This design comes from an exercise in tuning for small area on the open sky130 flow, not from production work.
The RTL was checked by simulation tests, not by an equivalence proof against the original design.
Not every run is shown, and edits may drop behaviour that the tests do not exercise.

### flow/config.mk
export PLATFORM = sky130hd
export DESIGN_NAME = processor
export DESIGN_NICKNAME = processor
export VERILOG_FILES = /design/flow/design.v
export SDC_FILE = /design/flow/constraint.sdc
export NUM_CORES = 4
export LEC_CHECK = 0
export CAP_MARGIN = 20
export CORE_MARGIN = 2
export CORE_UTILIZATION = 40
export SLEW_MARGIN = 20
### flow/design.v
module processor
(
	input wire clk_i,
	input wire rst_i,
	input wire stall_i,
	output wire [31:0] addr_o,
	input wire [31:0] data_i,
	output wire [31:0] data_o,
	output wire [3:0] data_w_o,
	output wire [2:0] data_mode_o,
	input wire [7:0] extio_in,
	output wire [7:0] extio_out
);
	wire stall_cpu; wire mwait_cpu; wire irq_cpu; wire irq_ack_cpu; wire exception_cpu; wire data_b_cpu; wire data_h_cpu; wire data_access_cpu;
	wire [31:0] irq_vector_cpu; wire [31:0] inst_addr_cpu; wire [31:0] inst_in_cpu; wire [31:0] data_addr_cpu; wire [31:0] data_in_cpu; wire [31:0] data_out_cpu;
	wire [3:0] data_w_cpu;
	assign data_mode_o = {data_b_cpu,data_h_cpu,data_access_cpu};
	datapath core
	(
		.clock(clk_i),
		.reset(rst_i),
		.stall(stall_cpu),
		.mwait(mwait_cpu),
		.irq_vector(irq_vector_cpu),
		.irq(irq_cpu),
		.irq_ack(irq_ack_cpu),
		.exception(exception_cpu),
		.inst_addr(inst_addr_cpu),
		.inst_in(inst_in_cpu),
		.data_addr(data_addr_cpu),
		.data_in(data_in_cpu),
		.data_out(data_out_cpu),
		.data_w(data_w_cpu),
		.data_b(data_b_cpu),
		.data_h(data_h_cpu),
		.data_access(data_access_cpu)
	);
	interrupt_controller int_control
	(
		.clock(clk_i),
		.reset(rst_i),
		.stall(stall_i),
		.stall_cpu(stall_cpu),
		.mwait_cpu(mwait_cpu),
		.irq_vector_cpu(irq_vector_cpu),
		.irq_cpu(irq_cpu),
		.irq_ack_cpu(irq_ack_cpu),
		.exception_cpu(exception_cpu),
		.inst_addr_cpu(inst_addr_cpu),
		.inst_in_cpu(inst_in_cpu),
		.data_addr_cpu(data_addr_cpu),
		.data_in_cpu(data_in_cpu),
		.data_out_cpu(data_out_cpu),
		.data_w_cpu(data_w_cpu),
		.data_access_cpu(data_access_cpu),
		.addr_mem(addr_o),
		.data_read_mem(data_i),
		.data_write_mem(data_o),
		.data_we_mem(data_w_o),
		.extio_in(extio_in),
		.extio_out(extio_out)
	);
endmodule
module datapath
(
	input wire clock,
	input wire reset,
	input wire stall,
	input wire mwait,
	input wire [31:0] irq_vector,
	input wire irq,
	output wire irq_ack,
	output wire exception,
	output wire [31:0] inst_addr,
	input wire [31:0] inst_in,
	output wire [31:0] data_addr,
	input wire [31:0] data_in,
	output reg [31:0] data_out,
	output reg [3:0] data_w,
	output wire data_b,
	output wire data_h,
	output wire data_access
);
	wire [31:0] inst_in_s; reg [31:0] data_in_s; reg [31:0] pc; reg [31:0] pc_last;
	reg [31:0] pc_last2; wire [31:0] pc_plus4; wire [31:0] pc_next;
	wire [31:0] result; wire [31:0] branch; wire [31:0] ext32b;
	wire [31:0] ext32h; wire [31:0] alu_src1; wire [31:0] alu_src2;
	wire [31:12] ext32;
	wire [6:0] opcode; wire [6:0] funct7;
	wire [2:0] funct3;
	wire [3:0] read_reg1; wire [3:0] read_reg2; wire [3:0] write_reg;
	wire [4:0] rs1; wire [4:0] rs2; wire [4:0] rd;
	wire [31:0] write_data; wire [31:0] read_data1; wire [31:0] read_data2;
	wire [31:0] imm_i; wire [31:0] imm_s; wire [31:0] imm_sb;
	wire [31:0] imm_uj; wire [31:0] branch_src1; wire [31:0] branch_src2;
	wire [31:12] imm_u;
	wire wreg; wire zero; wire less_than; wire branch_taken; wire jump_taken; reg stall_reg;
	wire irq_ack_s; reg irq_ack_s_dly; reg bds; wire data_access_s; reg data_access_s_dly;
	wire reg_write_ctl; wire alu_src1_ctl; wire sig_read_ctl; wire reg_to_mem; wire mem_to_reg; wire except;
	wire [1:0] jump_ctl; wire [1:0] mem_write_ctl; wire [1:0] mem_read_ctl;
	wire [2:0] alu_src2_ctl; wire [2:0] branch_ctl;
	wire [3:0] alu_op_ctl;
	reg [4:0] rs1_r; reg [4:0] rs2_r; reg [4:0] rd_r;
	reg [31:0] imm_i_r; reg [31:0] imm_s_r; reg [31:0] imm_sb_r; reg [31:0] imm_uj_r;
	reg [31:12] imm_u_r;
	reg reg_write_ctl_r; reg alu_src1_ctl_r; reg sig_read_ctl_r; reg reg_to_mem_r; reg mem_to_reg_r;
	reg [1:0] jump_ctl_r; reg [1:0] mem_write_ctl_r; reg [1:0] mem_read_ctl_r;
	reg [2:0] alu_src2_ctl_r; reg [2:0] branch_ctl_r;
	reg [3:0] alu_op_ctl_r;
	always @(posedge clock or posedge reset) begin
		if (reset == 1'b1) begin
			pc <= {32{1'b0}};
			pc_last <= {32{1'b0}};
			pc_last2 <= {32{1'b0}};
		end else begin
			if (stall == 1'b0) begin
				pc <= pc_next;
				pc_last <= pc;
				pc_last2 <= pc_last;
			end
		end
	end
	assign pc_plus4 = pc + 4;
	assign pc_next = (irq == 1'b1 && irq_ack_s == 1'b1) || except == 1'b1 ? 
	irq_vector : branch_taken == 1'b1 || jump_taken == 1'b1 ? 
	branch : data_access_s == 1'b1 ?
	pc_last : pc_plus4;
	assign irq_ack_s = irq == 1'b1 && bds == 1'b0 && branch_taken == 1'b0 && jump_taken == 1'b0 && reg_to_mem_r == 1'b0 && mem_to_reg_r == 1'b0 ? 1'b1 : 1'b0;
	assign irq_ack = irq_ack_s_dly;
	assign exception = except == 1'b1 ? 1'b1 : 1'b0;
	always @(posedge clock or posedge reset) begin
		if (reset == 1'b1) begin
			irq_ack_s_dly <= 1'b0;
			bds <= 1'b0;
			data_access_s_dly <= 1'b0;
			stall_reg <= 1'b0;
		end else begin
			stall_reg <= stall;
			if (stall == 1'b0) begin
				data_access_s_dly <= data_access_s;
				if (mwait == 1'b0) begin
					irq_ack_s_dly <= irq_ack_s;
					if (branch_taken == 1'b1 || jump_taken == 1'b1) begin
						bds <= 1'b1;
					end
					else begin
						bds <= 1'b0;
					end
				end
			end
		end
	end
	assign inst_in_s = data_access_s == 1'b1 || except == 1'b1 || branch_taken == 1'b1 || 
		jump_taken == 1'b1 || bds == 1'b1 || irq_ack_s == 1'b1 ? 32'h00000000 : 
		{inst_in[7:0],inst_in[15:8],inst_in[23:16],inst_in[31:24]};
	assign opcode = inst_in_s[6:0];
	assign funct3 = inst_in_s[14:12];
	assign funct7 = inst_in_s[31:25];
	assign rd = inst_in_s[11:7];
	assign rs1 = inst_in_s[19:15];
	assign rs2 = inst_in_s[24:20];
	assign imm_i = {ext32[31:12],inst_in_s[31:20]};
	assign imm_s = {ext32[31:12],inst_in_s[31:25],inst_in_s[11:7]};
	assign imm_sb = {ext32[31:13],inst_in_s[31],inst_in_s[7],inst_in_s[30:25],inst_in_s[11:8],1'b0};
	assign imm_u = inst_in_s[31:12];
	assign imm_uj = {ext32[31:21],inst_in_s[31],inst_in_s[19:12],inst_in_s[20],inst_in_s[30:21],1'b0};
	assign ext32 = inst_in_s[31] == 1'b1 ? {20{1'b1}} : {20{1'b0}};
	control control_unit
	(
		.opcode(opcode),
		.funct3(funct3),
		.funct7(funct7),
		.reg_write(reg_write_ctl),
		.alu_src1(alu_src1_ctl),
		.alu_src2(alu_src2_ctl),
		.alu_op(alu_op_ctl),
		.jump(jump_ctl),
		.branch(branch_ctl),
		.mem_write(mem_write_ctl),
		.mem_read(mem_read_ctl),
		.sig_read(sig_read_ctl)
	);
	assign reg_to_mem = mem_write_ctl != 2'b00 ? 1'b1 : 1'b0;
	assign mem_to_reg = mem_read_ctl != 2'b00 ? 1'b1 : 1'b0;
	always @(posedge clock or posedge reset) begin
		if (reset == 1'b1) begin
			rd_r <= {5{1'b0}};
			rs1_r <= {5{1'b0}};
			rs2_r <= {5{1'b0}};
			imm_i_r <= {32{1'b0}};
			imm_s_r <= {32{1'b0}};
			imm_sb_r <= {32{1'b0}};
			imm_u_r <= {20{1'b0}};
			imm_uj_r <= {32{1'b0}};
			reg_write_ctl_r <= 1'b0;
			alu_src1_ctl_r <= 1'b0;
			alu_src2_ctl_r <= {3{1'b0}};
			alu_op_ctl_r <= {4{1'b0}};
			jump_ctl_r <= {2{1'b0}};
			branch_ctl_r <= {3{1'b0}};
			mem_write_ctl_r <= {2{1'b0}};
			mem_read_ctl_r <= {2{1'b0}};
			sig_read_ctl_r <= 1'b0;
			reg_to_mem_r <= 1'b0;
			mem_to_reg_r <= 1'b0;
		end else begin
			if (stall == 1'b0 && mwait == 1'b0) begin
				rd_r <= rd;
				rs1_r <= rs1;
				rs2_r <= rs2;
				imm_i_r <= imm_i;
				imm_s_r <= imm_s;
				imm_sb_r <= imm_sb;
				imm_u_r <= imm_u;
				imm_uj_r <= imm_uj;
				reg_write_ctl_r <= reg_write_ctl;
				alu_src1_ctl_r <= alu_src1_ctl;
				alu_src2_ctl_r <= alu_src2_ctl;
				alu_op_ctl_r <= alu_op_ctl;
				jump_ctl_r <= jump_ctl;
				branch_ctl_r <= branch_ctl;
				mem_write_ctl_r <= mem_write_ctl;
				mem_read_ctl_r <= mem_read_ctl;
				sig_read_ctl_r <= sig_read_ctl;
				reg_to_mem_r <= reg_to_mem;
				mem_to_reg_r <= mem_to_reg;
			end
		end
	end
	reg_bank register_bank
	(
		.clock(clock),
		.read_reg1(read_reg1),
		.read_reg2(read_reg2),
		.write_reg(write_reg),
		.wreg(wreg),
		.write_data(write_data),
		.read_data1(read_data1),
		.read_data2(read_data2)
	);
	assign read_reg1 = rs1_r[3:0];
	assign read_reg2 = rs2_r[3:0];
	assign write_reg = rd_r[3:0];
	assign wreg = (reg_write_ctl_r | mem_to_reg_r) &  ~mwait &  ~stall_reg;
	alu alu
	(
		.op1(alu_src1),
		.op2(alu_src2),
		.alu_op(alu_op_ctl_r),
		.result(result),
		.zero(zero),
		.less_than(less_than)
	);
	assign alu_src1 = alu_src1_ctl_r == 1'b0 ? read_data1 : pc_last2;
	assign alu_src2 = alu_src2_ctl_r == 3'b000 ? {imm_u_r,12'h000} : alu_src2_ctl_r == 3'b001 ? 
		imm_i_r : alu_src2_ctl_r == 3'b010 ? imm_s_r : alu_src2_ctl_r == 3'b011 ? 
		pc : alu_src2_ctl_r == 3'b100 ? {24'h000000,3'b000,rs2_r} : read_data2;
	assign branch_src1 = jump_ctl_r == 2'b11 ? read_data1 : pc_last2;
	assign branch_src2 = jump_ctl_r == 2'b10 ? imm_uj_r : jump_ctl_r == 2'b11 ? imm_i_r : imm_sb_r;
	assign branch = branch_src1 + branch_src2;
	assign branch_taken = (zero == 1'b1 && branch_ctl_r == 3'b001) || 
		(zero == 1'b0 && branch_ctl_r == 3'b010) || (less_than == 1'b1 && branch_ctl_r == 3'b011) || 
		(less_than == 1'b0 && branch_ctl_r == 3'b100) || (less_than == 1'b1 && branch_ctl_r == 3'b101) || 
		(less_than == 1'b0 && branch_ctl_r == 3'b110) ? 1'b1 : 1'b0;
	assign except = branch_ctl_r == 3'b111 ? 1'b1 : 1'b0;
	assign jump_taken = jump_ctl_r != 2'b00 ? 1'b1 : 1'b0;
	assign inst_addr = pc;
	assign data_addr = result;
	assign data_b = mem_read_ctl_r == 2'b01 || mem_write_ctl_r == 2'b01 ? 1'b1 : 1'b0;
	assign data_h = mem_read_ctl_r == 2'b10 || mem_write_ctl_r == 2'b10 ? 1'b1 : 1'b0;
	assign data_access_s = reg_to_mem_r == 1'b1 || mem_to_reg_r == 1'b1 ? 1'b1 : 1'b0;
	assign data_access = data_access_s == 1'b1 && data_access_s_dly == 1'b0 ? 1'b1 : 1'b0;
	always @(mem_write_ctl_r, result, read_data2) begin
		case (mem_write_ctl_r)
		2'b11 : begin
			data_out <= {read_data2[7:0],read_data2[15:8],read_data2[23:16],read_data2[31:24]};
			data_w <= 4'b1111;
		end
		2'b01 : begin
			data_out <= {read_data2[7:0],read_data2[7:0],read_data2[7:0],read_data2[7:0]};
			case (result[1:0])
			2'b11 : begin data_w <= 4'b0001; end
			2'b10 : begin data_w <= 4'b0010; end
			2'b01 : begin data_w <= 4'b0100; end
			default : begin data_w <= 4'b1000; end
			endcase
		end
		2'b10 : begin
			data_out <= {read_data2[7:0],read_data2[15:8],read_data2[7:0],read_data2[15:8]};
			case (result[1])
			1'b1 : begin data_w <= 4'b0011; end
			default : begin data_w <= 4'b1100; end
			endcase
			end
		default : begin
			data_out <= {read_data2[7:0],read_data2[15:8],read_data2[23:16],read_data2[31:24]};
			data_w <= 4'b0000;
		end
		endcase
	end
	always @(mem_read_ctl_r, result, data_in) begin
		case (mem_read_ctl_r)
		2'b01 : begin
			case (result[1:0])
			2'b11 : begin data_in_s <= {24'h000000,data_in[7:0]}; end
			2'b10 : begin data_in_s <= {24'h000000,data_in[15:8]}; end
			2'b01 : begin data_in_s <= {24'h000000,data_in[23:16]}; end
			default : begin data_in_s <= {24'h000000,data_in[31:24]}; end
			endcase
		end
		2'b10 : begin
			case (result[1])
			1'b1 : begin data_in_s <= {16'h0000,data_in[7:0],data_in[15:8]}; end
			default : begin data_in_s <= {16'h0000,data_in[23:16],data_in[31:24]}; end
			endcase
		end
		default : begin
			data_in_s <= {data_in[7:0],data_in[15:8],data_in[23:16],data_in[31:24]};
		end
		endcase
	end
	assign ext32b = (data_in_s[7] == 1'b0 || sig_read_ctl_r == 1'b0) ? 
		{24'h000000,data_in_s[7:0]} : {24'hffffff,data_in_s[7:0]};
	assign ext32h = (data_in_s[15] == 1'b0 || sig_read_ctl_r == 1'b0) ? 
		{16'h0000,data_in_s[15:0]} : {16'hffff,data_in_s[15:0]};
	assign write_data = mem_read_ctl_r == 2'b11 ? data_in_s : mem_read_ctl_r == 2'b01 ? 
		ext32b : mem_read_ctl_r == 2'b10 ? ext32h : jump_taken == 1'b1 ? 
		pc_last : result;
endmodule
module control
(
	input wire [6:0] opcode,
	input wire [2:0] funct3,
	input wire [6:0] funct7,
	output reg reg_write,
	output reg alu_src1,
	output reg [2:0] alu_src2,
	output reg [3:0] alu_op,
	output reg [1:0] jump,
	output reg [2:0] branch,
	output reg [1:0] mem_write,
	output reg [1:0] mem_read,
	output reg sig_read
);
	always @(opcode, funct3, funct7) begin
		case (opcode)			 
		7'b0110111 : begin		 
			reg_write <= 1'b1;
			alu_src1 <= 1'b0;
			alu_src2 <= 3'b000;
			alu_op <= 4'b0110;
			jump <= 2'b00;
			branch <= 3'b000;
			mem_write <= 2'b00;
			mem_read <= 2'b00;
			sig_read <= 1'b0;
		end
		7'b0010111 : begin		 
			reg_write <= 1'b1;
			alu_src1 <= 1'b1;
			alu_src2 <= 3'b000;
			alu_op <= 4'b0100;
			jump <= 2'b00;
			branch <= 3'b000;
			mem_write <= 2'b00;
			mem_read <= 2'b00;
			sig_read <= 1'b0;
		end
		7'b1101111 : begin		 
			reg_write <= 1'b1;
			alu_src1 <= 1'b0;
			alu_src2 <= 3'b011;
			alu_op <= 4'b0110;
			jump <= 2'b10;
			branch <= 3'b000;
			mem_write <= 2'b00;
			mem_read <= 2'b00;
			sig_read <= 1'b0;
		end
		7'b1100111 : begin		 
			reg_write <= 1'b1;
			alu_src1 <= 1'b0;
			alu_src2 <= 3'b011;
			alu_op <= 4'b0110;
			jump <= 2'b11;
			branch <= 3'b000;
			mem_write <= 2'b00;
			mem_read <= 2'b00;
			sig_read <= 1'b0;
		end
		7'b1100011 : begin		 
			case (funct3)
			3'b000 : begin		 
				reg_write <= 1'b0;
				alu_src1 <= 1'b0;
				alu_src2 <= 3'b101;
				alu_op <= 4'b0101;
				jump <= 2'b00;
				branch <= 3'b001;
				mem_write <= 2'b00;
				mem_read <= 2'b00;
				sig_read <= 1'b0;
			end
			3'b001 : begin		 
				reg_write <= 1'b0;
				alu_src1 <= 1'b0;
				alu_src2 <= 3'b101;
				alu_op <= 4'b0101;
				jump <= 2'b00;
				branch <= 3'b010;
				mem_write <= 2'b00;
				mem_read <= 2'b00;
				sig_read <= 1'b0;
			end
			3'b100 : begin		 
				reg_write <= 1'b0;
				alu_src1 <= 1'b0;
				alu_src2 <= 3'b101;
				alu_op <= 4'b0111;
				jump <= 2'b00;
				branch <= 3'b011;
				mem_write <= 2'b00;
				mem_read <= 2'b00;
				sig_read <= 1'b0;
			end
			3'b101 : begin		 
				reg_write <= 1'b0;
				alu_src1 <= 1'b0;
				alu_src2 <= 3'b101;
				alu_op <= 4'b0111;
				jump <= 2'b00;
				branch <= 3'b100;
				mem_write <= 2'b00;
				mem_read <= 2'b00;
				sig_read <= 1'b0;
			end
			3'b110 : begin		 
				reg_write <= 1'b0;
				alu_src1 <= 1'b0;
				alu_src2 <= 3'b101;
				alu_op <= 4'b1000;
				jump <= 2'b00;
				branch <= 3'b101;
				mem_write <= 2'b00;
				mem_read <= 2'b00;
				sig_read <= 1'b0;
			end
			3'b111 : begin		 
				reg_write <= 1'b0;
				alu_src1 <= 1'b0;
				alu_src2 <= 3'b101;
				alu_op <= 4'b1000;
				jump <= 2'b00;
				branch <= 3'b110;
				mem_write <= 2'b00;
				mem_read <= 2'b00;
				sig_read <= 1'b0;
			end
			default : begin
				reg_write <= 1'b0;
				alu_src1 <= 1'b0;
				alu_src2 <= 3'b000;
				alu_op <= 4'b0000;
				jump <= 2'b00;
				branch <= 3'b000;
				mem_write <= 2'b00;
				mem_read <= 2'b00;
				sig_read <= 1'b0;
			end
			endcase
		end
		7'b0000011 : begin		 
			case (funct3)
			3'b000 : begin		 
				reg_write <= 1'b1;
				alu_src1 <= 1'b0;
				alu_src2 <= 3'b001;
				alu_op <= 4'b0100;
				jump <= 2'b00;
				branch <= 3'b000;
				mem_write <= 2'b00;
				mem_read <= 2'b01;
				sig_read <= 1'b1;
			end
			3'b001 : begin		 
				reg_write <= 1'b1;
				alu_src1 <= 1'b0;
				alu_src2 <= 3'b001;
				alu_op <= 4'b0100;
				jump <= 2'b00;
				branch <= 3'b000;
				mem_write <= 2'b00;
				mem_read <= 2'b10;
				sig_read <= 1'b1;
			end
			3'b010 : begin		 
				reg_write <= 1'b1;
				alu_src1 <= 1'b0;
				alu_src2 <= 3'b001;
				alu_op <= 4'b0100;
				jump <= 2'b00;
				branch <= 3'b000;
				mem_write <= 2'b00;
				mem_read <= 2'b11;
				sig_read <= 1'b1;
			end
			3'b100 : begin		 
				reg_write <= 1'b1;
				alu_src1 <= 1'b0;
				alu_src2 <= 3'b001;
				alu_op <= 4'b0100;
				jump <= 2'b00;
				branch <= 3'b000;
				mem_write <= 2'b00;
				mem_read <= 2'b01;
				sig_read <= 1'b0;
			end
			3'b101 : begin		 
				reg_write <= 1'b1;
				alu_src1 <= 1'b0;
				alu_src2 <= 3'b001;
				alu_op <= 4'b0100;
				jump <= 2'b00;
				branch <= 3'b000;
				mem_write <= 2'b00;
				mem_read <= 2'b10;
				sig_read <= 1'b0;
			end
			default : begin
				reg_write <= 1'b0;
				alu_src1 <= 1'b0;
				alu_src2 <= 3'b000;
				alu_op <= 4'b0000;
				jump <= 2'b00;
				branch <= 3'b000;
				mem_write <= 2'b00;
				mem_read <= 2'b00;
				sig_read <= 1'b0;
			end
			endcase
		end
		7'b0100011 : begin		 
			case (funct3)
			3'b000 : begin		 
				reg_write <= 1'b0;
				alu_src1 <= 1'b0;
				alu_src2 <= 3'b010;
				alu_op <= 4'b0100;
				jump <= 2'b00;
				branch <= 3'b000;
				mem_write <= 2'b01;
				mem_read <= 2'b00;
				sig_read <= 1'b0;
			end
			3'b001 : begin		 
				reg_write <= 1'b0;
				alu_src1 <= 1'b0;
				alu_src2 <= 3'b010;
				alu_op <= 4'b0100;
				jump <= 2'b00;
				branch <= 3'b000;
				mem_write <= 2'b10;
				mem_read <= 2'b00;
				sig_read <= 1'b0;
			end
			3'b010 : begin		 
				reg_write <= 1'b0;
				alu_src1 <= 1'b0;
				alu_src2 <= 3'b010;
				alu_op <= 4'b0100;
				jump <= 2'b00;
				branch <= 3'b000;
				mem_write <= 2'b11;
				mem_read <= 2'b00;
				sig_read <= 1'b0;
			end
			default : begin
				reg_write <= 1'b0;
				alu_src1 <= 1'b0;
				alu_src2 <= 3'b000;
				alu_op <= 4'b0000;
				jump <= 2'b00;
				branch <= 3'b000;
				mem_write <= 2'b00;
				mem_read <= 2'b00;
				sig_read <= 1'b0;
			end
			endcase
		end
		7'b0010011 : begin		 
			case (funct3)
			3'b000 : begin		 
				reg_write <= 1'b1;
				alu_src1 <= 1'b0;
				alu_src2 <= 3'b001;
				alu_op <= 4'b0100;
				jump <= 2'b00;
				branch <= 3'b000;
				mem_write <= 2'b00;
				mem_read <= 2'b00;
				sig_read <= 1'b0;
			end
			3'b010 : begin		 
				reg_write <= 1'b1;
				alu_src1 <= 1'b0;
				alu_src2 <= 3'b001;
				alu_op <= 4'b0111;
				jump <= 2'b00;
				branch <= 3'b000;
				mem_write <= 2'b00;
				mem_read <= 2'b00;
				sig_read <= 1'b0;
			end
			3'b011 : begin		 
				reg_write <= 1'b1;
				alu_src1 <= 1'b0;
				alu_src2 <= 3'b001;
				alu_op <= 4'b1000;
				jump <= 2'b00;
				branch <= 3'b000;
				mem_write <= 2'b00;
				mem_read <= 2'b00;
				sig_read <= 1'b0;
			end
			3'b100 : begin		 
				reg_write <= 1'b1;
				alu_src1 <= 1'b0;
				alu_src2 <= 3'b001;
				alu_op <= 4'b0010;
				jump <= 2'b00;
				branch <= 3'b000;
				mem_write <= 2'b00;
				mem_read <= 2'b00;
				sig_read <= 1'b0;
			end
			3'b110 : begin		 
				reg_write <= 1'b1;
				alu_src1 <= 1'b0;
				alu_src2 <= 3'b001;
				alu_op <= 4'b0001;
				jump <= 2'b00;
				branch <= 3'b000;
				mem_write <= 2'b00;
				mem_read <= 2'b00;
				sig_read <= 1'b0;
			end
			3'b111 : begin		 
				reg_write <= 1'b1;
				alu_src1 <= 1'b0;
				alu_src2 <= 3'b001;
				alu_op <= 4'b0000;
				jump <= 2'b00;
				branch <= 3'b000;
				mem_write <= 2'b00;
				mem_read <= 2'b00;
				sig_read <= 1'b0;
			end
			3'b001 : begin		 
				reg_write <= 1'b1;
				alu_src1 <= 1'b0;
				alu_src2 <= 3'b100;
				alu_op <= 4'b1001;
				jump <= 2'b00;
				branch <= 3'b000;
				mem_write <= 2'b00;
				mem_read <= 2'b00;
				sig_read <= 1'b0;
			end
			3'b101 : begin
				case (funct7)
				7'b0000000 : begin	 
					reg_write <= 1'b1;
					alu_src1 <= 1'b0;
					alu_src2 <= 3'b100;
					alu_op <= 4'b1010;
					jump <= 2'b00;
					branch <= 3'b000;
					mem_write <= 2'b00;
					mem_read <= 2'b00;
					sig_read <= 1'b0;
				end
				7'b0100000 : begin	 
					reg_write <= 1'b1;
					alu_src1 <= 1'b0;
					alu_src2 <= 3'b100;
					alu_op <= 4'b1100;
					jump <= 2'b00;
					branch <= 3'b000;
					mem_write <= 2'b00;
					mem_read <= 2'b00;
					sig_read <= 1'b0;
				end
				default : begin
					reg_write <= 1'b0;
					alu_src1 <= 1'b0;
					alu_src2 <= 3'b000;
					alu_op <= 4'b0000;
					jump <= 2'b00;
					branch <= 3'b000;
					mem_write <= 2'b00;
					mem_read <= 2'b00;
					sig_read <= 1'b0;
				end
				endcase
			end
			default : begin
				reg_write <= 1'b0;
				alu_src1 <= 1'b0;
				alu_src2 <= 3'b000;
				alu_op <= 4'b0000;
				jump <= 2'b00;
				branch <= 3'b000;
				mem_write <= 2'b00;
				mem_read <= 2'b00;
				sig_read <= 1'b0;
			end
			endcase
		end
		7'b0110011 : begin		 
			case (funct3)
			3'b000 : begin
				case (funct7)
				7'b0000000 : begin
				reg_write <= 1'b1;
				alu_src1 <= 1'b0;
				alu_src2 <= 3'b101;
				alu_op <= 4'b0100;
				jump <= 2'b00;
				branch <= 3'b000;
				mem_write <= 2'b00;
				mem_read <= 2'b00;
				sig_read <= 1'b0;
				end
				7'b0100000 : begin
				reg_write <= 1'b1;
				alu_src1 <= 1'b0;
				alu_src2 <= 3'b101;
				alu_op <= 4'b0101;
				jump <= 2'b00;
				branch <= 3'b000;
				mem_write <= 2'b00;
				mem_read <= 2'b00;
				sig_read <= 1'b0;
				end
				default : begin
				reg_write <= 1'b0;
				alu_src1 <= 1'b0;
				alu_src2 <= 3'b000;
				alu_op <= 4'b0000;
				jump <= 2'b00;
				branch <= 3'b000;
				mem_write <= 2'b00;
				mem_read <= 2'b00;
				sig_read <= 1'b0;
				end
				endcase
			end
			3'b001 : begin			 
				reg_write <= 1'b1;
				alu_src1 <= 1'b0;
				alu_src2 <= 3'b101;
				alu_op <= 4'b1001;
				jump <= 2'b00;
				branch <= 3'b000;
				mem_write <= 2'b00;
				mem_read <= 2'b00;
				sig_read <= 1'b0;
			end
			3'b010 : begin			 
				reg_write <= 1'b1;
				alu_src1 <= 1'b0;
				alu_src2 <= 3'b101;
				alu_op <= 4'b0111;
				jump <= 2'b00;
				branch <= 3'b000;
				mem_write <= 2'b00;
				mem_read <= 2'b00;
				sig_read <= 1'b0;
			end
			3'b011 : begin			 
				reg_write <= 1'b1;
				alu_src1 <= 1'b0;
				alu_src2 <= 3'b101;
				alu_op <= 4'b1000;
				jump <= 2'b00;
				branch <= 3'b000;
				mem_write <= 2'b00;
				mem_read <= 2'b00;
				sig_read <= 1'b0;
			end
			3'b100 : begin			 
				reg_write <= 1'b1;
				alu_src1 <= 1'b0;
				alu_src2 <= 3'b101;
				alu_op <= 4'b0010;
				jump <= 2'b00;
				branch <= 3'b000;
				mem_write <= 2'b00;
				mem_read <= 2'b00;
				sig_read <= 1'b0;
			end
			3'b101 : begin
				case (funct7)		
				7'b0000000 : begin	 
					reg_write <= 1'b1;
					alu_src1 <= 1'b0;
					alu_src2 <= 3'b101;
					alu_op <= 4'b1010;
					jump <= 2'b00;
					branch <= 3'b000;
					mem_write <= 2'b00;
					mem_read <= 2'b00;
					sig_read <= 1'b0;
				end
				7'b0100000 : begin	 
					reg_write <= 1'b1;
					alu_src1 <= 1'b0;
					alu_src2 <= 3'b101;
					alu_op <= 4'b1100;
					jump <= 2'b00;
					branch <= 3'b000;
					mem_write <= 2'b00;
					mem_read <= 2'b00;
					sig_read <= 1'b0;
				end
				default : begin
					reg_write <= 1'b0;
					alu_src1 <= 1'b0;
					alu_src2 <= 3'b000;
					alu_op <= 4'b0000;
					jump <= 2'b00;
					branch <= 3'b000;
					mem_write <= 2'b00;
					mem_read <= 2'b00;
					sig_read <= 1'b0;
				end
				endcase
			end
			3'b110 : begin			 
				reg_write <= 1'b1;
				alu_src1 <= 1'b0;
				alu_src2 <= 3'b101;
				alu_op <= 4'b0001;
				jump <= 2'b00;
				branch <= 3'b000;
				mem_write <= 2'b00;
				mem_read <= 2'b00;
				sig_read <= 1'b0;
			end
			3'b111 : begin			 
				reg_write <= 1'b1;
				alu_src1 <= 1'b0;
				alu_src2 <= 3'b101;
				alu_op <= 4'b0000;
				jump <= 2'b00;
				branch <= 3'b000;
				mem_write <= 2'b00;
				mem_read <= 2'b00;
				sig_read <= 1'b0;
			end
			default : begin
				reg_write <= 1'b0;
				alu_src1 <= 1'b0;
				alu_src2 <= 3'b000;
				alu_op <= 4'b0000;
				jump <= 2'b00;
				branch <= 3'b000;
				mem_write <= 2'b00;
				mem_read <= 2'b00;
				sig_read <= 1'b0;
			end
			endcase
		end
		7'b1110011 : begin		 
			reg_write <= 1'b0;
			alu_src1 <= 1'b0;
			alu_src2 <= 3'b000;
			alu_op <= 4'b0000;
			jump <= 2'b00;
			branch <= 3'b111;
			mem_write <= 2'b00;
			mem_read <= 2'b00;
			sig_read <= 1'b0;
		end
		default : begin
			reg_write <= 1'b0;
			alu_src1 <= 1'b0;
			alu_src2 <= 3'b000;
			alu_op <= 4'b0000;
			jump <= 2'b00;
			branch <= 3'b000;
			mem_write <= 2'b00;
			mem_read <= 2'b00;
			sig_read <= 1'b0;
		end
		endcase
	end
endmodule
module reg_bank
(
	input wire clock,
	input wire [3:0] read_reg1,
	input wire [3:0] read_reg2,
	input wire [3:0] write_reg,
	input wire wreg,
	input wire [31:0] write_data,
	output wire [31:0] read_data1,
	output wire [31:0] read_data2
);
	reg [31:0] registers[0:15];
	always @(posedge clock) begin
		if (write_reg != 4'b0000 && wreg == 1'b1) begin
			registers[write_reg] <= write_data;
		end
	end
	assign read_data1 = read_reg1 != 4'b0000 ? registers[read_reg1] : {32{1'b0}};
	assign read_data2 = read_reg2 != 4'b0000 ? registers[read_reg2] : {32{1'b0}};
endmodule
module alu
(
	input wire [31:0] op1,
	input wire [31:0] op2,
	input wire [3:0] alu_op,
	output wire [31:0] result,
	output wire zero,
	output wire less_than
);
	reg [31:0] r; wire [31:0] shift;
	wire [4:0] shift_op2;
	wire [32:0] addsub;
	wire less; wire lshift; wire logical;
	always @(op1, op2, alu_op, addsub, less, shift_op2, shift) begin
		case (alu_op)
		4'b0000 : begin r <= op1 & op2; end
		4'b0001 : begin r <= op1 | op2; end
		4'b0010 : begin r <= op1 ^ op2; end
		4'b0100, 4'b0101 : begin r <= addsub[31:0]; end
		4'b0110 : begin r <= op2; end
		4'b0111,4'b1000 : begin r <= {28'h0000000,3'b000,less}; end
		default : begin r <= shift; end
		endcase
	end
	assign addsub = alu_op > 4'b0100 ? ({1'b0,op1}) - ({1'b0,op2}) : ({1'b0,op1}) + ({1'b0,op2});
	assign less = op1[31] == op2[31] || alu_op == 4'b1000 ? addsub[32] : op1[31];
	assign less_than = less;
	assign zero =  ~(r[31] | r[30] | r[29] | r[28] | r[27] | r[26] | 
		r[25] | r[24] | r[23] | r[22] | r[21] | r[20] | r[19] | 
		r[18] | r[17] | r[16] | r[15] | r[14] | r[13] | r[12] | 
		r[11] | r[10] | r[9] | r[8] | r[7] | r[6] | r[5] | r[4] | 
		r[3] | r[2] | r[1] | r[0]);
	assign shift_op2 = op2[4:0];
	assign lshift = alu_op[0] == 1'b1 ? 1'b1 : 1'b0;
	assign logical = alu_op[2] == 1'b0 ? 1'b1 : 1'b0;
	bshift barrel_shifter
	(
		.lshift(lshift),
		.logical(logical),
		.shift(shift_op2),
		.in(op1),
		.out(shift)
	);
	assign result = r;
endmodule
module bshift
(
	input wire lshift,
	input wire logical,
	input wire [4:0] shift,
	input wire [31:0] in,
	output wire [31:0] out
);
	wire [31:0] shift1l; wire [31:0] shift2l; wire [31:0] shift4l; wire [31:0] shift8l; wire [31:0] shift16l;
	wire [31:0] shift1r; wire [31:0] shift2r; wire [31:0] shift4r; wire [31:0] shift8r; wire [31:0] shift16r;
	wire [31:16] fill;
	assign fill = logical == 1'b0 ? {16{in[31]}} : 16'h0000;
	assign shift1l = shift[0] == 1'b1 ? {in[30:0],1'b0} : in;
	assign shift2l = shift[1] == 1'b1 ? {shift1l[29:0],2'b00} : shift1l;
	assign shift4l = shift[2] == 1'b1 ? {shift2l[27:0],4'h0} : shift2l;
	assign shift8l = shift[3] == 1'b1 ? {shift4l[23:0],8'h00} : shift4l;
	assign shift16l = shift[4] == 1'b1 ? {shift8l[15:0],16'h0000} : shift8l;
	assign shift1r = shift[0] == 1'b1 ? {fill[31],in[31:1]} : in;
	assign shift2r = shift[1] == 1'b1 ? {fill[31:30],shift1r[31:2]} : shift1r;
	assign shift4r = shift[2] == 1'b1 ? {fill[31:28],shift2r[31:4]} : shift2r;
	assign shift8r = shift[3] == 1'b1 ? {fill[31:24],shift4r[31:8]} : shift4r;
	assign shift16r = shift[4] == 1'b1 ? {fill[31:16],shift8r[31:16]} : shift8r;
	assign out = lshift == 1'b0 ? shift16r : shift16l;
endmodule
module interrupt_controller
(
	input wire clock,
	input wire reset,
	input wire stall,
	output wire stall_cpu,
	output wire mwait_cpu,
	output wire [31:0] irq_vector_cpu,
	output wire irq_cpu,
	input wire irq_ack_cpu,
	input wire exception_cpu,
	input wire [31:0] inst_addr_cpu,
	output wire [31:0] inst_in_cpu,
	input wire [31:0] data_addr_cpu,
	output wire [31:0] data_in_cpu,
	input wire [31:0] data_out_cpu,
	input wire [3:0] data_w_cpu,
	input wire data_access_cpu,
	output wire [31:0] addr_mem,
	input wire [31:0] data_read_mem,
	output wire [31:0] data_write_mem,
	output wire [3:0] data_we_mem,
	input wire [7:0] extio_in,
	output wire [7:0] extio_out
);
	wire [7:0] irq_cause; reg [7:0] irq_mask_reg; reg [7:0] irq_status_reg; reg [7:0] extio_out_reg;
	reg [31:0] periph_data; reg [31:0] irq_vector_reg; reg [31:0] irq_epc_reg; reg [31:0] inst_reg;
	wire interrupt; reg irq; reg data_access_cpu_dly;
	parameter [2:0] irq_idle = 0, irq_int = 1, irq_req = 2, irq_ackn = 3, irq_done = 4;
	reg [2:0] pulse_state;
	reg [2:0] pulse_next_state;
	wire periph_access; reg periph_access_dly; wire periph_access_we;
	wire [3:0] data_we_mem_s;
	always @(posedge clock or posedge reset) begin
		if (reset == 1'b1) begin
			periph_data <= {32{1'b0}};
		end else begin
			if (periph_access == 1'b1) begin
			case (data_addr_cpu[7:4])
			4'b0000 : begin periph_data <= irq_vector_reg; end			 
			4'b0001 : begin periph_data <= {irq_cause[7:0],24'h000000}; end		 
			4'b0010 : begin periph_data <= {irq_mask_reg[7:0],24'h000000}; end	 
			4'b0011 : begin periph_data <= {irq_status_reg,24'h000000}; end		 
			4'b0100 : begin 							 
				periph_data <= {irq_epc_reg[7:0],irq_epc_reg[15:8],irq_epc_reg[23:16],irq_epc_reg[31:24]};
			end
			4'b1000 : begin periph_data <= {extio_in,24'h000000}; end		 
			4'b1001 : begin periph_data <= {extio_out_reg,24'h000000}; end		 
			default : begin periph_data <= data_read_mem; end
			endcase
			end
		end
	end
	assign inst_in_cpu = data_access_cpu == 1'b0 ? data_read_mem : inst_reg;
	assign data_in_cpu = periph_access_dly == 1'b0 ? data_read_mem : periph_data;
	always @(posedge clock or posedge reset) begin
		if (reset == 1'b1) begin
			irq_vector_reg <= {32{1'b0}};
			irq_mask_reg <= {8{1'b0}};
			irq_status_reg <= {8{1'b0}};
			extio_out_reg <= {8{1'b0}};
		end else begin
			if (periph_access == 1'b1 && periph_access_we == 1'b1) begin
				case (data_addr_cpu[7:4])
				4'b0000 : begin				 
					irq_vector_reg <= {data_out_cpu[7:0],data_out_cpu[15:8],data_out_cpu[23:16],data_out_cpu[31:24]};
				end
				4'b0010 : begin				 
					irq_mask_reg <= data_out_cpu[31:24];
				end
				4'b0011 : begin				 
					irq_status_reg <= data_out_cpu[31:24];
				end
				4'b1001 : begin				 
					extio_out_reg <= data_out_cpu[31:24];
				end
				default : begin
				end
				endcase
			end
			if (irq_ack_cpu == 1'b1 || exception_cpu == 1'b1) begin
				irq_status_reg[0] <= 1'b0;		 
			end
		end
	end
	always @(posedge clock or posedge reset) begin
		if (reset == 1'b1) begin
			irq_epc_reg <= 32'h00000000;
		end else begin
			if (((irq == 1'b1 && irq_ack_cpu == 1'b0) || exception_cpu == 1'b1)) begin
				irq_epc_reg <= inst_addr_cpu;
			end
		end
	end
	always @(posedge clock or posedge reset) begin
		if (reset == 1'b1) begin
			pulse_state <= irq_idle;
			pulse_next_state <= irq_idle;
			irq <= 1'b0;
		end else begin
			if (stall == 1'b0) begin
				pulse_state <= pulse_next_state;
				case (pulse_state)
				irq_idle : begin
					if (interrupt == 1'b1 && irq_status_reg[0] == 1'b1) begin
						pulse_next_state <= irq_int;
					end
				end
				irq_int : begin
					irq <= 1'b1;
					pulse_next_state <= irq_req;
				end
				irq_req : begin
					if (irq_ack_cpu == 1'b1) begin
						irq <= 1'b0;
						pulse_next_state <= irq_ackn;
					end
				end
				irq_ackn : begin
					pulse_next_state <= irq_done;
				end
				irq_done : begin
					if (irq_status_reg[0] == 1'b1) begin
						pulse_next_state <= irq_idle;
					end
				end
				default : begin
					pulse_next_state <= irq_idle;
				end
				endcase
			end
		end
	end
	always @(posedge clock or posedge reset) begin
		if (reset == 1'b1) begin
			periph_access_dly <= 1'b0;
			data_access_cpu_dly <= 1'b0;
			inst_reg <= {32{1'b0}};
		end else begin
			if (stall == 1'b0) begin
				periph_access_dly <= periph_access;
				data_access_cpu_dly <= data_access_cpu;
				if ((data_access_cpu == 1'b0)) begin
					inst_reg <= data_read_mem;
				end
			end
		end
	end
	assign periph_access = data_addr_cpu[31:27] == 5'b11110 && data_access_cpu == 1'b1 ? 1'b1 : 1'b0;
	assign periph_access_we = periph_access <= 1'b1 && data_w_cpu != 4'b0000 ? 1'b1 : 1'b0;
	assign addr_mem = data_access_cpu == 1'b1 ? data_addr_cpu : inst_addr_cpu;
	assign data_write_mem = data_out_cpu;
	assign data_we_mem_s = data_access_cpu == 1'b1 && periph_access == 1'b0 ? data_w_cpu : 4'b0000;
	assign data_we_mem = data_we_mem_s;
	assign mwait_cpu = data_access_cpu == 1'b1 && data_access_cpu_dly == 1'b0 ? 1'b1 : 1'b0;
	assign stall_cpu = stall;
	assign interrupt = (irq_cause & irq_mask_reg) == 16'h0000 ? 1'b0 : 1'b1;
	assign irq_cause = extio_in;
	assign irq_cpu = irq;
	assign irq_vector_cpu = irq_vector_reg;
	assign extio_out = extio_out_reg;
endmodule
### flow/run.sh
#!/bin/bash
# synth_recipe.tcl (not shown) runs the flow's synth.tcl, then flattens the netlist and writes it again
# the make line also repeats each setting of config.mk as NAME=value (left out here)
make -C /OpenROAD-flow-scripts/flow DESIGN_CONFIG=/design/flow/config.mk WORK_HOME=/design/flow/orfs CLKGATE_MAP_FILE= SYNTH_SCRIPT=/design/flow/synth_recipe.tcl finish
### flow/constraint.sdc
create_clock -name core_clock -period 12.0 [get_ports {clk_i}]
set_input_delay 2.4000 -clock core_clock [delete_from_list [all_inputs] [get_ports {clk_i}]]
set_output_delay 2.4000 -clock core_clock [all_outputs]
set_load 0.01 [all_outputs]
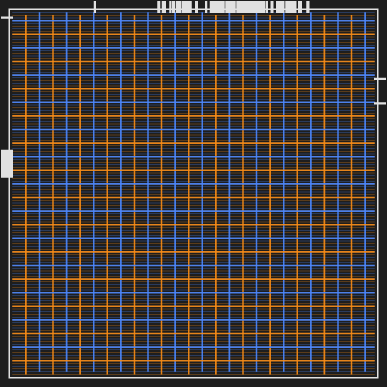
Fig. 1. Floorplan with the power grid (run 1).
Scale: 1 px per um. Pins as bars on the die edge.
VDD: marked blue. VSS: marked orange.
26 straps on met5. 134 met1 rails follow the rows. 122 signal pins sit on the boundary. The core has 133 rows.

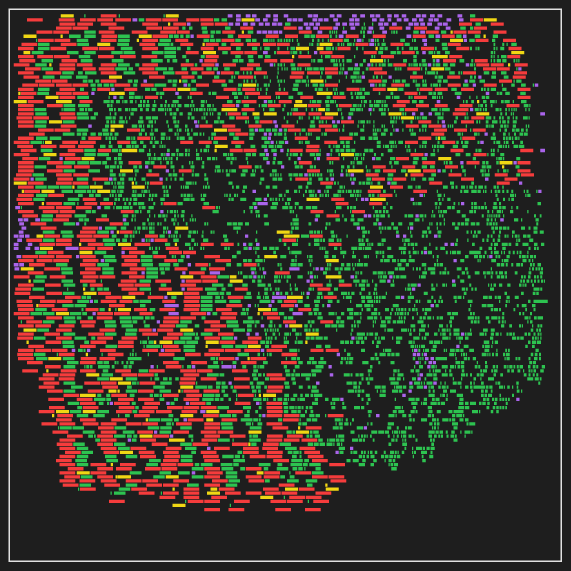
Fig. 2. Placement by cell class (run 1).
Scale: 1.5 px per um.
clock drivers and dummy loads: marked yellow, cells 164, share of their area 5.2%. remaining buffers and delay cells: marked purple, cells 353, share of their area 5.4%. registers: marked red, cells 804, share of their area 39%. remaining logic cells: marked green, cells 3548, share of their area 50%.

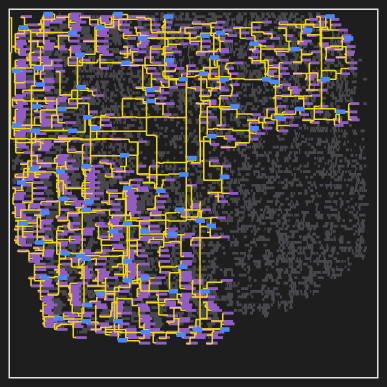
Fig. 3. Clock wires, drivers and flops (run 1).
Scale: 1 px per um.
clock wires: marked yellow, length 10900 um. clock-net drivers: marked blue, count 87. flip-flops: marked purple, count 804.
Position of the flops: all over the die.

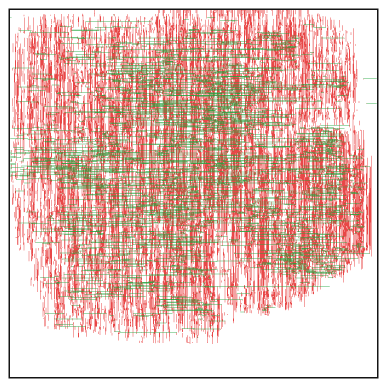
Fig. 4. Routed metal, one colour a layer (run 1).
Scale: 1 px per um. Only two layers are drawn.
M2: marked red, wire length 103 mm. M3: marked green, wire length 31.3 mm.

==> metrics.md, run 1 <==
| Metric | Value |
|---|---|
| Status | `finished clean` |
| Post-synthesis compound-gate area fraction | `17.5%` |
| Simple-Gate Fraction of Synth Area | `9.94%` |
| Post-synth EDFFs | `512` |
| R2R Path Start | `core.imm_u_r[20]` |
| Largest net degree at the start of global routing | `100` |
| CP delay by family, top | `compound AO/OA/AOI/OAI gates` |
| Final instance area | `59800 um^2` |
| Maximum buffer depth of the clock tree | `3` |
| Post-CTS Setup Bufs | `0` |
| Fraction of area in non-clock buffers | `5.16%` |
| Pre-CTS setup slack | `0.612 ns` |
| Biggest register | `core.register_bank.registers` |
| GRT Max-Usage Layer | `met2` |
| Top-area cell type share of the netlist area | `29.2%` |
| Most frequent cells in the layout | `edfxtp_1 (512), nand2_1 (360), dfrtp_1 (283)` |
| Vias | `45700` |
| Vias in the first global route | `43000` |
| Port buffer count | `121` |
| Worst EP arrival | `9.28 ns` |
| Met3 Use GR | `12.5%` |
| Post-layout min period | `11.68 ns` |
| Share of synthesized cell area in full adder, half adder and majority cells | `3.34%` |
| Top cells by area, synth | `edfxtp_1 (29%), dfrtp_1 (14%), mux4_2 (12%)` |
| Setup TNS | `0 ns` |
| Worst Clk Skew | `0.0874 ns` |
| Multi-input combinational area share | `47.3%` |
| Core area | `131000 um^2` |
| #FFs+latches synth | `804` |
| Critical Path Sink | `data_w_o[3]` |
| DIE AREA | `135000 um^2` |
| Worst-Margin Slew | `1.34 ns` |
| Netlist Area Pre-Place | `52700 um^2` |
| Clock-cell share | `5.04%` |
| Fillers | `12100` |
| WS Path Type | `flip-flop to output pin` |
| XOR/XNOR Fraction of Synth Area | `1.83%` |
| #MultiIn Comb | `3418` |
| CP endpoint kind | `output pin` |
| Nets | `4975` |
| Share of synthesized registers carrying an async set or reset | `36.3%` |
| RePlAce Congestion | `1.07` |
| Post-route ant nets | `0` |
| Placed Instances | `6455` |
| Final setup viols | `0` |
| Drt initial violations | `7318` |
| Most common cell after layout, fill and taps aside | `edfxtp_1` |
| GRT Util Overall | `35.5%` |
Fig. 5: run 1, CTS result over the die
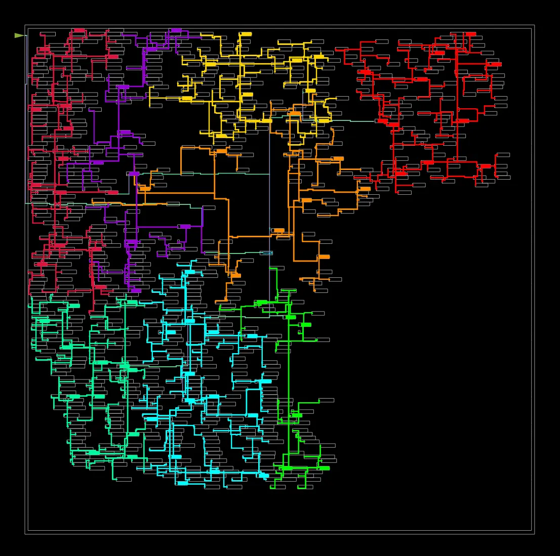

## Run 2: files that changed since run 1, shown whole
==> flow/design.v <==
module processor
(
	input wire clk_i,
	input wire rst_i,
	input wire stall_i,
	output wire [31:0] addr_o,
	input wire [31:0] data_i,
	output wire [31:0] data_o,
	output wire [3:0] data_w_o,
	output wire [2:0] data_mode_o,
	input wire [7:0] extio_in,
	output wire [7:0] extio_out
);
	wire stall_cpu; wire mwait_cpu; wire irq_cpu; wire irq_ack_cpu; wire exception_cpu; wire data_b_cpu; wire data_h_cpu; wire data_access_cpu;
	wire [31:0] irq_vector_cpu; wire [31:0] inst_addr_cpu; wire [31:0] inst_in_cpu; wire [31:0] data_addr_cpu; wire [31:0] data_in_cpu; wire [31:0] data_out_cpu;
	wire [3:0] data_w_cpu;
	assign data_mode_o = {data_b_cpu,data_h_cpu,data_access_cpu};
	datapath core
	(
		.clock(clk_i),
		.reset(rst_i),
		.stall(stall_cpu),
		.mwait(mwait_cpu),
		.irq_vector(irq_vector_cpu),
		.irq(irq_cpu),
		.irq_ack(irq_ack_cpu),
		.exception(exception_cpu),
		.inst_addr(inst_addr_cpu),
		.inst_in(inst_in_cpu),
		.data_addr(data_addr_cpu),
		.data_in(data_in_cpu),
		.data_out(data_out_cpu),
		.data_w(data_w_cpu),
		.data_b(data_b_cpu),
		.data_h(data_h_cpu),
		.data_access(data_access_cpu)
	);
	interrupt_controller int_control
	(
		.clock(clk_i),
		.reset(rst_i),
		.stall(stall_i),
		.stall_cpu(stall_cpu),
		.mwait_cpu(mwait_cpu),
		.irq_vector_cpu(irq_vector_cpu),
		.irq_cpu(irq_cpu),
		.irq_ack_cpu(irq_ack_cpu),
		.exception_cpu(exception_cpu),
		.inst_addr_cpu(inst_addr_cpu),
		.inst_in_cpu(inst_in_cpu),
		.data_addr_cpu(data_addr_cpu),
		.data_in_cpu(data_in_cpu),
		.data_out_cpu(data_out_cpu),
		.data_w_cpu(data_w_cpu),
		.data_access_cpu(data_access_cpu),
		.addr_mem(addr_o),
		.data_read_mem(data_i),
		.data_write_mem(data_o),
		.data_we_mem(data_w_o),
		.extio_in(extio_in),
		.extio_out(extio_out)
	);
endmodule
module datapath
(
	input wire clock,
	input wire reset,
	input wire stall,
	input wire mwait,
	input wire [31:0] irq_vector,
	input wire irq,
	output wire irq_ack,
	output wire exception,
	output wire [31:0] inst_addr,
	input wire [31:0] inst_in,
	output wire [31:0] data_addr,
	input wire [31:0] data_in,
	output reg [31:0] data_out,
	output reg [3:0] data_w,
	output wire data_b,
	output wire data_h,
	output wire data_access
);
	localparam [3:0] T_NOP = 4'b0000, T_SYS = 4'b0001, T_JAL = 4'b0010, T_JALR = 4'b0011,
		T_BR = 4'b0100, T_LUI = 4'b0101, T_AUIPC = 4'b0110, T_OPI = 4'b1000, T_OP = 4'b1001,
		T_LD = 4'b1100, T_ST = 4'b1101;
	reg [31:0] pc; reg [31:0] pc_last; reg [31:0] pc_last2;
	wire [31:0] pc_plus4; wire [31:0] pc_next; wire [31:0] branch;
	wire [31:0] inst_sw; wire [3:0] itype_dec;
	reg [3:0] t; reg [31:7] ir;
	reg stall_reg; reg irq_ack_s_dly; reg bds; reg data_access_s_dly;
	wire irq_ack_s; wire data_access_s; wire branch_taken; wire jump_taken; wire except; wire kill;
	wire [31:0] read_data1; wire [31:0] read_data2; wire [31:0] write_data;
	wire [31:0] alu_src1; wire [31:0] alu_src2; wire [31:0] result;
	wire [31:0] imm_i; wire [31:0] imm_s; wire [31:0] imm_sb; wire [31:0] imm_uj; wire [31:0] imm_u;
	wire [31:0] ld; wire wreg; wire equal; wire less_than;
	wire [2:0] f3;
	always @(posedge clock or posedge reset) begin
		if (reset == 1'b1) begin
			pc <= {32{1'b0}};
			pc_last <= {32{1'b0}};
		end else begin
			if (stall == 1'b0) begin
				pc <= pc_next;
				pc_last <= pc;
			end
		end
	end
	always @(posedge clock) begin
		if (stall == 1'b0)
			pc_last2 <= pc_last;
	end
	assign pc_plus4 = {pc[31:2] + 30'd1, pc[1:0]};
	assign pc_next = irq_ack_s == 1'b1 || except == 1'b1 ? irq_vector :
		branch_taken == 1'b1 || jump_taken == 1'b1 ? branch :
		data_access_s == 1'b1 ? pc_last : pc_plus4;
	assign irq_ack_s = irq & ~bds & ~branch_taken & ~jump_taken & ~data_access_s;
	assign irq_ack = irq_ack_s_dly;
	assign exception = except;
	always @(posedge clock or posedge reset) begin
		if (reset == 1'b1) begin
			irq_ack_s_dly <= 1'b0;
			bds <= 1'b0;
			data_access_s_dly <= 1'b0;
			stall_reg <= 1'b0;
		end else begin
			stall_reg <= stall;
			if (stall == 1'b0) begin
				data_access_s_dly <= data_access_s;
				if (mwait == 1'b0) begin
					irq_ack_s_dly <= irq_ack_s;
					bds <= branch_taken | jump_taken;
				end
			end
		end
	end
	assign inst_sw = {inst_in[7:0],inst_in[15:8],inst_in[23:16],inst_in[31:24]};
	assign kill = data_access_s | except | branch_taken | jump_taken | bds | irq_ack_s;
	control control_unit
	(
		.opcode(inst_sw[6:0]),
		.funct3(inst_sw[14:12]),
		.funct7(inst_sw[31:25]),
		.itype(itype_dec)
	);
	always @(posedge clock or posedge reset) begin
		if (reset == 1'b1) begin
			t <= T_NOP;
		end else begin
			if (stall == 1'b0 && mwait == 1'b0)
				t <= kill ? T_NOP : itype_dec;
		end
	end
	always @(posedge clock) begin
		if (stall == 1'b0 && mwait == 1'b0)
			ir <= inst_sw[31:7];
	end
	wire is_mem = t[3] & t[2];
	wire is_ld = t == T_LD;
	wire is_st = t == T_ST;
	wire is_br = t == T_BR;
	wire is_jal = t == T_JAL;
	wire is_jalr = t == T_JALR;
	wire is_lui = t == T_LUI;
	wire is_auipc = t == T_AUIPC;
	wire is_op = t == T_OP;
	wire is_alu = t[3] & ~t[2];
	wire rw = is_jal | is_jalr | is_lui | is_auipc | is_alu | is_ld;
	assign f3 = ir[14:12];
	assign imm_i = {{20{ir[31]}}, ir[31:20]};
	assign imm_s = {{20{ir[31]}}, ir[31:25], ir[11:7]};
	assign imm_sb = {{19{ir[31]}}, ir[31], ir[7], ir[30:25], ir[11:8], 1'b0};
	assign imm_uj = {{11{ir[31]}}, ir[31], ir[19:12], ir[20], ir[30:21], 1'b0};
	assign imm_u = {ir[31:12], 12'h000};
	reg_bank register_bank
	(
		.clock(clock),
		.read_reg1(ir[18:15]),
		.read_reg2(ir[23:20]),
		.write_reg(ir[10:7]),
		.wreg(wreg),
		.write_data(write_data),
		.read_data1(read_data1),
		.read_data2(read_data2)
	);
	assign wreg = rw & ~mwait & ~stall_reg;
	assign alu_src1 = is_auipc ? pc_last2 : read_data1;
	assign alu_src2 = (is_op | is_br) ? read_data2 : is_st ? imm_s : (is_lui | is_auipc) ? imm_u : imm_i;
	alu alu
	(
		.op1(alu_src1),
		.op2(alu_src2),
		.sel(is_alu ? f3 : 3'b000),
		.sub(is_br | (is_alu & f3[2:1] == 2'b01) | (is_op & f3 == 3'b000 & ir[30])),
		.unsgn(is_br ? f3[1] : f3[0]),
		.arith(ir[30]),
		.pass(is_lui),
		.result(result),
		.equal(equal),
		.less_than(less_than)
	);
	assign branch = (is_jalr ? read_data1 : pc_last2) + (is_jal ? imm_uj : is_jalr ? imm_i : imm_sb);
	assign branch_taken = is_br & (f3[2] ? less_than ^ f3[0] : equal ^ f3[0]);
	assign except = t == T_SYS;
	assign jump_taken = is_jal | is_jalr;
	assign inst_addr = pc;
	assign data_addr = result;
	assign data_b = is_mem & f3[1:0] == 2'b00;
	assign data_h = is_mem & f3[1:0] == 2'b01;
	assign data_access_s = is_mem;
	assign data_access = data_access_s & ~data_access_s_dly;
	always @(*) begin
		data_out[31:24] = read_data2[7:0];
		data_out[23:16] = f3[1:0] == 2'b00 ? read_data2[7:0] : read_data2[15:8];
		data_out[15:8] = f3[1:0] == 2'b10 ? read_data2[23:16] : read_data2[7:0];
		data_out[7:0] = f3[1:0] == 2'b10 ? read_data2[31:24] : f3[1:0] == 2'b01 ? read_data2[15:8] : read_data2[7:0];
		if (is_st == 1'b0)
			data_w = 4'b0000;
		else if (f3[1:0] == 2'b10)
			data_w = 4'b1111;
		else if (f3[1:0] == 2'b01)
			data_w = result[1] ? 4'b0011 : 4'b1100;
		else
			case (result[1:0])
			2'b11 : data_w = 4'b0001;
			2'b10 : data_w = 4'b0010;
			2'b01 : data_w = 4'b0100;
			default : data_w = 4'b1000;
			endcase
	end
	wire [7:0] ld_b0; wire [7:0] ld_b1; wire ld_sign;
	assign ld_b0 = f3[1:0] == 2'b10 || result[1:0] == 2'b00 || (f3[1:0] == 2'b01 && result[1] == 1'b0) ? data_in[31:24] :
		result[1:0] == 2'b01 ? data_in[23:16] : result[1:0] == 2'b10 || f3[1:0] == 2'b01 ? data_in[15:8] : data_in[7:0];
	assign ld_b1 = f3[1:0] == 2'b10 || result[1] == 1'b0 ? data_in[23:16] : data_in[7:0];
	assign ld_sign = ~f3[2] & (f3[1:0] == 2'b00 ? ld_b0[7] : ld_b1[7]);
	assign ld = f3[1:0] == 2'b10 ? {data_in[7:0], data_in[15:8], ld_b1, ld_b0} :
		f3[1:0] == 2'b01 ? {{16{ld_sign}}, ld_b1, ld_b0} : {{24{ld_sign}}, ld_b0};
	assign write_data = is_ld ? ld : jump_taken ? pc_last : result;
endmodule
module control
(
	input wire [6:0] opcode,
	input wire [2:0] funct3,
	input wire [6:0] funct7,
	output reg [3:0] itype
);
	wire f7z = funct7 == 7'b0000000;
	wire f7s = funct7 == 7'b0100000;
	always @(*) begin
		case (opcode)
		7'b0110111 : itype = 4'b0101;
		7'b0010111 : itype = 4'b0110;
		7'b1101111 : itype = 4'b0010;
		7'b1100111 : itype = 4'b0011;
		7'b1100011 : itype = (funct3[2:1] == 2'b01) ? 4'b0000 : 4'b0100;
		7'b0000011 : itype = (funct3 == 3'b011 || funct3[2:1] == 2'b11) ? 4'b0000 : 4'b1100;
		7'b0100011 : itype = (funct3[2] == 1'b1 || funct3[1:0] == 2'b11) ? 4'b0000 : 4'b1101;
		7'b0010011 : itype = (funct3 == 3'b101 && !f7z && !f7s) ? 4'b0000 : 4'b1000;
		7'b0110011 : itype = ((funct3 == 3'b000 || funct3 == 3'b101) && !f7z && !f7s) ? 4'b0000 : 4'b1001;
		7'b1110011 : itype = 4'b0001;
		default : itype = 4'b0000;
		endcase
	end
endmodule
module reg_bank
(
	input wire clock,
	input wire [3:0] read_reg1,
	input wire [3:0] read_reg2,
	input wire [3:0] write_reg,
	input wire wreg,
	input wire [31:0] write_data,
	output wire [31:0] read_data1,
	output wire [31:0] read_data2
);
	reg [31:0] registers[1:15];
	reg [31:0] rd1; reg [31:0] rd2;
	integer i;
	always @(posedge clock) begin
		for (i = 1; i < 16; i = i + 1)
			if (wreg == 1'b1 && write_reg == i)
				registers[i] <= write_data;
	end
	always @(*) begin
		rd1 = {32{1'b0}};
		rd2 = {32{1'b0}};
		for (i = 1; i < 16; i = i + 1) begin
			rd1 = rd1 | (registers[i] & {32{read_reg1 == i}});
			rd2 = rd2 | (registers[i] & {32{read_reg2 == i}});
		end
	end
	assign read_data1 = rd1;
	assign read_data2 = rd2;
endmodule
module alu
(
	input wire [31:0] op1,
	input wire [31:0] op2,
	input wire [2:0] sel,
	input wire sub,
	input wire unsgn,
	input wire arith,
	input wire pass,
	output reg [31:0] result,
	output wire equal,
	output wire less_than
);
	wire [32:0] addsub; wire [31:0] shift; wire [31:0] x;
	wire less;
	assign addsub = sub ? {1'b0, op1} - {1'b0, op2} : {1'b0, op1} + {1'b0, op2};
	assign less = (op1[31] == op2[31] || unsgn) ? addsub[32] : op1[31];
	assign less_than = less;
	assign x = op1 ^ op2;
	assign equal = ~|x;
	bshift barrel_shifter
	(
		.lshift(~sel[2]),
		.arith(arith),
		.shift(op2[4:0]),
		.in(op1),
		.out(shift)
	);
	always @(*) begin
		if (pass)
			result = op2;
		else
			case (sel)
			3'b000 : result = addsub[31:0];
			3'b010, 3'b011 : result = {31'b0, less};
			3'b100 : result = x;
			3'b110 : result = op1 | op2;
			3'b111 : result = op1 & op2;
			default : result = shift;
			endcase
	end
endmodule
module bshift
(
	input wire lshift,
	input wire arith,
	input wire [4:0] shift,
	input wire [31:0] in,
	output wire [31:0] out
);
	wire [31:0] x; wire [31:0] y; wire [63:0] ext;
	wire fill;
	genvar i;
	generate
		for (i = 0; i < 32; i = i + 1) begin : rev
			assign x[i] = lshift ? in[31 - i] : in[i];
			assign out[i] = lshift ? y[31 - i] : y[i];
		end
	endgenerate
	assign fill = arith & ~lshift & in[31];
	assign ext = {{32{fill}}, x} >> shift;
	assign y = ext[31:0];
endmodule
module interrupt_controller
(
	input wire clock,
	input wire reset,
	input wire stall,
	output wire stall_cpu,
	output wire mwait_cpu,
	output wire [31:0] irq_vector_cpu,
	output wire irq_cpu,
	input wire irq_ack_cpu,
	input wire exception_cpu,
	input wire [31:0] inst_addr_cpu,
	output wire [31:0] inst_in_cpu,
	input wire [31:0] data_addr_cpu,
	output wire [31:0] data_in_cpu,
	input wire [31:0] data_out_cpu,
	input wire [3:0] data_w_cpu,
	input wire data_access_cpu,
	output wire [31:0] addr_mem,
	input wire [31:0] data_read_mem,
	output wire [31:0] data_write_mem,
	output wire [3:0] data_we_mem,
	input wire [7:0] extio_in,
	output wire [7:0] extio_out
);
	reg [7:0] irq_mask_reg; reg [7:0] irq_status_reg; reg [7:0] extio_out_reg;
	reg [31:0] periph_data; reg [31:0] irq_vector_reg; reg [31:0] irq_epc_reg;
	wire interrupt; reg irq;
	parameter [2:0] irq_idle = 0, irq_int = 1, irq_req = 2, irq_ackn = 3, irq_done = 4;
	reg [2:0] pulse_state;
	reg [2:0] pulse_next_state;
	wire periph_access; reg periph_access_dly; wire periph_access_we;
	always @(posedge clock) begin
		if (periph_access == 1'b1) begin
			case (data_addr_cpu[7:4])
			4'b0000 : begin periph_data <= irq_vector_reg; end			 
			4'b0001 : begin periph_data <= {extio_in,24'h000000}; end		 
			4'b0010 : begin periph_data <= {irq_mask_reg,24'h000000}; end		 
			4'b0011 : begin periph_data <= {irq_status_reg,24'h000000}; end		 
			4'b0100 : begin 							 
				periph_data <= {irq_epc_reg[7:0],irq_epc_reg[15:8],irq_epc_reg[23:16],irq_epc_reg[31:24]};
			end
			4'b1000 : begin periph_data <= {extio_in,24'h000000}; end		 
			4'b1001 : begin periph_data <= {extio_out_reg,24'h000000}; end		 
			default : begin periph_data <= data_read_mem; end
			endcase
		end
	end
	assign inst_in_cpu = data_read_mem;
	assign data_in_cpu = periph_access_dly == 1'b0 ? data_read_mem : periph_data;
	always @(posedge clock or posedge reset) begin
		if (reset == 1'b1) begin
			irq_vector_reg <= {32{1'b0}};
			irq_mask_reg <= {8{1'b0}};
			irq_status_reg <= {8{1'b0}};
			extio_out_reg <= {8{1'b0}};
		end else begin
			if (periph_access == 1'b1 && periph_access_we == 1'b1) begin
				case (data_addr_cpu[7:4])
				4'b0000 : begin				 
					irq_vector_reg <= {data_out_cpu[7:0],data_out_cpu[15:8],data_out_cpu[23:16],data_out_cpu[31:24]};
				end
				4'b0010 : begin				 
					irq_mask_reg <= data_out_cpu[31:24];
				end
				4'b0011 : begin				 
					irq_status_reg <= data_out_cpu[31:24];
				end
				4'b1001 : begin				 
					extio_out_reg <= data_out_cpu[31:24];
				end
				default : begin
				end
				endcase
			end
			if (irq_ack_cpu == 1'b1 || exception_cpu == 1'b1) begin
				irq_status_reg[0] <= 1'b0;		 
			end
		end
	end
	always @(posedge clock or posedge reset) begin
		if (reset == 1'b1) begin
			irq_epc_reg <= 32'h00000000;
		end else begin
			if (((irq == 1'b1 && irq_ack_cpu == 1'b0) || exception_cpu == 1'b1)) begin
				irq_epc_reg <= inst_addr_cpu;
			end
		end
	end
	always @(posedge clock or posedge reset) begin
		if (reset == 1'b1) begin
			pulse_state <= irq_idle;
			pulse_next_state <= irq_idle;
			irq <= 1'b0;
		end else begin
			if (stall == 1'b0) begin
				pulse_state <= pulse_next_state;
				case (pulse_state)
				irq_idle : begin
					if (interrupt == 1'b1 && irq_status_reg[0] == 1'b1) begin
						pulse_next_state <= irq_int;
					end
				end
				irq_int : begin
					irq <= 1'b1;
					pulse_next_state <= irq_req;
				end
				irq_req : begin
					if (irq_ack_cpu == 1'b1) begin
						irq <= 1'b0;
						pulse_next_state <= irq_ackn;
					end
				end
				irq_ackn : begin
					pulse_next_state <= irq_done;
				end
				irq_done : begin
					if (irq_status_reg[0] == 1'b1) begin
						pulse_next_state <= irq_idle;
					end
				end
				default : begin
					pulse_next_state <= irq_idle;
				end
				endcase
			end
		end
	end
	always @(posedge clock or posedge reset) begin
		if (reset == 1'b1) begin
			periph_access_dly <= 1'b0;
		end else begin
			if (stall == 1'b0) begin
				periph_access_dly <= periph_access;
			end
		end
	end
	assign periph_access = data_addr_cpu[31:27] == 5'b11110 && data_access_cpu == 1'b1 ? 1'b1 : 1'b0;
	assign periph_access_we = data_w_cpu != 4'b0000 ? 1'b1 : 1'b0;
	assign addr_mem = data_access_cpu == 1'b1 ? data_addr_cpu : inst_addr_cpu;
	assign data_write_mem = data_out_cpu;
	assign data_we_mem = data_access_cpu == 1'b1 && periph_access == 1'b0 ? data_w_cpu : 4'b0000;
	assign mwait_cpu = data_access_cpu;
	assign stall_cpu = stall;
	assign interrupt = (extio_in & irq_mask_reg) != 8'h00;
	assign irq_cpu = irq;
	assign irq_vector_cpu = irq_vector_reg;
	assign extio_out = extio_out_reg;
endmodule
==> flow/config.mk <==
export PLATFORM = sky130hd
export DESIGN_NAME = processor
export DESIGN_NICKNAME = processor
export VERILOG_FILES = /design/flow/design.v
export SDC_FILE = /design/flow/constraint.sdc
export NUM_CORES = 4
export LEC_CHECK = 0
export ABC_AREA = 1
export CAP_MARGIN = 20
export CORE_MARGIN = 2
export CORE_UTILIZATION = 40
export SLEW_MARGIN = 20
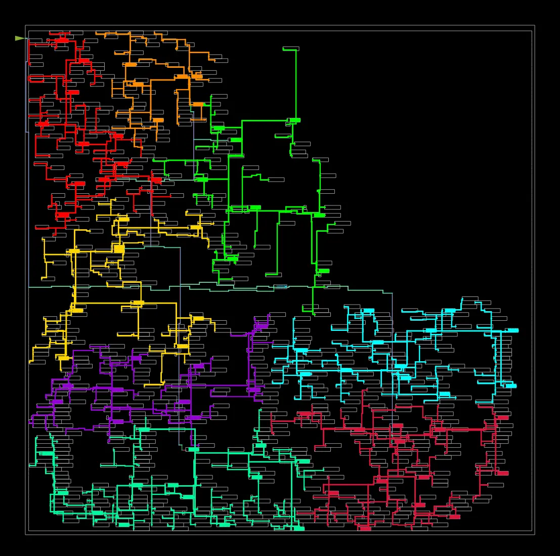
Fig. 6. CTS result over the die (run 2).
CTS Buf Count: 85
Clock Sinks: 737

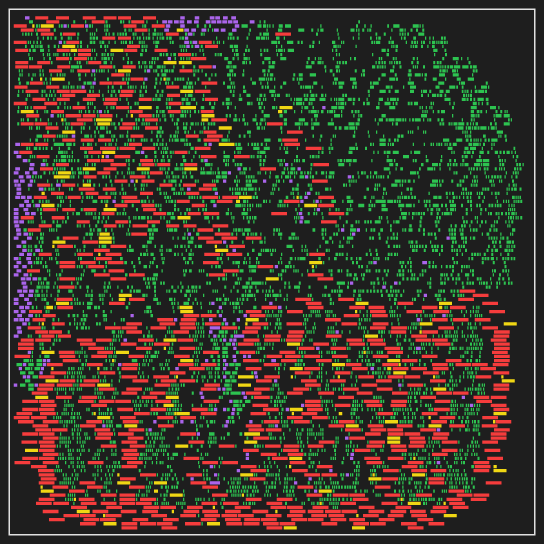
Fig. 7. Placement by cell class (run 2).
Scale: 1.5 px per um.
remaining logic cells: marked green, cells 5253, share of their area 49%. registers: marked red, cells 737, share of their area 41%. remaining buffers and delay cells: marked purple, cells 274, share of their area 4.6%. clock drivers and dummy loads: marked yellow, cells 157, share of their area 5.3%.

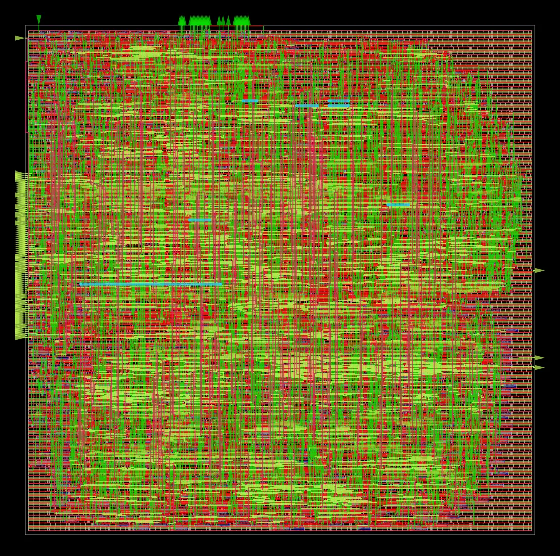
Fig. 8. Routing view (run 2).
drt wl/cell: 31.9 um
drt total wl: 254 mm
Vias: 48900
metal3 WL: 33.4 mm
highest routed layer: met5

==> run 2 against run 1 <==
  * Core utilization is 0.37 points lower
  * Global-route usage increased by 5.5 points
  * Register-to-register slack better by 0.93 ns
  * Clock-buffer cell count shrank 22
  * Critical path type unchanged
  * Still clean
  * Hold slack lost 0.017 ns
  * Synthesized area fell by 9.5%
  * Highest routed layer unchanged
  * Flip-flop and latch count is 67 lower
  * Via count up 6.9%
  * Critical path depth increased by 3
  * Critical endpoint is now data_w_o[0]
==> metrics.md, run 2 <==
| Metric | Value |
|---|---|
| Final instance area | `53500 um^2 (was 59800 um^2)` |
| Worst EP arrival | `9.10 ns (was 9.28 ns)` |
| Share of synthesized cell area in full adder, half adder and majority cells | `3.47% (was 3.34%)` |
| GRT Max-Usage Layer | `met2 (unchanged)` |
| Crit-path most repeated cell | `nand2_1` |
| Worst Clk Skew | `0.0890 ns (was 0.0874 ns)` |
| Most frequent cells in the layout | `nand2_1 (2140), nand3_1 (787), edfxtp_1 (569) (was edfxtp_1 (512), nand2_1 (360), dfrtp_1 (283))` |
| Post-route ant nets | `0 (unchanged)` |
| DIE AREA | `122000 um^2 (was 135000 um^2)` |
| Status | `finished clean (unchanged)` |
| Critical Path Sink | `data_w_o[0] (was data_w_o[3])` |
| Top cells by area, synth | `edfxtp_1 (36%), nand2_1 (17%), dfrtp_1 (8.8%) (was edfxtp_1 (29%), dfrtp_1 (14%), mux4_2 (12%))` |
| WS Path Type | `flip-flop to output pin (unchanged)` |
| Post-synth EDFFs | `569 (was 512)` |
| XOR/XNOR Fraction of Synth Area | `1.32% (was 1.83%)` |
| Pre-CTS setup slack | `1.15 ns (was 0.612 ns)` |
| GRT Util Overall | `40.9% (was 35.5%)` |
| Fraction of area in non-clock buffers | `4.47% (was 5.16%)` |
| Top-area cell type share of the netlist area | `35.8% (was 29.2%)` |
| Area growth syn-to-layout | `12.1% (was 13.4%)` |
| Clock-cell share | `5.15% (was 5.04%)` |
| Multi-input combinational area share | `43.7% (was 47.3%)` |
| Port buffer count | `121 (unchanged)` |
| Met3 Use GR | `10.8% (was 12.5%)` |
| Simple-Gate Fraction of Synth Area | `33.1% (was 9.94%)` |
| Vias in the first global route | `44900 (was 43000)` |
| CP endpoint kind | `output pin (unchanged)` |
| R2R Path Start | `core.t[3] (was core.imm_u_r[20])` |
| Nets | `6525 (was 4975)` |
| Post-synthesis compound-gate area fraction | `10.1% (was 17.5%)` |
| Placed Instances | `7790 (was 6455)` |
| Most common cell after layout, fill and taps aside | `nand2_1 (was edfxtp_1)` |
| Drt initial violations | `7530 (was 7318)` |
| Netlist Area Pre-Place | `47700 um^2 (was 52700 um^2)` |
| Share of synthesized registers carrying an async set or reset | `22.8% (was 36.3%)` |
| #MultiIn Comb | `4799 (was 3418)` |
| Final global-route overflow total | `0 (unchanged)` |
| Final setup viols | `0 (unchanged)` |
| Slowest cell on the critical path | `o21ai_1 (was or4_1)` |
| Largest net degree at the start of global routing | `73 (was 100)` |
| RePlAce Congestion | `1.05 (was 1.07)` |
| Post-DP HPWL | `187 mm (was 174 mm)` |
| CP delay by family, top | `simple AND/OR/NAND/NOR gates (was compound AO/OA/AOI/OAI gates)` |
| Multiplexer area fraction after synthesis | `0.399% (was 20.0%)` |
| Fillers | `12000 (was 12100)` |
| Post-CTS Setup Bufs | `0 (unchanged)` |
| Post-layout min period | `11.50 ns (was 11.68 ns)` |
| #FFs+latches synth | `737 (was 804)` |
| Biggest register | `core.register_bank.registers (unchanged)` |
| Maximum buffer depth of the clock tree | `3 (unchanged)` |
| Crit start category | `flip-flop (unchanged)` |
| Setup TNS | `0 ns (unchanged)` |
Fig. 9: run 2, floorplan with the power grid
Scale: 1.5 px per um. Pins as bars on the die edge.
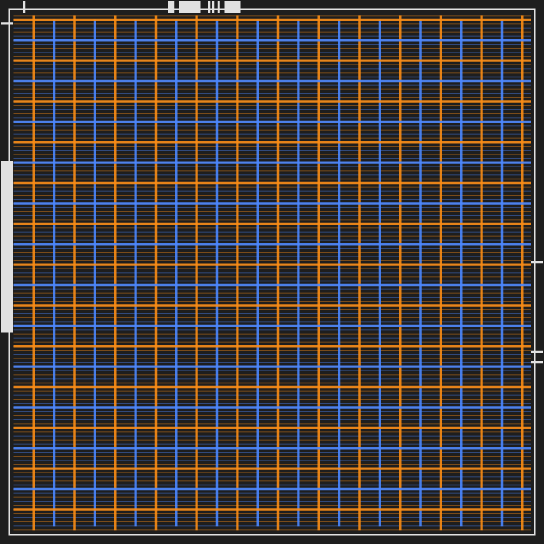

==> run 2 -> run 3 <==
--- a/flow/design.v
+++ b/flow/design.v
@@ -91,7 +91,7 @@
 	reg stall_reg; reg irq_ack_s_dly; reg bds; reg data_access_s_dly;
 	wire irq_ack_s; wire data_access_s; wire branch_taken; wire jump_taken; wire except; wire kill;
 	wire [31:0] read_data1; wire [31:0] read_data2; wire [31:0] write_data;
-	wire [31:0] alu_src1; wire [31:0] alu_src2; wire [31:0] result;
+	wire [31:0] alu_src1; wire [31:0] alu_src2; wire [31:0] result; wire [31:0] sum;
 	wire [31:0] imm_i; wire [31:0] imm_s; wire [31:0] imm_sb; wire [31:0] imm_uj; wire [31:0] imm_u;
 	wire [31:0] ld; wire wreg; wire equal; wire less_than;
 	wire [2:0] f3;
@@ -196,6 +196,7 @@
 		.arith(ir[30]),
 		.pass(is_lui),
 		.result(result),
+		.sum(sum),
 		.equal(equal),
 		.less_than(less_than)
 	);
@@ -204,7 +205,7 @@
 	assign except = t == T_SYS;
 	assign jump_taken = is_jal | is_jalr;
 	assign inst_addr = pc;
-	assign data_addr = result;
+	assign data_addr = sum;
 	assign data_b = is_mem & f3[1:0] == 2'b00;
 	assign data_h = is_mem & f3[1:0] == 2'b01;
 	assign data_access_s = is_mem;
@@ -274,23 +275,50 @@
 	output wire [31:0] read_data2
 );
 	reg [31:0] registers[1:15];
-	reg [31:0] rd1; reg [31:0] rd2;
+	wire [15:1] sel1; wire [15:1] sel2;
 	integer i;
+	genvar g;
 	always @(posedge clock) begin
 		for (i = 1; i < 16; i = i + 1)
 			if (wreg == 1'b1 && write_reg == i)
 				registers[i] <= write_data;
 	end
-	always @(*) begin
-		rd1 = {32{1'b0}};
-		rd2 = {32{1'b0}};
-		for (i = 1; i < 16; i = i + 1) begin
-			rd1 = rd1 | (registers[i] & {32{read_reg1 == i}});
-			rd2 = rd2 | (registers[i] & {32{read_reg2 == i}});
+	generate
+		for (g = 1; g < 16; g = g + 1) begin : dec
+			assign sel1[g] = read_reg1 == g;
+			assign sel2[g] = read_reg2 == g;
 		end
-	end
-	assign read_data1 = rd1;
-	assign read_data2 = rd2;
+	endgenerate
+	rf_read port1 (.sel(sel1), .r1(registers[1]), .r2(registers[2]), .r3(registers[3]), .r4(registers[4]), .r5(registers[5]),
+		.r6(registers[6]), .r7(registers[7]), .r8(registers[8]), .r9(registers[9]), .r10(registers[10]),
+		.r11(registers[11]), .r12(registers[12]), .r13(registers[13]), .r14(registers[14]), .r15(registers[15]), .y(read_data1));
+	rf_read port2 (.sel(sel2), .r1(registers[1]), .r2(registers[2]), .r3(registers[3]), .r4(registers[4]), .r5(registers[5]),
+		.r6(registers[6]), .r7(registers[7]), .r8(registers[8]), .r9(registers[9]), .r10(registers[10]),
+		.r11(registers[11]), .r12(registers[12]), .r13(registers[13]), .r14(registers[14]), .r15(registers[15]), .y(read_data2));
+endmodule
+module rf_read
+(
+	input wire [15:1] sel,
+	input wire [31:0] r1, input wire [31:0] r2, input wire [31:0] r3, input wire [31:0] r4, input wire [31:0] r5,
+	input wire [31:0] r6, input wire [31:0] r7, input wire [31:0] r8, input wire [31:0] r9, input wire [31:0] r10,
+	input wire [31:0] r11, input wire [31:0] r12, input wire [31:0] r13, input wire [31:0] r14, input wire [31:0] r15,
+	output wire [31:0] y
+);
+	wire [31:0] g1; wire [31:0] g2; wire [31:0] g3; wire [31:0] g4; wire [31:0] g5;
+	rf_aoi3 a1 (.a(r1), .b(r2), .c(r3), .sa(sel[1]), .sb(sel[2]), .sc(sel[3]), .y(g1));
+	rf_aoi3 a2 (.a(r4), .b(r5), .c(r6), .sa(sel[4]), .sb(sel[5]), .sc(sel[6]), .y(g2));
+	rf_aoi3 a3 (.a(r7), .b(r8), .c(r9), .sa(sel[7]), .sb(sel[8]), .sc(sel[9]), .y(g3));
+	rf_aoi3 a4 (.a(r10), .b(r11), .c(r12), .sa(sel[10]), .sb(sel[11]), .sc(sel[12]), .y(g4));
+	rf_aoi3 a5 (.a(r13), .b(r14), .c(r15), .sa(sel[13]), .sb(sel[14]), .sc(sel[15]), .y(g5));
+	assign y = ~(g1 & g2 & g3 & g4 & g5);
+endmodule
+module rf_aoi3
+(
+	input wire [31:0] a, input wire [31:0] b, input wire [31:0] c,
+	input wire sa, input wire sb, input wire sc,
+	output wire [31:0] y
+);
+	assign y = ~((a & {32{sa}}) | (b & {32{sb}}) | (c & {32{sc}}));
 endmodule
 module alu
 (
@@ -301,38 +329,80 @@
 	input wire unsgn,
 	input wire arith,
 	input wire pass,
-	output reg [31:0] result,
+	output wire [31:0] result,
+	output wire [31:0] sum,
 	output wire equal,
 	output wire less_than
 );
-	wire [32:0] addsub; wire [31:0] shift; wire [31:0] x;
-	wire less;
-	assign addsub = sub ? {1'b0, op1} - {1'b0, op2} : {1'b0, op1} + {1'b0, op2};
-	assign less = (op1[31] == op2[31] || unsgn) ? addsub[32] : op1[31];
+	wire [31:0] p; wire [31:0] g; wire [31:0] y;
+	wire cout; wire less;
+	wire s_add; wire s_slt; wire s_xor; wire s_or; wire s_and; wire s_sr; wire s_sl;
+	alu_add adder
+	(
+		.a(op1),
+		.b(op2 ^ {32{sub}}),
+		.cin(sub),
+		.p(p),
+		.g(g),
+		.sum(sum),
+		.cout(cout)
+	);
+	assign equal = &p;
+	assign less = (op1[31] == op2[31] || unsgn) ? ~cout : op1[31];
 	assign less_than = less;
-	assign x = op1 ^ op2;
-	assign equal = ~|x;
 	bshift barrel_shifter
 	(
 		.lshift(~sel[2]),
 		.arith(arith),
 		.shift(op2[4:0]),
 		.in(op1),
-		.out(shift)
+		.out(y)
 	);
+	assign s_add = ~pass & sel == 3'b000;
+	assign s_sl = ~pass & sel == 3'b001;
+	assign s_slt = ~pass & sel[2:1] == 2'b01;
+	assign s_xor = ~pass & sel == 3'b100;
+	assign s_sr = ~pass & sel == 3'b101;
+	assign s_or = ~pass & sel == 3'b110;
+	assign s_and = ~pass & sel == 3'b111;
+	genvar i;
+	generate
+		for (i = 0; i < 32; i = i + 1) begin : rmux
+			assign result[i] = (s_add & sum[i]) | (s_xor & p[i]) | (s_or & (p[i] | g[i])) | (s_and & g[i]) |
+				(s_sr & y[i]) | (s_sl & y[31 - i]) | (pass & op2[i]) | (i == 0 ? s_slt & less : 1'b0);
+		end
+	endgenerate
+endmodule
+module alu_add
+(
+	input wire [31:0] a,
+	input wire [31:0] b,
+	input wire cin,
+	output wire [31:0] p,
+	output wire [31:0] g,
+	output wire [31:0] sum,
+	output wire cout
+);
+	reg [31:0] gg; reg [31:0] pp;
+	integer d; integer i;
+	assign p = a ^ b;
+	assign g = a & b;
 	always @(*) begin
-		if (pass)
-			result = op2;
-		else
-			case (sel)
-			3'b000 : result = addsub[31:0];
-			3'b010, 3'b011 : result = {31'b0, less};
-			3'b100 : result = x;
-			3'b110 : result = op1 | op2;
-			3'b111 : result = op1 & op2;
-			default : result = shift;
-			endcase
+		gg = {g[30:0], cin};
+		pp = {p[30:0], 1'b0};
+		for (d = 1; d < 32; d = d * 2)
+			for (i = 2 * d - 1; i < 32; i = i + 2 * d) begin
+				gg[i] = gg[i] | (pp[i] & gg[i - d]);
+				pp[i] = pp[i] & pp[i - d];
+			end
+		for (d = 8; d >= 1; d = d / 2)
+			for (i = 3 * d - 1; i < 32; i = i + 2 * d) begin
+				gg[i] = gg[i] | (pp[i] & gg[i - d]);
+				pp[i] = pp[i] & pp[i - d];
+			end
 	end
+	assign sum = p ^ gg;
+	assign cout = g[31] | (p[31] & gg[31]);
 endmodule
 module bshift
 (
@@ -342,18 +412,17 @@
 	input wire [31:0] in,
 	output wire [31:0] out
 );
-	wire [31:0] x; wire [31:0] y; wire [63:0] ext;
+	wire [31:0] x; wire [63:0] ext;
 	wire fill;
 	genvar i;
 	generate
 		for (i = 0; i < 32; i = i + 1) begin : rev
 			assign x[i] = lshift ? in[31 - i] : in[i];
-			assign out[i] = lshift ? y[31 - i] : y[i];
 		end
 	endgenerate
 	assign fill = arith & ~lshift & in[31];
 	assign ext = {{32{fill}}, x} >> shift;
-	assign y = ext[31:0];
+	assign out = ext[31:0];
 endmodule
 module interrupt_controller
 (
--- a/flow/config.mk
+++ b/flow/config.mk
@@ -5,8 +5,8 @@
 export SDC_FILE = /design/flow/constraint.sdc
 export NUM_CORES = 4
 export LEC_CHECK = 0
-export ABC_AREA = 1
 export CAP_MARGIN = 20
 export CORE_MARGIN = 2
 export CORE_UTILIZATION = 40
 export SLEW_MARGIN = 20
+export SYNTH_HIERARCHICAL = 1
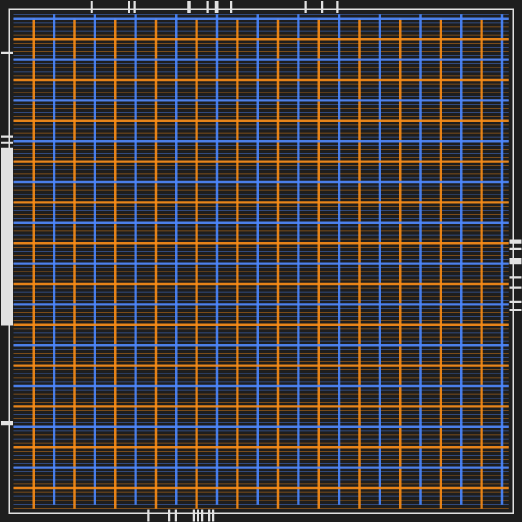
Fig. 10. Floorplan with the power grid (run 3).
Scale: 1.5 px per um. Pins as bars on the die edge.
VSS: marked orange. VDD: marked blue.
24 straps on met5. 24 straps on met4. 122 met1 rails follow the rows. 122 signal pins sit on the boundary. The core has 121 rows.

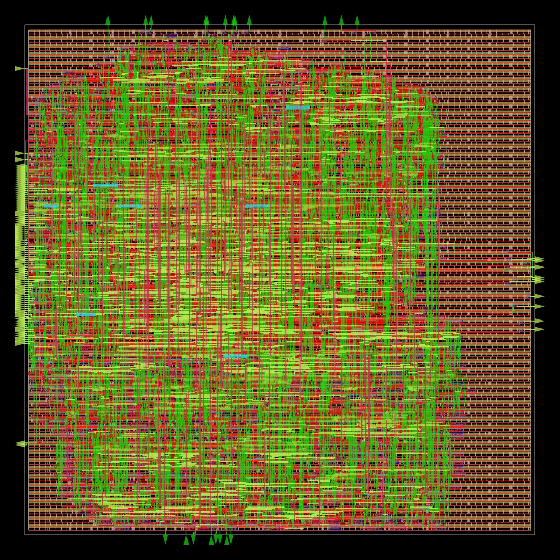
Fig. 11. Routing view (run 3).
GRT Util Overall: 31.8%
metal3 WL: 22.9 mm
drt total wl: 183 mm
drt wl/cell: 35.6 um

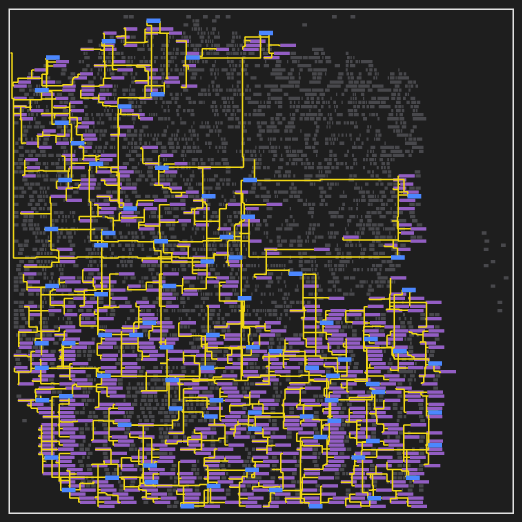
Fig. 12. Clock wires, drivers and flops (run 3).
Scale: 1.5 px per um.
flip-flops: marked purple, count 737. clock wires: marked yellow, length 9750 um. clock-net drivers: marked blue, count 82.
There are 83 routed clock nets. Position of the flops: all over the die.

==> run 3 against run 2 <==
  * Final cell count fell by 35%
  * First-iteration DRC count fell by 4.4%
  * Sequential share of layout area rose by 3.9 points
  * Routed wire length fell by 28%
  * Die area fell by 8.0%
  * Non-clock buffer count fell by 16
  * Via count fell by 26%
  * Synthesized area fell by 8.1%
  * Hold slack improved by 0.019 ns
  * Critical path type unchanged
  * Critical endpoint unchanged
==> metrics.md, run 3 <==
| Metric | Value |
|---|---|
| Status | `finished clean (unchanged)` |
| Simple-Gate Fraction of Synth Area | `10.2% (was 33.1%)` |
| Final global-route overflow total | `0 (unchanged)` |
| Post-synthesis compound-gate area fraction | `19.4% (was 10.1%)` |
| Crit-path most repeated cell | `a21oi_1 (was nand2_1)` |
| Post-route ant nets | `0 (unchanged)` |
| Post-DP HPWL | `132 mm (was 187 mm)` |
| Vias | `36000 (was 48900)` |
| Area growth syn-to-layout | `11.3% (was 12.1%)` |
| Final instance area | `48800 um^2 (was 53500 um^2)` |
| Setup TNS | `0 ns (unchanged)` |
| Drt initial violations | `7202 (was 7530)` |
| Biggest register | `core.register_bank.registers (unchanged)` |
| Fillers | `10000 (was 12000)` |
| RePlAce Congestion | `1.02 (was 1.05)` |
| Multi-input combinational area share | `41.4% (was 43.7%)` |
| Core area | `109000 um^2 (was 118000 um^2)` |
| Placed Instances | `4997 (was 7790)` |
| Clock Sinks | `737 (unchanged)` |
| Crit start category | `flip-flop (unchanged)` |
| R2R Path Start | `core.ir[20] (was core.t[3])` |
| GRT Max-Usage Layer | `met2 (unchanged)` |
| Highest routed layer | `met5 (unchanged)` |
| Netlist Area Pre-Place | `43800 um^2 (was 47700 um^2)` |
| Vias in the first global route | `33400 (was 44900)` |
| Top cells by area, synth | `edfxtp_1 (39%), dfrtp_1 (9.6%), a222oi_1 (7.9%) (was edfxtp_1 (36%), nand2_1 (17%), dfrtp_1 (8.8%))` |
| Worst Clk Skew | `0.0615 ns (was 0.0890 ns)` |
| #FFs+latches synth | `737 (unchanged)` |
Fig. 13: run 3, CTS result over the die
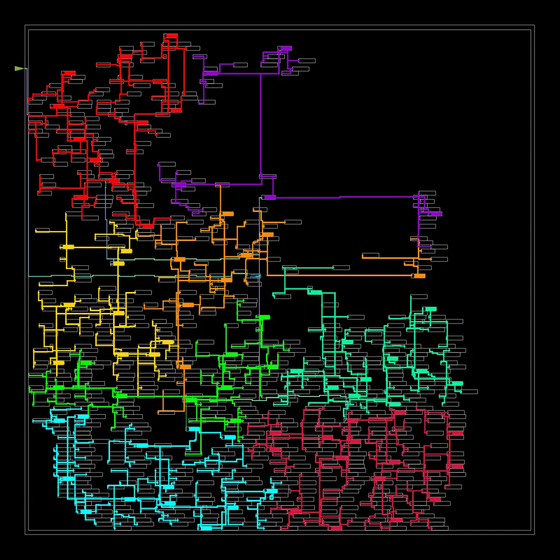

==> run 3 -> run 4 <==
--- a/flow/design.v
+++ b/flow/design.v
@@ -84,15 +84,15 @@
 	localparam [3:0] T_NOP = 4'b0000, T_SYS = 4'b0001, T_JAL = 4'b0010, T_JALR = 4'b0011,
 		T_BR = 4'b0100, T_LUI = 4'b0101, T_AUIPC = 4'b0110, T_OPI = 4'b1000, T_OP = 4'b1001,
 		T_LD = 4'b1100, T_ST = 4'b1101;
-	reg [31:0] pc; reg [31:0] pc_last; reg [31:0] pc_last2;
-	wire [31:0] pc_plus4; wire [31:0] pc_next; wire [31:0] branch;
+	reg [31:0] pc; reg [31:0] pc_last; reg [31:0] tgt;
+	wire [31:0] pc_plus4; wire [31:0] pc_next; wire [31:0] imm_d; wire [31:0] tgt_d;
 	wire [31:0] inst_sw; wire [3:0] itype_dec;
 	reg [3:0] t; reg [31:7] ir;
 	reg stall_reg; reg irq_ack_s_dly; reg bds; reg data_access_s_dly;
 	wire irq_ack_s; wire data_access_s; wire branch_taken; wire jump_taken; wire except; wire kill;
 	wire [31:0] read_data1; wire [31:0] read_data2; wire [31:0] write_data;
 	wire [31:0] alu_src1; wire [31:0] alu_src2; wire [31:0] result; wire [31:0] sum;
-	wire [31:0] imm_i; wire [31:0] imm_s; wire [31:0] imm_sb; wire [31:0] imm_uj; wire [31:0] imm_u;
+	wire [31:0] imm_i; wire [31:0] imm_s; wire [31:0] imm_u;
 	wire [31:0] ld; wire wreg; wire equal; wire less_than;
 	wire [2:0] f3;
 	always @(posedge clock or posedge reset) begin
@@ -106,13 +106,9 @@
 			end
 		end
 	end
-	always @(posedge clock) begin
-		if (stall == 1'b0)
-			pc_last2 <= pc_last;
-	end
 	assign pc_plus4 = {pc[31:2] + 30'd1, pc[1:0]};
 	assign pc_next = irq_ack_s == 1'b1 || except == 1'b1 ? irq_vector :
-		branch_taken == 1'b1 || jump_taken == 1'b1 ? branch :
+		branch_taken == 1'b1 || is_jal == 1'b1 ? tgt : is_jalr == 1'b1 ? sum :
 		data_access_s == 1'b1 ? pc_last : pc_plus4;
 	assign irq_ack_s = irq & ~bds & ~branch_taken & ~jump_taken & ~data_access_s;
 	assign irq_ack = irq_ack_s_dly;
@@ -151,9 +147,24 @@
 				t <= kill ? T_NOP : itype_dec;
 		end
 	end
+	assign imm_d = inst_sw[2] == 1'b0 ? {{19{inst_sw[31]}}, inst_sw[31], inst_sw[7], inst_sw[30:25], inst_sw[11:8], 1'b0} :
+		inst_sw[3] == 1'b1 ? {{11{inst_sw[31]}}, inst_sw[31], inst_sw[19:12], inst_sw[20], inst_sw[30:21], 1'b0} :
+		{inst_sw[31:12], 12'h000};
+	alu_add target_adder
+	(
+		.a(pc_last),
+		.b(imm_d),
+		.cin(1'b0),
+		.p(),
+		.g(),
+		.sum(tgt_d),
+		.cout()
+	);
 	always @(posedge clock) begin
-		if (stall == 1'b0 && mwait == 1'b0)
+		if (stall == 1'b0 && mwait == 1'b0) begin
 			ir <= inst_sw[31:7];
+			tgt <= tgt_d;
+		end
 	end
 	wire is_mem = t[3] & t[2];
 	wire is_ld = t == T_LD;
@@ -169,8 +180,6 @@
 	assign f3 = ir[14:12];
 	assign imm_i = {{20{ir[31]}}, ir[31:20]};
 	assign imm_s = {{20{ir[31]}}, ir[31:25], ir[11:7]};
-	assign imm_sb = {{19{ir[31]}}, ir[31], ir[7], ir[30:25], ir[11:8], 1'b0};
-	assign imm_uj = {{11{ir[31]}}, ir[31], ir[19:12], ir[20], ir[30:21], 1'b0};
 	assign imm_u = {ir[31:12], 12'h000};
 	reg_bank register_bank
 	(
@@ -184,8 +193,8 @@
 		.read_data2(read_data2)
 	);
 	assign wreg = rw & ~mwait & ~stall_reg;
-	assign alu_src1 = is_auipc ? pc_last2 : read_data1;
-	assign alu_src2 = (is_op | is_br) ? read_data2 : is_st ? imm_s : (is_lui | is_auipc) ? imm_u : imm_i;
+	assign alu_src1 = read_data1;
+	assign alu_src2 = (is_op | is_br) ? read_data2 : is_st ? imm_s : is_lui ? imm_u : imm_i;
 	alu alu
 	(
 		.op1(alu_src1),
@@ -195,12 +204,13 @@
 		.unsgn(is_br ? f3[1] : f3[0]),
 		.arith(ir[30]),
 		.pass(is_lui),
+		.tgt(tgt),
+		.auipc(is_auipc),
 		.result(result),
 		.sum(sum),
 		.equal(equal),
 		.less_than(less_than)
 	);
-	assign branch = (is_jalr ? read_data1 : pc_last2) + (is_jal ? imm_uj : is_jalr ? imm_i : imm_sb);
 	assign branch_taken = is_br & (f3[2] ? less_than ^ f3[0] : equal ^ f3[0]);
 	assign except = t == T_SYS;
 	assign jump_taken = is_jal | is_jalr;
@@ -329,6 +339,8 @@
 	input wire unsgn,
 	input wire arith,
 	input wire pass,
+	input wire [31:0] tgt,
+	input wire auipc,
 	output wire [31:0] result,
 	output wire [31:0] sum,
 	output wire equal,
@@ -358,7 +370,7 @@
 		.in(op1),
 		.out(y)
 	);
-	assign s_add = ~pass & sel == 3'b000;
+	assign s_add = ~pass & ~auipc & sel == 3'b000;
 	assign s_sl = ~pass & sel == 3'b001;
 	assign s_slt = ~pass & sel[2:1] == 2'b01;
 	assign s_xor = ~pass & sel == 3'b100;
@@ -369,7 +381,7 @@
 	generate
 		for (i = 0; i < 32; i = i + 1) begin : rmux
 			assign result[i] = (s_add & sum[i]) | (s_xor & p[i]) | (s_or & (p[i] | g[i])) | (s_and & g[i]) |
-				(s_sr & y[i]) | (s_sl & y[31 - i]) | (pass & op2[i]) | (i == 0 ? s_slt & less : 1'b0);
+				(s_sr & y[i]) | (s_sl & y[31 - i]) | (pass & op2[i]) | (auipc & tgt[i]) | (i == 0 ? s_slt & less : 1'b0);
 		end
 	endgenerate
 endmodule
--- a/flow/config.mk
+++ b/flow/config.mk
@@ -8,5 +8,6 @@
 export CAP_MARGIN = 20
 export CORE_MARGIN = 2
 export CORE_UTILIZATION = 40
+export CTS_BUF_LIST = sky130_fd_sc_hd__clkbuf_8
 export SLEW_MARGIN = 20
 export SYNTH_HIERARCHICAL = 1
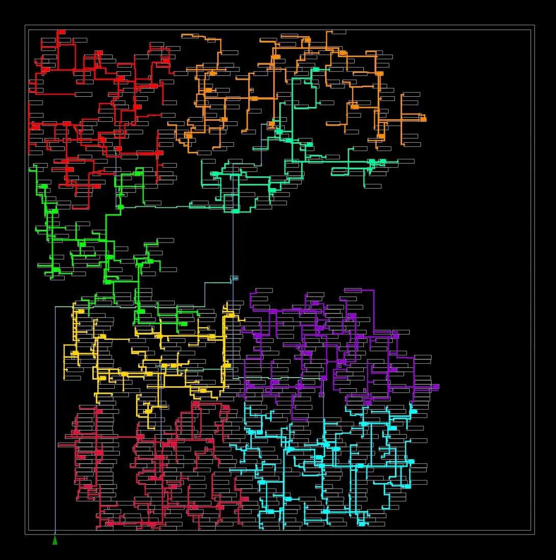
Fig. 14. CTS result over the die (run 4).
FF+latch count: 737
Root Buffer: clkbuf_8
CTS Buf Count: 115
htree depth: 3

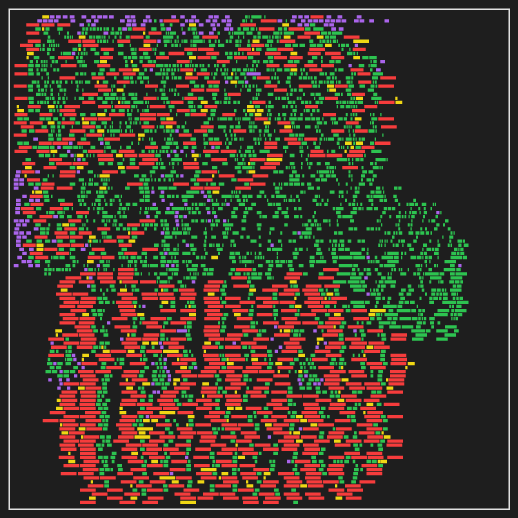
Fig. 15. Placement by cell class (run 4).
Scale: 1.5 px per um.
clock drivers and dummy loads: marked yellow, cells 211, share of their area 5.3%. registers: marked red, cells 737, share of their area 46%. remaining logic cells: marked green, cells 2503, share of their area 44%. remaining buffers and delay cells: marked purple, cells 242, share of their area 4.7%.

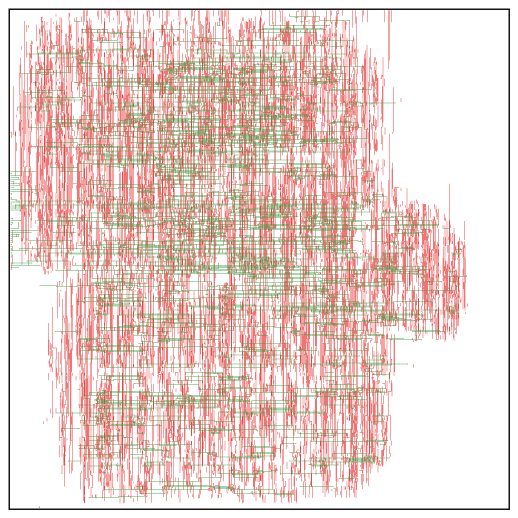
Fig. 16. Routed metal, one colour a layer (run 4).
Scale: 1.5 px per um. Only two layers are drawn.
M2: marked red, wire length 76.9 mm. M3: marked green, wire length 23.0 mm.

==> run 4 against run 3 <==
  * Non-clock buffer count fell by 16
  * Final area shrank 2.3%
  * Clock skew down 0.016 ns
  * Global-route usage shrank 0.24 points
  * Routed wire length fell by 2.4%
  * Die area decreased by 1.6%
  * Clock-buffer cell count increased by 29
==> metrics.md, run 4 <==
| Metric | Value |
|---|---|
| Post-DP HPWL | `126 mm (was 132 mm)` |
| Worst Clk Skew | `0.0452 ns (was 0.0615 ns)` |
| Final setup viols | `0 (unchanged)` |
| R2R Path Start | `core.ir[23] (was core.ir[20])` |
| Crit start category | `flip-flop (unchanged)` |
| Crit-path most repeated cell | `a21oi_2 (was a21oi_1)` |
| Post-layout min period | `10.99 ns (was 10.85 ns)` |
| Placed Instances | `4884 (was 4997)` |
| Worst-Margin Slew | `1.17 ns (was 1.23 ns)` |
| Met3 Use GR | `7.43% (was 6.90%)` |
| Vias | `35500 (was 36000)` |
| Setup TNS | `0 ns (unchanged)` |
| Clock Sinks | `737 (unchanged)` |
| Worst EP arrival | `8.59 ns (was 8.45 ns)` |
| Multi-input combinational area share | `40.8% (was 41.4%)` |
| Final instance area | `47600 um^2 (was 48800 um^2)` |
| Status | `finished clean (unchanged)` |
| CP delay by family, top | `simple AND/OR/NAND/NOR gates (was compound AO/OA/AOI/OAI gates)` |
| Biggest register | `core.register_bank.registers (unchanged)` |
| Most common cell after layout, fill and taps aside | `edfxtp_1 (unchanged)` |
| Core area | `107000 um^2 (was 109000 um^2)` |
| Post-route ant nets | `0 (unchanged)` |
| Area growth syn-to-layout | `10.5% (was 11.3%)` |
| WS Path Type | `flip-flop to output pin (unchanged)` |
Fig. 17: run 4, clock wires, drivers and flops
Scale: 1.5 px per um.
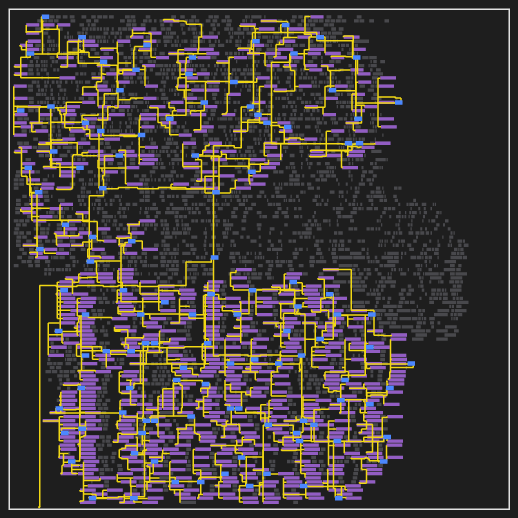

==> run 4 -> run 5 <==
==> flow/flow/run.sh (new file) <==
#!/bin/bash
# Own flow: the standard layout (standard.sh) unchanged except that
# synthesis maps with an area-leaning ABC script (flow/abc_area_relaxed.script)
# through flow/my_abc_synth.tcl, which is synth_recipe.tcl with the abc call
# redirected. Registers, flattening and renaming are those of synth_recipe.tcl.
set -euo pipefail
W=$(pwd)
bash standard.sh finish SYNTH_SCRIPT="$W/flow/my_abc_synth.tcl" > "$W/standard_flow.log" 2>&1
test -f "$W/out/final.def"
==> flow/flow/abc_area_relaxed.script (new file) <==
&get -n
&st
&dch
&nf -R 1000 -p
&put
buffer -c
topo
stime -c
upsize -c
dnsize -c
==> flow/flow/my_abc_synth.tcl (new file) <==
proc synth {args} { yosys synth -nofsm -noshare {*}$args }
# map with an area-leaning ABC script in place of ORFS's speed script
set ::my_abc_script [file join [file dirname [file normalize [info script]]] abc_area_relaxed.script]
proc abc {args} {
  set i [lsearch -exact $args -script]
  if {$i >= 0} { lset args [expr {$i + 1}] $::my_abc_script }
  yosys abc {*}$args
}
source $::env(SCRIPTS_DIR)/synth.tcl
# left out here: clear keep_hierarchy, flatten, clean up, hide names made inside functions, write 1_2_yosys.v
==> flow/standard.sh (new file) <==
#!/bin/bash
# synth_recipe.tcl (not shown) runs the flow's synth.tcl, then flattens the netlist and writes it again
# the make line also repeats each setting of config.mk as NAME=value (left out here)
make -C /OpenROAD-flow-scripts/flow DESIGN_CONFIG=/design/flow/config.mk WORK_HOME=/design/flow/orfs CLKGATE_MAP_FILE= SYNTH_SCRIPT=/design/flow/synth_recipe.tcl "${@:-finish}"
--- a/flow/config.mk
+++ b/flow/config.mk
@@ -8,6 +8,5 @@
 export CAP_MARGIN = 20
 export CORE_MARGIN = 2
 export CORE_UTILIZATION = 40
-export CTS_BUF_LIST = sky130_fd_sc_hd__clkbuf_8
 export SLEW_MARGIN = 20
 export SYNTH_HIERARCHICAL = 1
removed: flow/run.sh
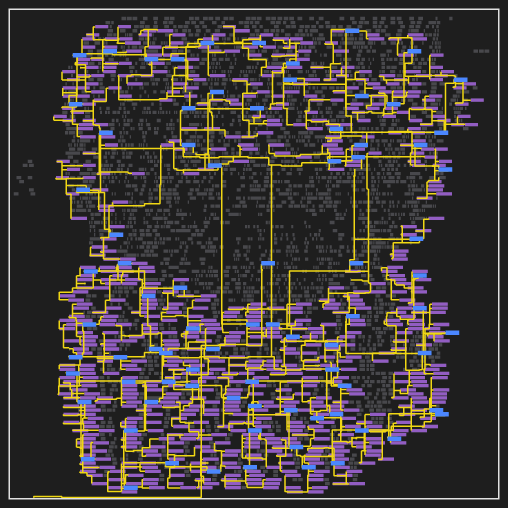
Fig. 18. Clock wires, drivers and flops (run 5).
Scale: 1.5 px per um.
clock wires: marked yellow, length 9680 um. flip-flops: marked purple, count 737. clock-net drivers: marked blue, count 81.
Position of the flops: all over the die. There are 82 routed clock nets.

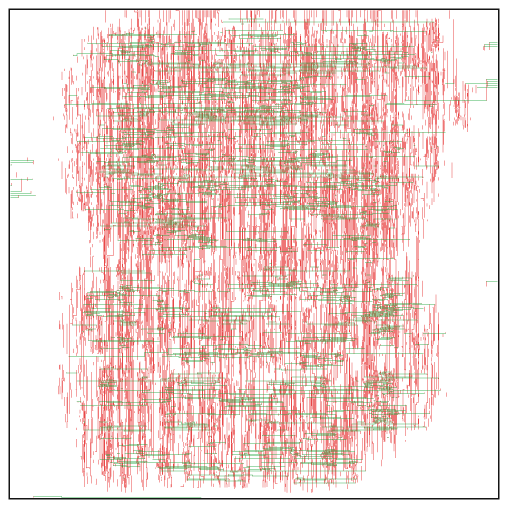
Fig. 19. Routed metal, one colour a layer (run 5).
Scale: 1.5 px per um. Only two layers are drawn.
M3: marked green, wire length 19000 um. M2: marked red, wire length 70.7 mm.

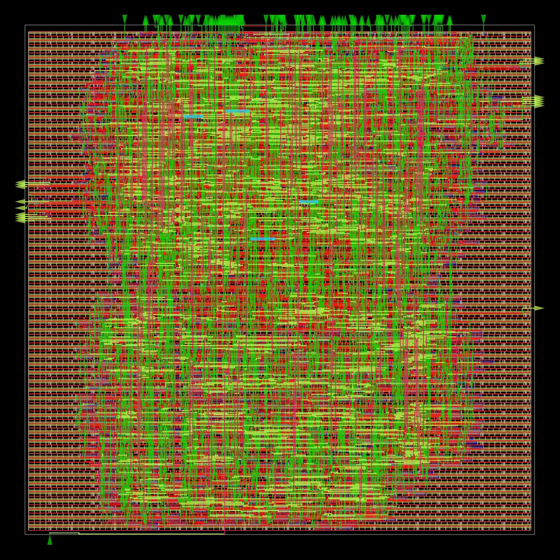
Fig. 20. Routing view (run 5).
DRT met1 WL: 62.9 mm
drt wl/cell: 32.6 um

==> run 5 against run 4 <==
  * Hold slack got worse by 0.033 ns
  * Still clean
  * Highest routed layer unchanged
  * Register-to-register slack got worse by 0.18 ns
  * Largest cell class unchanged
==> metrics.md, run 5 <==
| Metric | Value |
|---|---|
| CTS Buf Count | `81 (was 115)` |
| Vias in the first global route | `31400 (was 33300)` |
| Highest routed layer | `met5 (unchanged)` |
| Fraction of area in non-clock buffers | `4.76% (was 4.51%)` |
| Worst Clk Skew | `0.0312 ns (was 0.0452 ns)` |
| Status | `finished clean (unchanged)` |
| Critical Path Sink | `data_w_o[3] (unchanged)` |
| Maximum buffer depth of the clock tree | `3 (unchanged)` |
| Htree depth | `3 (unchanged)` |
| Clock-cell share | `5.74% (was 5.12%)` |
| Final instance area | `46000 um^2 (was 47600 um^2)` |
| Largest net degree at the start of global routing | `67 (was 73)` |
| Crit-path most repeated cell | `nand3_1 (was a21oi_2)` |
| Port buffer count | `121 (unchanged)` |
| CP endpoint kind | `output pin (unchanged)` |
| Root Buffer | `clkbuf_16 (was clkbuf_8)` |
| Post-CTS Setup Bufs | `0 (unchanged)` |
| Multi-input combinational area share | `38.7% (was 40.8%)` |
| Drt total wl | `162 mm (was 179 mm)` |
| Final setup viols | `0 (unchanged)` |
| Final global-route overflow total | `0 (unchanged)` |
| Slowest cell on the critical path | `edfxtp_1 (was nor2_2)` |
| Worst EP arrival | `8.59 ns (about the same)` |
| #MultiIn Comb | `2382 (was 2358)` |
| Crit start category | `flip-flop (unchanged)` |
| GRT Max-Usage Layer | `met2 (unchanged)` |
| Most frequent cells in the layout | `edfxtp_1 (569), a222oi_1 (385), nand2_1 (327) (was edfxtp_1 (569), a222oi_1 (389), nand2_1 (227))` |
| Setup TNS | `0 ns (unchanged)` |
| Metal3 WL | `19.0 mm (was 23.0 mm)` |
| Placed Instances | `4825 (was 4884)` |
| R2R Path Start | `core.ir[21] (was core.ir[23])` |
| Met3 Use GR | `6.45% (was 7.43%)` |
Fig. 21: run 5, placement by cell class
Scale: 2 px per um.
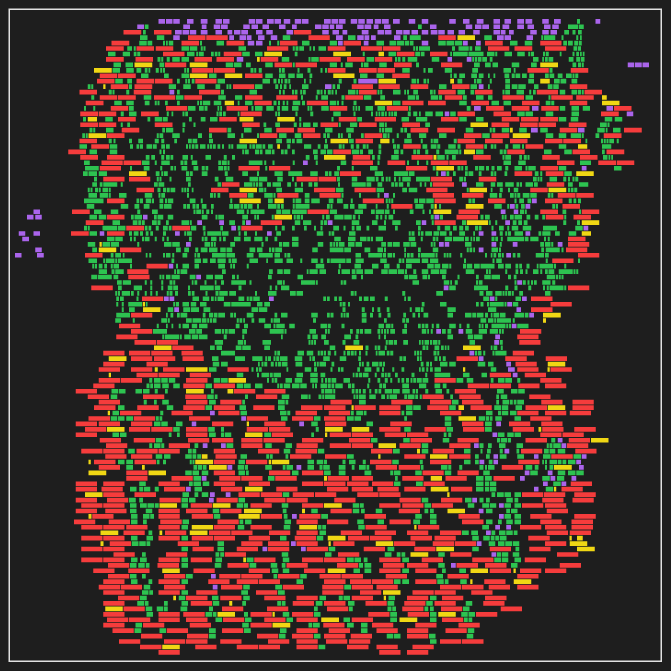

==> run 5 -> run 6 <==
--- a/flow/design.v
+++ b/flow/design.v
@@ -85,14 +85,14 @@
 		T_BR = 4'b0100, T_LUI = 4'b0101, T_AUIPC = 4'b0110, T_OPI = 4'b1000, T_OP = 4'b1001,
 		T_LD = 4'b1100, T_ST = 4'b1101;
 	reg [31:0] pc; reg [31:0] pc_last; reg [31:0] tgt;
-	wire [31:0] pc_plus4; wire [31:0] pc_next; wire [31:0] imm_d; wire [31:0] tgt_d;
+	wire [31:0] pc_plus4; wire [31:0] pc_next; wire [31:0] imm_d; wire [31:0] tgt_d; wire [31:0] tgt_base;
 	wire [31:0] inst_sw; wire [3:0] itype_dec;
 	reg [3:0] t; reg [31:7] ir;
 	reg stall_reg; reg irq_ack_s_dly; reg bds; reg data_access_s_dly;
 	wire irq_ack_s; wire data_access_s; wire branch_taken; wire jump_taken; wire except; wire kill;
 	wire [31:0] read_data1; wire [31:0] read_data2; wire [31:0] write_data;
 	wire [31:0] alu_src1; wire [31:0] alu_src2; wire [31:0] result; wire [31:0] sum;
-	wire [31:0] imm_i; wire [31:0] imm_s; wire [31:0] imm_u;
+	wire [31:0] imm_i; wire [31:0] imm_s;
 	wire [31:0] ld; wire wreg; wire equal; wire less_than;
 	wire [2:0] f3;
 	always @(posedge clock or posedge reset) begin
@@ -150,9 +150,10 @@
 	assign imm_d = inst_sw[2] == 1'b0 ? {{19{inst_sw[31]}}, inst_sw[31], inst_sw[7], inst_sw[30:25], inst_sw[11:8], 1'b0} :
 		inst_sw[3] == 1'b1 ? {{11{inst_sw[31]}}, inst_sw[31], inst_sw[19:12], inst_sw[20], inst_sw[30:21], 1'b0} :
 		{inst_sw[31:12], 12'h000};
+	assign tgt_base = (inst_sw[5] & inst_sw[4] & ~inst_sw[3] & inst_sw[2]) ? 32'h00000000 : pc_last;
 	alu_add target_adder
 	(
-		.a(pc_last),
+		.a(tgt_base),
 		.b(imm_d),
 		.cin(1'b0),
 		.p(),
@@ -180,7 +181,6 @@
 	assign f3 = ir[14:12];
 	assign imm_i = {{20{ir[31]}}, ir[31:20]};
 	assign imm_s = {{20{ir[31]}}, ir[31:25], ir[11:7]};
-	assign imm_u = {ir[31:12], 12'h000};
 	reg_bank register_bank
 	(
 		.clock(clock),
@@ -194,7 +194,7 @@
 	);
 	assign wreg = rw & ~mwait & ~stall_reg;
 	assign alu_src1 = read_data1;
-	assign alu_src2 = (is_op | is_br) ? read_data2 : is_st ? imm_s : is_lui ? imm_u : imm_i;
+	assign alu_src2 = (is_op | is_br) ? read_data2 : is_st ? imm_s : imm_i;
 	alu alu
 	(
 		.op1(alu_src1),
@@ -203,9 +203,8 @@
 		.sub(is_br | (is_alu & f3[2:1] == 2'b01) | (is_op & f3 == 3'b000 & ir[30])),
 		.unsgn(is_br ? f3[1] : f3[0]),
 		.arith(ir[30]),
-		.pass(is_lui),
 		.tgt(tgt),
-		.auipc(is_auipc),
+		.use_tgt(is_auipc | is_lui),
 		.result(result),
 		.sum(sum),
 		.equal(equal),
@@ -338,9 +337,8 @@
 	input wire sub,
 	input wire unsgn,
 	input wire arith,
-	input wire pass,
 	input wire [31:0] tgt,
-	input wire auipc,
+	input wire use_tgt,
 	output wire [31:0] result,
 	output wire [31:0] sum,
 	output wire equal,
@@ -370,18 +368,18 @@
 		.in(op1),
 		.out(y)
 	);
-	assign s_add = ~pass & ~auipc & sel == 3'b000;
-	assign s_sl = ~pass & sel == 3'b001;
-	assign s_slt = ~pass & sel[2:1] == 2'b01;
-	assign s_xor = ~pass & sel == 3'b100;
-	assign s_sr = ~pass & sel == 3'b101;
-	assign s_or = ~pass & sel == 3'b110;
-	assign s_and = ~pass & sel == 3'b111;
+	assign s_add = ~use_tgt & sel == 3'b000;
+	assign s_sl = sel == 3'b001;
+	assign s_slt = sel[2:1] == 2'b01;
+	assign s_xor = sel == 3'b100;
+	assign s_sr = sel == 3'b101;
+	assign s_or = sel == 3'b110;
+	assign s_and = sel == 3'b111;
 	genvar i;
 	generate
 		for (i = 0; i < 32; i = i + 1) begin : rmux
 			assign result[i] = (s_add & sum[i]) | (s_xor & p[i]) | (s_or & (p[i] | g[i])) | (s_and & g[i]) |
-				(s_sr & y[i]) | (s_sl & y[31 - i]) | (pass & op2[i]) | (auipc & tgt[i]) | (i == 0 ? s_slt & less : 1'b0);
+				(s_sr & y[i]) | (s_sl & y[31 - i]) | (use_tgt & tgt[i]) | (i == 0 ? s_slt & less : 1'b0);
 		end
 	endgenerate
 endmodule
@@ -469,20 +467,18 @@
 	reg [2:0] pulse_next_state;
 	wire periph_access; reg periph_access_dly; wire periph_access_we;
 	always @(posedge clock) begin
-		if (periph_access == 1'b1) begin
-			case (data_addr_cpu[7:4])
-			4'b0000 : begin periph_data <= irq_vector_reg; end			 
-			4'b0001 : begin periph_data <= {extio_in,24'h000000}; end		 
-			4'b0010 : begin periph_data <= {irq_mask_reg,24'h000000}; end		 
-			4'b0011 : begin periph_data <= {irq_status_reg,24'h000000}; end		 
-			4'b0100 : begin 							 
-				periph_data <= {irq_epc_reg[7:0],irq_epc_reg[15:8],irq_epc_reg[23:16],irq_epc_reg[31:24]};
-			end
-			4'b1000 : begin periph_data <= {extio_in,24'h000000}; end		 
-			4'b1001 : begin periph_data <= {extio_out_reg,24'h000000}; end		 
-			default : begin periph_data <= data_read_mem; end
-			endcase
+		case (data_addr_cpu[7:4])
+		4'b0000 : begin periph_data <= irq_vector_reg; end			 
+		4'b0001 : begin periph_data <= {extio_in,24'h000000}; end		 
+		4'b0010 : begin periph_data <= {irq_mask_reg,24'h000000}; end		 
+		4'b0011 : begin periph_data <= {irq_status_reg,24'h000000}; end		 
+		4'b0100 : begin 							 
+			periph_data <= {irq_epc_reg[7:0],irq_epc_reg[15:8],irq_epc_reg[23:16],irq_epc_reg[31:24]};
 		end
+		4'b1000 : begin periph_data <= {extio_in,24'h000000}; end		 
+		4'b1001 : begin periph_data <= {extio_out_reg,24'h000000}; end		 
+		default : begin periph_data <= data_read_mem; end
+		endcase
 	end
 	assign inst_in_cpu = data_read_mem;
 	assign data_in_cpu = periph_access_dly == 1'b0 ? data_read_mem : periph_data;
==> flow/flow/run.sh (replaced) <==
#!/bin/bash
# Own flow: the standard layout (standard.sh) with these changes:
#  - synthesis maps with an area-leaning ABC script (flow/abc_area_relaxed.script)
#    through flow/my_abc_synth.tcl, which is synth_recipe.tcl with the abc call
#    redirected (same registers, flattening and renaming);
#  - every port still gets a buffer, a sky130_fd_sc_hd__buf_1;
#  - clock tree built from clkbuf_8 without dummy loads;
#  - power recovery (downsizing off the critical paths) after global routing.
set -euo pipefail
W=$(pwd)
bash standard.sh finish \
  SYNTH_SCRIPT="$W/flow/my_abc_synth.tcl" \
  "BUFFER_PORTS_ARGS=-buffer_cell sky130_fd_sc_hd__buf_1" \
  "CTS_ARGS=-sink_clustering_enable -repair_clock_nets -buf_list sky130_fd_sc_hd__clkbuf_8 -dont_use_dummy_load" \
  RECOVER_POWER=100 \
  > "$W/standard_flow.log" 2>&1
test -f "$W/out/final.def"
==> flow/flow/abc_area_relaxed.script (replaced) <==
&get -n
&st
&dch
&nf -R 1000 -p
&put
topo
stime -c
--- a/flow/config.mk
+++ b/flow/config.mk
@@ -7,6 +7,6 @@
 export LEC_CHECK = 0
 export CAP_MARGIN = 20
 export CORE_MARGIN = 2
-export CORE_UTILIZATION = 40
+export CORE_UTILIZATION = 55
 export SLEW_MARGIN = 20
 export SYNTH_HIERARCHICAL = 1
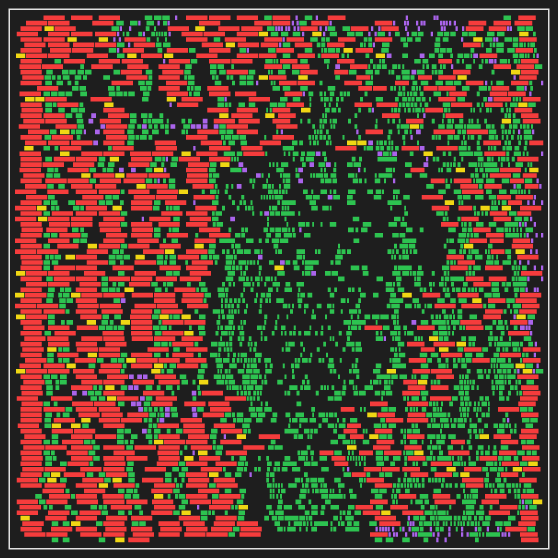
Fig. 22. Placement by cell class (run 6).
Scale: 2 px per um.
clock-net drivers: marked yellow, cells 117, share of their area 3.9%. remaining logic cells: marked green, cells 2435, share of their area 43%. registers: marked red, cells 736, share of their area 51%. remaining buffers and delay cells: marked purple, cells 238, share of their area 2.8%.

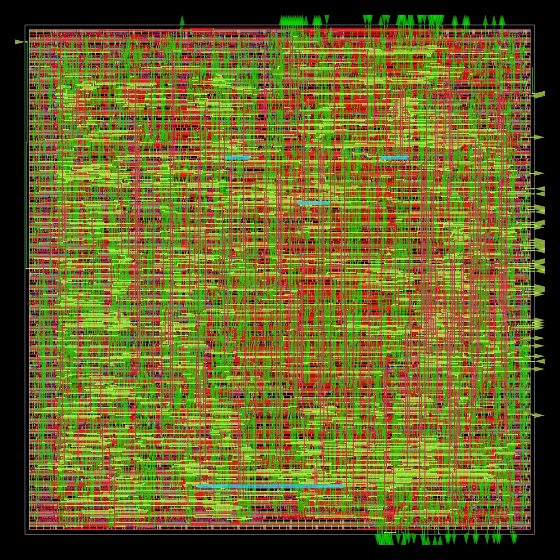
Fig. 23. Routing view (run 6).
metal3 WL: 21.8 mm
drt wl/cell: 35.3 um
DRT met1 WL: 57.0 mm
met2 WL post-DR: 68.4 mm

==> run 6 against run 5 <==
  * Now fails the layout checks on capacitance limit, slew limit
  * Global-route usage grew 13 points
  * Die area decreased by 32%
  * Sequential share of layout area increased by 3.1 points
  * Clock-buffer cell count rose by 14
  * Core utilization up 16 points
  * Worst setup slack worse by 0.44 ns
  * Synthesized area down 6.4%
  * Fmax shrank 3.8%
  * Synthesized cell count down 8.9%
  * Critical endpoint is now data_w_o[2]
==> metrics.md, run 6 <==
| Metric | Value |
|---|---|
| Fail Reasons | `capacitance limit, slew limit` |
| DIE AREA | `72400 um^2 (was 106000 um^2)` |
| Max_cap viols | `31 (was 0)` |
| Highest routed layer | `met5 (unchanged)` |
| Pre-CTS setup slack | `1.45 ns (was 1.89 ns)` |
| WS Path Type | `flip-flop to output pin (unchanged)` |
| Most frequent cells in the layout | `edfxtp_1 (536), a222oi_1 (385), nand2_1 (325) (was edfxtp_1 (569), a222oi_1 (385), nand2_1 (327))` |
| Worst-Margin Slew | `4.67 ns (was 1.17 ns)` |
| Root Buffer | `clkbuf_8 (was clkbuf_16)` |
| Clock-cell share | `3.80% (was 5.74%)` |
| Worst EP arrival | `9.03 ns (was 8.59 ns)` |
| Status | `complete, but fails checks (was finished clean)` |
| Largest net degree at the start of global routing | `81 (was 67)` |
| Clock Sinks | `736 (was 737)` |
| Met3 Use GR | `11.2% (was 6.45%)` |
| Vias | `33600 (was 33700)` |
| Maximum buffer depth of the clock tree | `3 (unchanged)` |
| Final slew viol count | `1080 (was 0)` |
| Final global-route overflow total | `0 (unchanged)` |
| Htree depth | `3 (unchanged)` |
| Post-CTS Setup Bufs | `0 (unchanged)` |
| CTS Buf Count | `117 (was 81)` |
| Netlist Area Pre-Place | `38600 um^2 (was 41300 um^2)` |
| Drt total wl | `158 mm (was 162 mm)` |
| Core area | `69800 um^2 (was 102000 um^2)` |
| Critical Path Sink | `data_w_o[2] (was data_w_o[3])` |
| Area growth syn-to-layout | `9.72% (was 11.5%)` |
| GRT Max-Usage Layer | `met2 (unchanged)` |
| GRT Util Overall | `43.1% (was 29.8%)` |
| R2R Path Start | `core.ir[21] (unchanged)` |
| Drt initial violations | `7565 (was 6641)` |
| Vias in the first global route | `31200 (was 31400)` |
| Biggest register | `core.register_bank.registers (unchanged)` |
| #MultiIn Comb | `2342 (was 2382)` |
| CP delay by family, top | `compound AO/OA/AOI/OAI gates (was simple AND/OR/NAND/NOR gates)` |
| RePlAce Congestion | `1.03 (was 0.996)` |
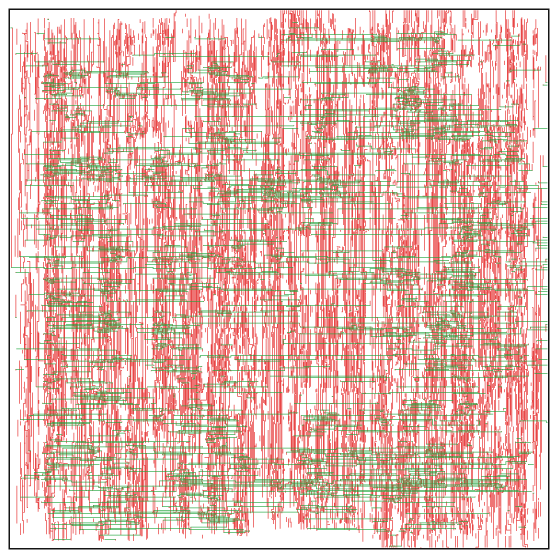
Fig. 24. Routed metal, one colour a layer (run 6).
Scale: 2 px per um. Only two layers are drawn.
M3: marked green, wire length 21.8 mm. M2: marked red, wire length 68.4 mm.

Fig. 25: run 6, clock wires, drivers and flops
Scale: 2 px per um.
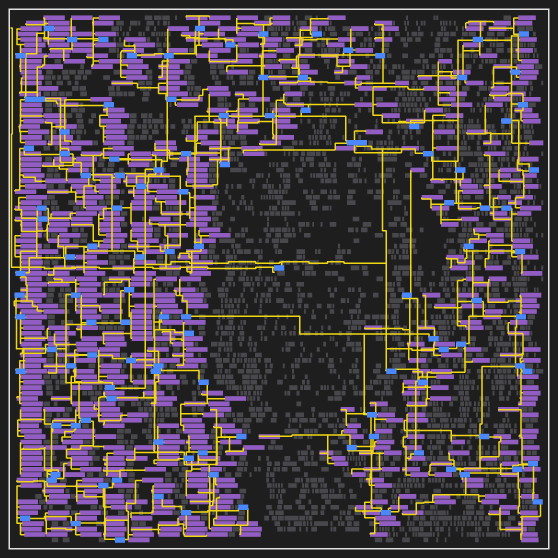

==> run 6 -> run 7 <==
--- a/flow/design.v
+++ b/flow/design.v
@@ -11,51 +11,45 @@
 	input wire [7:0] extio_in,
 	output wire [7:0] extio_out
 );
-	wire stall_cpu; wire mwait_cpu; wire irq_cpu; wire irq_ack_cpu; wire exception_cpu; wire data_b_cpu; wire data_h_cpu; wire data_access_cpu;
-	wire [31:0] irq_vector_cpu; wire [31:0] inst_addr_cpu; wire [31:0] inst_in_cpu; wire [31:0] data_addr_cpu; wire [31:0] data_in_cpu; wire [31:0] data_out_cpu;
+	wire irq_cpu; wire irq_ack_cpu; wire exception_cpu;
+	wire [31:0] irq_vector_cpu; wire [31:0] inst_addr_cpu; wire [31:0] data_addr_cpu; wire [31:0] data_in_cpu;
 	wire [3:0] data_w_cpu;
-	assign data_mode_o = {data_b_cpu,data_h_cpu,data_access_cpu};
 	datapath core
 	(
 		.clock(clk_i),
 		.reset(rst_i),
-		.stall(stall_cpu),
-		.mwait(mwait_cpu),
+		.stall(stall_i),
 		.irq_vector(irq_vector_cpu),
 		.irq(irq_cpu),
 		.irq_ack(irq_ack_cpu),
 		.exception(exception_cpu),
 		.inst_addr(inst_addr_cpu),
-		.inst_in(inst_in_cpu),
+		.inst_in(data_i),
 		.data_addr(data_addr_cpu),
 		.data_in(data_in_cpu),
-		.data_out(data_out_cpu),
+		.data_out(data_o),
 		.data_w(data_w_cpu),
-		.data_b(data_b_cpu),
-		.data_h(data_h_cpu),
-		.data_access(data_access_cpu)
+		.data_b(data_mode_o[2]),
+		.data_h(data_mode_o[1]),
+		.data_access(data_mode_o[0])
 	);
 	interrupt_controller int_control
 	(
 		.clock(clk_i),
 		.reset(rst_i),
 		.stall(stall_i),
-		.stall_cpu(stall_cpu),
-		.mwait_cpu(mwait_cpu),
 		.irq_vector_cpu(irq_vector_cpu),
 		.irq_cpu(irq_cpu),
 		.irq_ack_cpu(irq_ack_cpu),
 		.exception_cpu(exception_cpu),
 		.inst_addr_cpu(inst_addr_cpu),
-		.inst_in_cpu(inst_in_cpu),
 		.data_addr_cpu(data_addr_cpu),
 		.data_in_cpu(data_in_cpu),
-		.data_out_cpu(data_out_cpu),
+		.data_out_cpu(data_o),
 		.data_w_cpu(data_w_cpu),
-		.data_access_cpu(data_access_cpu),
+		.data_access_cpu(data_mode_o[0]),
 		.addr_mem(addr_o),
 		.data_read_mem(data_i),
-		.data_write_mem(data_o),
 		.data_we_mem(data_w_o),
 		.extio_in(extio_in),
 		.extio_out(extio_out)
@@ -66,7 +60,6 @@
 	input wire clock,
 	input wire reset,
 	input wire stall,
-	input wire mwait,
 	input wire [31:0] irq_vector,
 	input wire irq,
 	output wire irq_ack,
@@ -81,6 +74,8 @@
 	output wire data_h,
 	output wire data_access
 );
+	wire mwait;
+	assign mwait = data_access;
 	localparam [3:0] T_NOP = 4'b0000, T_SYS = 4'b0001, T_JAL = 4'b0010, T_JALR = 4'b0011,
 		T_BR = 4'b0100, T_LUI = 4'b0101, T_AUIPC = 4'b0110, T_OPI = 4'b1000, T_OP = 4'b1001,
 		T_LD = 4'b1100, T_ST = 4'b1101;
@@ -439,14 +434,11 @@
 	input wire clock,
 	input wire reset,
 	input wire stall,
-	output wire stall_cpu,
-	output wire mwait_cpu,
 	output wire [31:0] irq_vector_cpu,
 	output wire irq_cpu,
 	input wire irq_ack_cpu,
 	input wire exception_cpu,
 	input wire [31:0] inst_addr_cpu,
-	output wire [31:0] inst_in_cpu,
 	input wire [31:0] data_addr_cpu,
 	output wire [31:0] data_in_cpu,
 	input wire [31:0] data_out_cpu,
@@ -454,7 +446,6 @@
 	input wire data_access_cpu,
 	output wire [31:0] addr_mem,
 	input wire [31:0] data_read_mem,
-	output wire [31:0] data_write_mem,
 	output wire [3:0] data_we_mem,
 	input wire [7:0] extio_in,
 	output wire [7:0] extio_out
@@ -480,7 +471,6 @@
 		default : begin periph_data <= data_read_mem; end
 		endcase
 	end
-	assign inst_in_cpu = data_read_mem;
 	assign data_in_cpu = periph_access_dly == 1'b0 ? data_read_mem : periph_data;
 	always @(posedge clock or posedge reset) begin
 		if (reset == 1'b1) begin
@@ -572,10 +562,7 @@
 	assign periph_access = data_addr_cpu[31:27] == 5'b11110 && data_access_cpu == 1'b1 ? 1'b1 : 1'b0;
 	assign periph_access_we = data_w_cpu != 4'b0000 ? 1'b1 : 1'b0;
 	assign addr_mem = data_access_cpu == 1'b1 ? data_addr_cpu : inst_addr_cpu;
-	assign data_write_mem = data_out_cpu;
 	assign data_we_mem = data_access_cpu == 1'b1 && periph_access == 1'b0 ? data_w_cpu : 4'b0000;
-	assign mwait_cpu = data_access_cpu;
-	assign stall_cpu = stall;
 	assign interrupt = (extio_in & irq_mask_reg) != 8'h00;
 	assign irq_cpu = irq;
 	assign irq_vector_cpu = irq_vector_reg;
--- a/flow/flow/run.sh
+++ b/flow/flow/run.sh
@@ -5,13 +5,11 @@
 #    redirected (same registers, flattening and renaming);
 #  - every port still gets a buffer, a sky130_fd_sc_hd__buf_1;
 #  - clock tree built from clkbuf_8 without dummy loads;
-#  - power recovery (downsizing off the critical paths) after global routing.
 set -euo pipefail
 W=$(pwd)
 bash standard.sh finish \
   SYNTH_SCRIPT="$W/flow/my_abc_synth.tcl" \
   "BUFFER_PORTS_ARGS=-buffer_cell sky130_fd_sc_hd__buf_1" \
   "CTS_ARGS=-sink_clustering_enable -repair_clock_nets -buf_list sky130_fd_sc_hd__clkbuf_8 -dont_use_dummy_load" \
-  RECOVER_POWER=100 \
   > "$W/standard_flow.log" 2>&1
 test -f "$W/out/final.def"
--- a/flow/config.mk
+++ b/flow/config.mk
@@ -7,6 +7,6 @@
 export LEC_CHECK = 0
 export CAP_MARGIN = 20
 export CORE_MARGIN = 2
-export CORE_UTILIZATION = 55
+export CORE_UTILIZATION = 45
 export SLEW_MARGIN = 20
 export SYNTH_HIERARCHICAL = 1
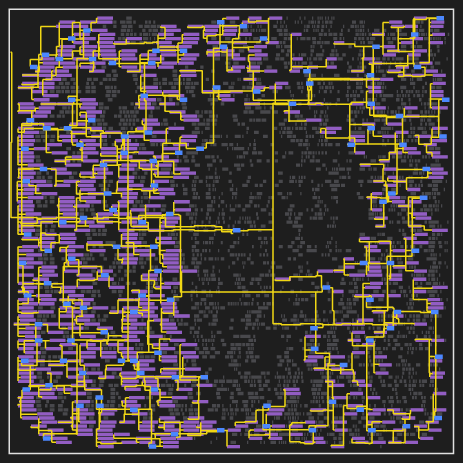
Fig. 26. Clock wires, drivers and flops (run 7).
Scale: 1.5 px per um.
clock wires: marked yellow, length 9650 um. flip-flops: marked purple, count 736. clock-net drivers: marked blue, count 121.
There are 122 routed clock nets.

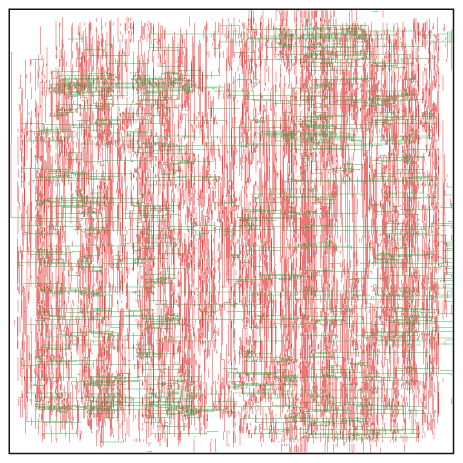
Fig. 27. Routed metal, one colour a layer (run 7).
Scale: 1.5 px per um. Only two layers are drawn.
M2: marked red, wire length 74.9 mm. M3: marked green, wire length 17800 um.

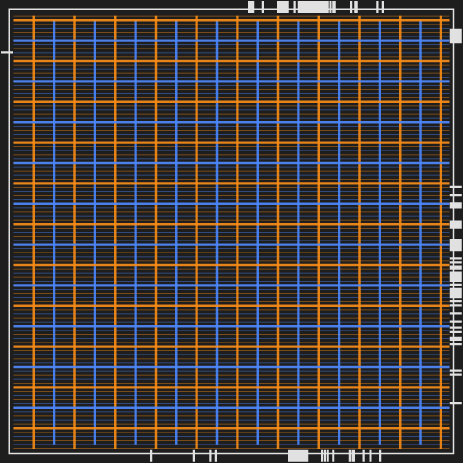
Fig. 28. Floorplan with the power grid (run 7).
Scale: 1.5 px per um. Pins as bars on the die edge.
VSS: marked orange. VDD: marked blue.
122 signal pins sit on the boundary. 21 straps on met4. 107 met1 rails follow the rows. 21 straps on met5. The core has 106 rows.

==> run 7 against run 6 <==
  * Now clean on timing, DRC and antenna
  * Via count decreased by 1.3%
  * Critical path type unchanged
  * Global-route usage decreased by 5.4 points
  * Worst setup slack lost 0.10 ns
  * Final cell count increased by 4.9%
  * Core utilization decreased by 9.3 points
  * Synthesized cell count is 2.0% lower
  * Register-to-register slack better by 0.69 ns
  * Non-clock buffer count is 19 higher
  * Clock-buffer cell count grew 4
  * Final area up 1.8%
==> metrics.md, run 7 <==
| Metric | Value |
|---|---|
| R2R Path Start | `core.ir[21] (unchanged)` |
| Status | `finished clean (was complete, but fails checks)` |
| Root Buffer | `clkbuf_8 (unchanged)` |
| WS Path Type | `flip-flop to output pin (unchanged)` |
| Maximum buffer depth of the clock tree | `3 (unchanged)` |
| Met2 WL post-DR | `74.9 mm (was 68.4 mm)` |
| Post-route ant nets | `0 (unchanged)` |
| Core area | `83800 um^2 (was 69800 um^2)` |
| DRT met1 WL | `64.5 mm (was 57.0 mm)` |
| Post-DP HPWL | `120 mm (was 113 mm)` |
| Port buffer count | `121 (unchanged)` |
| GRT Max-Usage Layer | `met2 (unchanged)` |
| Biggest register | `core.register_bank.registers (unchanged)` |
| Worst Clk Skew | `0.107 ns (was 0.119 ns)` |
| Crit start category | `flip-flop (unchanged)` |
| Nets | `3695 (was 3668)` |
| Worst-Margin Slew | `1.15 ns (was 4.67 ns)` |
| Fraction of area in non-clock buffers | `3.49% (was 2.67%)` |
| Drt wl/cell | `35.5 um (was 35.3 um)` |
| Clock Sinks | `736 (unchanged)` |
| Netlist Area Pre-Place | `38100 um^2 (was 38600 um^2)` |
| Final slew viol count | `0 (was 1080)` |
| CTS Buf Count | `121 (was 117)` |
| Largest net degree at the start of global routing | `60 (was 81)` |
| DIE AREA | `87100 um^2 (was 72400 um^2)` |
| Fillers | `7465 (was 5700)` |
| Most frequent cells in the layout | `edfxtp_1 (536), a222oi_1 (385), nand2_1 (328) (was edfxtp_1 (536), a222oi_1 (385), nand2_1 (325))` |
| Vias in the first global route | `31800 (was 31200)` |
| Htree depth | `3 (unchanged)` |
| Max_cap viols | `0 (was 31)` |
| Worst EP arrival | `9.13 ns (was 9.03 ns)` |
| Final setup viols | `0 (unchanged)` |
| CP endpoint kind | `output pin (unchanged)` |
| Vias | `33100 (was 33600)` |
| GRT Util Overall | `37.7% (was 43.1%)` |
| Critical Path Sink | `data_w_o[3] (was data_w_o[2])` |
| RePlAce Congestion | `1.05 (was 1.03)` |
| Post-layout min period | `11.53 ns (was 11.43 ns)` |
| Placed Instances | `4565 (was 4342)` |
| Setup TNS | `0 ns (unchanged)` |
| #MultiIn Comb | `2345 (was 2342)` |
Fig. 29: run 7, CTS result over the die
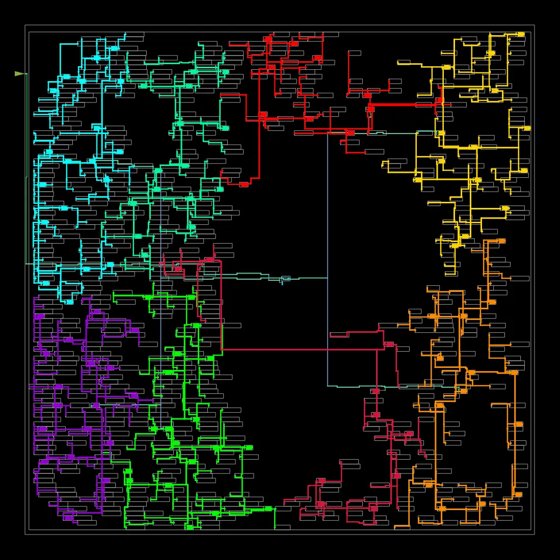

==> run 7 -> run 8 <==
==> flow/flow/run.sh (replaced) <==
#!/bin/bash
# Own flow: the standard layout (standard.sh) with these changes:
#  - synthesis maps with an area-leaning ABC script (flow/abc_area_relaxed.script)
#    through flow/my_abc_synth.tcl, which is synth_recipe.tcl with the abc call
#    redirected (same registers, flattening and renaming);
#  - every port still gets a buffer, a sky130_fd_sc_hd__buf_1;
#  - clock tree built from clkbuf_8 in clusters of up to 12 sinks, without dummy loads;
set -euo pipefail
W=$(pwd)
bash standard.sh finish \
  SYNTH_SCRIPT="$W/flow/my_abc_synth.tcl" \
  "BUFFER_PORTS_ARGS=-buffer_cell sky130_fd_sc_hd__buf_1" \
  "CTS_ARGS=-sink_clustering_enable -repair_clock_nets -buf_list sky130_fd_sc_hd__clkbuf_8 -sink_clustering_size 12 -sink_clustering_max_diameter 80 -dont_use_dummy_load" \
  > "$W/standard_flow.log" 2>&1
test -f "$W/out/final.def"
==> flow/flow/abc_area_relaxed.script (replaced) <==
&get -n
&st
&dch
&nf -R 1000 -p
&put
buffer -c
topo
stime -c
upsize -c
dnsize -c
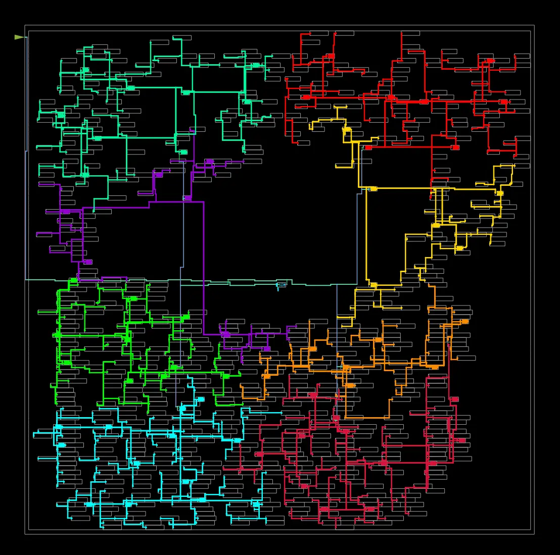
Fig. 30. CTS result over the die (run 8).
FF+latch count: 736
Clock Sinks: 736
CTS Buf Count: 73

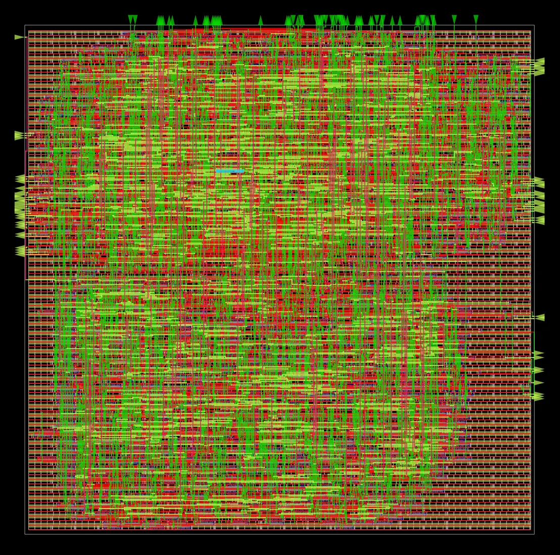
Fig. 31. Routing view (run 8).
drt wl/cell: 33.6 um
DRT met1 WL: 61.4 mm
metal3 WL: 19.4 mm
Vias: 32500
GRT Util Overall: 33.6%

==> run 8 against run 7 <==
  * Final area fell by 0.73%
  * Clock-buffer cell count fell by 48
  * Sequential share of layout area rose by 0.35 points
  * Still clean
==> metrics.md, run 8 <==
| Metric | Value |
|---|---|
| Core area | `88400 um^2 (was 83800 um^2)` |
| Critical Path Sink | `data_w_o[3] (unchanged)` |
| Final slew viol count | `0 (unchanged)` |
| Nets | `3631 (was 3695)` |
| Fraction of area in non-clock buffers | `3.17% (was 3.49%)` |
| Worst-Margin Slew | `1.12 ns (was 1.15 ns)` |
| Status | `finished clean (unchanged)` |
| R2R Path Start | `core.ir[21] (unchanged)` |
| Final setup viols | `0 (unchanged)` |
| Crit start category | `flip-flop (unchanged)` |
| Crit-path most repeated cell | `nand2_1` |
| Met3 Use GR | `7.46% (was 7.77%)` |
| RePlAce Congestion | `1.03 (was 1.05)` |
| Area growth syn-to-layout | `6.73% (was 13.1%)` |
| CP endpoint kind | `output pin (unchanged)` |
| Most frequent cells in the layout | `edfxtp_1 (536), a222oi_1 (385), nand2_1 (326) (was edfxtp_1 (536), a222oi_1 (385), nand2_1 (328))` |
| CP delay by family, top | `simple AND/OR/NAND/NOR gates (was compound AO/OA/AOI/OAI gates)` |
| Multi-input combinational area share | `41.3% (was 40.0%)` |
| #MultiIn Comb | `2345 (unchanged)` |
| Worst EP arrival | `8.47 ns (was 9.13 ns)` |
| Highest routed layer | `met5 (unchanged)` |
| Port buffer count | `121 (unchanged)` |
| DIE AREA | `91600 um^2 (was 87100 um^2)` |
| WS Path Type | `flip-flop to output pin (unchanged)` |
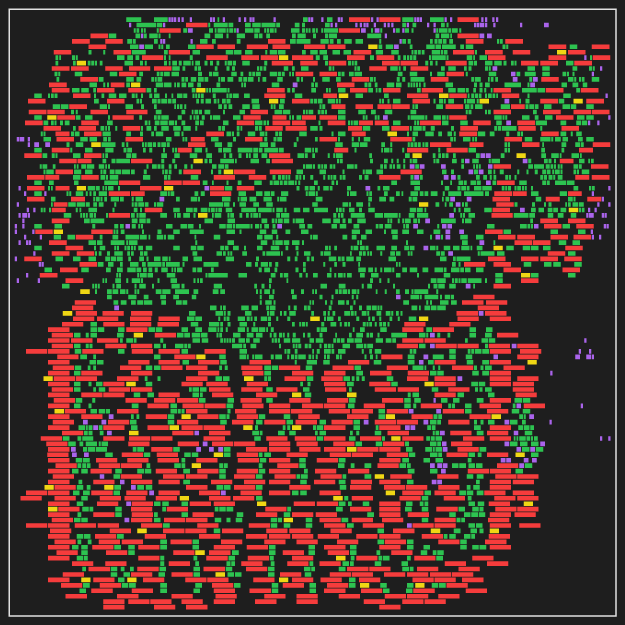
Fig. 32. Placement by cell class (run 8).
Scale: 2 px per um.
clock-net drivers: marked yellow, cells 73, share of their area 2.4%. remaining logic cells: marked green, cells 2439, share of their area 44%. registers: marked red, cells 736, share of their area 51%. remaining buffers and delay cells: marked purple, cells 241, share of their area 3.3%.

Fig. 33: run 8, clock wires, drivers and flops
Scale: 1.5 px per um.
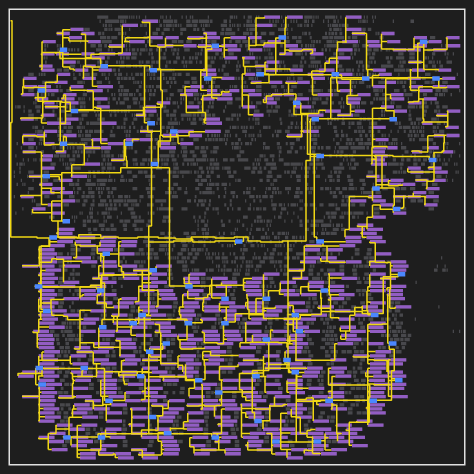

==> run 8 -> run 9 <==
==> flow/flow/abc_area_relaxed.script (replaced) <==
&get -n
&st
&dch
&nf -R 1000 -p
&put
topo
stime -c
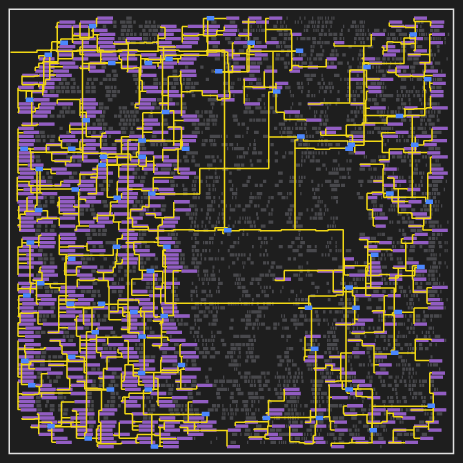
Fig. 34. Clock wires, drivers and flops (run 9).
Scale: 1.5 px per um.
flip-flops: marked purple, count 736. clock-net drivers: marked blue, count 74. clock wires: marked yellow, length 9400 um.
There are 75 routed clock nets. Position of the flops: all over the die.

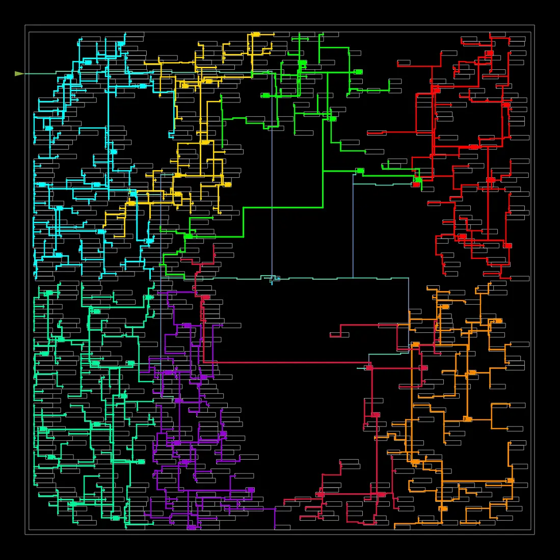
Fig. 35. CTS result over the die (run 9).
CTS Buf Count: 74

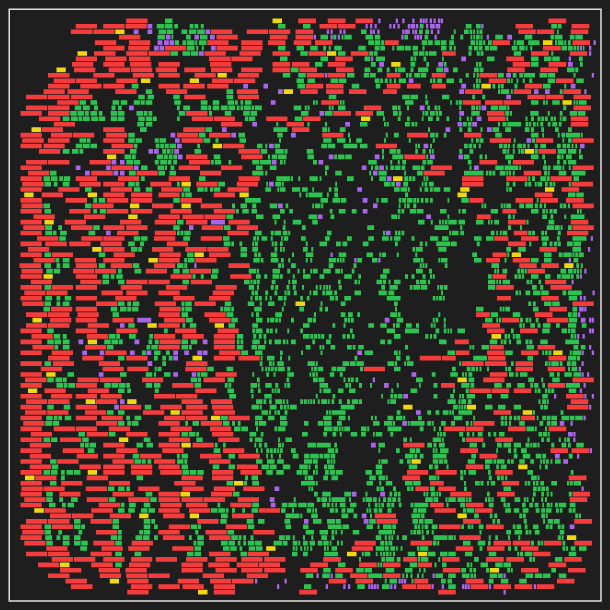
Fig. 36. Placement by cell class (run 9).
Scale: 2 px per um.
remaining logic cells: marked green, cells 2439, share of their area 43%. clock-net drivers: marked yellow, cells 74, share of their area 2.5%. remaining buffers and delay cells: marked purple, cells 257, share of their area 3.7%. registers: marked red, cells 736, share of their area 51%.

==> run 9 against run 8 <==
  * Non-clock buffer count rose by 16
  * Routed wire length rose by 6.4%
  * Via count rose by 1.6%
  * Highest routed layer unchanged
  * Global-route usage rose by 3.9 points
  * First-iteration DRC count rose by 5.3%
  * Synthesized area fell by 5.0%
  * Still clean
  * Critical path type unchanged
  * Core utilization rose by 2.2 points
  * Final cell count fell by 0.36%
  * Clock-buffer cell count rose by 1
  * Synthesized cell count fell by 7.7%
==> metrics.md, run 9 <==
| Metric | Value |
|---|---|
| Status | `finished clean (unchanged)` |
| Final instance area | `42500 um^2 (was 42800 um^2)` |
| Clock-cell share | `2.40% (was 2.35%)` |
| Final slew viol count | `0 (unchanged)` |
| GRT Max-Usage Layer | `met2 (unchanged)` |
| Critical Path Sink | `data_w_o[3] (unchanged)` |
| DRT met1 WL | `64.2 mm (was 61.4 mm)` |
| Drt wl/cell | `35.8 um (was 33.6 um)` |
| Netlist Area Pre-Place | `38100 um^2 (was 40100 um^2)` |
| Core area | `83800 um^2 (was 88400 um^2)` |
| GRT Util Overall | `37.5% (was 33.6%)` |
| Setup TNS | `0 ns (unchanged)` |
| Multi-input combinational area share | `40.6% (was 41.3%)` |
| Crit start category | `flip-flop (unchanged)` |
| Most frequent cells in the layout | `edfxtp_1 (536), a222oi_1 (385), nand2_1 (328) (was edfxtp_1 (536), a222oi_1 (385), nand2_1 (326))` |
| Post-layout min period | `11.55 ns (was 10.87 ns)` |
| Met3 Use GR | `7.62% (was 7.46%)` |
| Pre-CTS setup slack | `1.49 ns (was 2.02 ns)` |
| Highest routed layer | `met5 (unchanged)` |
| Post-route ant nets | `0 (unchanged)` |
| Vias in the first global route | `31500 (was 30500)` |
| Worst-Margin Slew | `1.14 ns (was 1.12 ns)` |
| Vias | `33100 (was 32500)` |
| Max_cap viols | `0 (unchanged)` |
| Drt initial violations | `6828 (was 6483)` |
| RePlAce Congestion | `1.05 (was 1.03)` |
| Post-CTS Setup Bufs | `0 (unchanged)` |
| Biggest register | `core.register_bank.registers (unchanged)` |
| Most common cell after layout, fill and taps aside | `edfxtp_1 (unchanged)` |
| WS Path Type | `flip-flop to output pin (unchanged)` |
| Root Buffer | `clkbuf_8 (unchanged)` |
| Worst EP arrival | `9.15 ns (was 8.47 ns)` |
| Largest net degree at the start of global routing | `60 (was 84)` |
| R2R Path Start | `core.ir[21] (unchanged)` |
Fig. 37: run 9, routing view
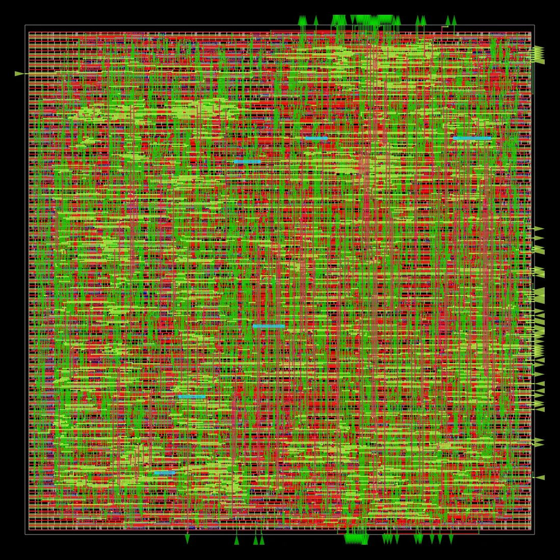

==> run 9 -> run 10 <==
==> flow/flow/run.sh (replaced) <==
#!/bin/bash
# Own flow: the standard layout (standard.sh) with these changes:
#  - synthesis maps with an area-leaning ABC script (flow/abc_area_relaxed.script)
#    through flow/my_abc_synth.tcl, which is synth_recipe.tcl with the abc call
#    redirected (same registers, flattening and renaming);
#  - every port still gets a buffer, a sky130_fd_sc_hd__buf_1;
#  - clock tree built from clkbuf_8 in clusters of up to 14 sinks, without dummy loads;
set -euo pipefail
W=$(pwd)
bash standard.sh finish \
  SYNTH_SCRIPT="$W/flow/my_abc_synth.tcl" \
  "BUFFER_PORTS_ARGS=-buffer_cell sky130_fd_sc_hd__buf_1" \
  "CTS_ARGS=-sink_clustering_enable -repair_clock_nets -buf_list sky130_fd_sc_hd__clkbuf_8 -sink_clustering_size 14 -sink_clustering_max_diameter 90 -dont_use_dummy_load" \
  > "$W/standard_flow.log" 2>&1
test -f "$W/out/final.def"
--- a/flow/config.mk
+++ b/flow/config.mk
@@ -7,6 +7,6 @@
 export LEC_CHECK = 0
 export CAP_MARGIN = 20
 export CORE_MARGIN = 2
-export CORE_UTILIZATION = 45
+export CORE_UTILIZATION = 50
 export SLEW_MARGIN = 20
 export SYNTH_HIERARCHICAL = 1
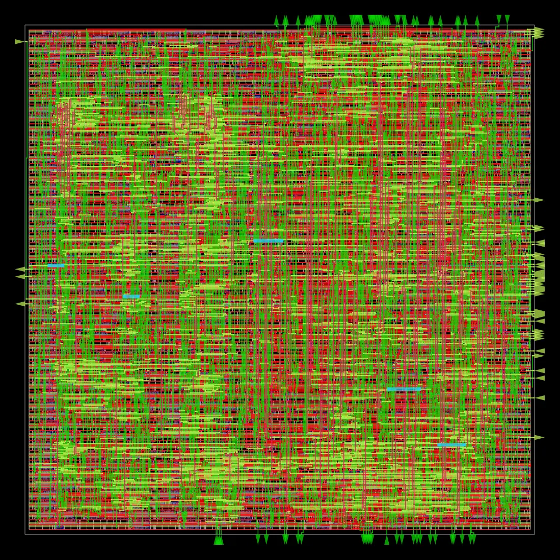
Fig. 38. Routing view (run 10).
DRT met1 WL: 60.4 mm
Vias: 33300
met2 WL post-DR: 71.7 mm
drt wl/cell: 35.9 um

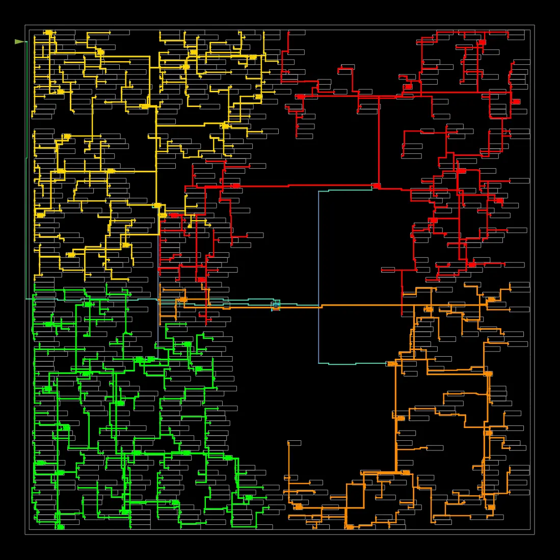
Fig. 39. CTS result over the die (run 10).
CTS Buf Count: 60
htree depth: 2

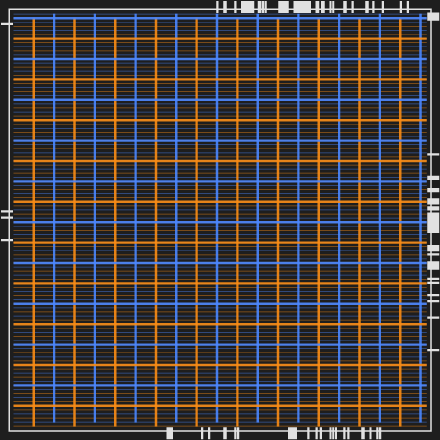
Fig. 40. Floorplan with the power grid (run 10).
Scale: 1.5 px per um. Pins as bars on the die edge.
VDD: marked blue. VSS: marked orange.
122 signal pins sit on the boundary. 20 straps on met4. The core has 101 rows. 102 met1 rails follow the rows. 20 straps on met5.

==> run 10 against run 9 <==
  * Still clean
  * Worst setup slack better by 0.39 ns
  * Die area is 9.9% lower
  * Synthesized cell count unchanged
  * Highest routed layer unchanged
==> metrics.md, run 10 <==
| Metric | Value |
|---|---|
| Post-DP HPWL | `116 mm (was 120 mm)` |
| CP delay by family, top | `compound AO/OA/AOI/OAI gates (unchanged)` |
| Drt total wl | `161 mm (was 167 mm)` |
| R2R Path Start | `core.ir[23] (was core.ir[21])` |
| Netlist Area Pre-Place | `38100 um^2 (unchanged)` |
| #MultiIn Comb | `2345 (unchanged)` |
| RePlAce Congestion | `1.09 (was 1.05)` |
| Max_cap viols | `0 (unchanged)` |
| Status | `finished clean (unchanged)` |
| Most frequent cells in the layout | `edfxtp_1 (536), a222oi_1 (385), nand2_1 (327) (was edfxtp_1 (536), a222oi_1 (385), nand2_1 (328))` |
| Final global-route overflow total | `0 (unchanged)` |
| Post-route ant nets | `0 (unchanged)` |
| Final setup viols | `0 (unchanged)` |
| Fraction of area in non-clock buffers | `3.62% (was 3.54%)` |
| Slowest cell on the critical path | `o31ai_1 (unchanged)` |
| WS Path Type | `flip-flop to output pin (unchanged)` |
| GRT Max-Usage Layer | `met2 (unchanged)` |
| Most common cell after layout, fill and taps aside | `edfxtp_1 (unchanged)` |
| Nets | `3629 (was 3648)` |
| Pre-CTS setup slack | `1.91 ns (was 1.49 ns)` |
| Critical Path Sink | `data_w_o[3] (unchanged)` |
| Highest routed layer | `met5 (unchanged)` |
| Final slew viol count | `0 (unchanged)` |
| Post-CTS Setup Bufs | `0 (unchanged)` |
| Setup TNS | `0 ns (unchanged)` |
| FF+latch count | `736 (unchanged)` |
| Vias in the first global route | `31300 (was 31500)` |
| Crit start category | `flip-flop (unchanged)` |
| Port buffer count | `121 (unchanged)` |
| Fillers | `6352 (was 7515)` |
| Met3 Use GR | `8.82% (was 7.62%)` |
| Root Buffer | `clkbuf_8 (unchanged)` |
| Metal3 WL | `19.4 mm (was 18.3 mm)` |
| Placed Instances | `4403 (was 4565)` |
| Worst EP arrival | `8.75 ns (was 9.15 ns)` |
| Worst Clk Skew | `0.0968 ns (was 0.125 ns)` |
| Clock Sinks | `736 (unchanged)` |
| DIE AREA | `78500 um^2 (was 87100 um^2)` |
Fig. 41: run 10, placement by cell class
Scale: 2 px per um.
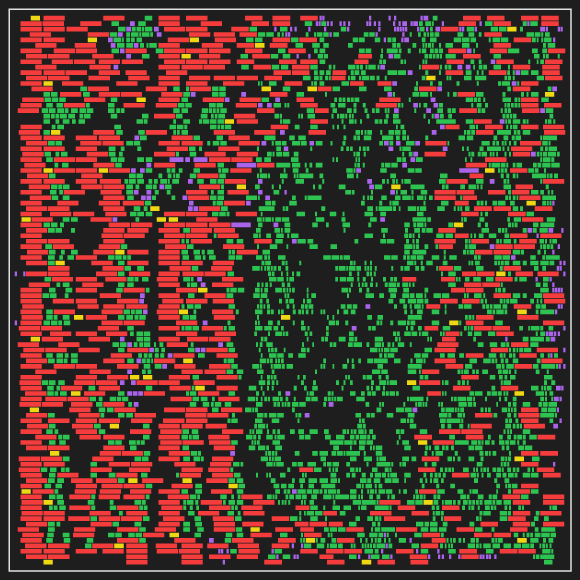

==> run 10 -> run 11 <==
--- a/flow/design.v
+++ b/flow/design.v
@@ -90,15 +90,16 @@
 	wire [31:0] imm_i; wire [31:0] imm_s;
 	wire [31:0] ld; wire wreg; wire equal; wire less_than;
 	wire [2:0] f3;
+	wire [31:0] pc_d; wire [31:0] pc_last_d;
+	hold_mux32 pc_hold (.en(~stall), .en_n(stall), .d(pc_next), .q(pc), .y(pc_d));
+	hold_mux32 pc_last_hold (.en(~stall), .en_n(stall), .d(pc), .q(pc_last), .y(pc_last_d));
 	always @(posedge clock or posedge reset) begin
 		if (reset == 1'b1) begin
 			pc <= {32{1'b0}};
 			pc_last <= {32{1'b0}};
 		end else begin
-			if (stall == 1'b0) begin
-				pc <= pc_next;
-				pc_last <= pc;
-			end
+			pc <= pc_d;
+			pc_last <= pc_last_d;
 		end
 	end
 	assign pc_plus4 = {pc[31:2] + 30'd1, pc[1:0]};
@@ -156,11 +157,13 @@
 		.sum(tgt_d),
 		.cout()
 	);
+	wire dec_en; wire [31:0] tgt_hold;
+	assign dec_en = stall == 1'b0 && mwait == 1'b0;
+	hold_mux32 tgt_load (.en(dec_en), .en_n(~dec_en), .d(tgt_d), .q(tgt), .y(tgt_hold));
 	always @(posedge clock) begin
-		if (stall == 1'b0 && mwait == 1'b0) begin
+		if (dec_en)
 			ir <= inst_sw[31:7];
-			tgt <= tgt_d;
-		end
+		tgt <= tgt_hold;
 	end
 	wire is_mem = t[3] & t[2];
 	wire is_ld = t == T_LD;
@@ -278,27 +281,39 @@
 	output wire [31:0] read_data1,
 	output wire [31:0] read_data2
 );
-	reg [31:0] registers[1:15];
-	wire [15:1] sel1; wire [15:1] sel2;
-	integer i;
+	wire [15:1] sel1; wire [15:1] sel2; wire [15:1] we;
+	wire [31:0] r [1:15];
 	genvar g;
-	always @(posedge clock) begin
-		for (i = 1; i < 16; i = i + 1)
-			if (wreg == 1'b1 && write_reg == i)
-				registers[i] <= write_data;
-	end
 	generate
-		for (g = 1; g < 16; g = g + 1) begin : dec
+		for (g = 1; g < 16; g = g + 1) begin : regs
+			reg [31:0] q;
+			wire [31:0] d;
+			assign we[g] = wreg == 1'b1 && write_reg == g;
+			hold_mux32 hold (.en(we[g]), .en_n(~we[g]), .d(write_data), .q(q), .y(d));
+			always @(posedge clock) begin
+				q <= d;
+			end
+			assign r[g] = q;
 			assign sel1[g] = read_reg1 == g;
 			assign sel2[g] = read_reg2 == g;
 		end
 	endgenerate
-	rf_read port1 (.sel(sel1), .r1(registers[1]), .r2(registers[2]), .r3(registers[3]), .r4(registers[4]), .r5(registers[5]),
-		.r6(registers[6]), .r7(registers[7]), .r8(registers[8]), .r9(registers[9]), .r10(registers[10]),
-		.r11(registers[11]), .r12(registers[12]), .r13(registers[13]), .r14(registers[14]), .r15(registers[15]), .y(read_data1));
-	rf_read port2 (.sel(sel2), .r1(registers[1]), .r2(registers[2]), .r3(registers[3]), .r4(registers[4]), .r5(registers[5]),
-		.r6(registers[6]), .r7(registers[7]), .r8(registers[8]), .r9(registers[9]), .r10(registers[10]),
-		.r11(registers[11]), .r12(registers[12]), .r13(registers[13]), .r14(registers[14]), .r15(registers[15]), .y(read_data2));
+	rf_read port1 (.sel(sel1), .r1(r[1]), .r2(r[2]), .r3(r[3]), .r4(r[4]), .r5(r[5]),
+		.r6(r[6]), .r7(r[7]), .r8(r[8]), .r9(r[9]), .r10(r[10]),
+		.r11(r[11]), .r12(r[12]), .r13(r[13]), .r14(r[14]), .r15(r[15]), .y(read_data1));
+	rf_read port2 (.sel(sel2), .r1(r[1]), .r2(r[2]), .r3(r[3]), .r4(r[4]), .r5(r[5]),
+		.r6(r[6]), .r7(r[7]), .r8(r[8]), .r9(r[9]), .r10(r[10]),
+		.r11(r[11]), .r12(r[12]), .r13(r[13]), .r14(r[14]), .r15(r[15]), .y(read_data2));
+endmodule
+module hold_mux32
+(
+	input wire en,
+	input wire en_n,
+	input wire [31:0] d,
+	input wire [31:0] q,
+	output wire [31:0] y
+);
+	assign y = (d & {32{en}}) | (q & {32{en_n}});
 endmodule
 module rf_read
 (
@@ -472,18 +487,25 @@
 		endcase
 	end
 	assign data_in_cpu = periph_access_dly == 1'b0 ? data_read_mem : periph_data;
+	wire vec_we; wire [31:0] irq_vector_d;
+	assign vec_we = periph_access == 1'b1 && periph_access_we == 1'b1 && data_addr_cpu[7:4] == 4'b0000;
+	hold_mux32 vec_hold (.en(vec_we), .en_n(~vec_we),
+		.d({data_out_cpu[7:0],data_out_cpu[15:8],data_out_cpu[23:16],data_out_cpu[31:24]}),
+		.q(irq_vector_reg), .y(irq_vector_d));
 	always @(posedge clock or posedge reset) begin
-		if (reset == 1'b1) begin
+		if (reset == 1'b1)
 			irq_vector_reg <= {32{1'b0}};
+		else
+			irq_vector_reg <= irq_vector_d;
+	end
+	always @(posedge clock or posedge reset) begin
+		if (reset == 1'b1) begin
 			irq_mask_reg <= {8{1'b0}};
 			irq_status_reg <= {8{1'b0}};
 			extio_out_reg <= {8{1'b0}};
 		end else begin
 			if (periph_access == 1'b1 && periph_access_we == 1'b1) begin
 				case (data_addr_cpu[7:4])
-				4'b0000 : begin				 
-					irq_vector_reg <= {data_out_cpu[7:0],data_out_cpu[15:8],data_out_cpu[23:16],data_out_cpu[31:24]};
-				end
 				4'b0010 : begin				 
 					irq_mask_reg <= data_out_cpu[31:24];
 				end
@@ -502,13 +524,14 @@
 			end
 		end
 	end
+	wire epc_we; wire [31:0] irq_epc_d;
+	assign epc_we = (irq == 1'b1 && irq_ack_cpu == 1'b0) || exception_cpu == 1'b1;
+	hold_mux32 epc_hold (.en(epc_we), .en_n(~epc_we), .d(inst_addr_cpu), .q(irq_epc_reg), .y(irq_epc_d));
 	always @(posedge clock or posedge reset) begin
 		if (reset == 1'b1) begin
 			irq_epc_reg <= 32'h00000000;
 		end else begin
-			if (((irq == 1'b1 && irq_ack_cpu == 1'b0) || exception_cpu == 1'b1)) begin
-				irq_epc_reg <= inst_addr_cpu;
-			end
+			irq_epc_reg <= irq_epc_d;
 		end
 	end
 	always @(posedge clock or posedge reset) begin
==> flow/flow/run.sh (replaced) <==
#!/bin/bash
# Own flow: the standard layout (standard.sh) with these changes:
#  - synthesis maps with an area-leaning ABC script (flow/abc_area_relaxed.script)
#    through flow/my_abc_synth.tcl, which is synth_recipe.tcl with the abc call
#    redirected (same registers, flattening and renaming);
#  - every port still gets a buffer, a sky130_fd_sc_hd__buf_1;
#  - clock tree built from clkbuf_8 in clusters of up to 12 sinks, without dummy loads;
set -euo pipefail
W=$(pwd)
bash standard.sh finish \
  SYNTH_SCRIPT="$W/flow/my_abc_synth.tcl" \
  "BUFFER_PORTS_ARGS=-buffer_cell sky130_fd_sc_hd__buf_1" \
  "CTS_ARGS=-sink_clustering_enable -repair_clock_nets -buf_list sky130_fd_sc_hd__clkbuf_8 -sink_clustering_size 12 -sink_clustering_max_diameter 80 -dont_use_dummy_load" \
  > "$W/standard_flow.log" 2>&1
test -f "$W/out/final.def"
--- a/flow/config.mk
+++ b/flow/config.mk
@@ -7,6 +7,6 @@
 export LEC_CHECK = 0
 export CAP_MARGIN = 20
 export CORE_MARGIN = 2
-export CORE_UTILIZATION = 50
+export CORE_UTILIZATION = 45
 export SLEW_MARGIN = 20
 export SYNTH_HIERARCHICAL = 1
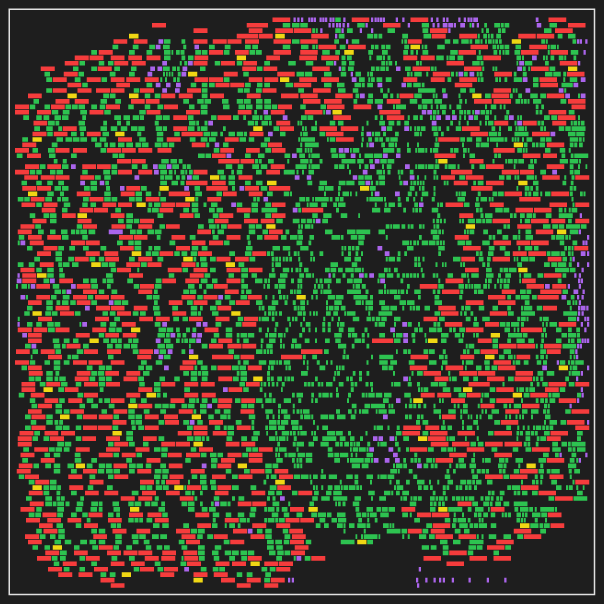
Fig. 42. Placement by cell class (run 11).
Scale: 2 px per um.
registers: marked red, cells 736, share of their area 39%. remaining logic cells: marked green, cells 2932, share of their area 54%. clock-net drivers: marked yellow, cells 73, share of their area 2.5%. remaining buffers and delay cells: marked purple, cells 281, share of their area 4.1%.

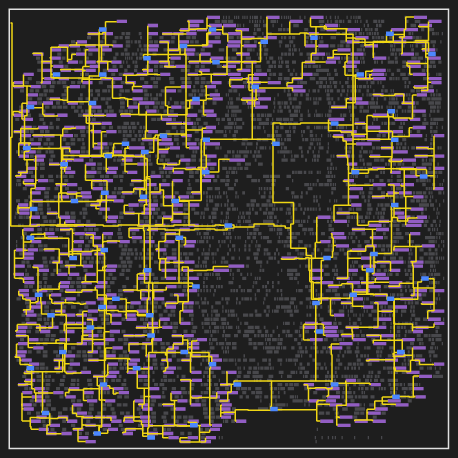
Fig. 43. Clock wires, drivers and flops (run 11).
Scale: 1.5 px per um.
flip-flops: marked purple, count 736. clock wires: marked yellow, length 9490 um. clock-net drivers: marked blue, count 73.
There are 74 routed clock nets. Position of the flops: all over the die.

==> run 11 against run 10 <==
  * Still clean
  * Fmax is 1.5% lower
  * Clock skew increased by 0.039 ns
  * Register-to-register slack got worse by 0.67 ns
==> metrics.md, run 11 <==
| Metric | Value |
|---|---|
| Final setup viols | `0 (unchanged)` |
| Multi-input combinational area share | `51.4% (was 41.0%)` |
| DRT met1 WL | `68.4 mm (was 60.4 mm)` |
| Htree depth | `3 (was 2)` |
| Critical Path Sink | `data_w_o[3] (unchanged)` |
| RePlAce Congestion | `1.02 (was 1.09)` |
| Worst EP arrival | `8.92 ns (was 8.75 ns)` |
| Netlist Area Pre-Place | `37300 um^2 (was 38100 um^2)` |
| Post-route ant nets | `0 (unchanged)` |
| #MultiIn Comb | `2822 (was 2345)` |
| Met3 Use GR | `8.39% (was 8.82%)` |
| Largest net degree at the start of global routing | `75 (was 87)` |
| Pre-CTS setup slack | `1.71 ns (was 1.91 ns)` |
| Most common cell after layout, fill and taps aside | `a22o_1 (was edfxtp_1)` |
| WS Path Type | `flip-flop to output pin (unchanged)` |
| GRT Util Overall | `39.1% (was 39.9%)` |
| Worst Clk Skew | `0.136 ns (was 0.0968 ns)` |
| Root Buffer | `clkbuf_8 (unchanged)` |
| Maximum buffer depth of the clock tree | `3 (unchanged)` |
| CP delay by family, top | `compound AO/OA/AOI/OAI gates (unchanged)` |
| Status | `finished clean (unchanged)` |
| Drt initial violations | `8245 (was 7517)` |
| Met2 WL post-DR | `74.8 mm (was 71.7 mm)` |
| DIE AREA | `85200 um^2 (was 78500 um^2)` |
| Area growth syn-to-layout | `11.7% (was 10.6%)` |
| Most frequent cells in the layout | `a22o_1 (648), dfxtp_1 (544), a222oi_1 (383) (was edfxtp_1 (536), a222oi_1 (385), nand2_1 (327))` |
| Fillers | `7734 (was 6352)` |
| Highest routed layer | `met5 (unchanged)` |
| Worst-Margin Slew | `1.20 ns (was 1.24 ns)` |
| Slowest cell on the critical path | `nor3_2 (was o31ai_1)` |
| Final slew viol count | `0 (unchanged)` |
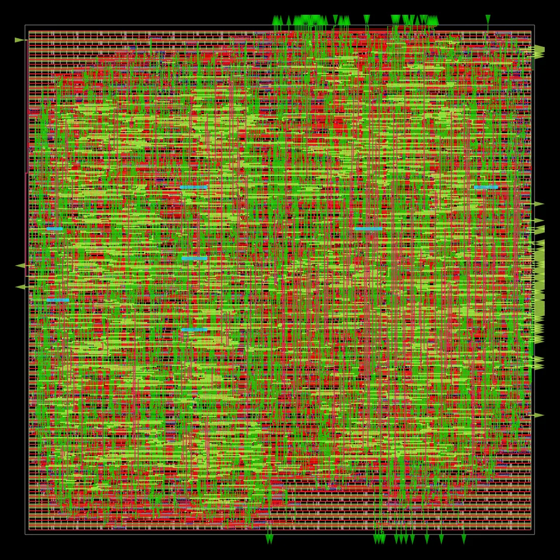
Fig. 44. Routing view (run 11).
drt total wl: 173 mm
Vias: 37500
metal3 WL: 20.5 mm

Fig. 45: run 11, CTS result over the die
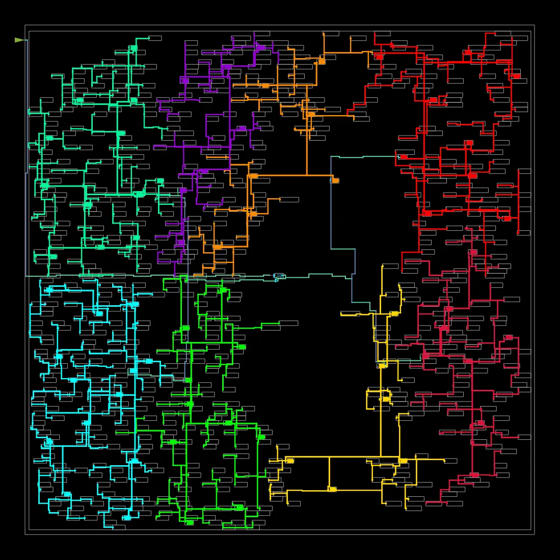

==> run 11 -> run 12 <==
--- a/flow/design.v
+++ b/flow/design.v
@@ -80,7 +80,7 @@
 		T_BR = 4'b0100, T_LUI = 4'b0101, T_AUIPC = 4'b0110, T_OPI = 4'b1000, T_OP = 4'b1001,
 		T_LD = 4'b1100, T_ST = 4'b1101;
 	reg [31:0] pc; reg [31:0] pc_last; reg [31:0] tgt;
-	wire [31:0] pc_plus4; wire [31:0] pc_next; wire [31:0] imm_d; wire [31:0] tgt_d; wire [31:0] tgt_base;
+	wire [31:0] pc_plus4; wire [31:0] imm_d; wire [31:0] tgt_d; wire [31:0] tgt_base;
 	wire [31:0] inst_sw; wire [3:0] itype_dec;
 	reg [3:0] t; reg [31:7] ir;
 	reg stall_reg; reg irq_ack_s_dly; reg bds; reg data_access_s_dly;
@@ -91,7 +91,14 @@
 	wire [31:0] ld; wire wreg; wire equal; wire less_than;
 	wire [2:0] f3;
 	wire [31:0] pc_d; wire [31:0] pc_last_d;
-	hold_mux32 pc_hold (.en(~stall), .en_n(stall), .d(pc_next), .q(pc), .y(pc_d));
+	wire s_vec; wire s_tgt; wire s_jalr; wire s_last; wire s_inc;
+	assign s_vec = ~stall & (irq_ack_s | except);
+	assign s_tgt = ~stall & (branch_taken | is_jal);
+	assign s_jalr = ~stall & is_jalr;
+	assign s_last = ~stall & data_access_s;
+	assign s_inc = ~stall & ~(irq_ack_s | except | branch_taken | jump_taken | data_access_s);
+	sel6_32 pc_sel (.s0(stall), .d0(pc), .s1(s_vec), .d1(irq_vector), .s2(s_tgt), .d2(tgt),
+		.s3(s_jalr), .d3(sum), .s4(s_last), .d4(pc_last), .s5(s_inc), .d5(pc_plus4), .y(pc_d));
 	hold_mux32 pc_last_hold (.en(~stall), .en_n(stall), .d(pc), .q(pc_last), .y(pc_last_d));
 	always @(posedge clock or posedge reset) begin
 		if (reset == 1'b1) begin
@@ -103,9 +110,6 @@
 		end
 	end
 	assign pc_plus4 = {pc[31:2] + 30'd1, pc[1:0]};
-	assign pc_next = irq_ack_s == 1'b1 || except == 1'b1 ? irq_vector :
-		branch_taken == 1'b1 || is_jal == 1'b1 ? tgt : is_jalr == 1'b1 ? sum :
-		data_access_s == 1'b1 ? pc_last : pc_plus4;
 	assign irq_ack_s = irq & ~bds & ~branch_taken & ~jump_taken & ~data_access_s;
 	assign irq_ack = irq_ack_s_dly;
 	assign exception = except;
@@ -245,6 +249,18 @@
 		f3[1:0] == 2'b01 ? {{16{ld_sign}}, ld_b1, ld_b0} : {{24{ld_sign}}, ld_b0};
 	assign write_data = is_ld ? ld : jump_taken ? pc_last : result;
 endmodule
+module sel6_32
+(
+	input wire s0, input wire [31:0] d0,
+	input wire s1, input wire [31:0] d1,
+	input wire s2, input wire [31:0] d2,
+	input wire s3, input wire [31:0] d3,
+	input wire s4, input wire [31:0] d4,
+	input wire s5, input wire [31:0] d5,
+	output wire [31:0] y
+);
+	assign y = (d0 & {32{s0}}) | (d1 & {32{s1}}) | (d2 & {32{s2}}) | (d3 & {32{s3}}) | (d4 & {32{s4}}) | (d5 & {32{s5}});
+endmodule
 module control
 (
 	input wire [6:0] opcode,
@@ -432,17 +448,31 @@
 	input wire [31:0] in,
 	output wire [31:0] out
 );
-	wire [31:0] x; wire [63:0] ext;
+	wire [31:0] rev; wire [31:0] x_n; wire [31:0] s0; wire [31:0] s1_n; wire [31:0] s2; wire [31:0] s3_n;
 	wire fill;
 	genvar i;
 	generate
-		for (i = 0; i < 32; i = i + 1) begin : rev
-			assign x[i] = lshift ? in[31 - i] : in[i];
+		for (i = 0; i < 32; i = i + 1) begin : reverse
+			assign rev[i] = in[31 - i];
 		end
 	endgenerate
 	assign fill = arith & ~lshift & in[31];
-	assign ext = {{32{fill}}, x} >> shift;
-	assign out = ext[31:0];
+	aoi_mux32 st_rev (.a(rev), .b(in), .s(lshift), .s_n(~lshift), .y(x_n));
+	aoi_mux32 st0 (.a({~fill, x_n[31:1]}), .b(x_n), .s(shift[0]), .s_n(~shift[0]), .y(s0));
+	aoi_mux32 st1 (.a({{2{fill}}, s0[31:2]}), .b(s0), .s(shift[1]), .s_n(~shift[1]), .y(s1_n));
+	aoi_mux32 st2 (.a({{4{~fill}}, s1_n[31:4]}), .b(s1_n), .s(shift[2]), .s_n(~shift[2]), .y(s2));
+	aoi_mux32 st3 (.a({{8{fill}}, s2[31:8]}), .b(s2), .s(shift[3]), .s_n(~shift[3]), .y(s3_n));
+	aoi_mux32 st4 (.a({{16{~fill}}, s3_n[31:16]}), .b(s3_n), .s(shift[4]), .s_n(~shift[4]), .y(out));
+endmodule
+module aoi_mux32
+(
+	input wire [31:0] a,
+	input wire [31:0] b,
+	input wire s,
+	input wire s_n,
+	output wire [31:0] y
+);
+	assign y = ~((a & {32{s}}) | (b & {32{s_n}}));
 endmodule
 module interrupt_controller
 (
@@ -486,7 +516,7 @@
 		default : begin periph_data <= data_read_mem; end
 		endcase
 	end
-	assign data_in_cpu = periph_access_dly == 1'b0 ? data_read_mem : periph_data;
+	hold_mux32 data_in_sel (.en(periph_access_dly), .en_n(~periph_access_dly), .d(periph_data), .q(data_read_mem), .y(data_in_cpu));
 	wire vec_we; wire [31:0] irq_vector_d;
 	assign vec_we = periph_access == 1'b1 && periph_access_we == 1'b1 && data_addr_cpu[7:4] == 4'b0000;
 	hold_mux32 vec_hold (.en(vec_we), .en_n(~vec_we),
@@ -584,7 +614,7 @@
 	end
 	assign periph_access = data_addr_cpu[31:27] == 5'b11110 && data_access_cpu == 1'b1 ? 1'b1 : 1'b0;
 	assign periph_access_we = data_w_cpu != 4'b0000 ? 1'b1 : 1'b0;
-	assign addr_mem = data_access_cpu == 1'b1 ? data_addr_cpu : inst_addr_cpu;
+	hold_mux32 addr_sel (.en(data_access_cpu), .en_n(~data_access_cpu), .d(data_addr_cpu), .q(inst_addr_cpu), .y(addr_mem));
 	assign data_we_mem = data_access_cpu == 1'b1 && periph_access == 1'b0 ? data_w_cpu : 4'b0000;
 	assign interrupt = (extio_in & irq_mask_reg) != 8'h00;
 	assign irq_cpu = irq;
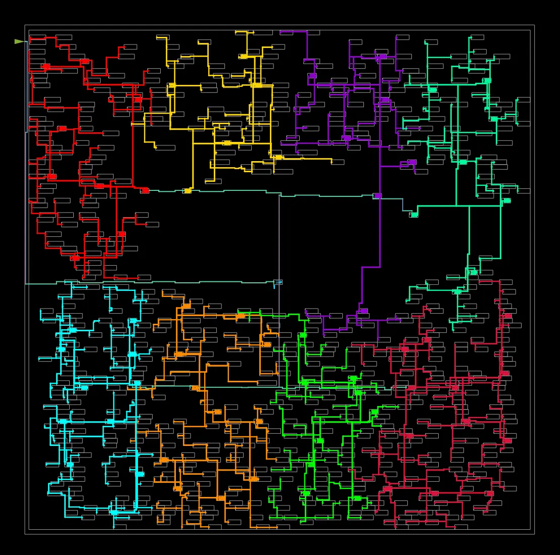
Fig. 46. CTS result over the die (run 12).
htree depth: 3
CTS Buf Count: 74

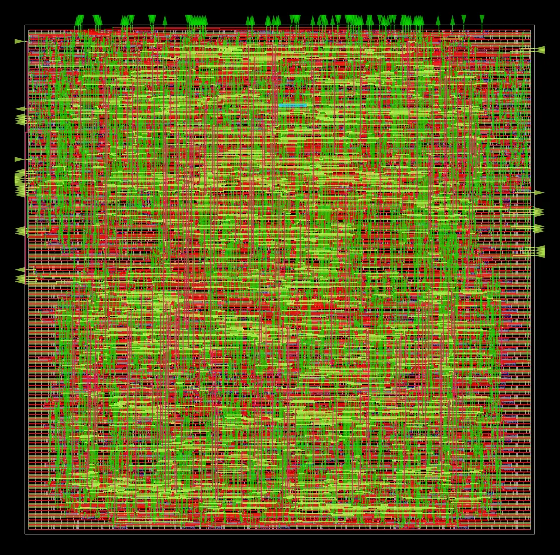
Fig. 47. Routing view (run 12).
GRT Util Overall: 39.0%
Vias: 37000

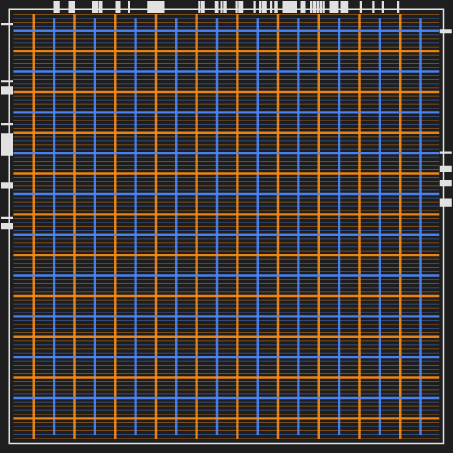
Fig. 48. Floorplan with the power grid (run 12).
Scale: 1.5 px per um. Pins as bars on the die edge.
VDD: marked blue. VSS: marked orange.
The core has 104 rows. 20 straps on met4. 122 signal pins sit on the boundary. 20 straps on met5.

==> run 12 against run 11 <==
  * Synthesized area shrank 2.3%
  * Die area decreased by 2.2%
  * Sequential share of layout area up 0.82 points
  * Fmax fell by 2.5%
  * Register-to-register slack got worse by 0.13 ns
  * Largest cell class unchanged
  * Highest routed layer unchanged
==> metrics.md, run 12 <==
| Metric | Value |
|---|---|
| Status | `finished clean (unchanged)` |
| R2R Path Start | `core.ir[21] (was core.ir[20])` |
| Clock-cell share | `2.50% (was 2.41%)` |
| CP endpoint kind | `output pin (unchanged)` |
| Most frequent cells in the layout | `a22o_1 (680), dfxtp_1 (544), a222oi_1 (415) (was a22o_1 (648), dfxtp_1 (544), a222oi_1 (383))` |
| Clock Sinks | `736 (unchanged)` |
| Max_cap viols | `0 (unchanged)` |
| Drt initial violations | `7861 (was 8245)` |
| Netlist Area Pre-Place | `36400 um^2 (was 37300 um^2)` |
| Multi-input combinational area share | `50.2% (was 51.4%)` |
| Final setup viols | `0 (unchanged)` |
| Post-route ant nets | `0 (unchanged)` |
| Maximum buffer depth of the clock tree | `3 (unchanged)` |
| Core area | `80300 um^2 (was 82100 um^2)` |
| #MultiIn Comb | `2640 (was 2822)` |
| Highest routed layer | `met5 (unchanged)` |
| Pre-CTS setup slack | `1.03 ns (was 1.71 ns)` |
| Biggest register | `core.register_bank.regs.q (unchanged)` |
| WS Path Type | `flip-flop to output pin (unchanged)` |
| Root Buffer | `clkbuf_8 (unchanged)` |
| Drt total wl | `168 mm (was 173 mm)` |
| DRT met1 WL | `67.1 mm (was 68.4 mm)` |
| Final instance area | `40800 um^2 (was 41600 um^2)` |
| Post-layout min period | `11.61 ns (was 11.32 ns)` |
| Worst-Margin Slew | `1.17 ns (was 1.20 ns)` |
| Port buffer count | `121 (unchanged)` |
Fig. 49: run 12, placement by cell class
Scale: 2 px per um.
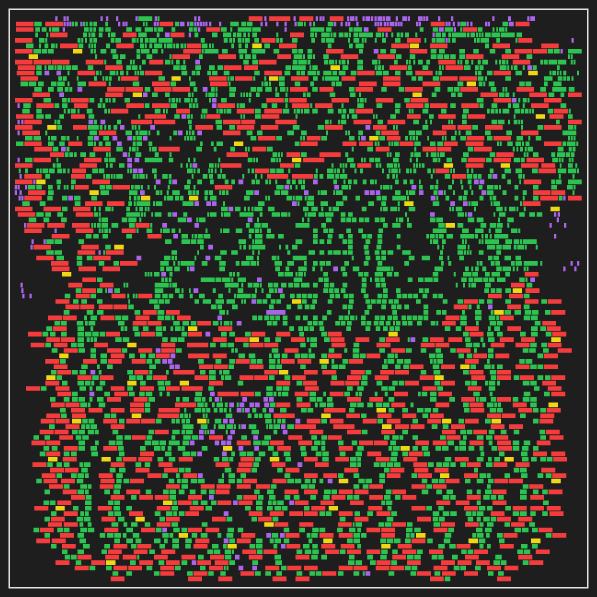

==> run 12 -> run 13 <==
==> flow/run.sh (new file) <==
#!/bin/bash
# synth_recipe.tcl (not shown) runs the flow's synth.tcl, then flattens the netlist and writes it again
# the make line also repeats each setting of config.mk as NAME=value (left out here)
make -C /OpenROAD-flow-scripts/flow DESIGN_CONFIG=/design/flow/config.mk WORK_HOME=/design/flow/orfs CLKGATE_MAP_FILE= SYNTH_SCRIPT=/design/flow/synth_recipe.tcl finish
--- a/flow/config.mk
+++ b/flow/config.mk
@@ -8,5 +8,8 @@
 export CAP_MARGIN = 20
 export CORE_MARGIN = 2
 export CORE_UTILIZATION = 45
+export CTS_BUF_LIST = sky130_fd_sc_hd__clkbuf_8
+export CTS_CLUSTER_DIAMETER = 80
+export CTS_CLUSTER_SIZE = 12
 export SLEW_MARGIN = 20
 export SYNTH_HIERARCHICAL = 1
removed: flow/flow/run.sh
removed: flow/flow/abc_area_relaxed.script
removed: flow/flow/my_abc_synth.tcl
removed: flow/standard.sh
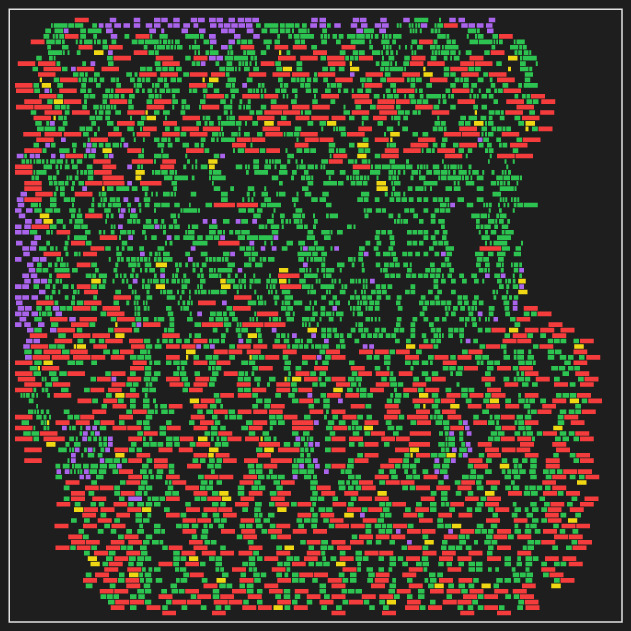
Fig. 50. Placement by cell class (run 13).
Scale: 2 px per um.
remaining buffers and delay cells: marked purple, cells 254, share of their area 5.3%. registers: marked red, cells 736, share of their area 38%. remaining logic cells: marked green, cells 2889, share of their area 54%. clock drivers and dummy loads: marked yellow, cells 108, share of their area 3.0%.

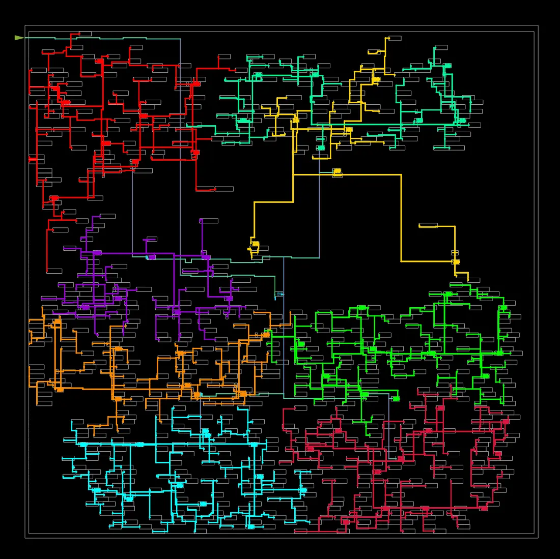
Fig. 51. CTS result over the die (run 13).

==> run 13 against run 12 <==
  * First-iteration DRC count up 16%
  * Synthesized cell count up 14%
  * Final area up 5.7%
  * Largest cell class unchanged
==> metrics.md, run 13 <==
| Metric | Value |
|---|---|
| DRT met1 WL | `71.7 mm (was 67.1 mm)` |
| Post-route ant nets | `0 (unchanged)` |
| Nets | `4095 (was 3991)` |
| DIE AREA | `93400 um^2 (was 83300 um^2)` |
| Post-layout min period | `11.07 ns (was 11.61 ns)` |
| GRT Util Overall | `37.2% (was 39.0%)` |
| Port buffer count | `121 (unchanged)` |
| WS Path Type | `flip-flop to output pin (unchanged)` |
| Most common cell after layout, fill and taps aside | `a22o_1 (unchanged)` |
| Fraction of area in non-clock buffers | `5.15% (was 4.09%)` |
| Max_cap viols | `0 (unchanged)` |
| CP endpoint kind | `output pin (unchanged)` |
| Final instance area | `43100 um^2 (was 40800 um^2)` |
| #MultiIn Comb | `2740 (was 2640)` |
| GRT Max-Usage Layer | `met1 (was met2)` |
| Biggest register | `core.register_bank.regs.q (unchanged)` |
| Maximum buffer depth of the clock tree | `3 (unchanged)` |
| Worst Clk Skew | `0.0557 ns (was 0.119 ns)` |
| Placed Instances | `5054 (was 4834)` |
| Met2 WL post-DR | `73.7 mm (was 70.4 mm)` |
| Clock-cell share | `2.90% (was 2.50%)` |
| Status | `finished clean (unchanged)` |
| CTS Buf Count | `74 (unchanged)` |
| Area growth syn-to-layout | `5.29% (was 11.9%)` |
| Post-DP HPWL | `125 mm (was 116 mm)` |
| Clock Sinks | `736 (unchanged)` |
| Htree depth | `3 (unchanged)` |
| Highest routed layer | `met5 (unchanged)` |
| Crit start category | `flip-flop (unchanged)` |
| Drt wl/cell | `35.2 um (was 34.2 um)` |
| Worst EP arrival | `8.67 ns (was 9.21 ns)` |
| Vias | `38300 (was 37000)` |
| Met3 Use GR | `8.63% (was 8.35%)` |
| Most frequent cells in the layout | `a22o_1 (636), dfxtp_1 (544), a222oi_1 (415) (was a22o_1 (680), dfxtp_1 (544), a222oi_1 (415))` |
| Final global-route overflow total | `0 (unchanged)` |
| Root Buffer | `clkbuf_8 (unchanged)` |
| Post-CTS Setup Bufs | `0 (unchanged)` |
| Critical Path Sink | `data_w_o[3] (unchanged)` |
| Final setup viols | `0 (unchanged)` |
| Largest net degree at the start of global routing | `58 (was 66)` |
| Crit-path most repeated cell | `a21oi_2 (was nand2_1)` |
| Final slew viol count | `0 (unchanged)` |
| Core area | `90000 um^2 (was 80300 um^2)` |
| Vias in the first global route | `34500 (was 33500)` |
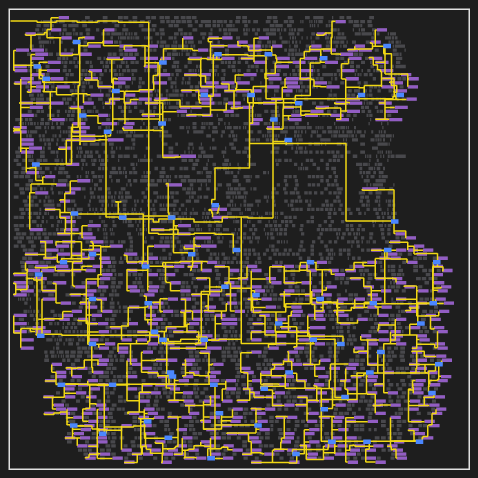
Fig. 52. Clock wires, drivers and flops (run 13).
Scale: 1.5 px per um.
clock-net drivers: marked blue, count 74. flip-flops: marked purple, count 736. clock wires: marked yellow, length 9880 um.
Position of the flops: all over the die.

Fig. 53: run 13, routing view
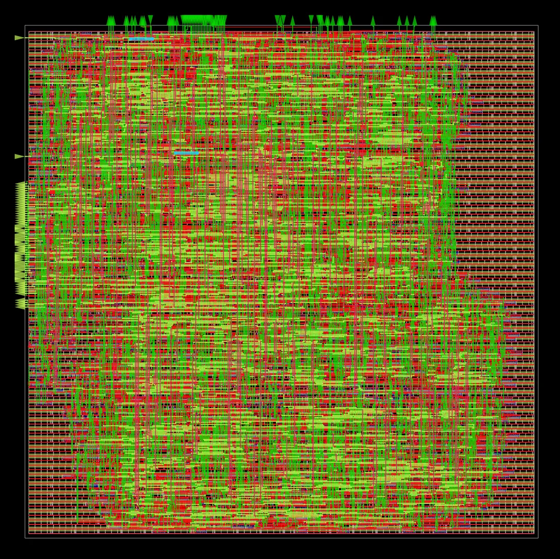

==> run 13 -> run 14 <==
--- a/flow/design.v
+++ b/flow/design.v
@@ -528,26 +528,26 @@
 		else
 			irq_vector_reg <= irq_vector_d;
 	end
+	wire mask_we; wire extio_we; wire [7:0] irq_mask_d; wire [7:0] extio_out_d;
+	assign mask_we = periph_access == 1'b1 && periph_access_we == 1'b1 && data_addr_cpu[7:4] == 4'b0010;
+	assign extio_we = periph_access == 1'b1 && periph_access_we == 1'b1 && data_addr_cpu[7:4] == 4'b1001;
+	hold_mux8 mask_hold (.en(mask_we), .en_n(~mask_we), .d(data_out_cpu[31:24]), .q(irq_mask_reg), .y(irq_mask_d));
+	hold_mux8 extio_hold (.en(extio_we), .en_n(~extio_we), .d(data_out_cpu[31:24]), .q(extio_out_reg), .y(extio_out_d));
 	always @(posedge clock or posedge reset) begin
 		if (reset == 1'b1) begin
 			irq_mask_reg <= {8{1'b0}};
-			irq_status_reg <= {8{1'b0}};
 			extio_out_reg <= {8{1'b0}};
 		end else begin
-			if (periph_access == 1'b1 && periph_access_we == 1'b1) begin
-				case (data_addr_cpu[7:4])
-				4'b0010 : begin				 
-					irq_mask_reg <= data_out_cpu[31:24];
-				end
-				4'b0011 : begin				 
-					irq_status_reg <= data_out_cpu[31:24];
-				end
-				4'b1001 : begin				 
-					extio_out_reg <= data_out_cpu[31:24];
-				end
-				default : begin
-				end
-				endcase
+			irq_mask_reg <= irq_mask_d;
+			extio_out_reg <= extio_out_d;
+		end
+	end
+	always @(posedge clock or posedge reset) begin
+		if (reset == 1'b1) begin
+			irq_status_reg <= {8{1'b0}};
+		end else begin
+			if (periph_access == 1'b1 && periph_access_we == 1'b1 && data_addr_cpu[7:4] == 4'b0011) begin
+				irq_status_reg <= data_out_cpu[31:24];
 			end
 			if (irq_ack_cpu == 1'b1 || exception_cpu == 1'b1) begin
 				irq_status_reg[0] <= 1'b0;		 
@@ -621,3 +621,13 @@
 	assign irq_vector_cpu = irq_vector_reg;
 	assign extio_out = extio_out_reg;
 endmodule
+module hold_mux8
+(
+	input wire en,
+	input wire en_n,
+	input wire [7:0] d,
+	input wire [7:0] q,
+	output wire [7:0] y
+);
+	assign y = (d & {8{en}}) | (q & {8{en_n}});
+endmodule
==> flow/flow/run.sh (new file) <==
#!/bin/bash
# Own flow: the standard layout (standard.sh) with these changes:
#  - synthesis maps with an area-leaning ABC script (flow/abc_area_relaxed.script)
#    through flow/my_abc_synth.tcl, which is synth_recipe.tcl with the abc call
#    redirected (same registers, flattening and renaming);
#  - every port still gets a buffer, a sky130_fd_sc_hd__buf_1;
#  - clock tree built from clkbuf_8 in clusters of up to 14 sinks, without dummy loads;
set -euo pipefail
W=$(pwd)
bash standard.sh finish \
  SYNTH_SCRIPT="$W/flow/my_abc_synth.tcl" \
  "BUFFER_PORTS_ARGS=-buffer_cell sky130_fd_sc_hd__buf_1" \
  "CTS_ARGS=-sink_clustering_enable -repair_clock_nets -buf_list sky130_fd_sc_hd__clkbuf_8 -sink_clustering_size 14 -sink_clustering_max_diameter 90 -dont_use_dummy_load" \
  > "$W/standard_flow.log" 2>&1
test -f "$W/out/final.def"
==> flow/flow/abc_area_relaxed.script (new file) <==
&get -n
&st
&dch
&nf -R 1000 -p
&put
topo
stime -c
==> flow/flow/my_abc_synth.tcl (new file) <==
proc synth {args} { yosys synth -nofsm -noshare {*}$args }
# map with an area-leaning ABC script in place of ORFS's speed script
set ::my_abc_script [file join [file dirname [file normalize [info script]]] abc_area_relaxed.script]
proc abc {args} {
  set i [lsearch -exact $args -script]
  if {$i >= 0} { lset args [expr {$i + 1}] $::my_abc_script }
  yosys abc {*}$args
}
source $::env(SCRIPTS_DIR)/synth.tcl
# left out here: clear keep_hierarchy, flatten, clean up, hide names made inside functions, write 1_2_yosys.v
==> flow/standard.sh (new file) <==
#!/bin/bash
# synth_recipe.tcl (not shown) runs the flow's synth.tcl, then flattens the netlist and writes it again
# the make line also repeats each setting of config.mk as NAME=value (left out here)
make -C /OpenROAD-flow-scripts/flow DESIGN_CONFIG=/design/flow/config.mk WORK_HOME=/design/flow/orfs CLKGATE_MAP_FILE= SYNTH_SCRIPT=/design/flow/synth_recipe.tcl "${@:-finish}"
--- a/flow/config.mk
+++ b/flow/config.mk
@@ -8,8 +8,5 @@
 export CAP_MARGIN = 20
 export CORE_MARGIN = 2
 export CORE_UTILIZATION = 45
-export CTS_BUF_LIST = sky130_fd_sc_hd__clkbuf_8
-export CTS_CLUSTER_DIAMETER = 80
-export CTS_CLUSTER_SIZE = 12
 export SLEW_MARGIN = 20
 export SYNTH_HIERARCHICAL = 1
removed: flow/run.sh
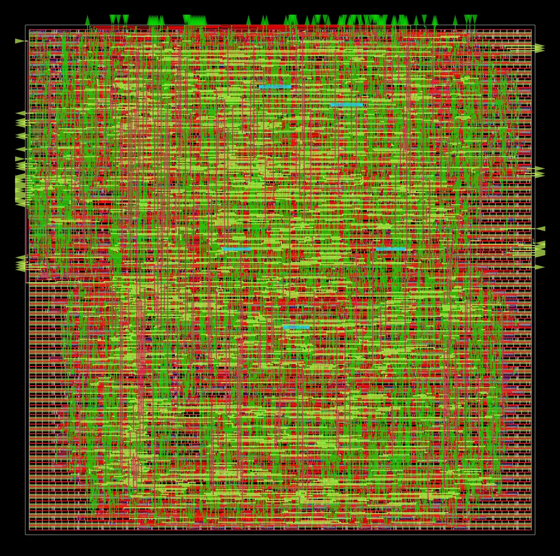
Fig. 54. Routing view (run 14).
Vias: 36700
metal3 WL: 21.4 mm
met2 WL post-DR: 70.1 mm
drt total wl: 167 mm

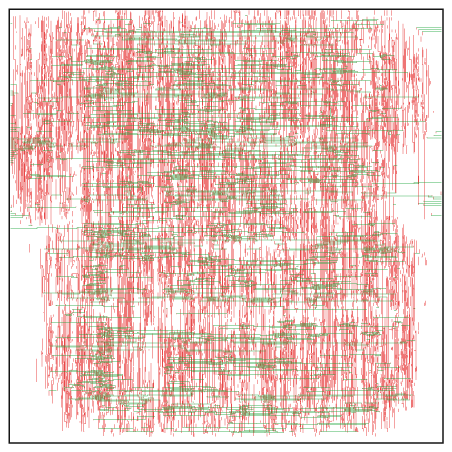
Fig. 55. Routed metal, one colour a layer (run 14).
Scale: 1.5 px per um. Only two layers are drawn.
M3: marked green, wire length 21.4 mm. M2: marked red, wire length 70.1 mm.

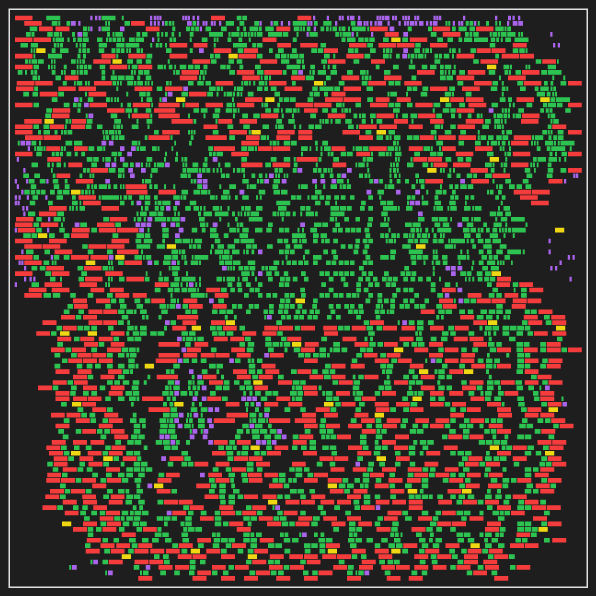
Fig. 56. Placement by cell class (run 14).
Scale: 2 px per um.
registers: marked red, cells 736, share of their area 40%. clock-net drivers: marked yellow, cells 61, share of their area 2.1%. remaining buffers and delay cells: marked purple, cells 277, share of their area 4.2%. remaining logic cells: marked green, cells 2734, share of their area 53%.

==> run 14 against run 13 <==
  * First-iteration DRC count is 7.6% lower
  * Hold slack worse by 0.011 ns
  * Critical endpoint unchanged
==> metrics.md, run 14 <==
| Metric | Value |
|---|---|
| Status | `finished clean (unchanged)` |
| R2R Path Start | `core.ir[20] (was core.ir[23])` |
| RePlAce Congestion | `1.02 (was 1.04)` |
| Multi-input combinational area share | `50.2% (was 50.5%)` |
| Final slew viol count | `0 (unchanged)` |
| Clock Sinks | `736 (unchanged)` |
| Final instance area | `40500 um^2 (was 43100 um^2)` |
| Maximum buffer depth of the clock tree | `3 (unchanged)` |
| Vias in the first global route | `33200 (was 34500)` |
| DIE AREA | `83100 um^2 (was 93400 um^2)` |
| Post-layout min period | `11.25 ns (was 11.07 ns)` |
| Drt initial violations | `8422 (was 9116)` |
| WS Path Type | `flip-flop to output pin (unchanged)` |
| Setup TNS | `0 ns (unchanged)` |
| Highest routed layer | `met5 (unchanged)` |
| Critical Path Sink | `data_w_o[3] (unchanged)` |
| Post-route ant nets | `0 (unchanged)` |
| Placed Instances | `4807 (was 5054)` |
| CP endpoint kind | `output pin (unchanged)` |
| Met3 Use GR | `7.24% (was 8.63%)` |
| #MultiIn Comb | `2590 (was 2740)` |
| Slowest cell on the critical path | `o31ai_1 (was nor2_4)` |
| GRT Util Overall | `38.8% (was 37.2%)` |
| Largest net degree at the start of global routing | `65 (was 58)` |
| Port buffer count | `121 (unchanged)` |
| Post-DP HPWL | `115 mm (was 125 mm)` |
Fig. 57: run 14, floorplan with the power grid
Scale: 1.5 px per um. Pins as bars on the die edge.
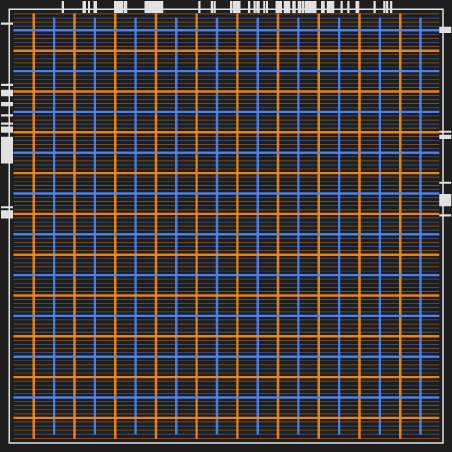

==> run 14 -> run 15 <==
--- a/flow/config.mk
+++ b/flow/config.mk
@@ -7,6 +7,6 @@
 export LEC_CHECK = 0
 export CAP_MARGIN = 20
 export CORE_MARGIN = 2
-export CORE_UTILIZATION = 45
+export CORE_UTILIZATION = 48
 export SLEW_MARGIN = 20
 export SYNTH_HIERARCHICAL = 1
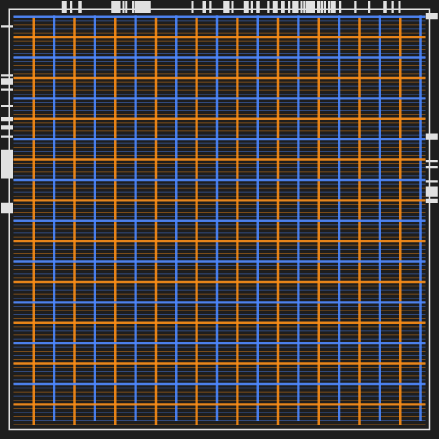
Fig. 58. Floorplan with the power grid (run 15).
Scale: 1.5 px per um. Pins as bars on the die edge.
VDD: marked blue. VSS: marked orange.
122 signal pins sit on the boundary. 20 straps on met4.

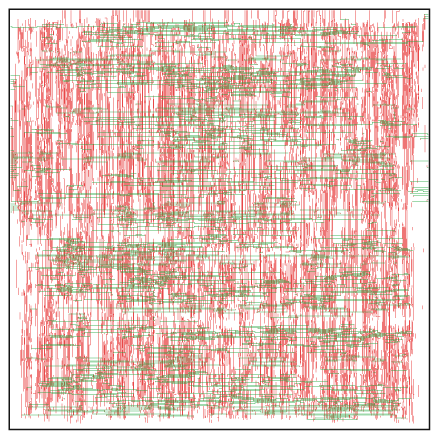
Fig. 59. Routed metal, one colour a layer (run 15).
Scale: 1.5 px per um. Only two layers are drawn.
M2: marked red, wire length 72.2 mm. M3: marked green, wire length 24.4 mm.

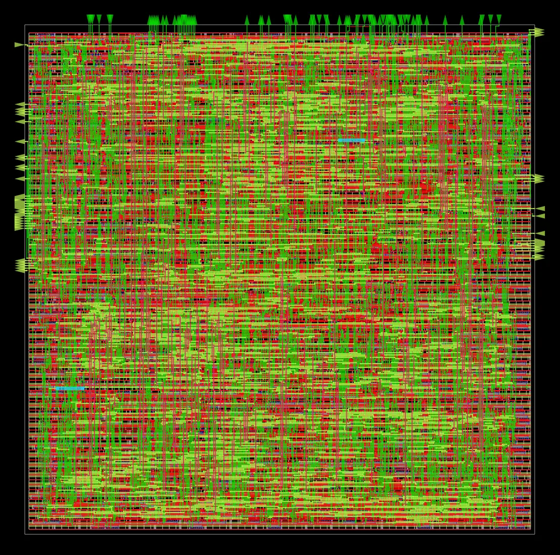
Fig. 60. Routing view (run 15).
drt wl/cell: 36.0 um
met2 WL post-DR: 72.2 mm
metal3 WL: 24.4 mm

==> run 15 against run 14 <==
  * Highest routed layer unchanged
  * Synthesized cell count unchanged
  * Final cell count decreased by 1.7%
  * Non-clock buffer count is 1 higher
  * Critical path depth shrank 1
  * Worst setup slack better by 0.025 ns
  * Routed wire length rose by 3.0%
  * Clock skew shrank 0.062 ns
==> metrics.md, run 15 <==
| Metric | Value |
|---|---|
| Status | `finished clean (unchanged)` |
| Setup TNS | `0 ns (unchanged)` |
| Critical Path Sink | `data_w_o[3] (unchanged)` |
| Netlist Area Pre-Place | `36400 um^2 (unchanged)` |
| Worst-Margin Slew | `1.12 ns (was 1.11 ns)` |
| Vias in the first global route | `35300 (was 33200)` |
| Fraction of area in non-clock buffers | `4.10% (was 4.02%)` |
| FF+latch count | `736 (unchanged)` |
| Post-CTS Setup Bufs | `0 (unchanged)` |
| CP delay by family, top | `simple AND/OR/NAND/NOR gates (was compound AO/OA/AOI/OAI gates)` |
| Routed vias/inst | `7.87 (was 7.54)` |
| DRT met1 WL | `65.7 mm (was 67.1 mm)` |
| Max reg flops | `480 (unchanged)` |
| #MultiIn Comb | `2590 (unchanged)` |
| Nets | `3949 (was 3950)` |
| Final instance area | `40300 um^2 (was 40500 um^2)` |
| Htree depth | `2 (unchanged)` |
| Post-route ant nets | `0 (unchanged)` |
| Crit-path most repeated cell | `nand2_1 (unchanged)` |
| Most frequent cells in the layout | `a22o_1 (693), dfxtp_1 (544), a222oi_1 (445) (unchanged)` |
| GRT Max-Usage Layer | `met2 (was met1)` |
| Highest routed layer | `met5 (unchanged)` |
| Worst Clk Skew | `0.0911 ns (was 0.153 ns)` |
| Crit start category | `flip-flop (unchanged)` |
| CTS Buf Count | `59 (was 61)` |
| Placed Instances | `4716 (was 4807)` |
| RePlAce Congestion | `1.01 (was 1.02)` |
| Post-layout min period | `11.22 ns (was 11.25 ns)` |
| Root Buffer | `clkbuf_8 (unchanged)` |
| Largest net degree at the start of global routing | `58 (was 65)` |
| Port buffer count | `121 (unchanged)` |
| Final slew viol count | `0 (unchanged)` |
| Core area | `74700 um^2 (was 80300 um^2)` |
| Pre-CTS setup slack | `1.85 ns (was 1.84 ns)` |
| Multi-input combinational area share | `50.2% (about the same)` |
| Worst EP arrival | `8.82 ns (was 8.85 ns)` |
| WS Path Type | `flip-flop to output pin (unchanged)` |
| Met3 Use GR | `11.4% (was 7.24%)` |
| Drt total wl | `172 mm (was 167 mm)` |
| Non-Filler Instances | `4791 (was 4872)` |
| Clock-cell share | `2.01% (was 2.08%)` |
| Max_cap viols | `0 (unchanged)` |
| Die height | `279 um (was 288 um)` |
| Area growth syn-to-layout | `10.9% (was 11.3%)` |
| Final global-route overflow total | `0 (unchanged)` |
| Maximum buffer depth of the clock tree | `3 (unchanged)` |
| CP endpoint kind | `output pin (unchanged)` |
| Final setup viols | `0 (unchanged)` |
| Clock Sinks | `736 (unchanged)` |
| Post-DP HPWL | `121 mm (was 115 mm)` |

static timing again, ports no longer ideal:
No port has a modelled driver above. Below, the same layouts with a new extraction and two added sets of constraints.
Step 1: set_driving_cell puts a clkbuf_16 on clk_i and a buf_2 on each other input, an assumption about the parent block.
Step 2 times the ports against the registers' clock, not the clock port: input delays grow and output delays shrink by t, the midpoint of the rising clock arrivals with the driver on.
Three values: ideal, step 1, step 2; two values: the first two.
run	t (ns)	setup WS [ns]	cell pins on the clock port's net
run 1	0.750	0.320 / 0.244 / 0.993	1
run 2	0.762	0.498 / 0.413 / 1.175	1
run 3	0.724	1.151 / 1.079 / 1.803	1
run 4	0.845	1.009 / 0.946 / 1.791	1
run 5	0.716	1.007 / 0.937 / 1.654	1
run 6	0.794	0.568 / 0.513 / 0.896	1
run 7	0.826	0.467 / 0.409 / 1.234	1
run 8	0.744	1.127 / 1.063 / 1.808	1
run 9	0.771	0.452 / 0.386 / 1.157	1
run 10	0.791	0.846 / 0.787 / 1.578	1
run 11	0.759	0.677 / 0.616 / 1.376	1
run 12	0.739	0.390 / 0.327 / 1.065	1
run 13	0.810	0.935 / 0.861 / 1.671	1
run 14	0.775	0.754 / 0.688 / 1.463	1
run 15	0.795	0.779 / 0.706 / 1.501	1
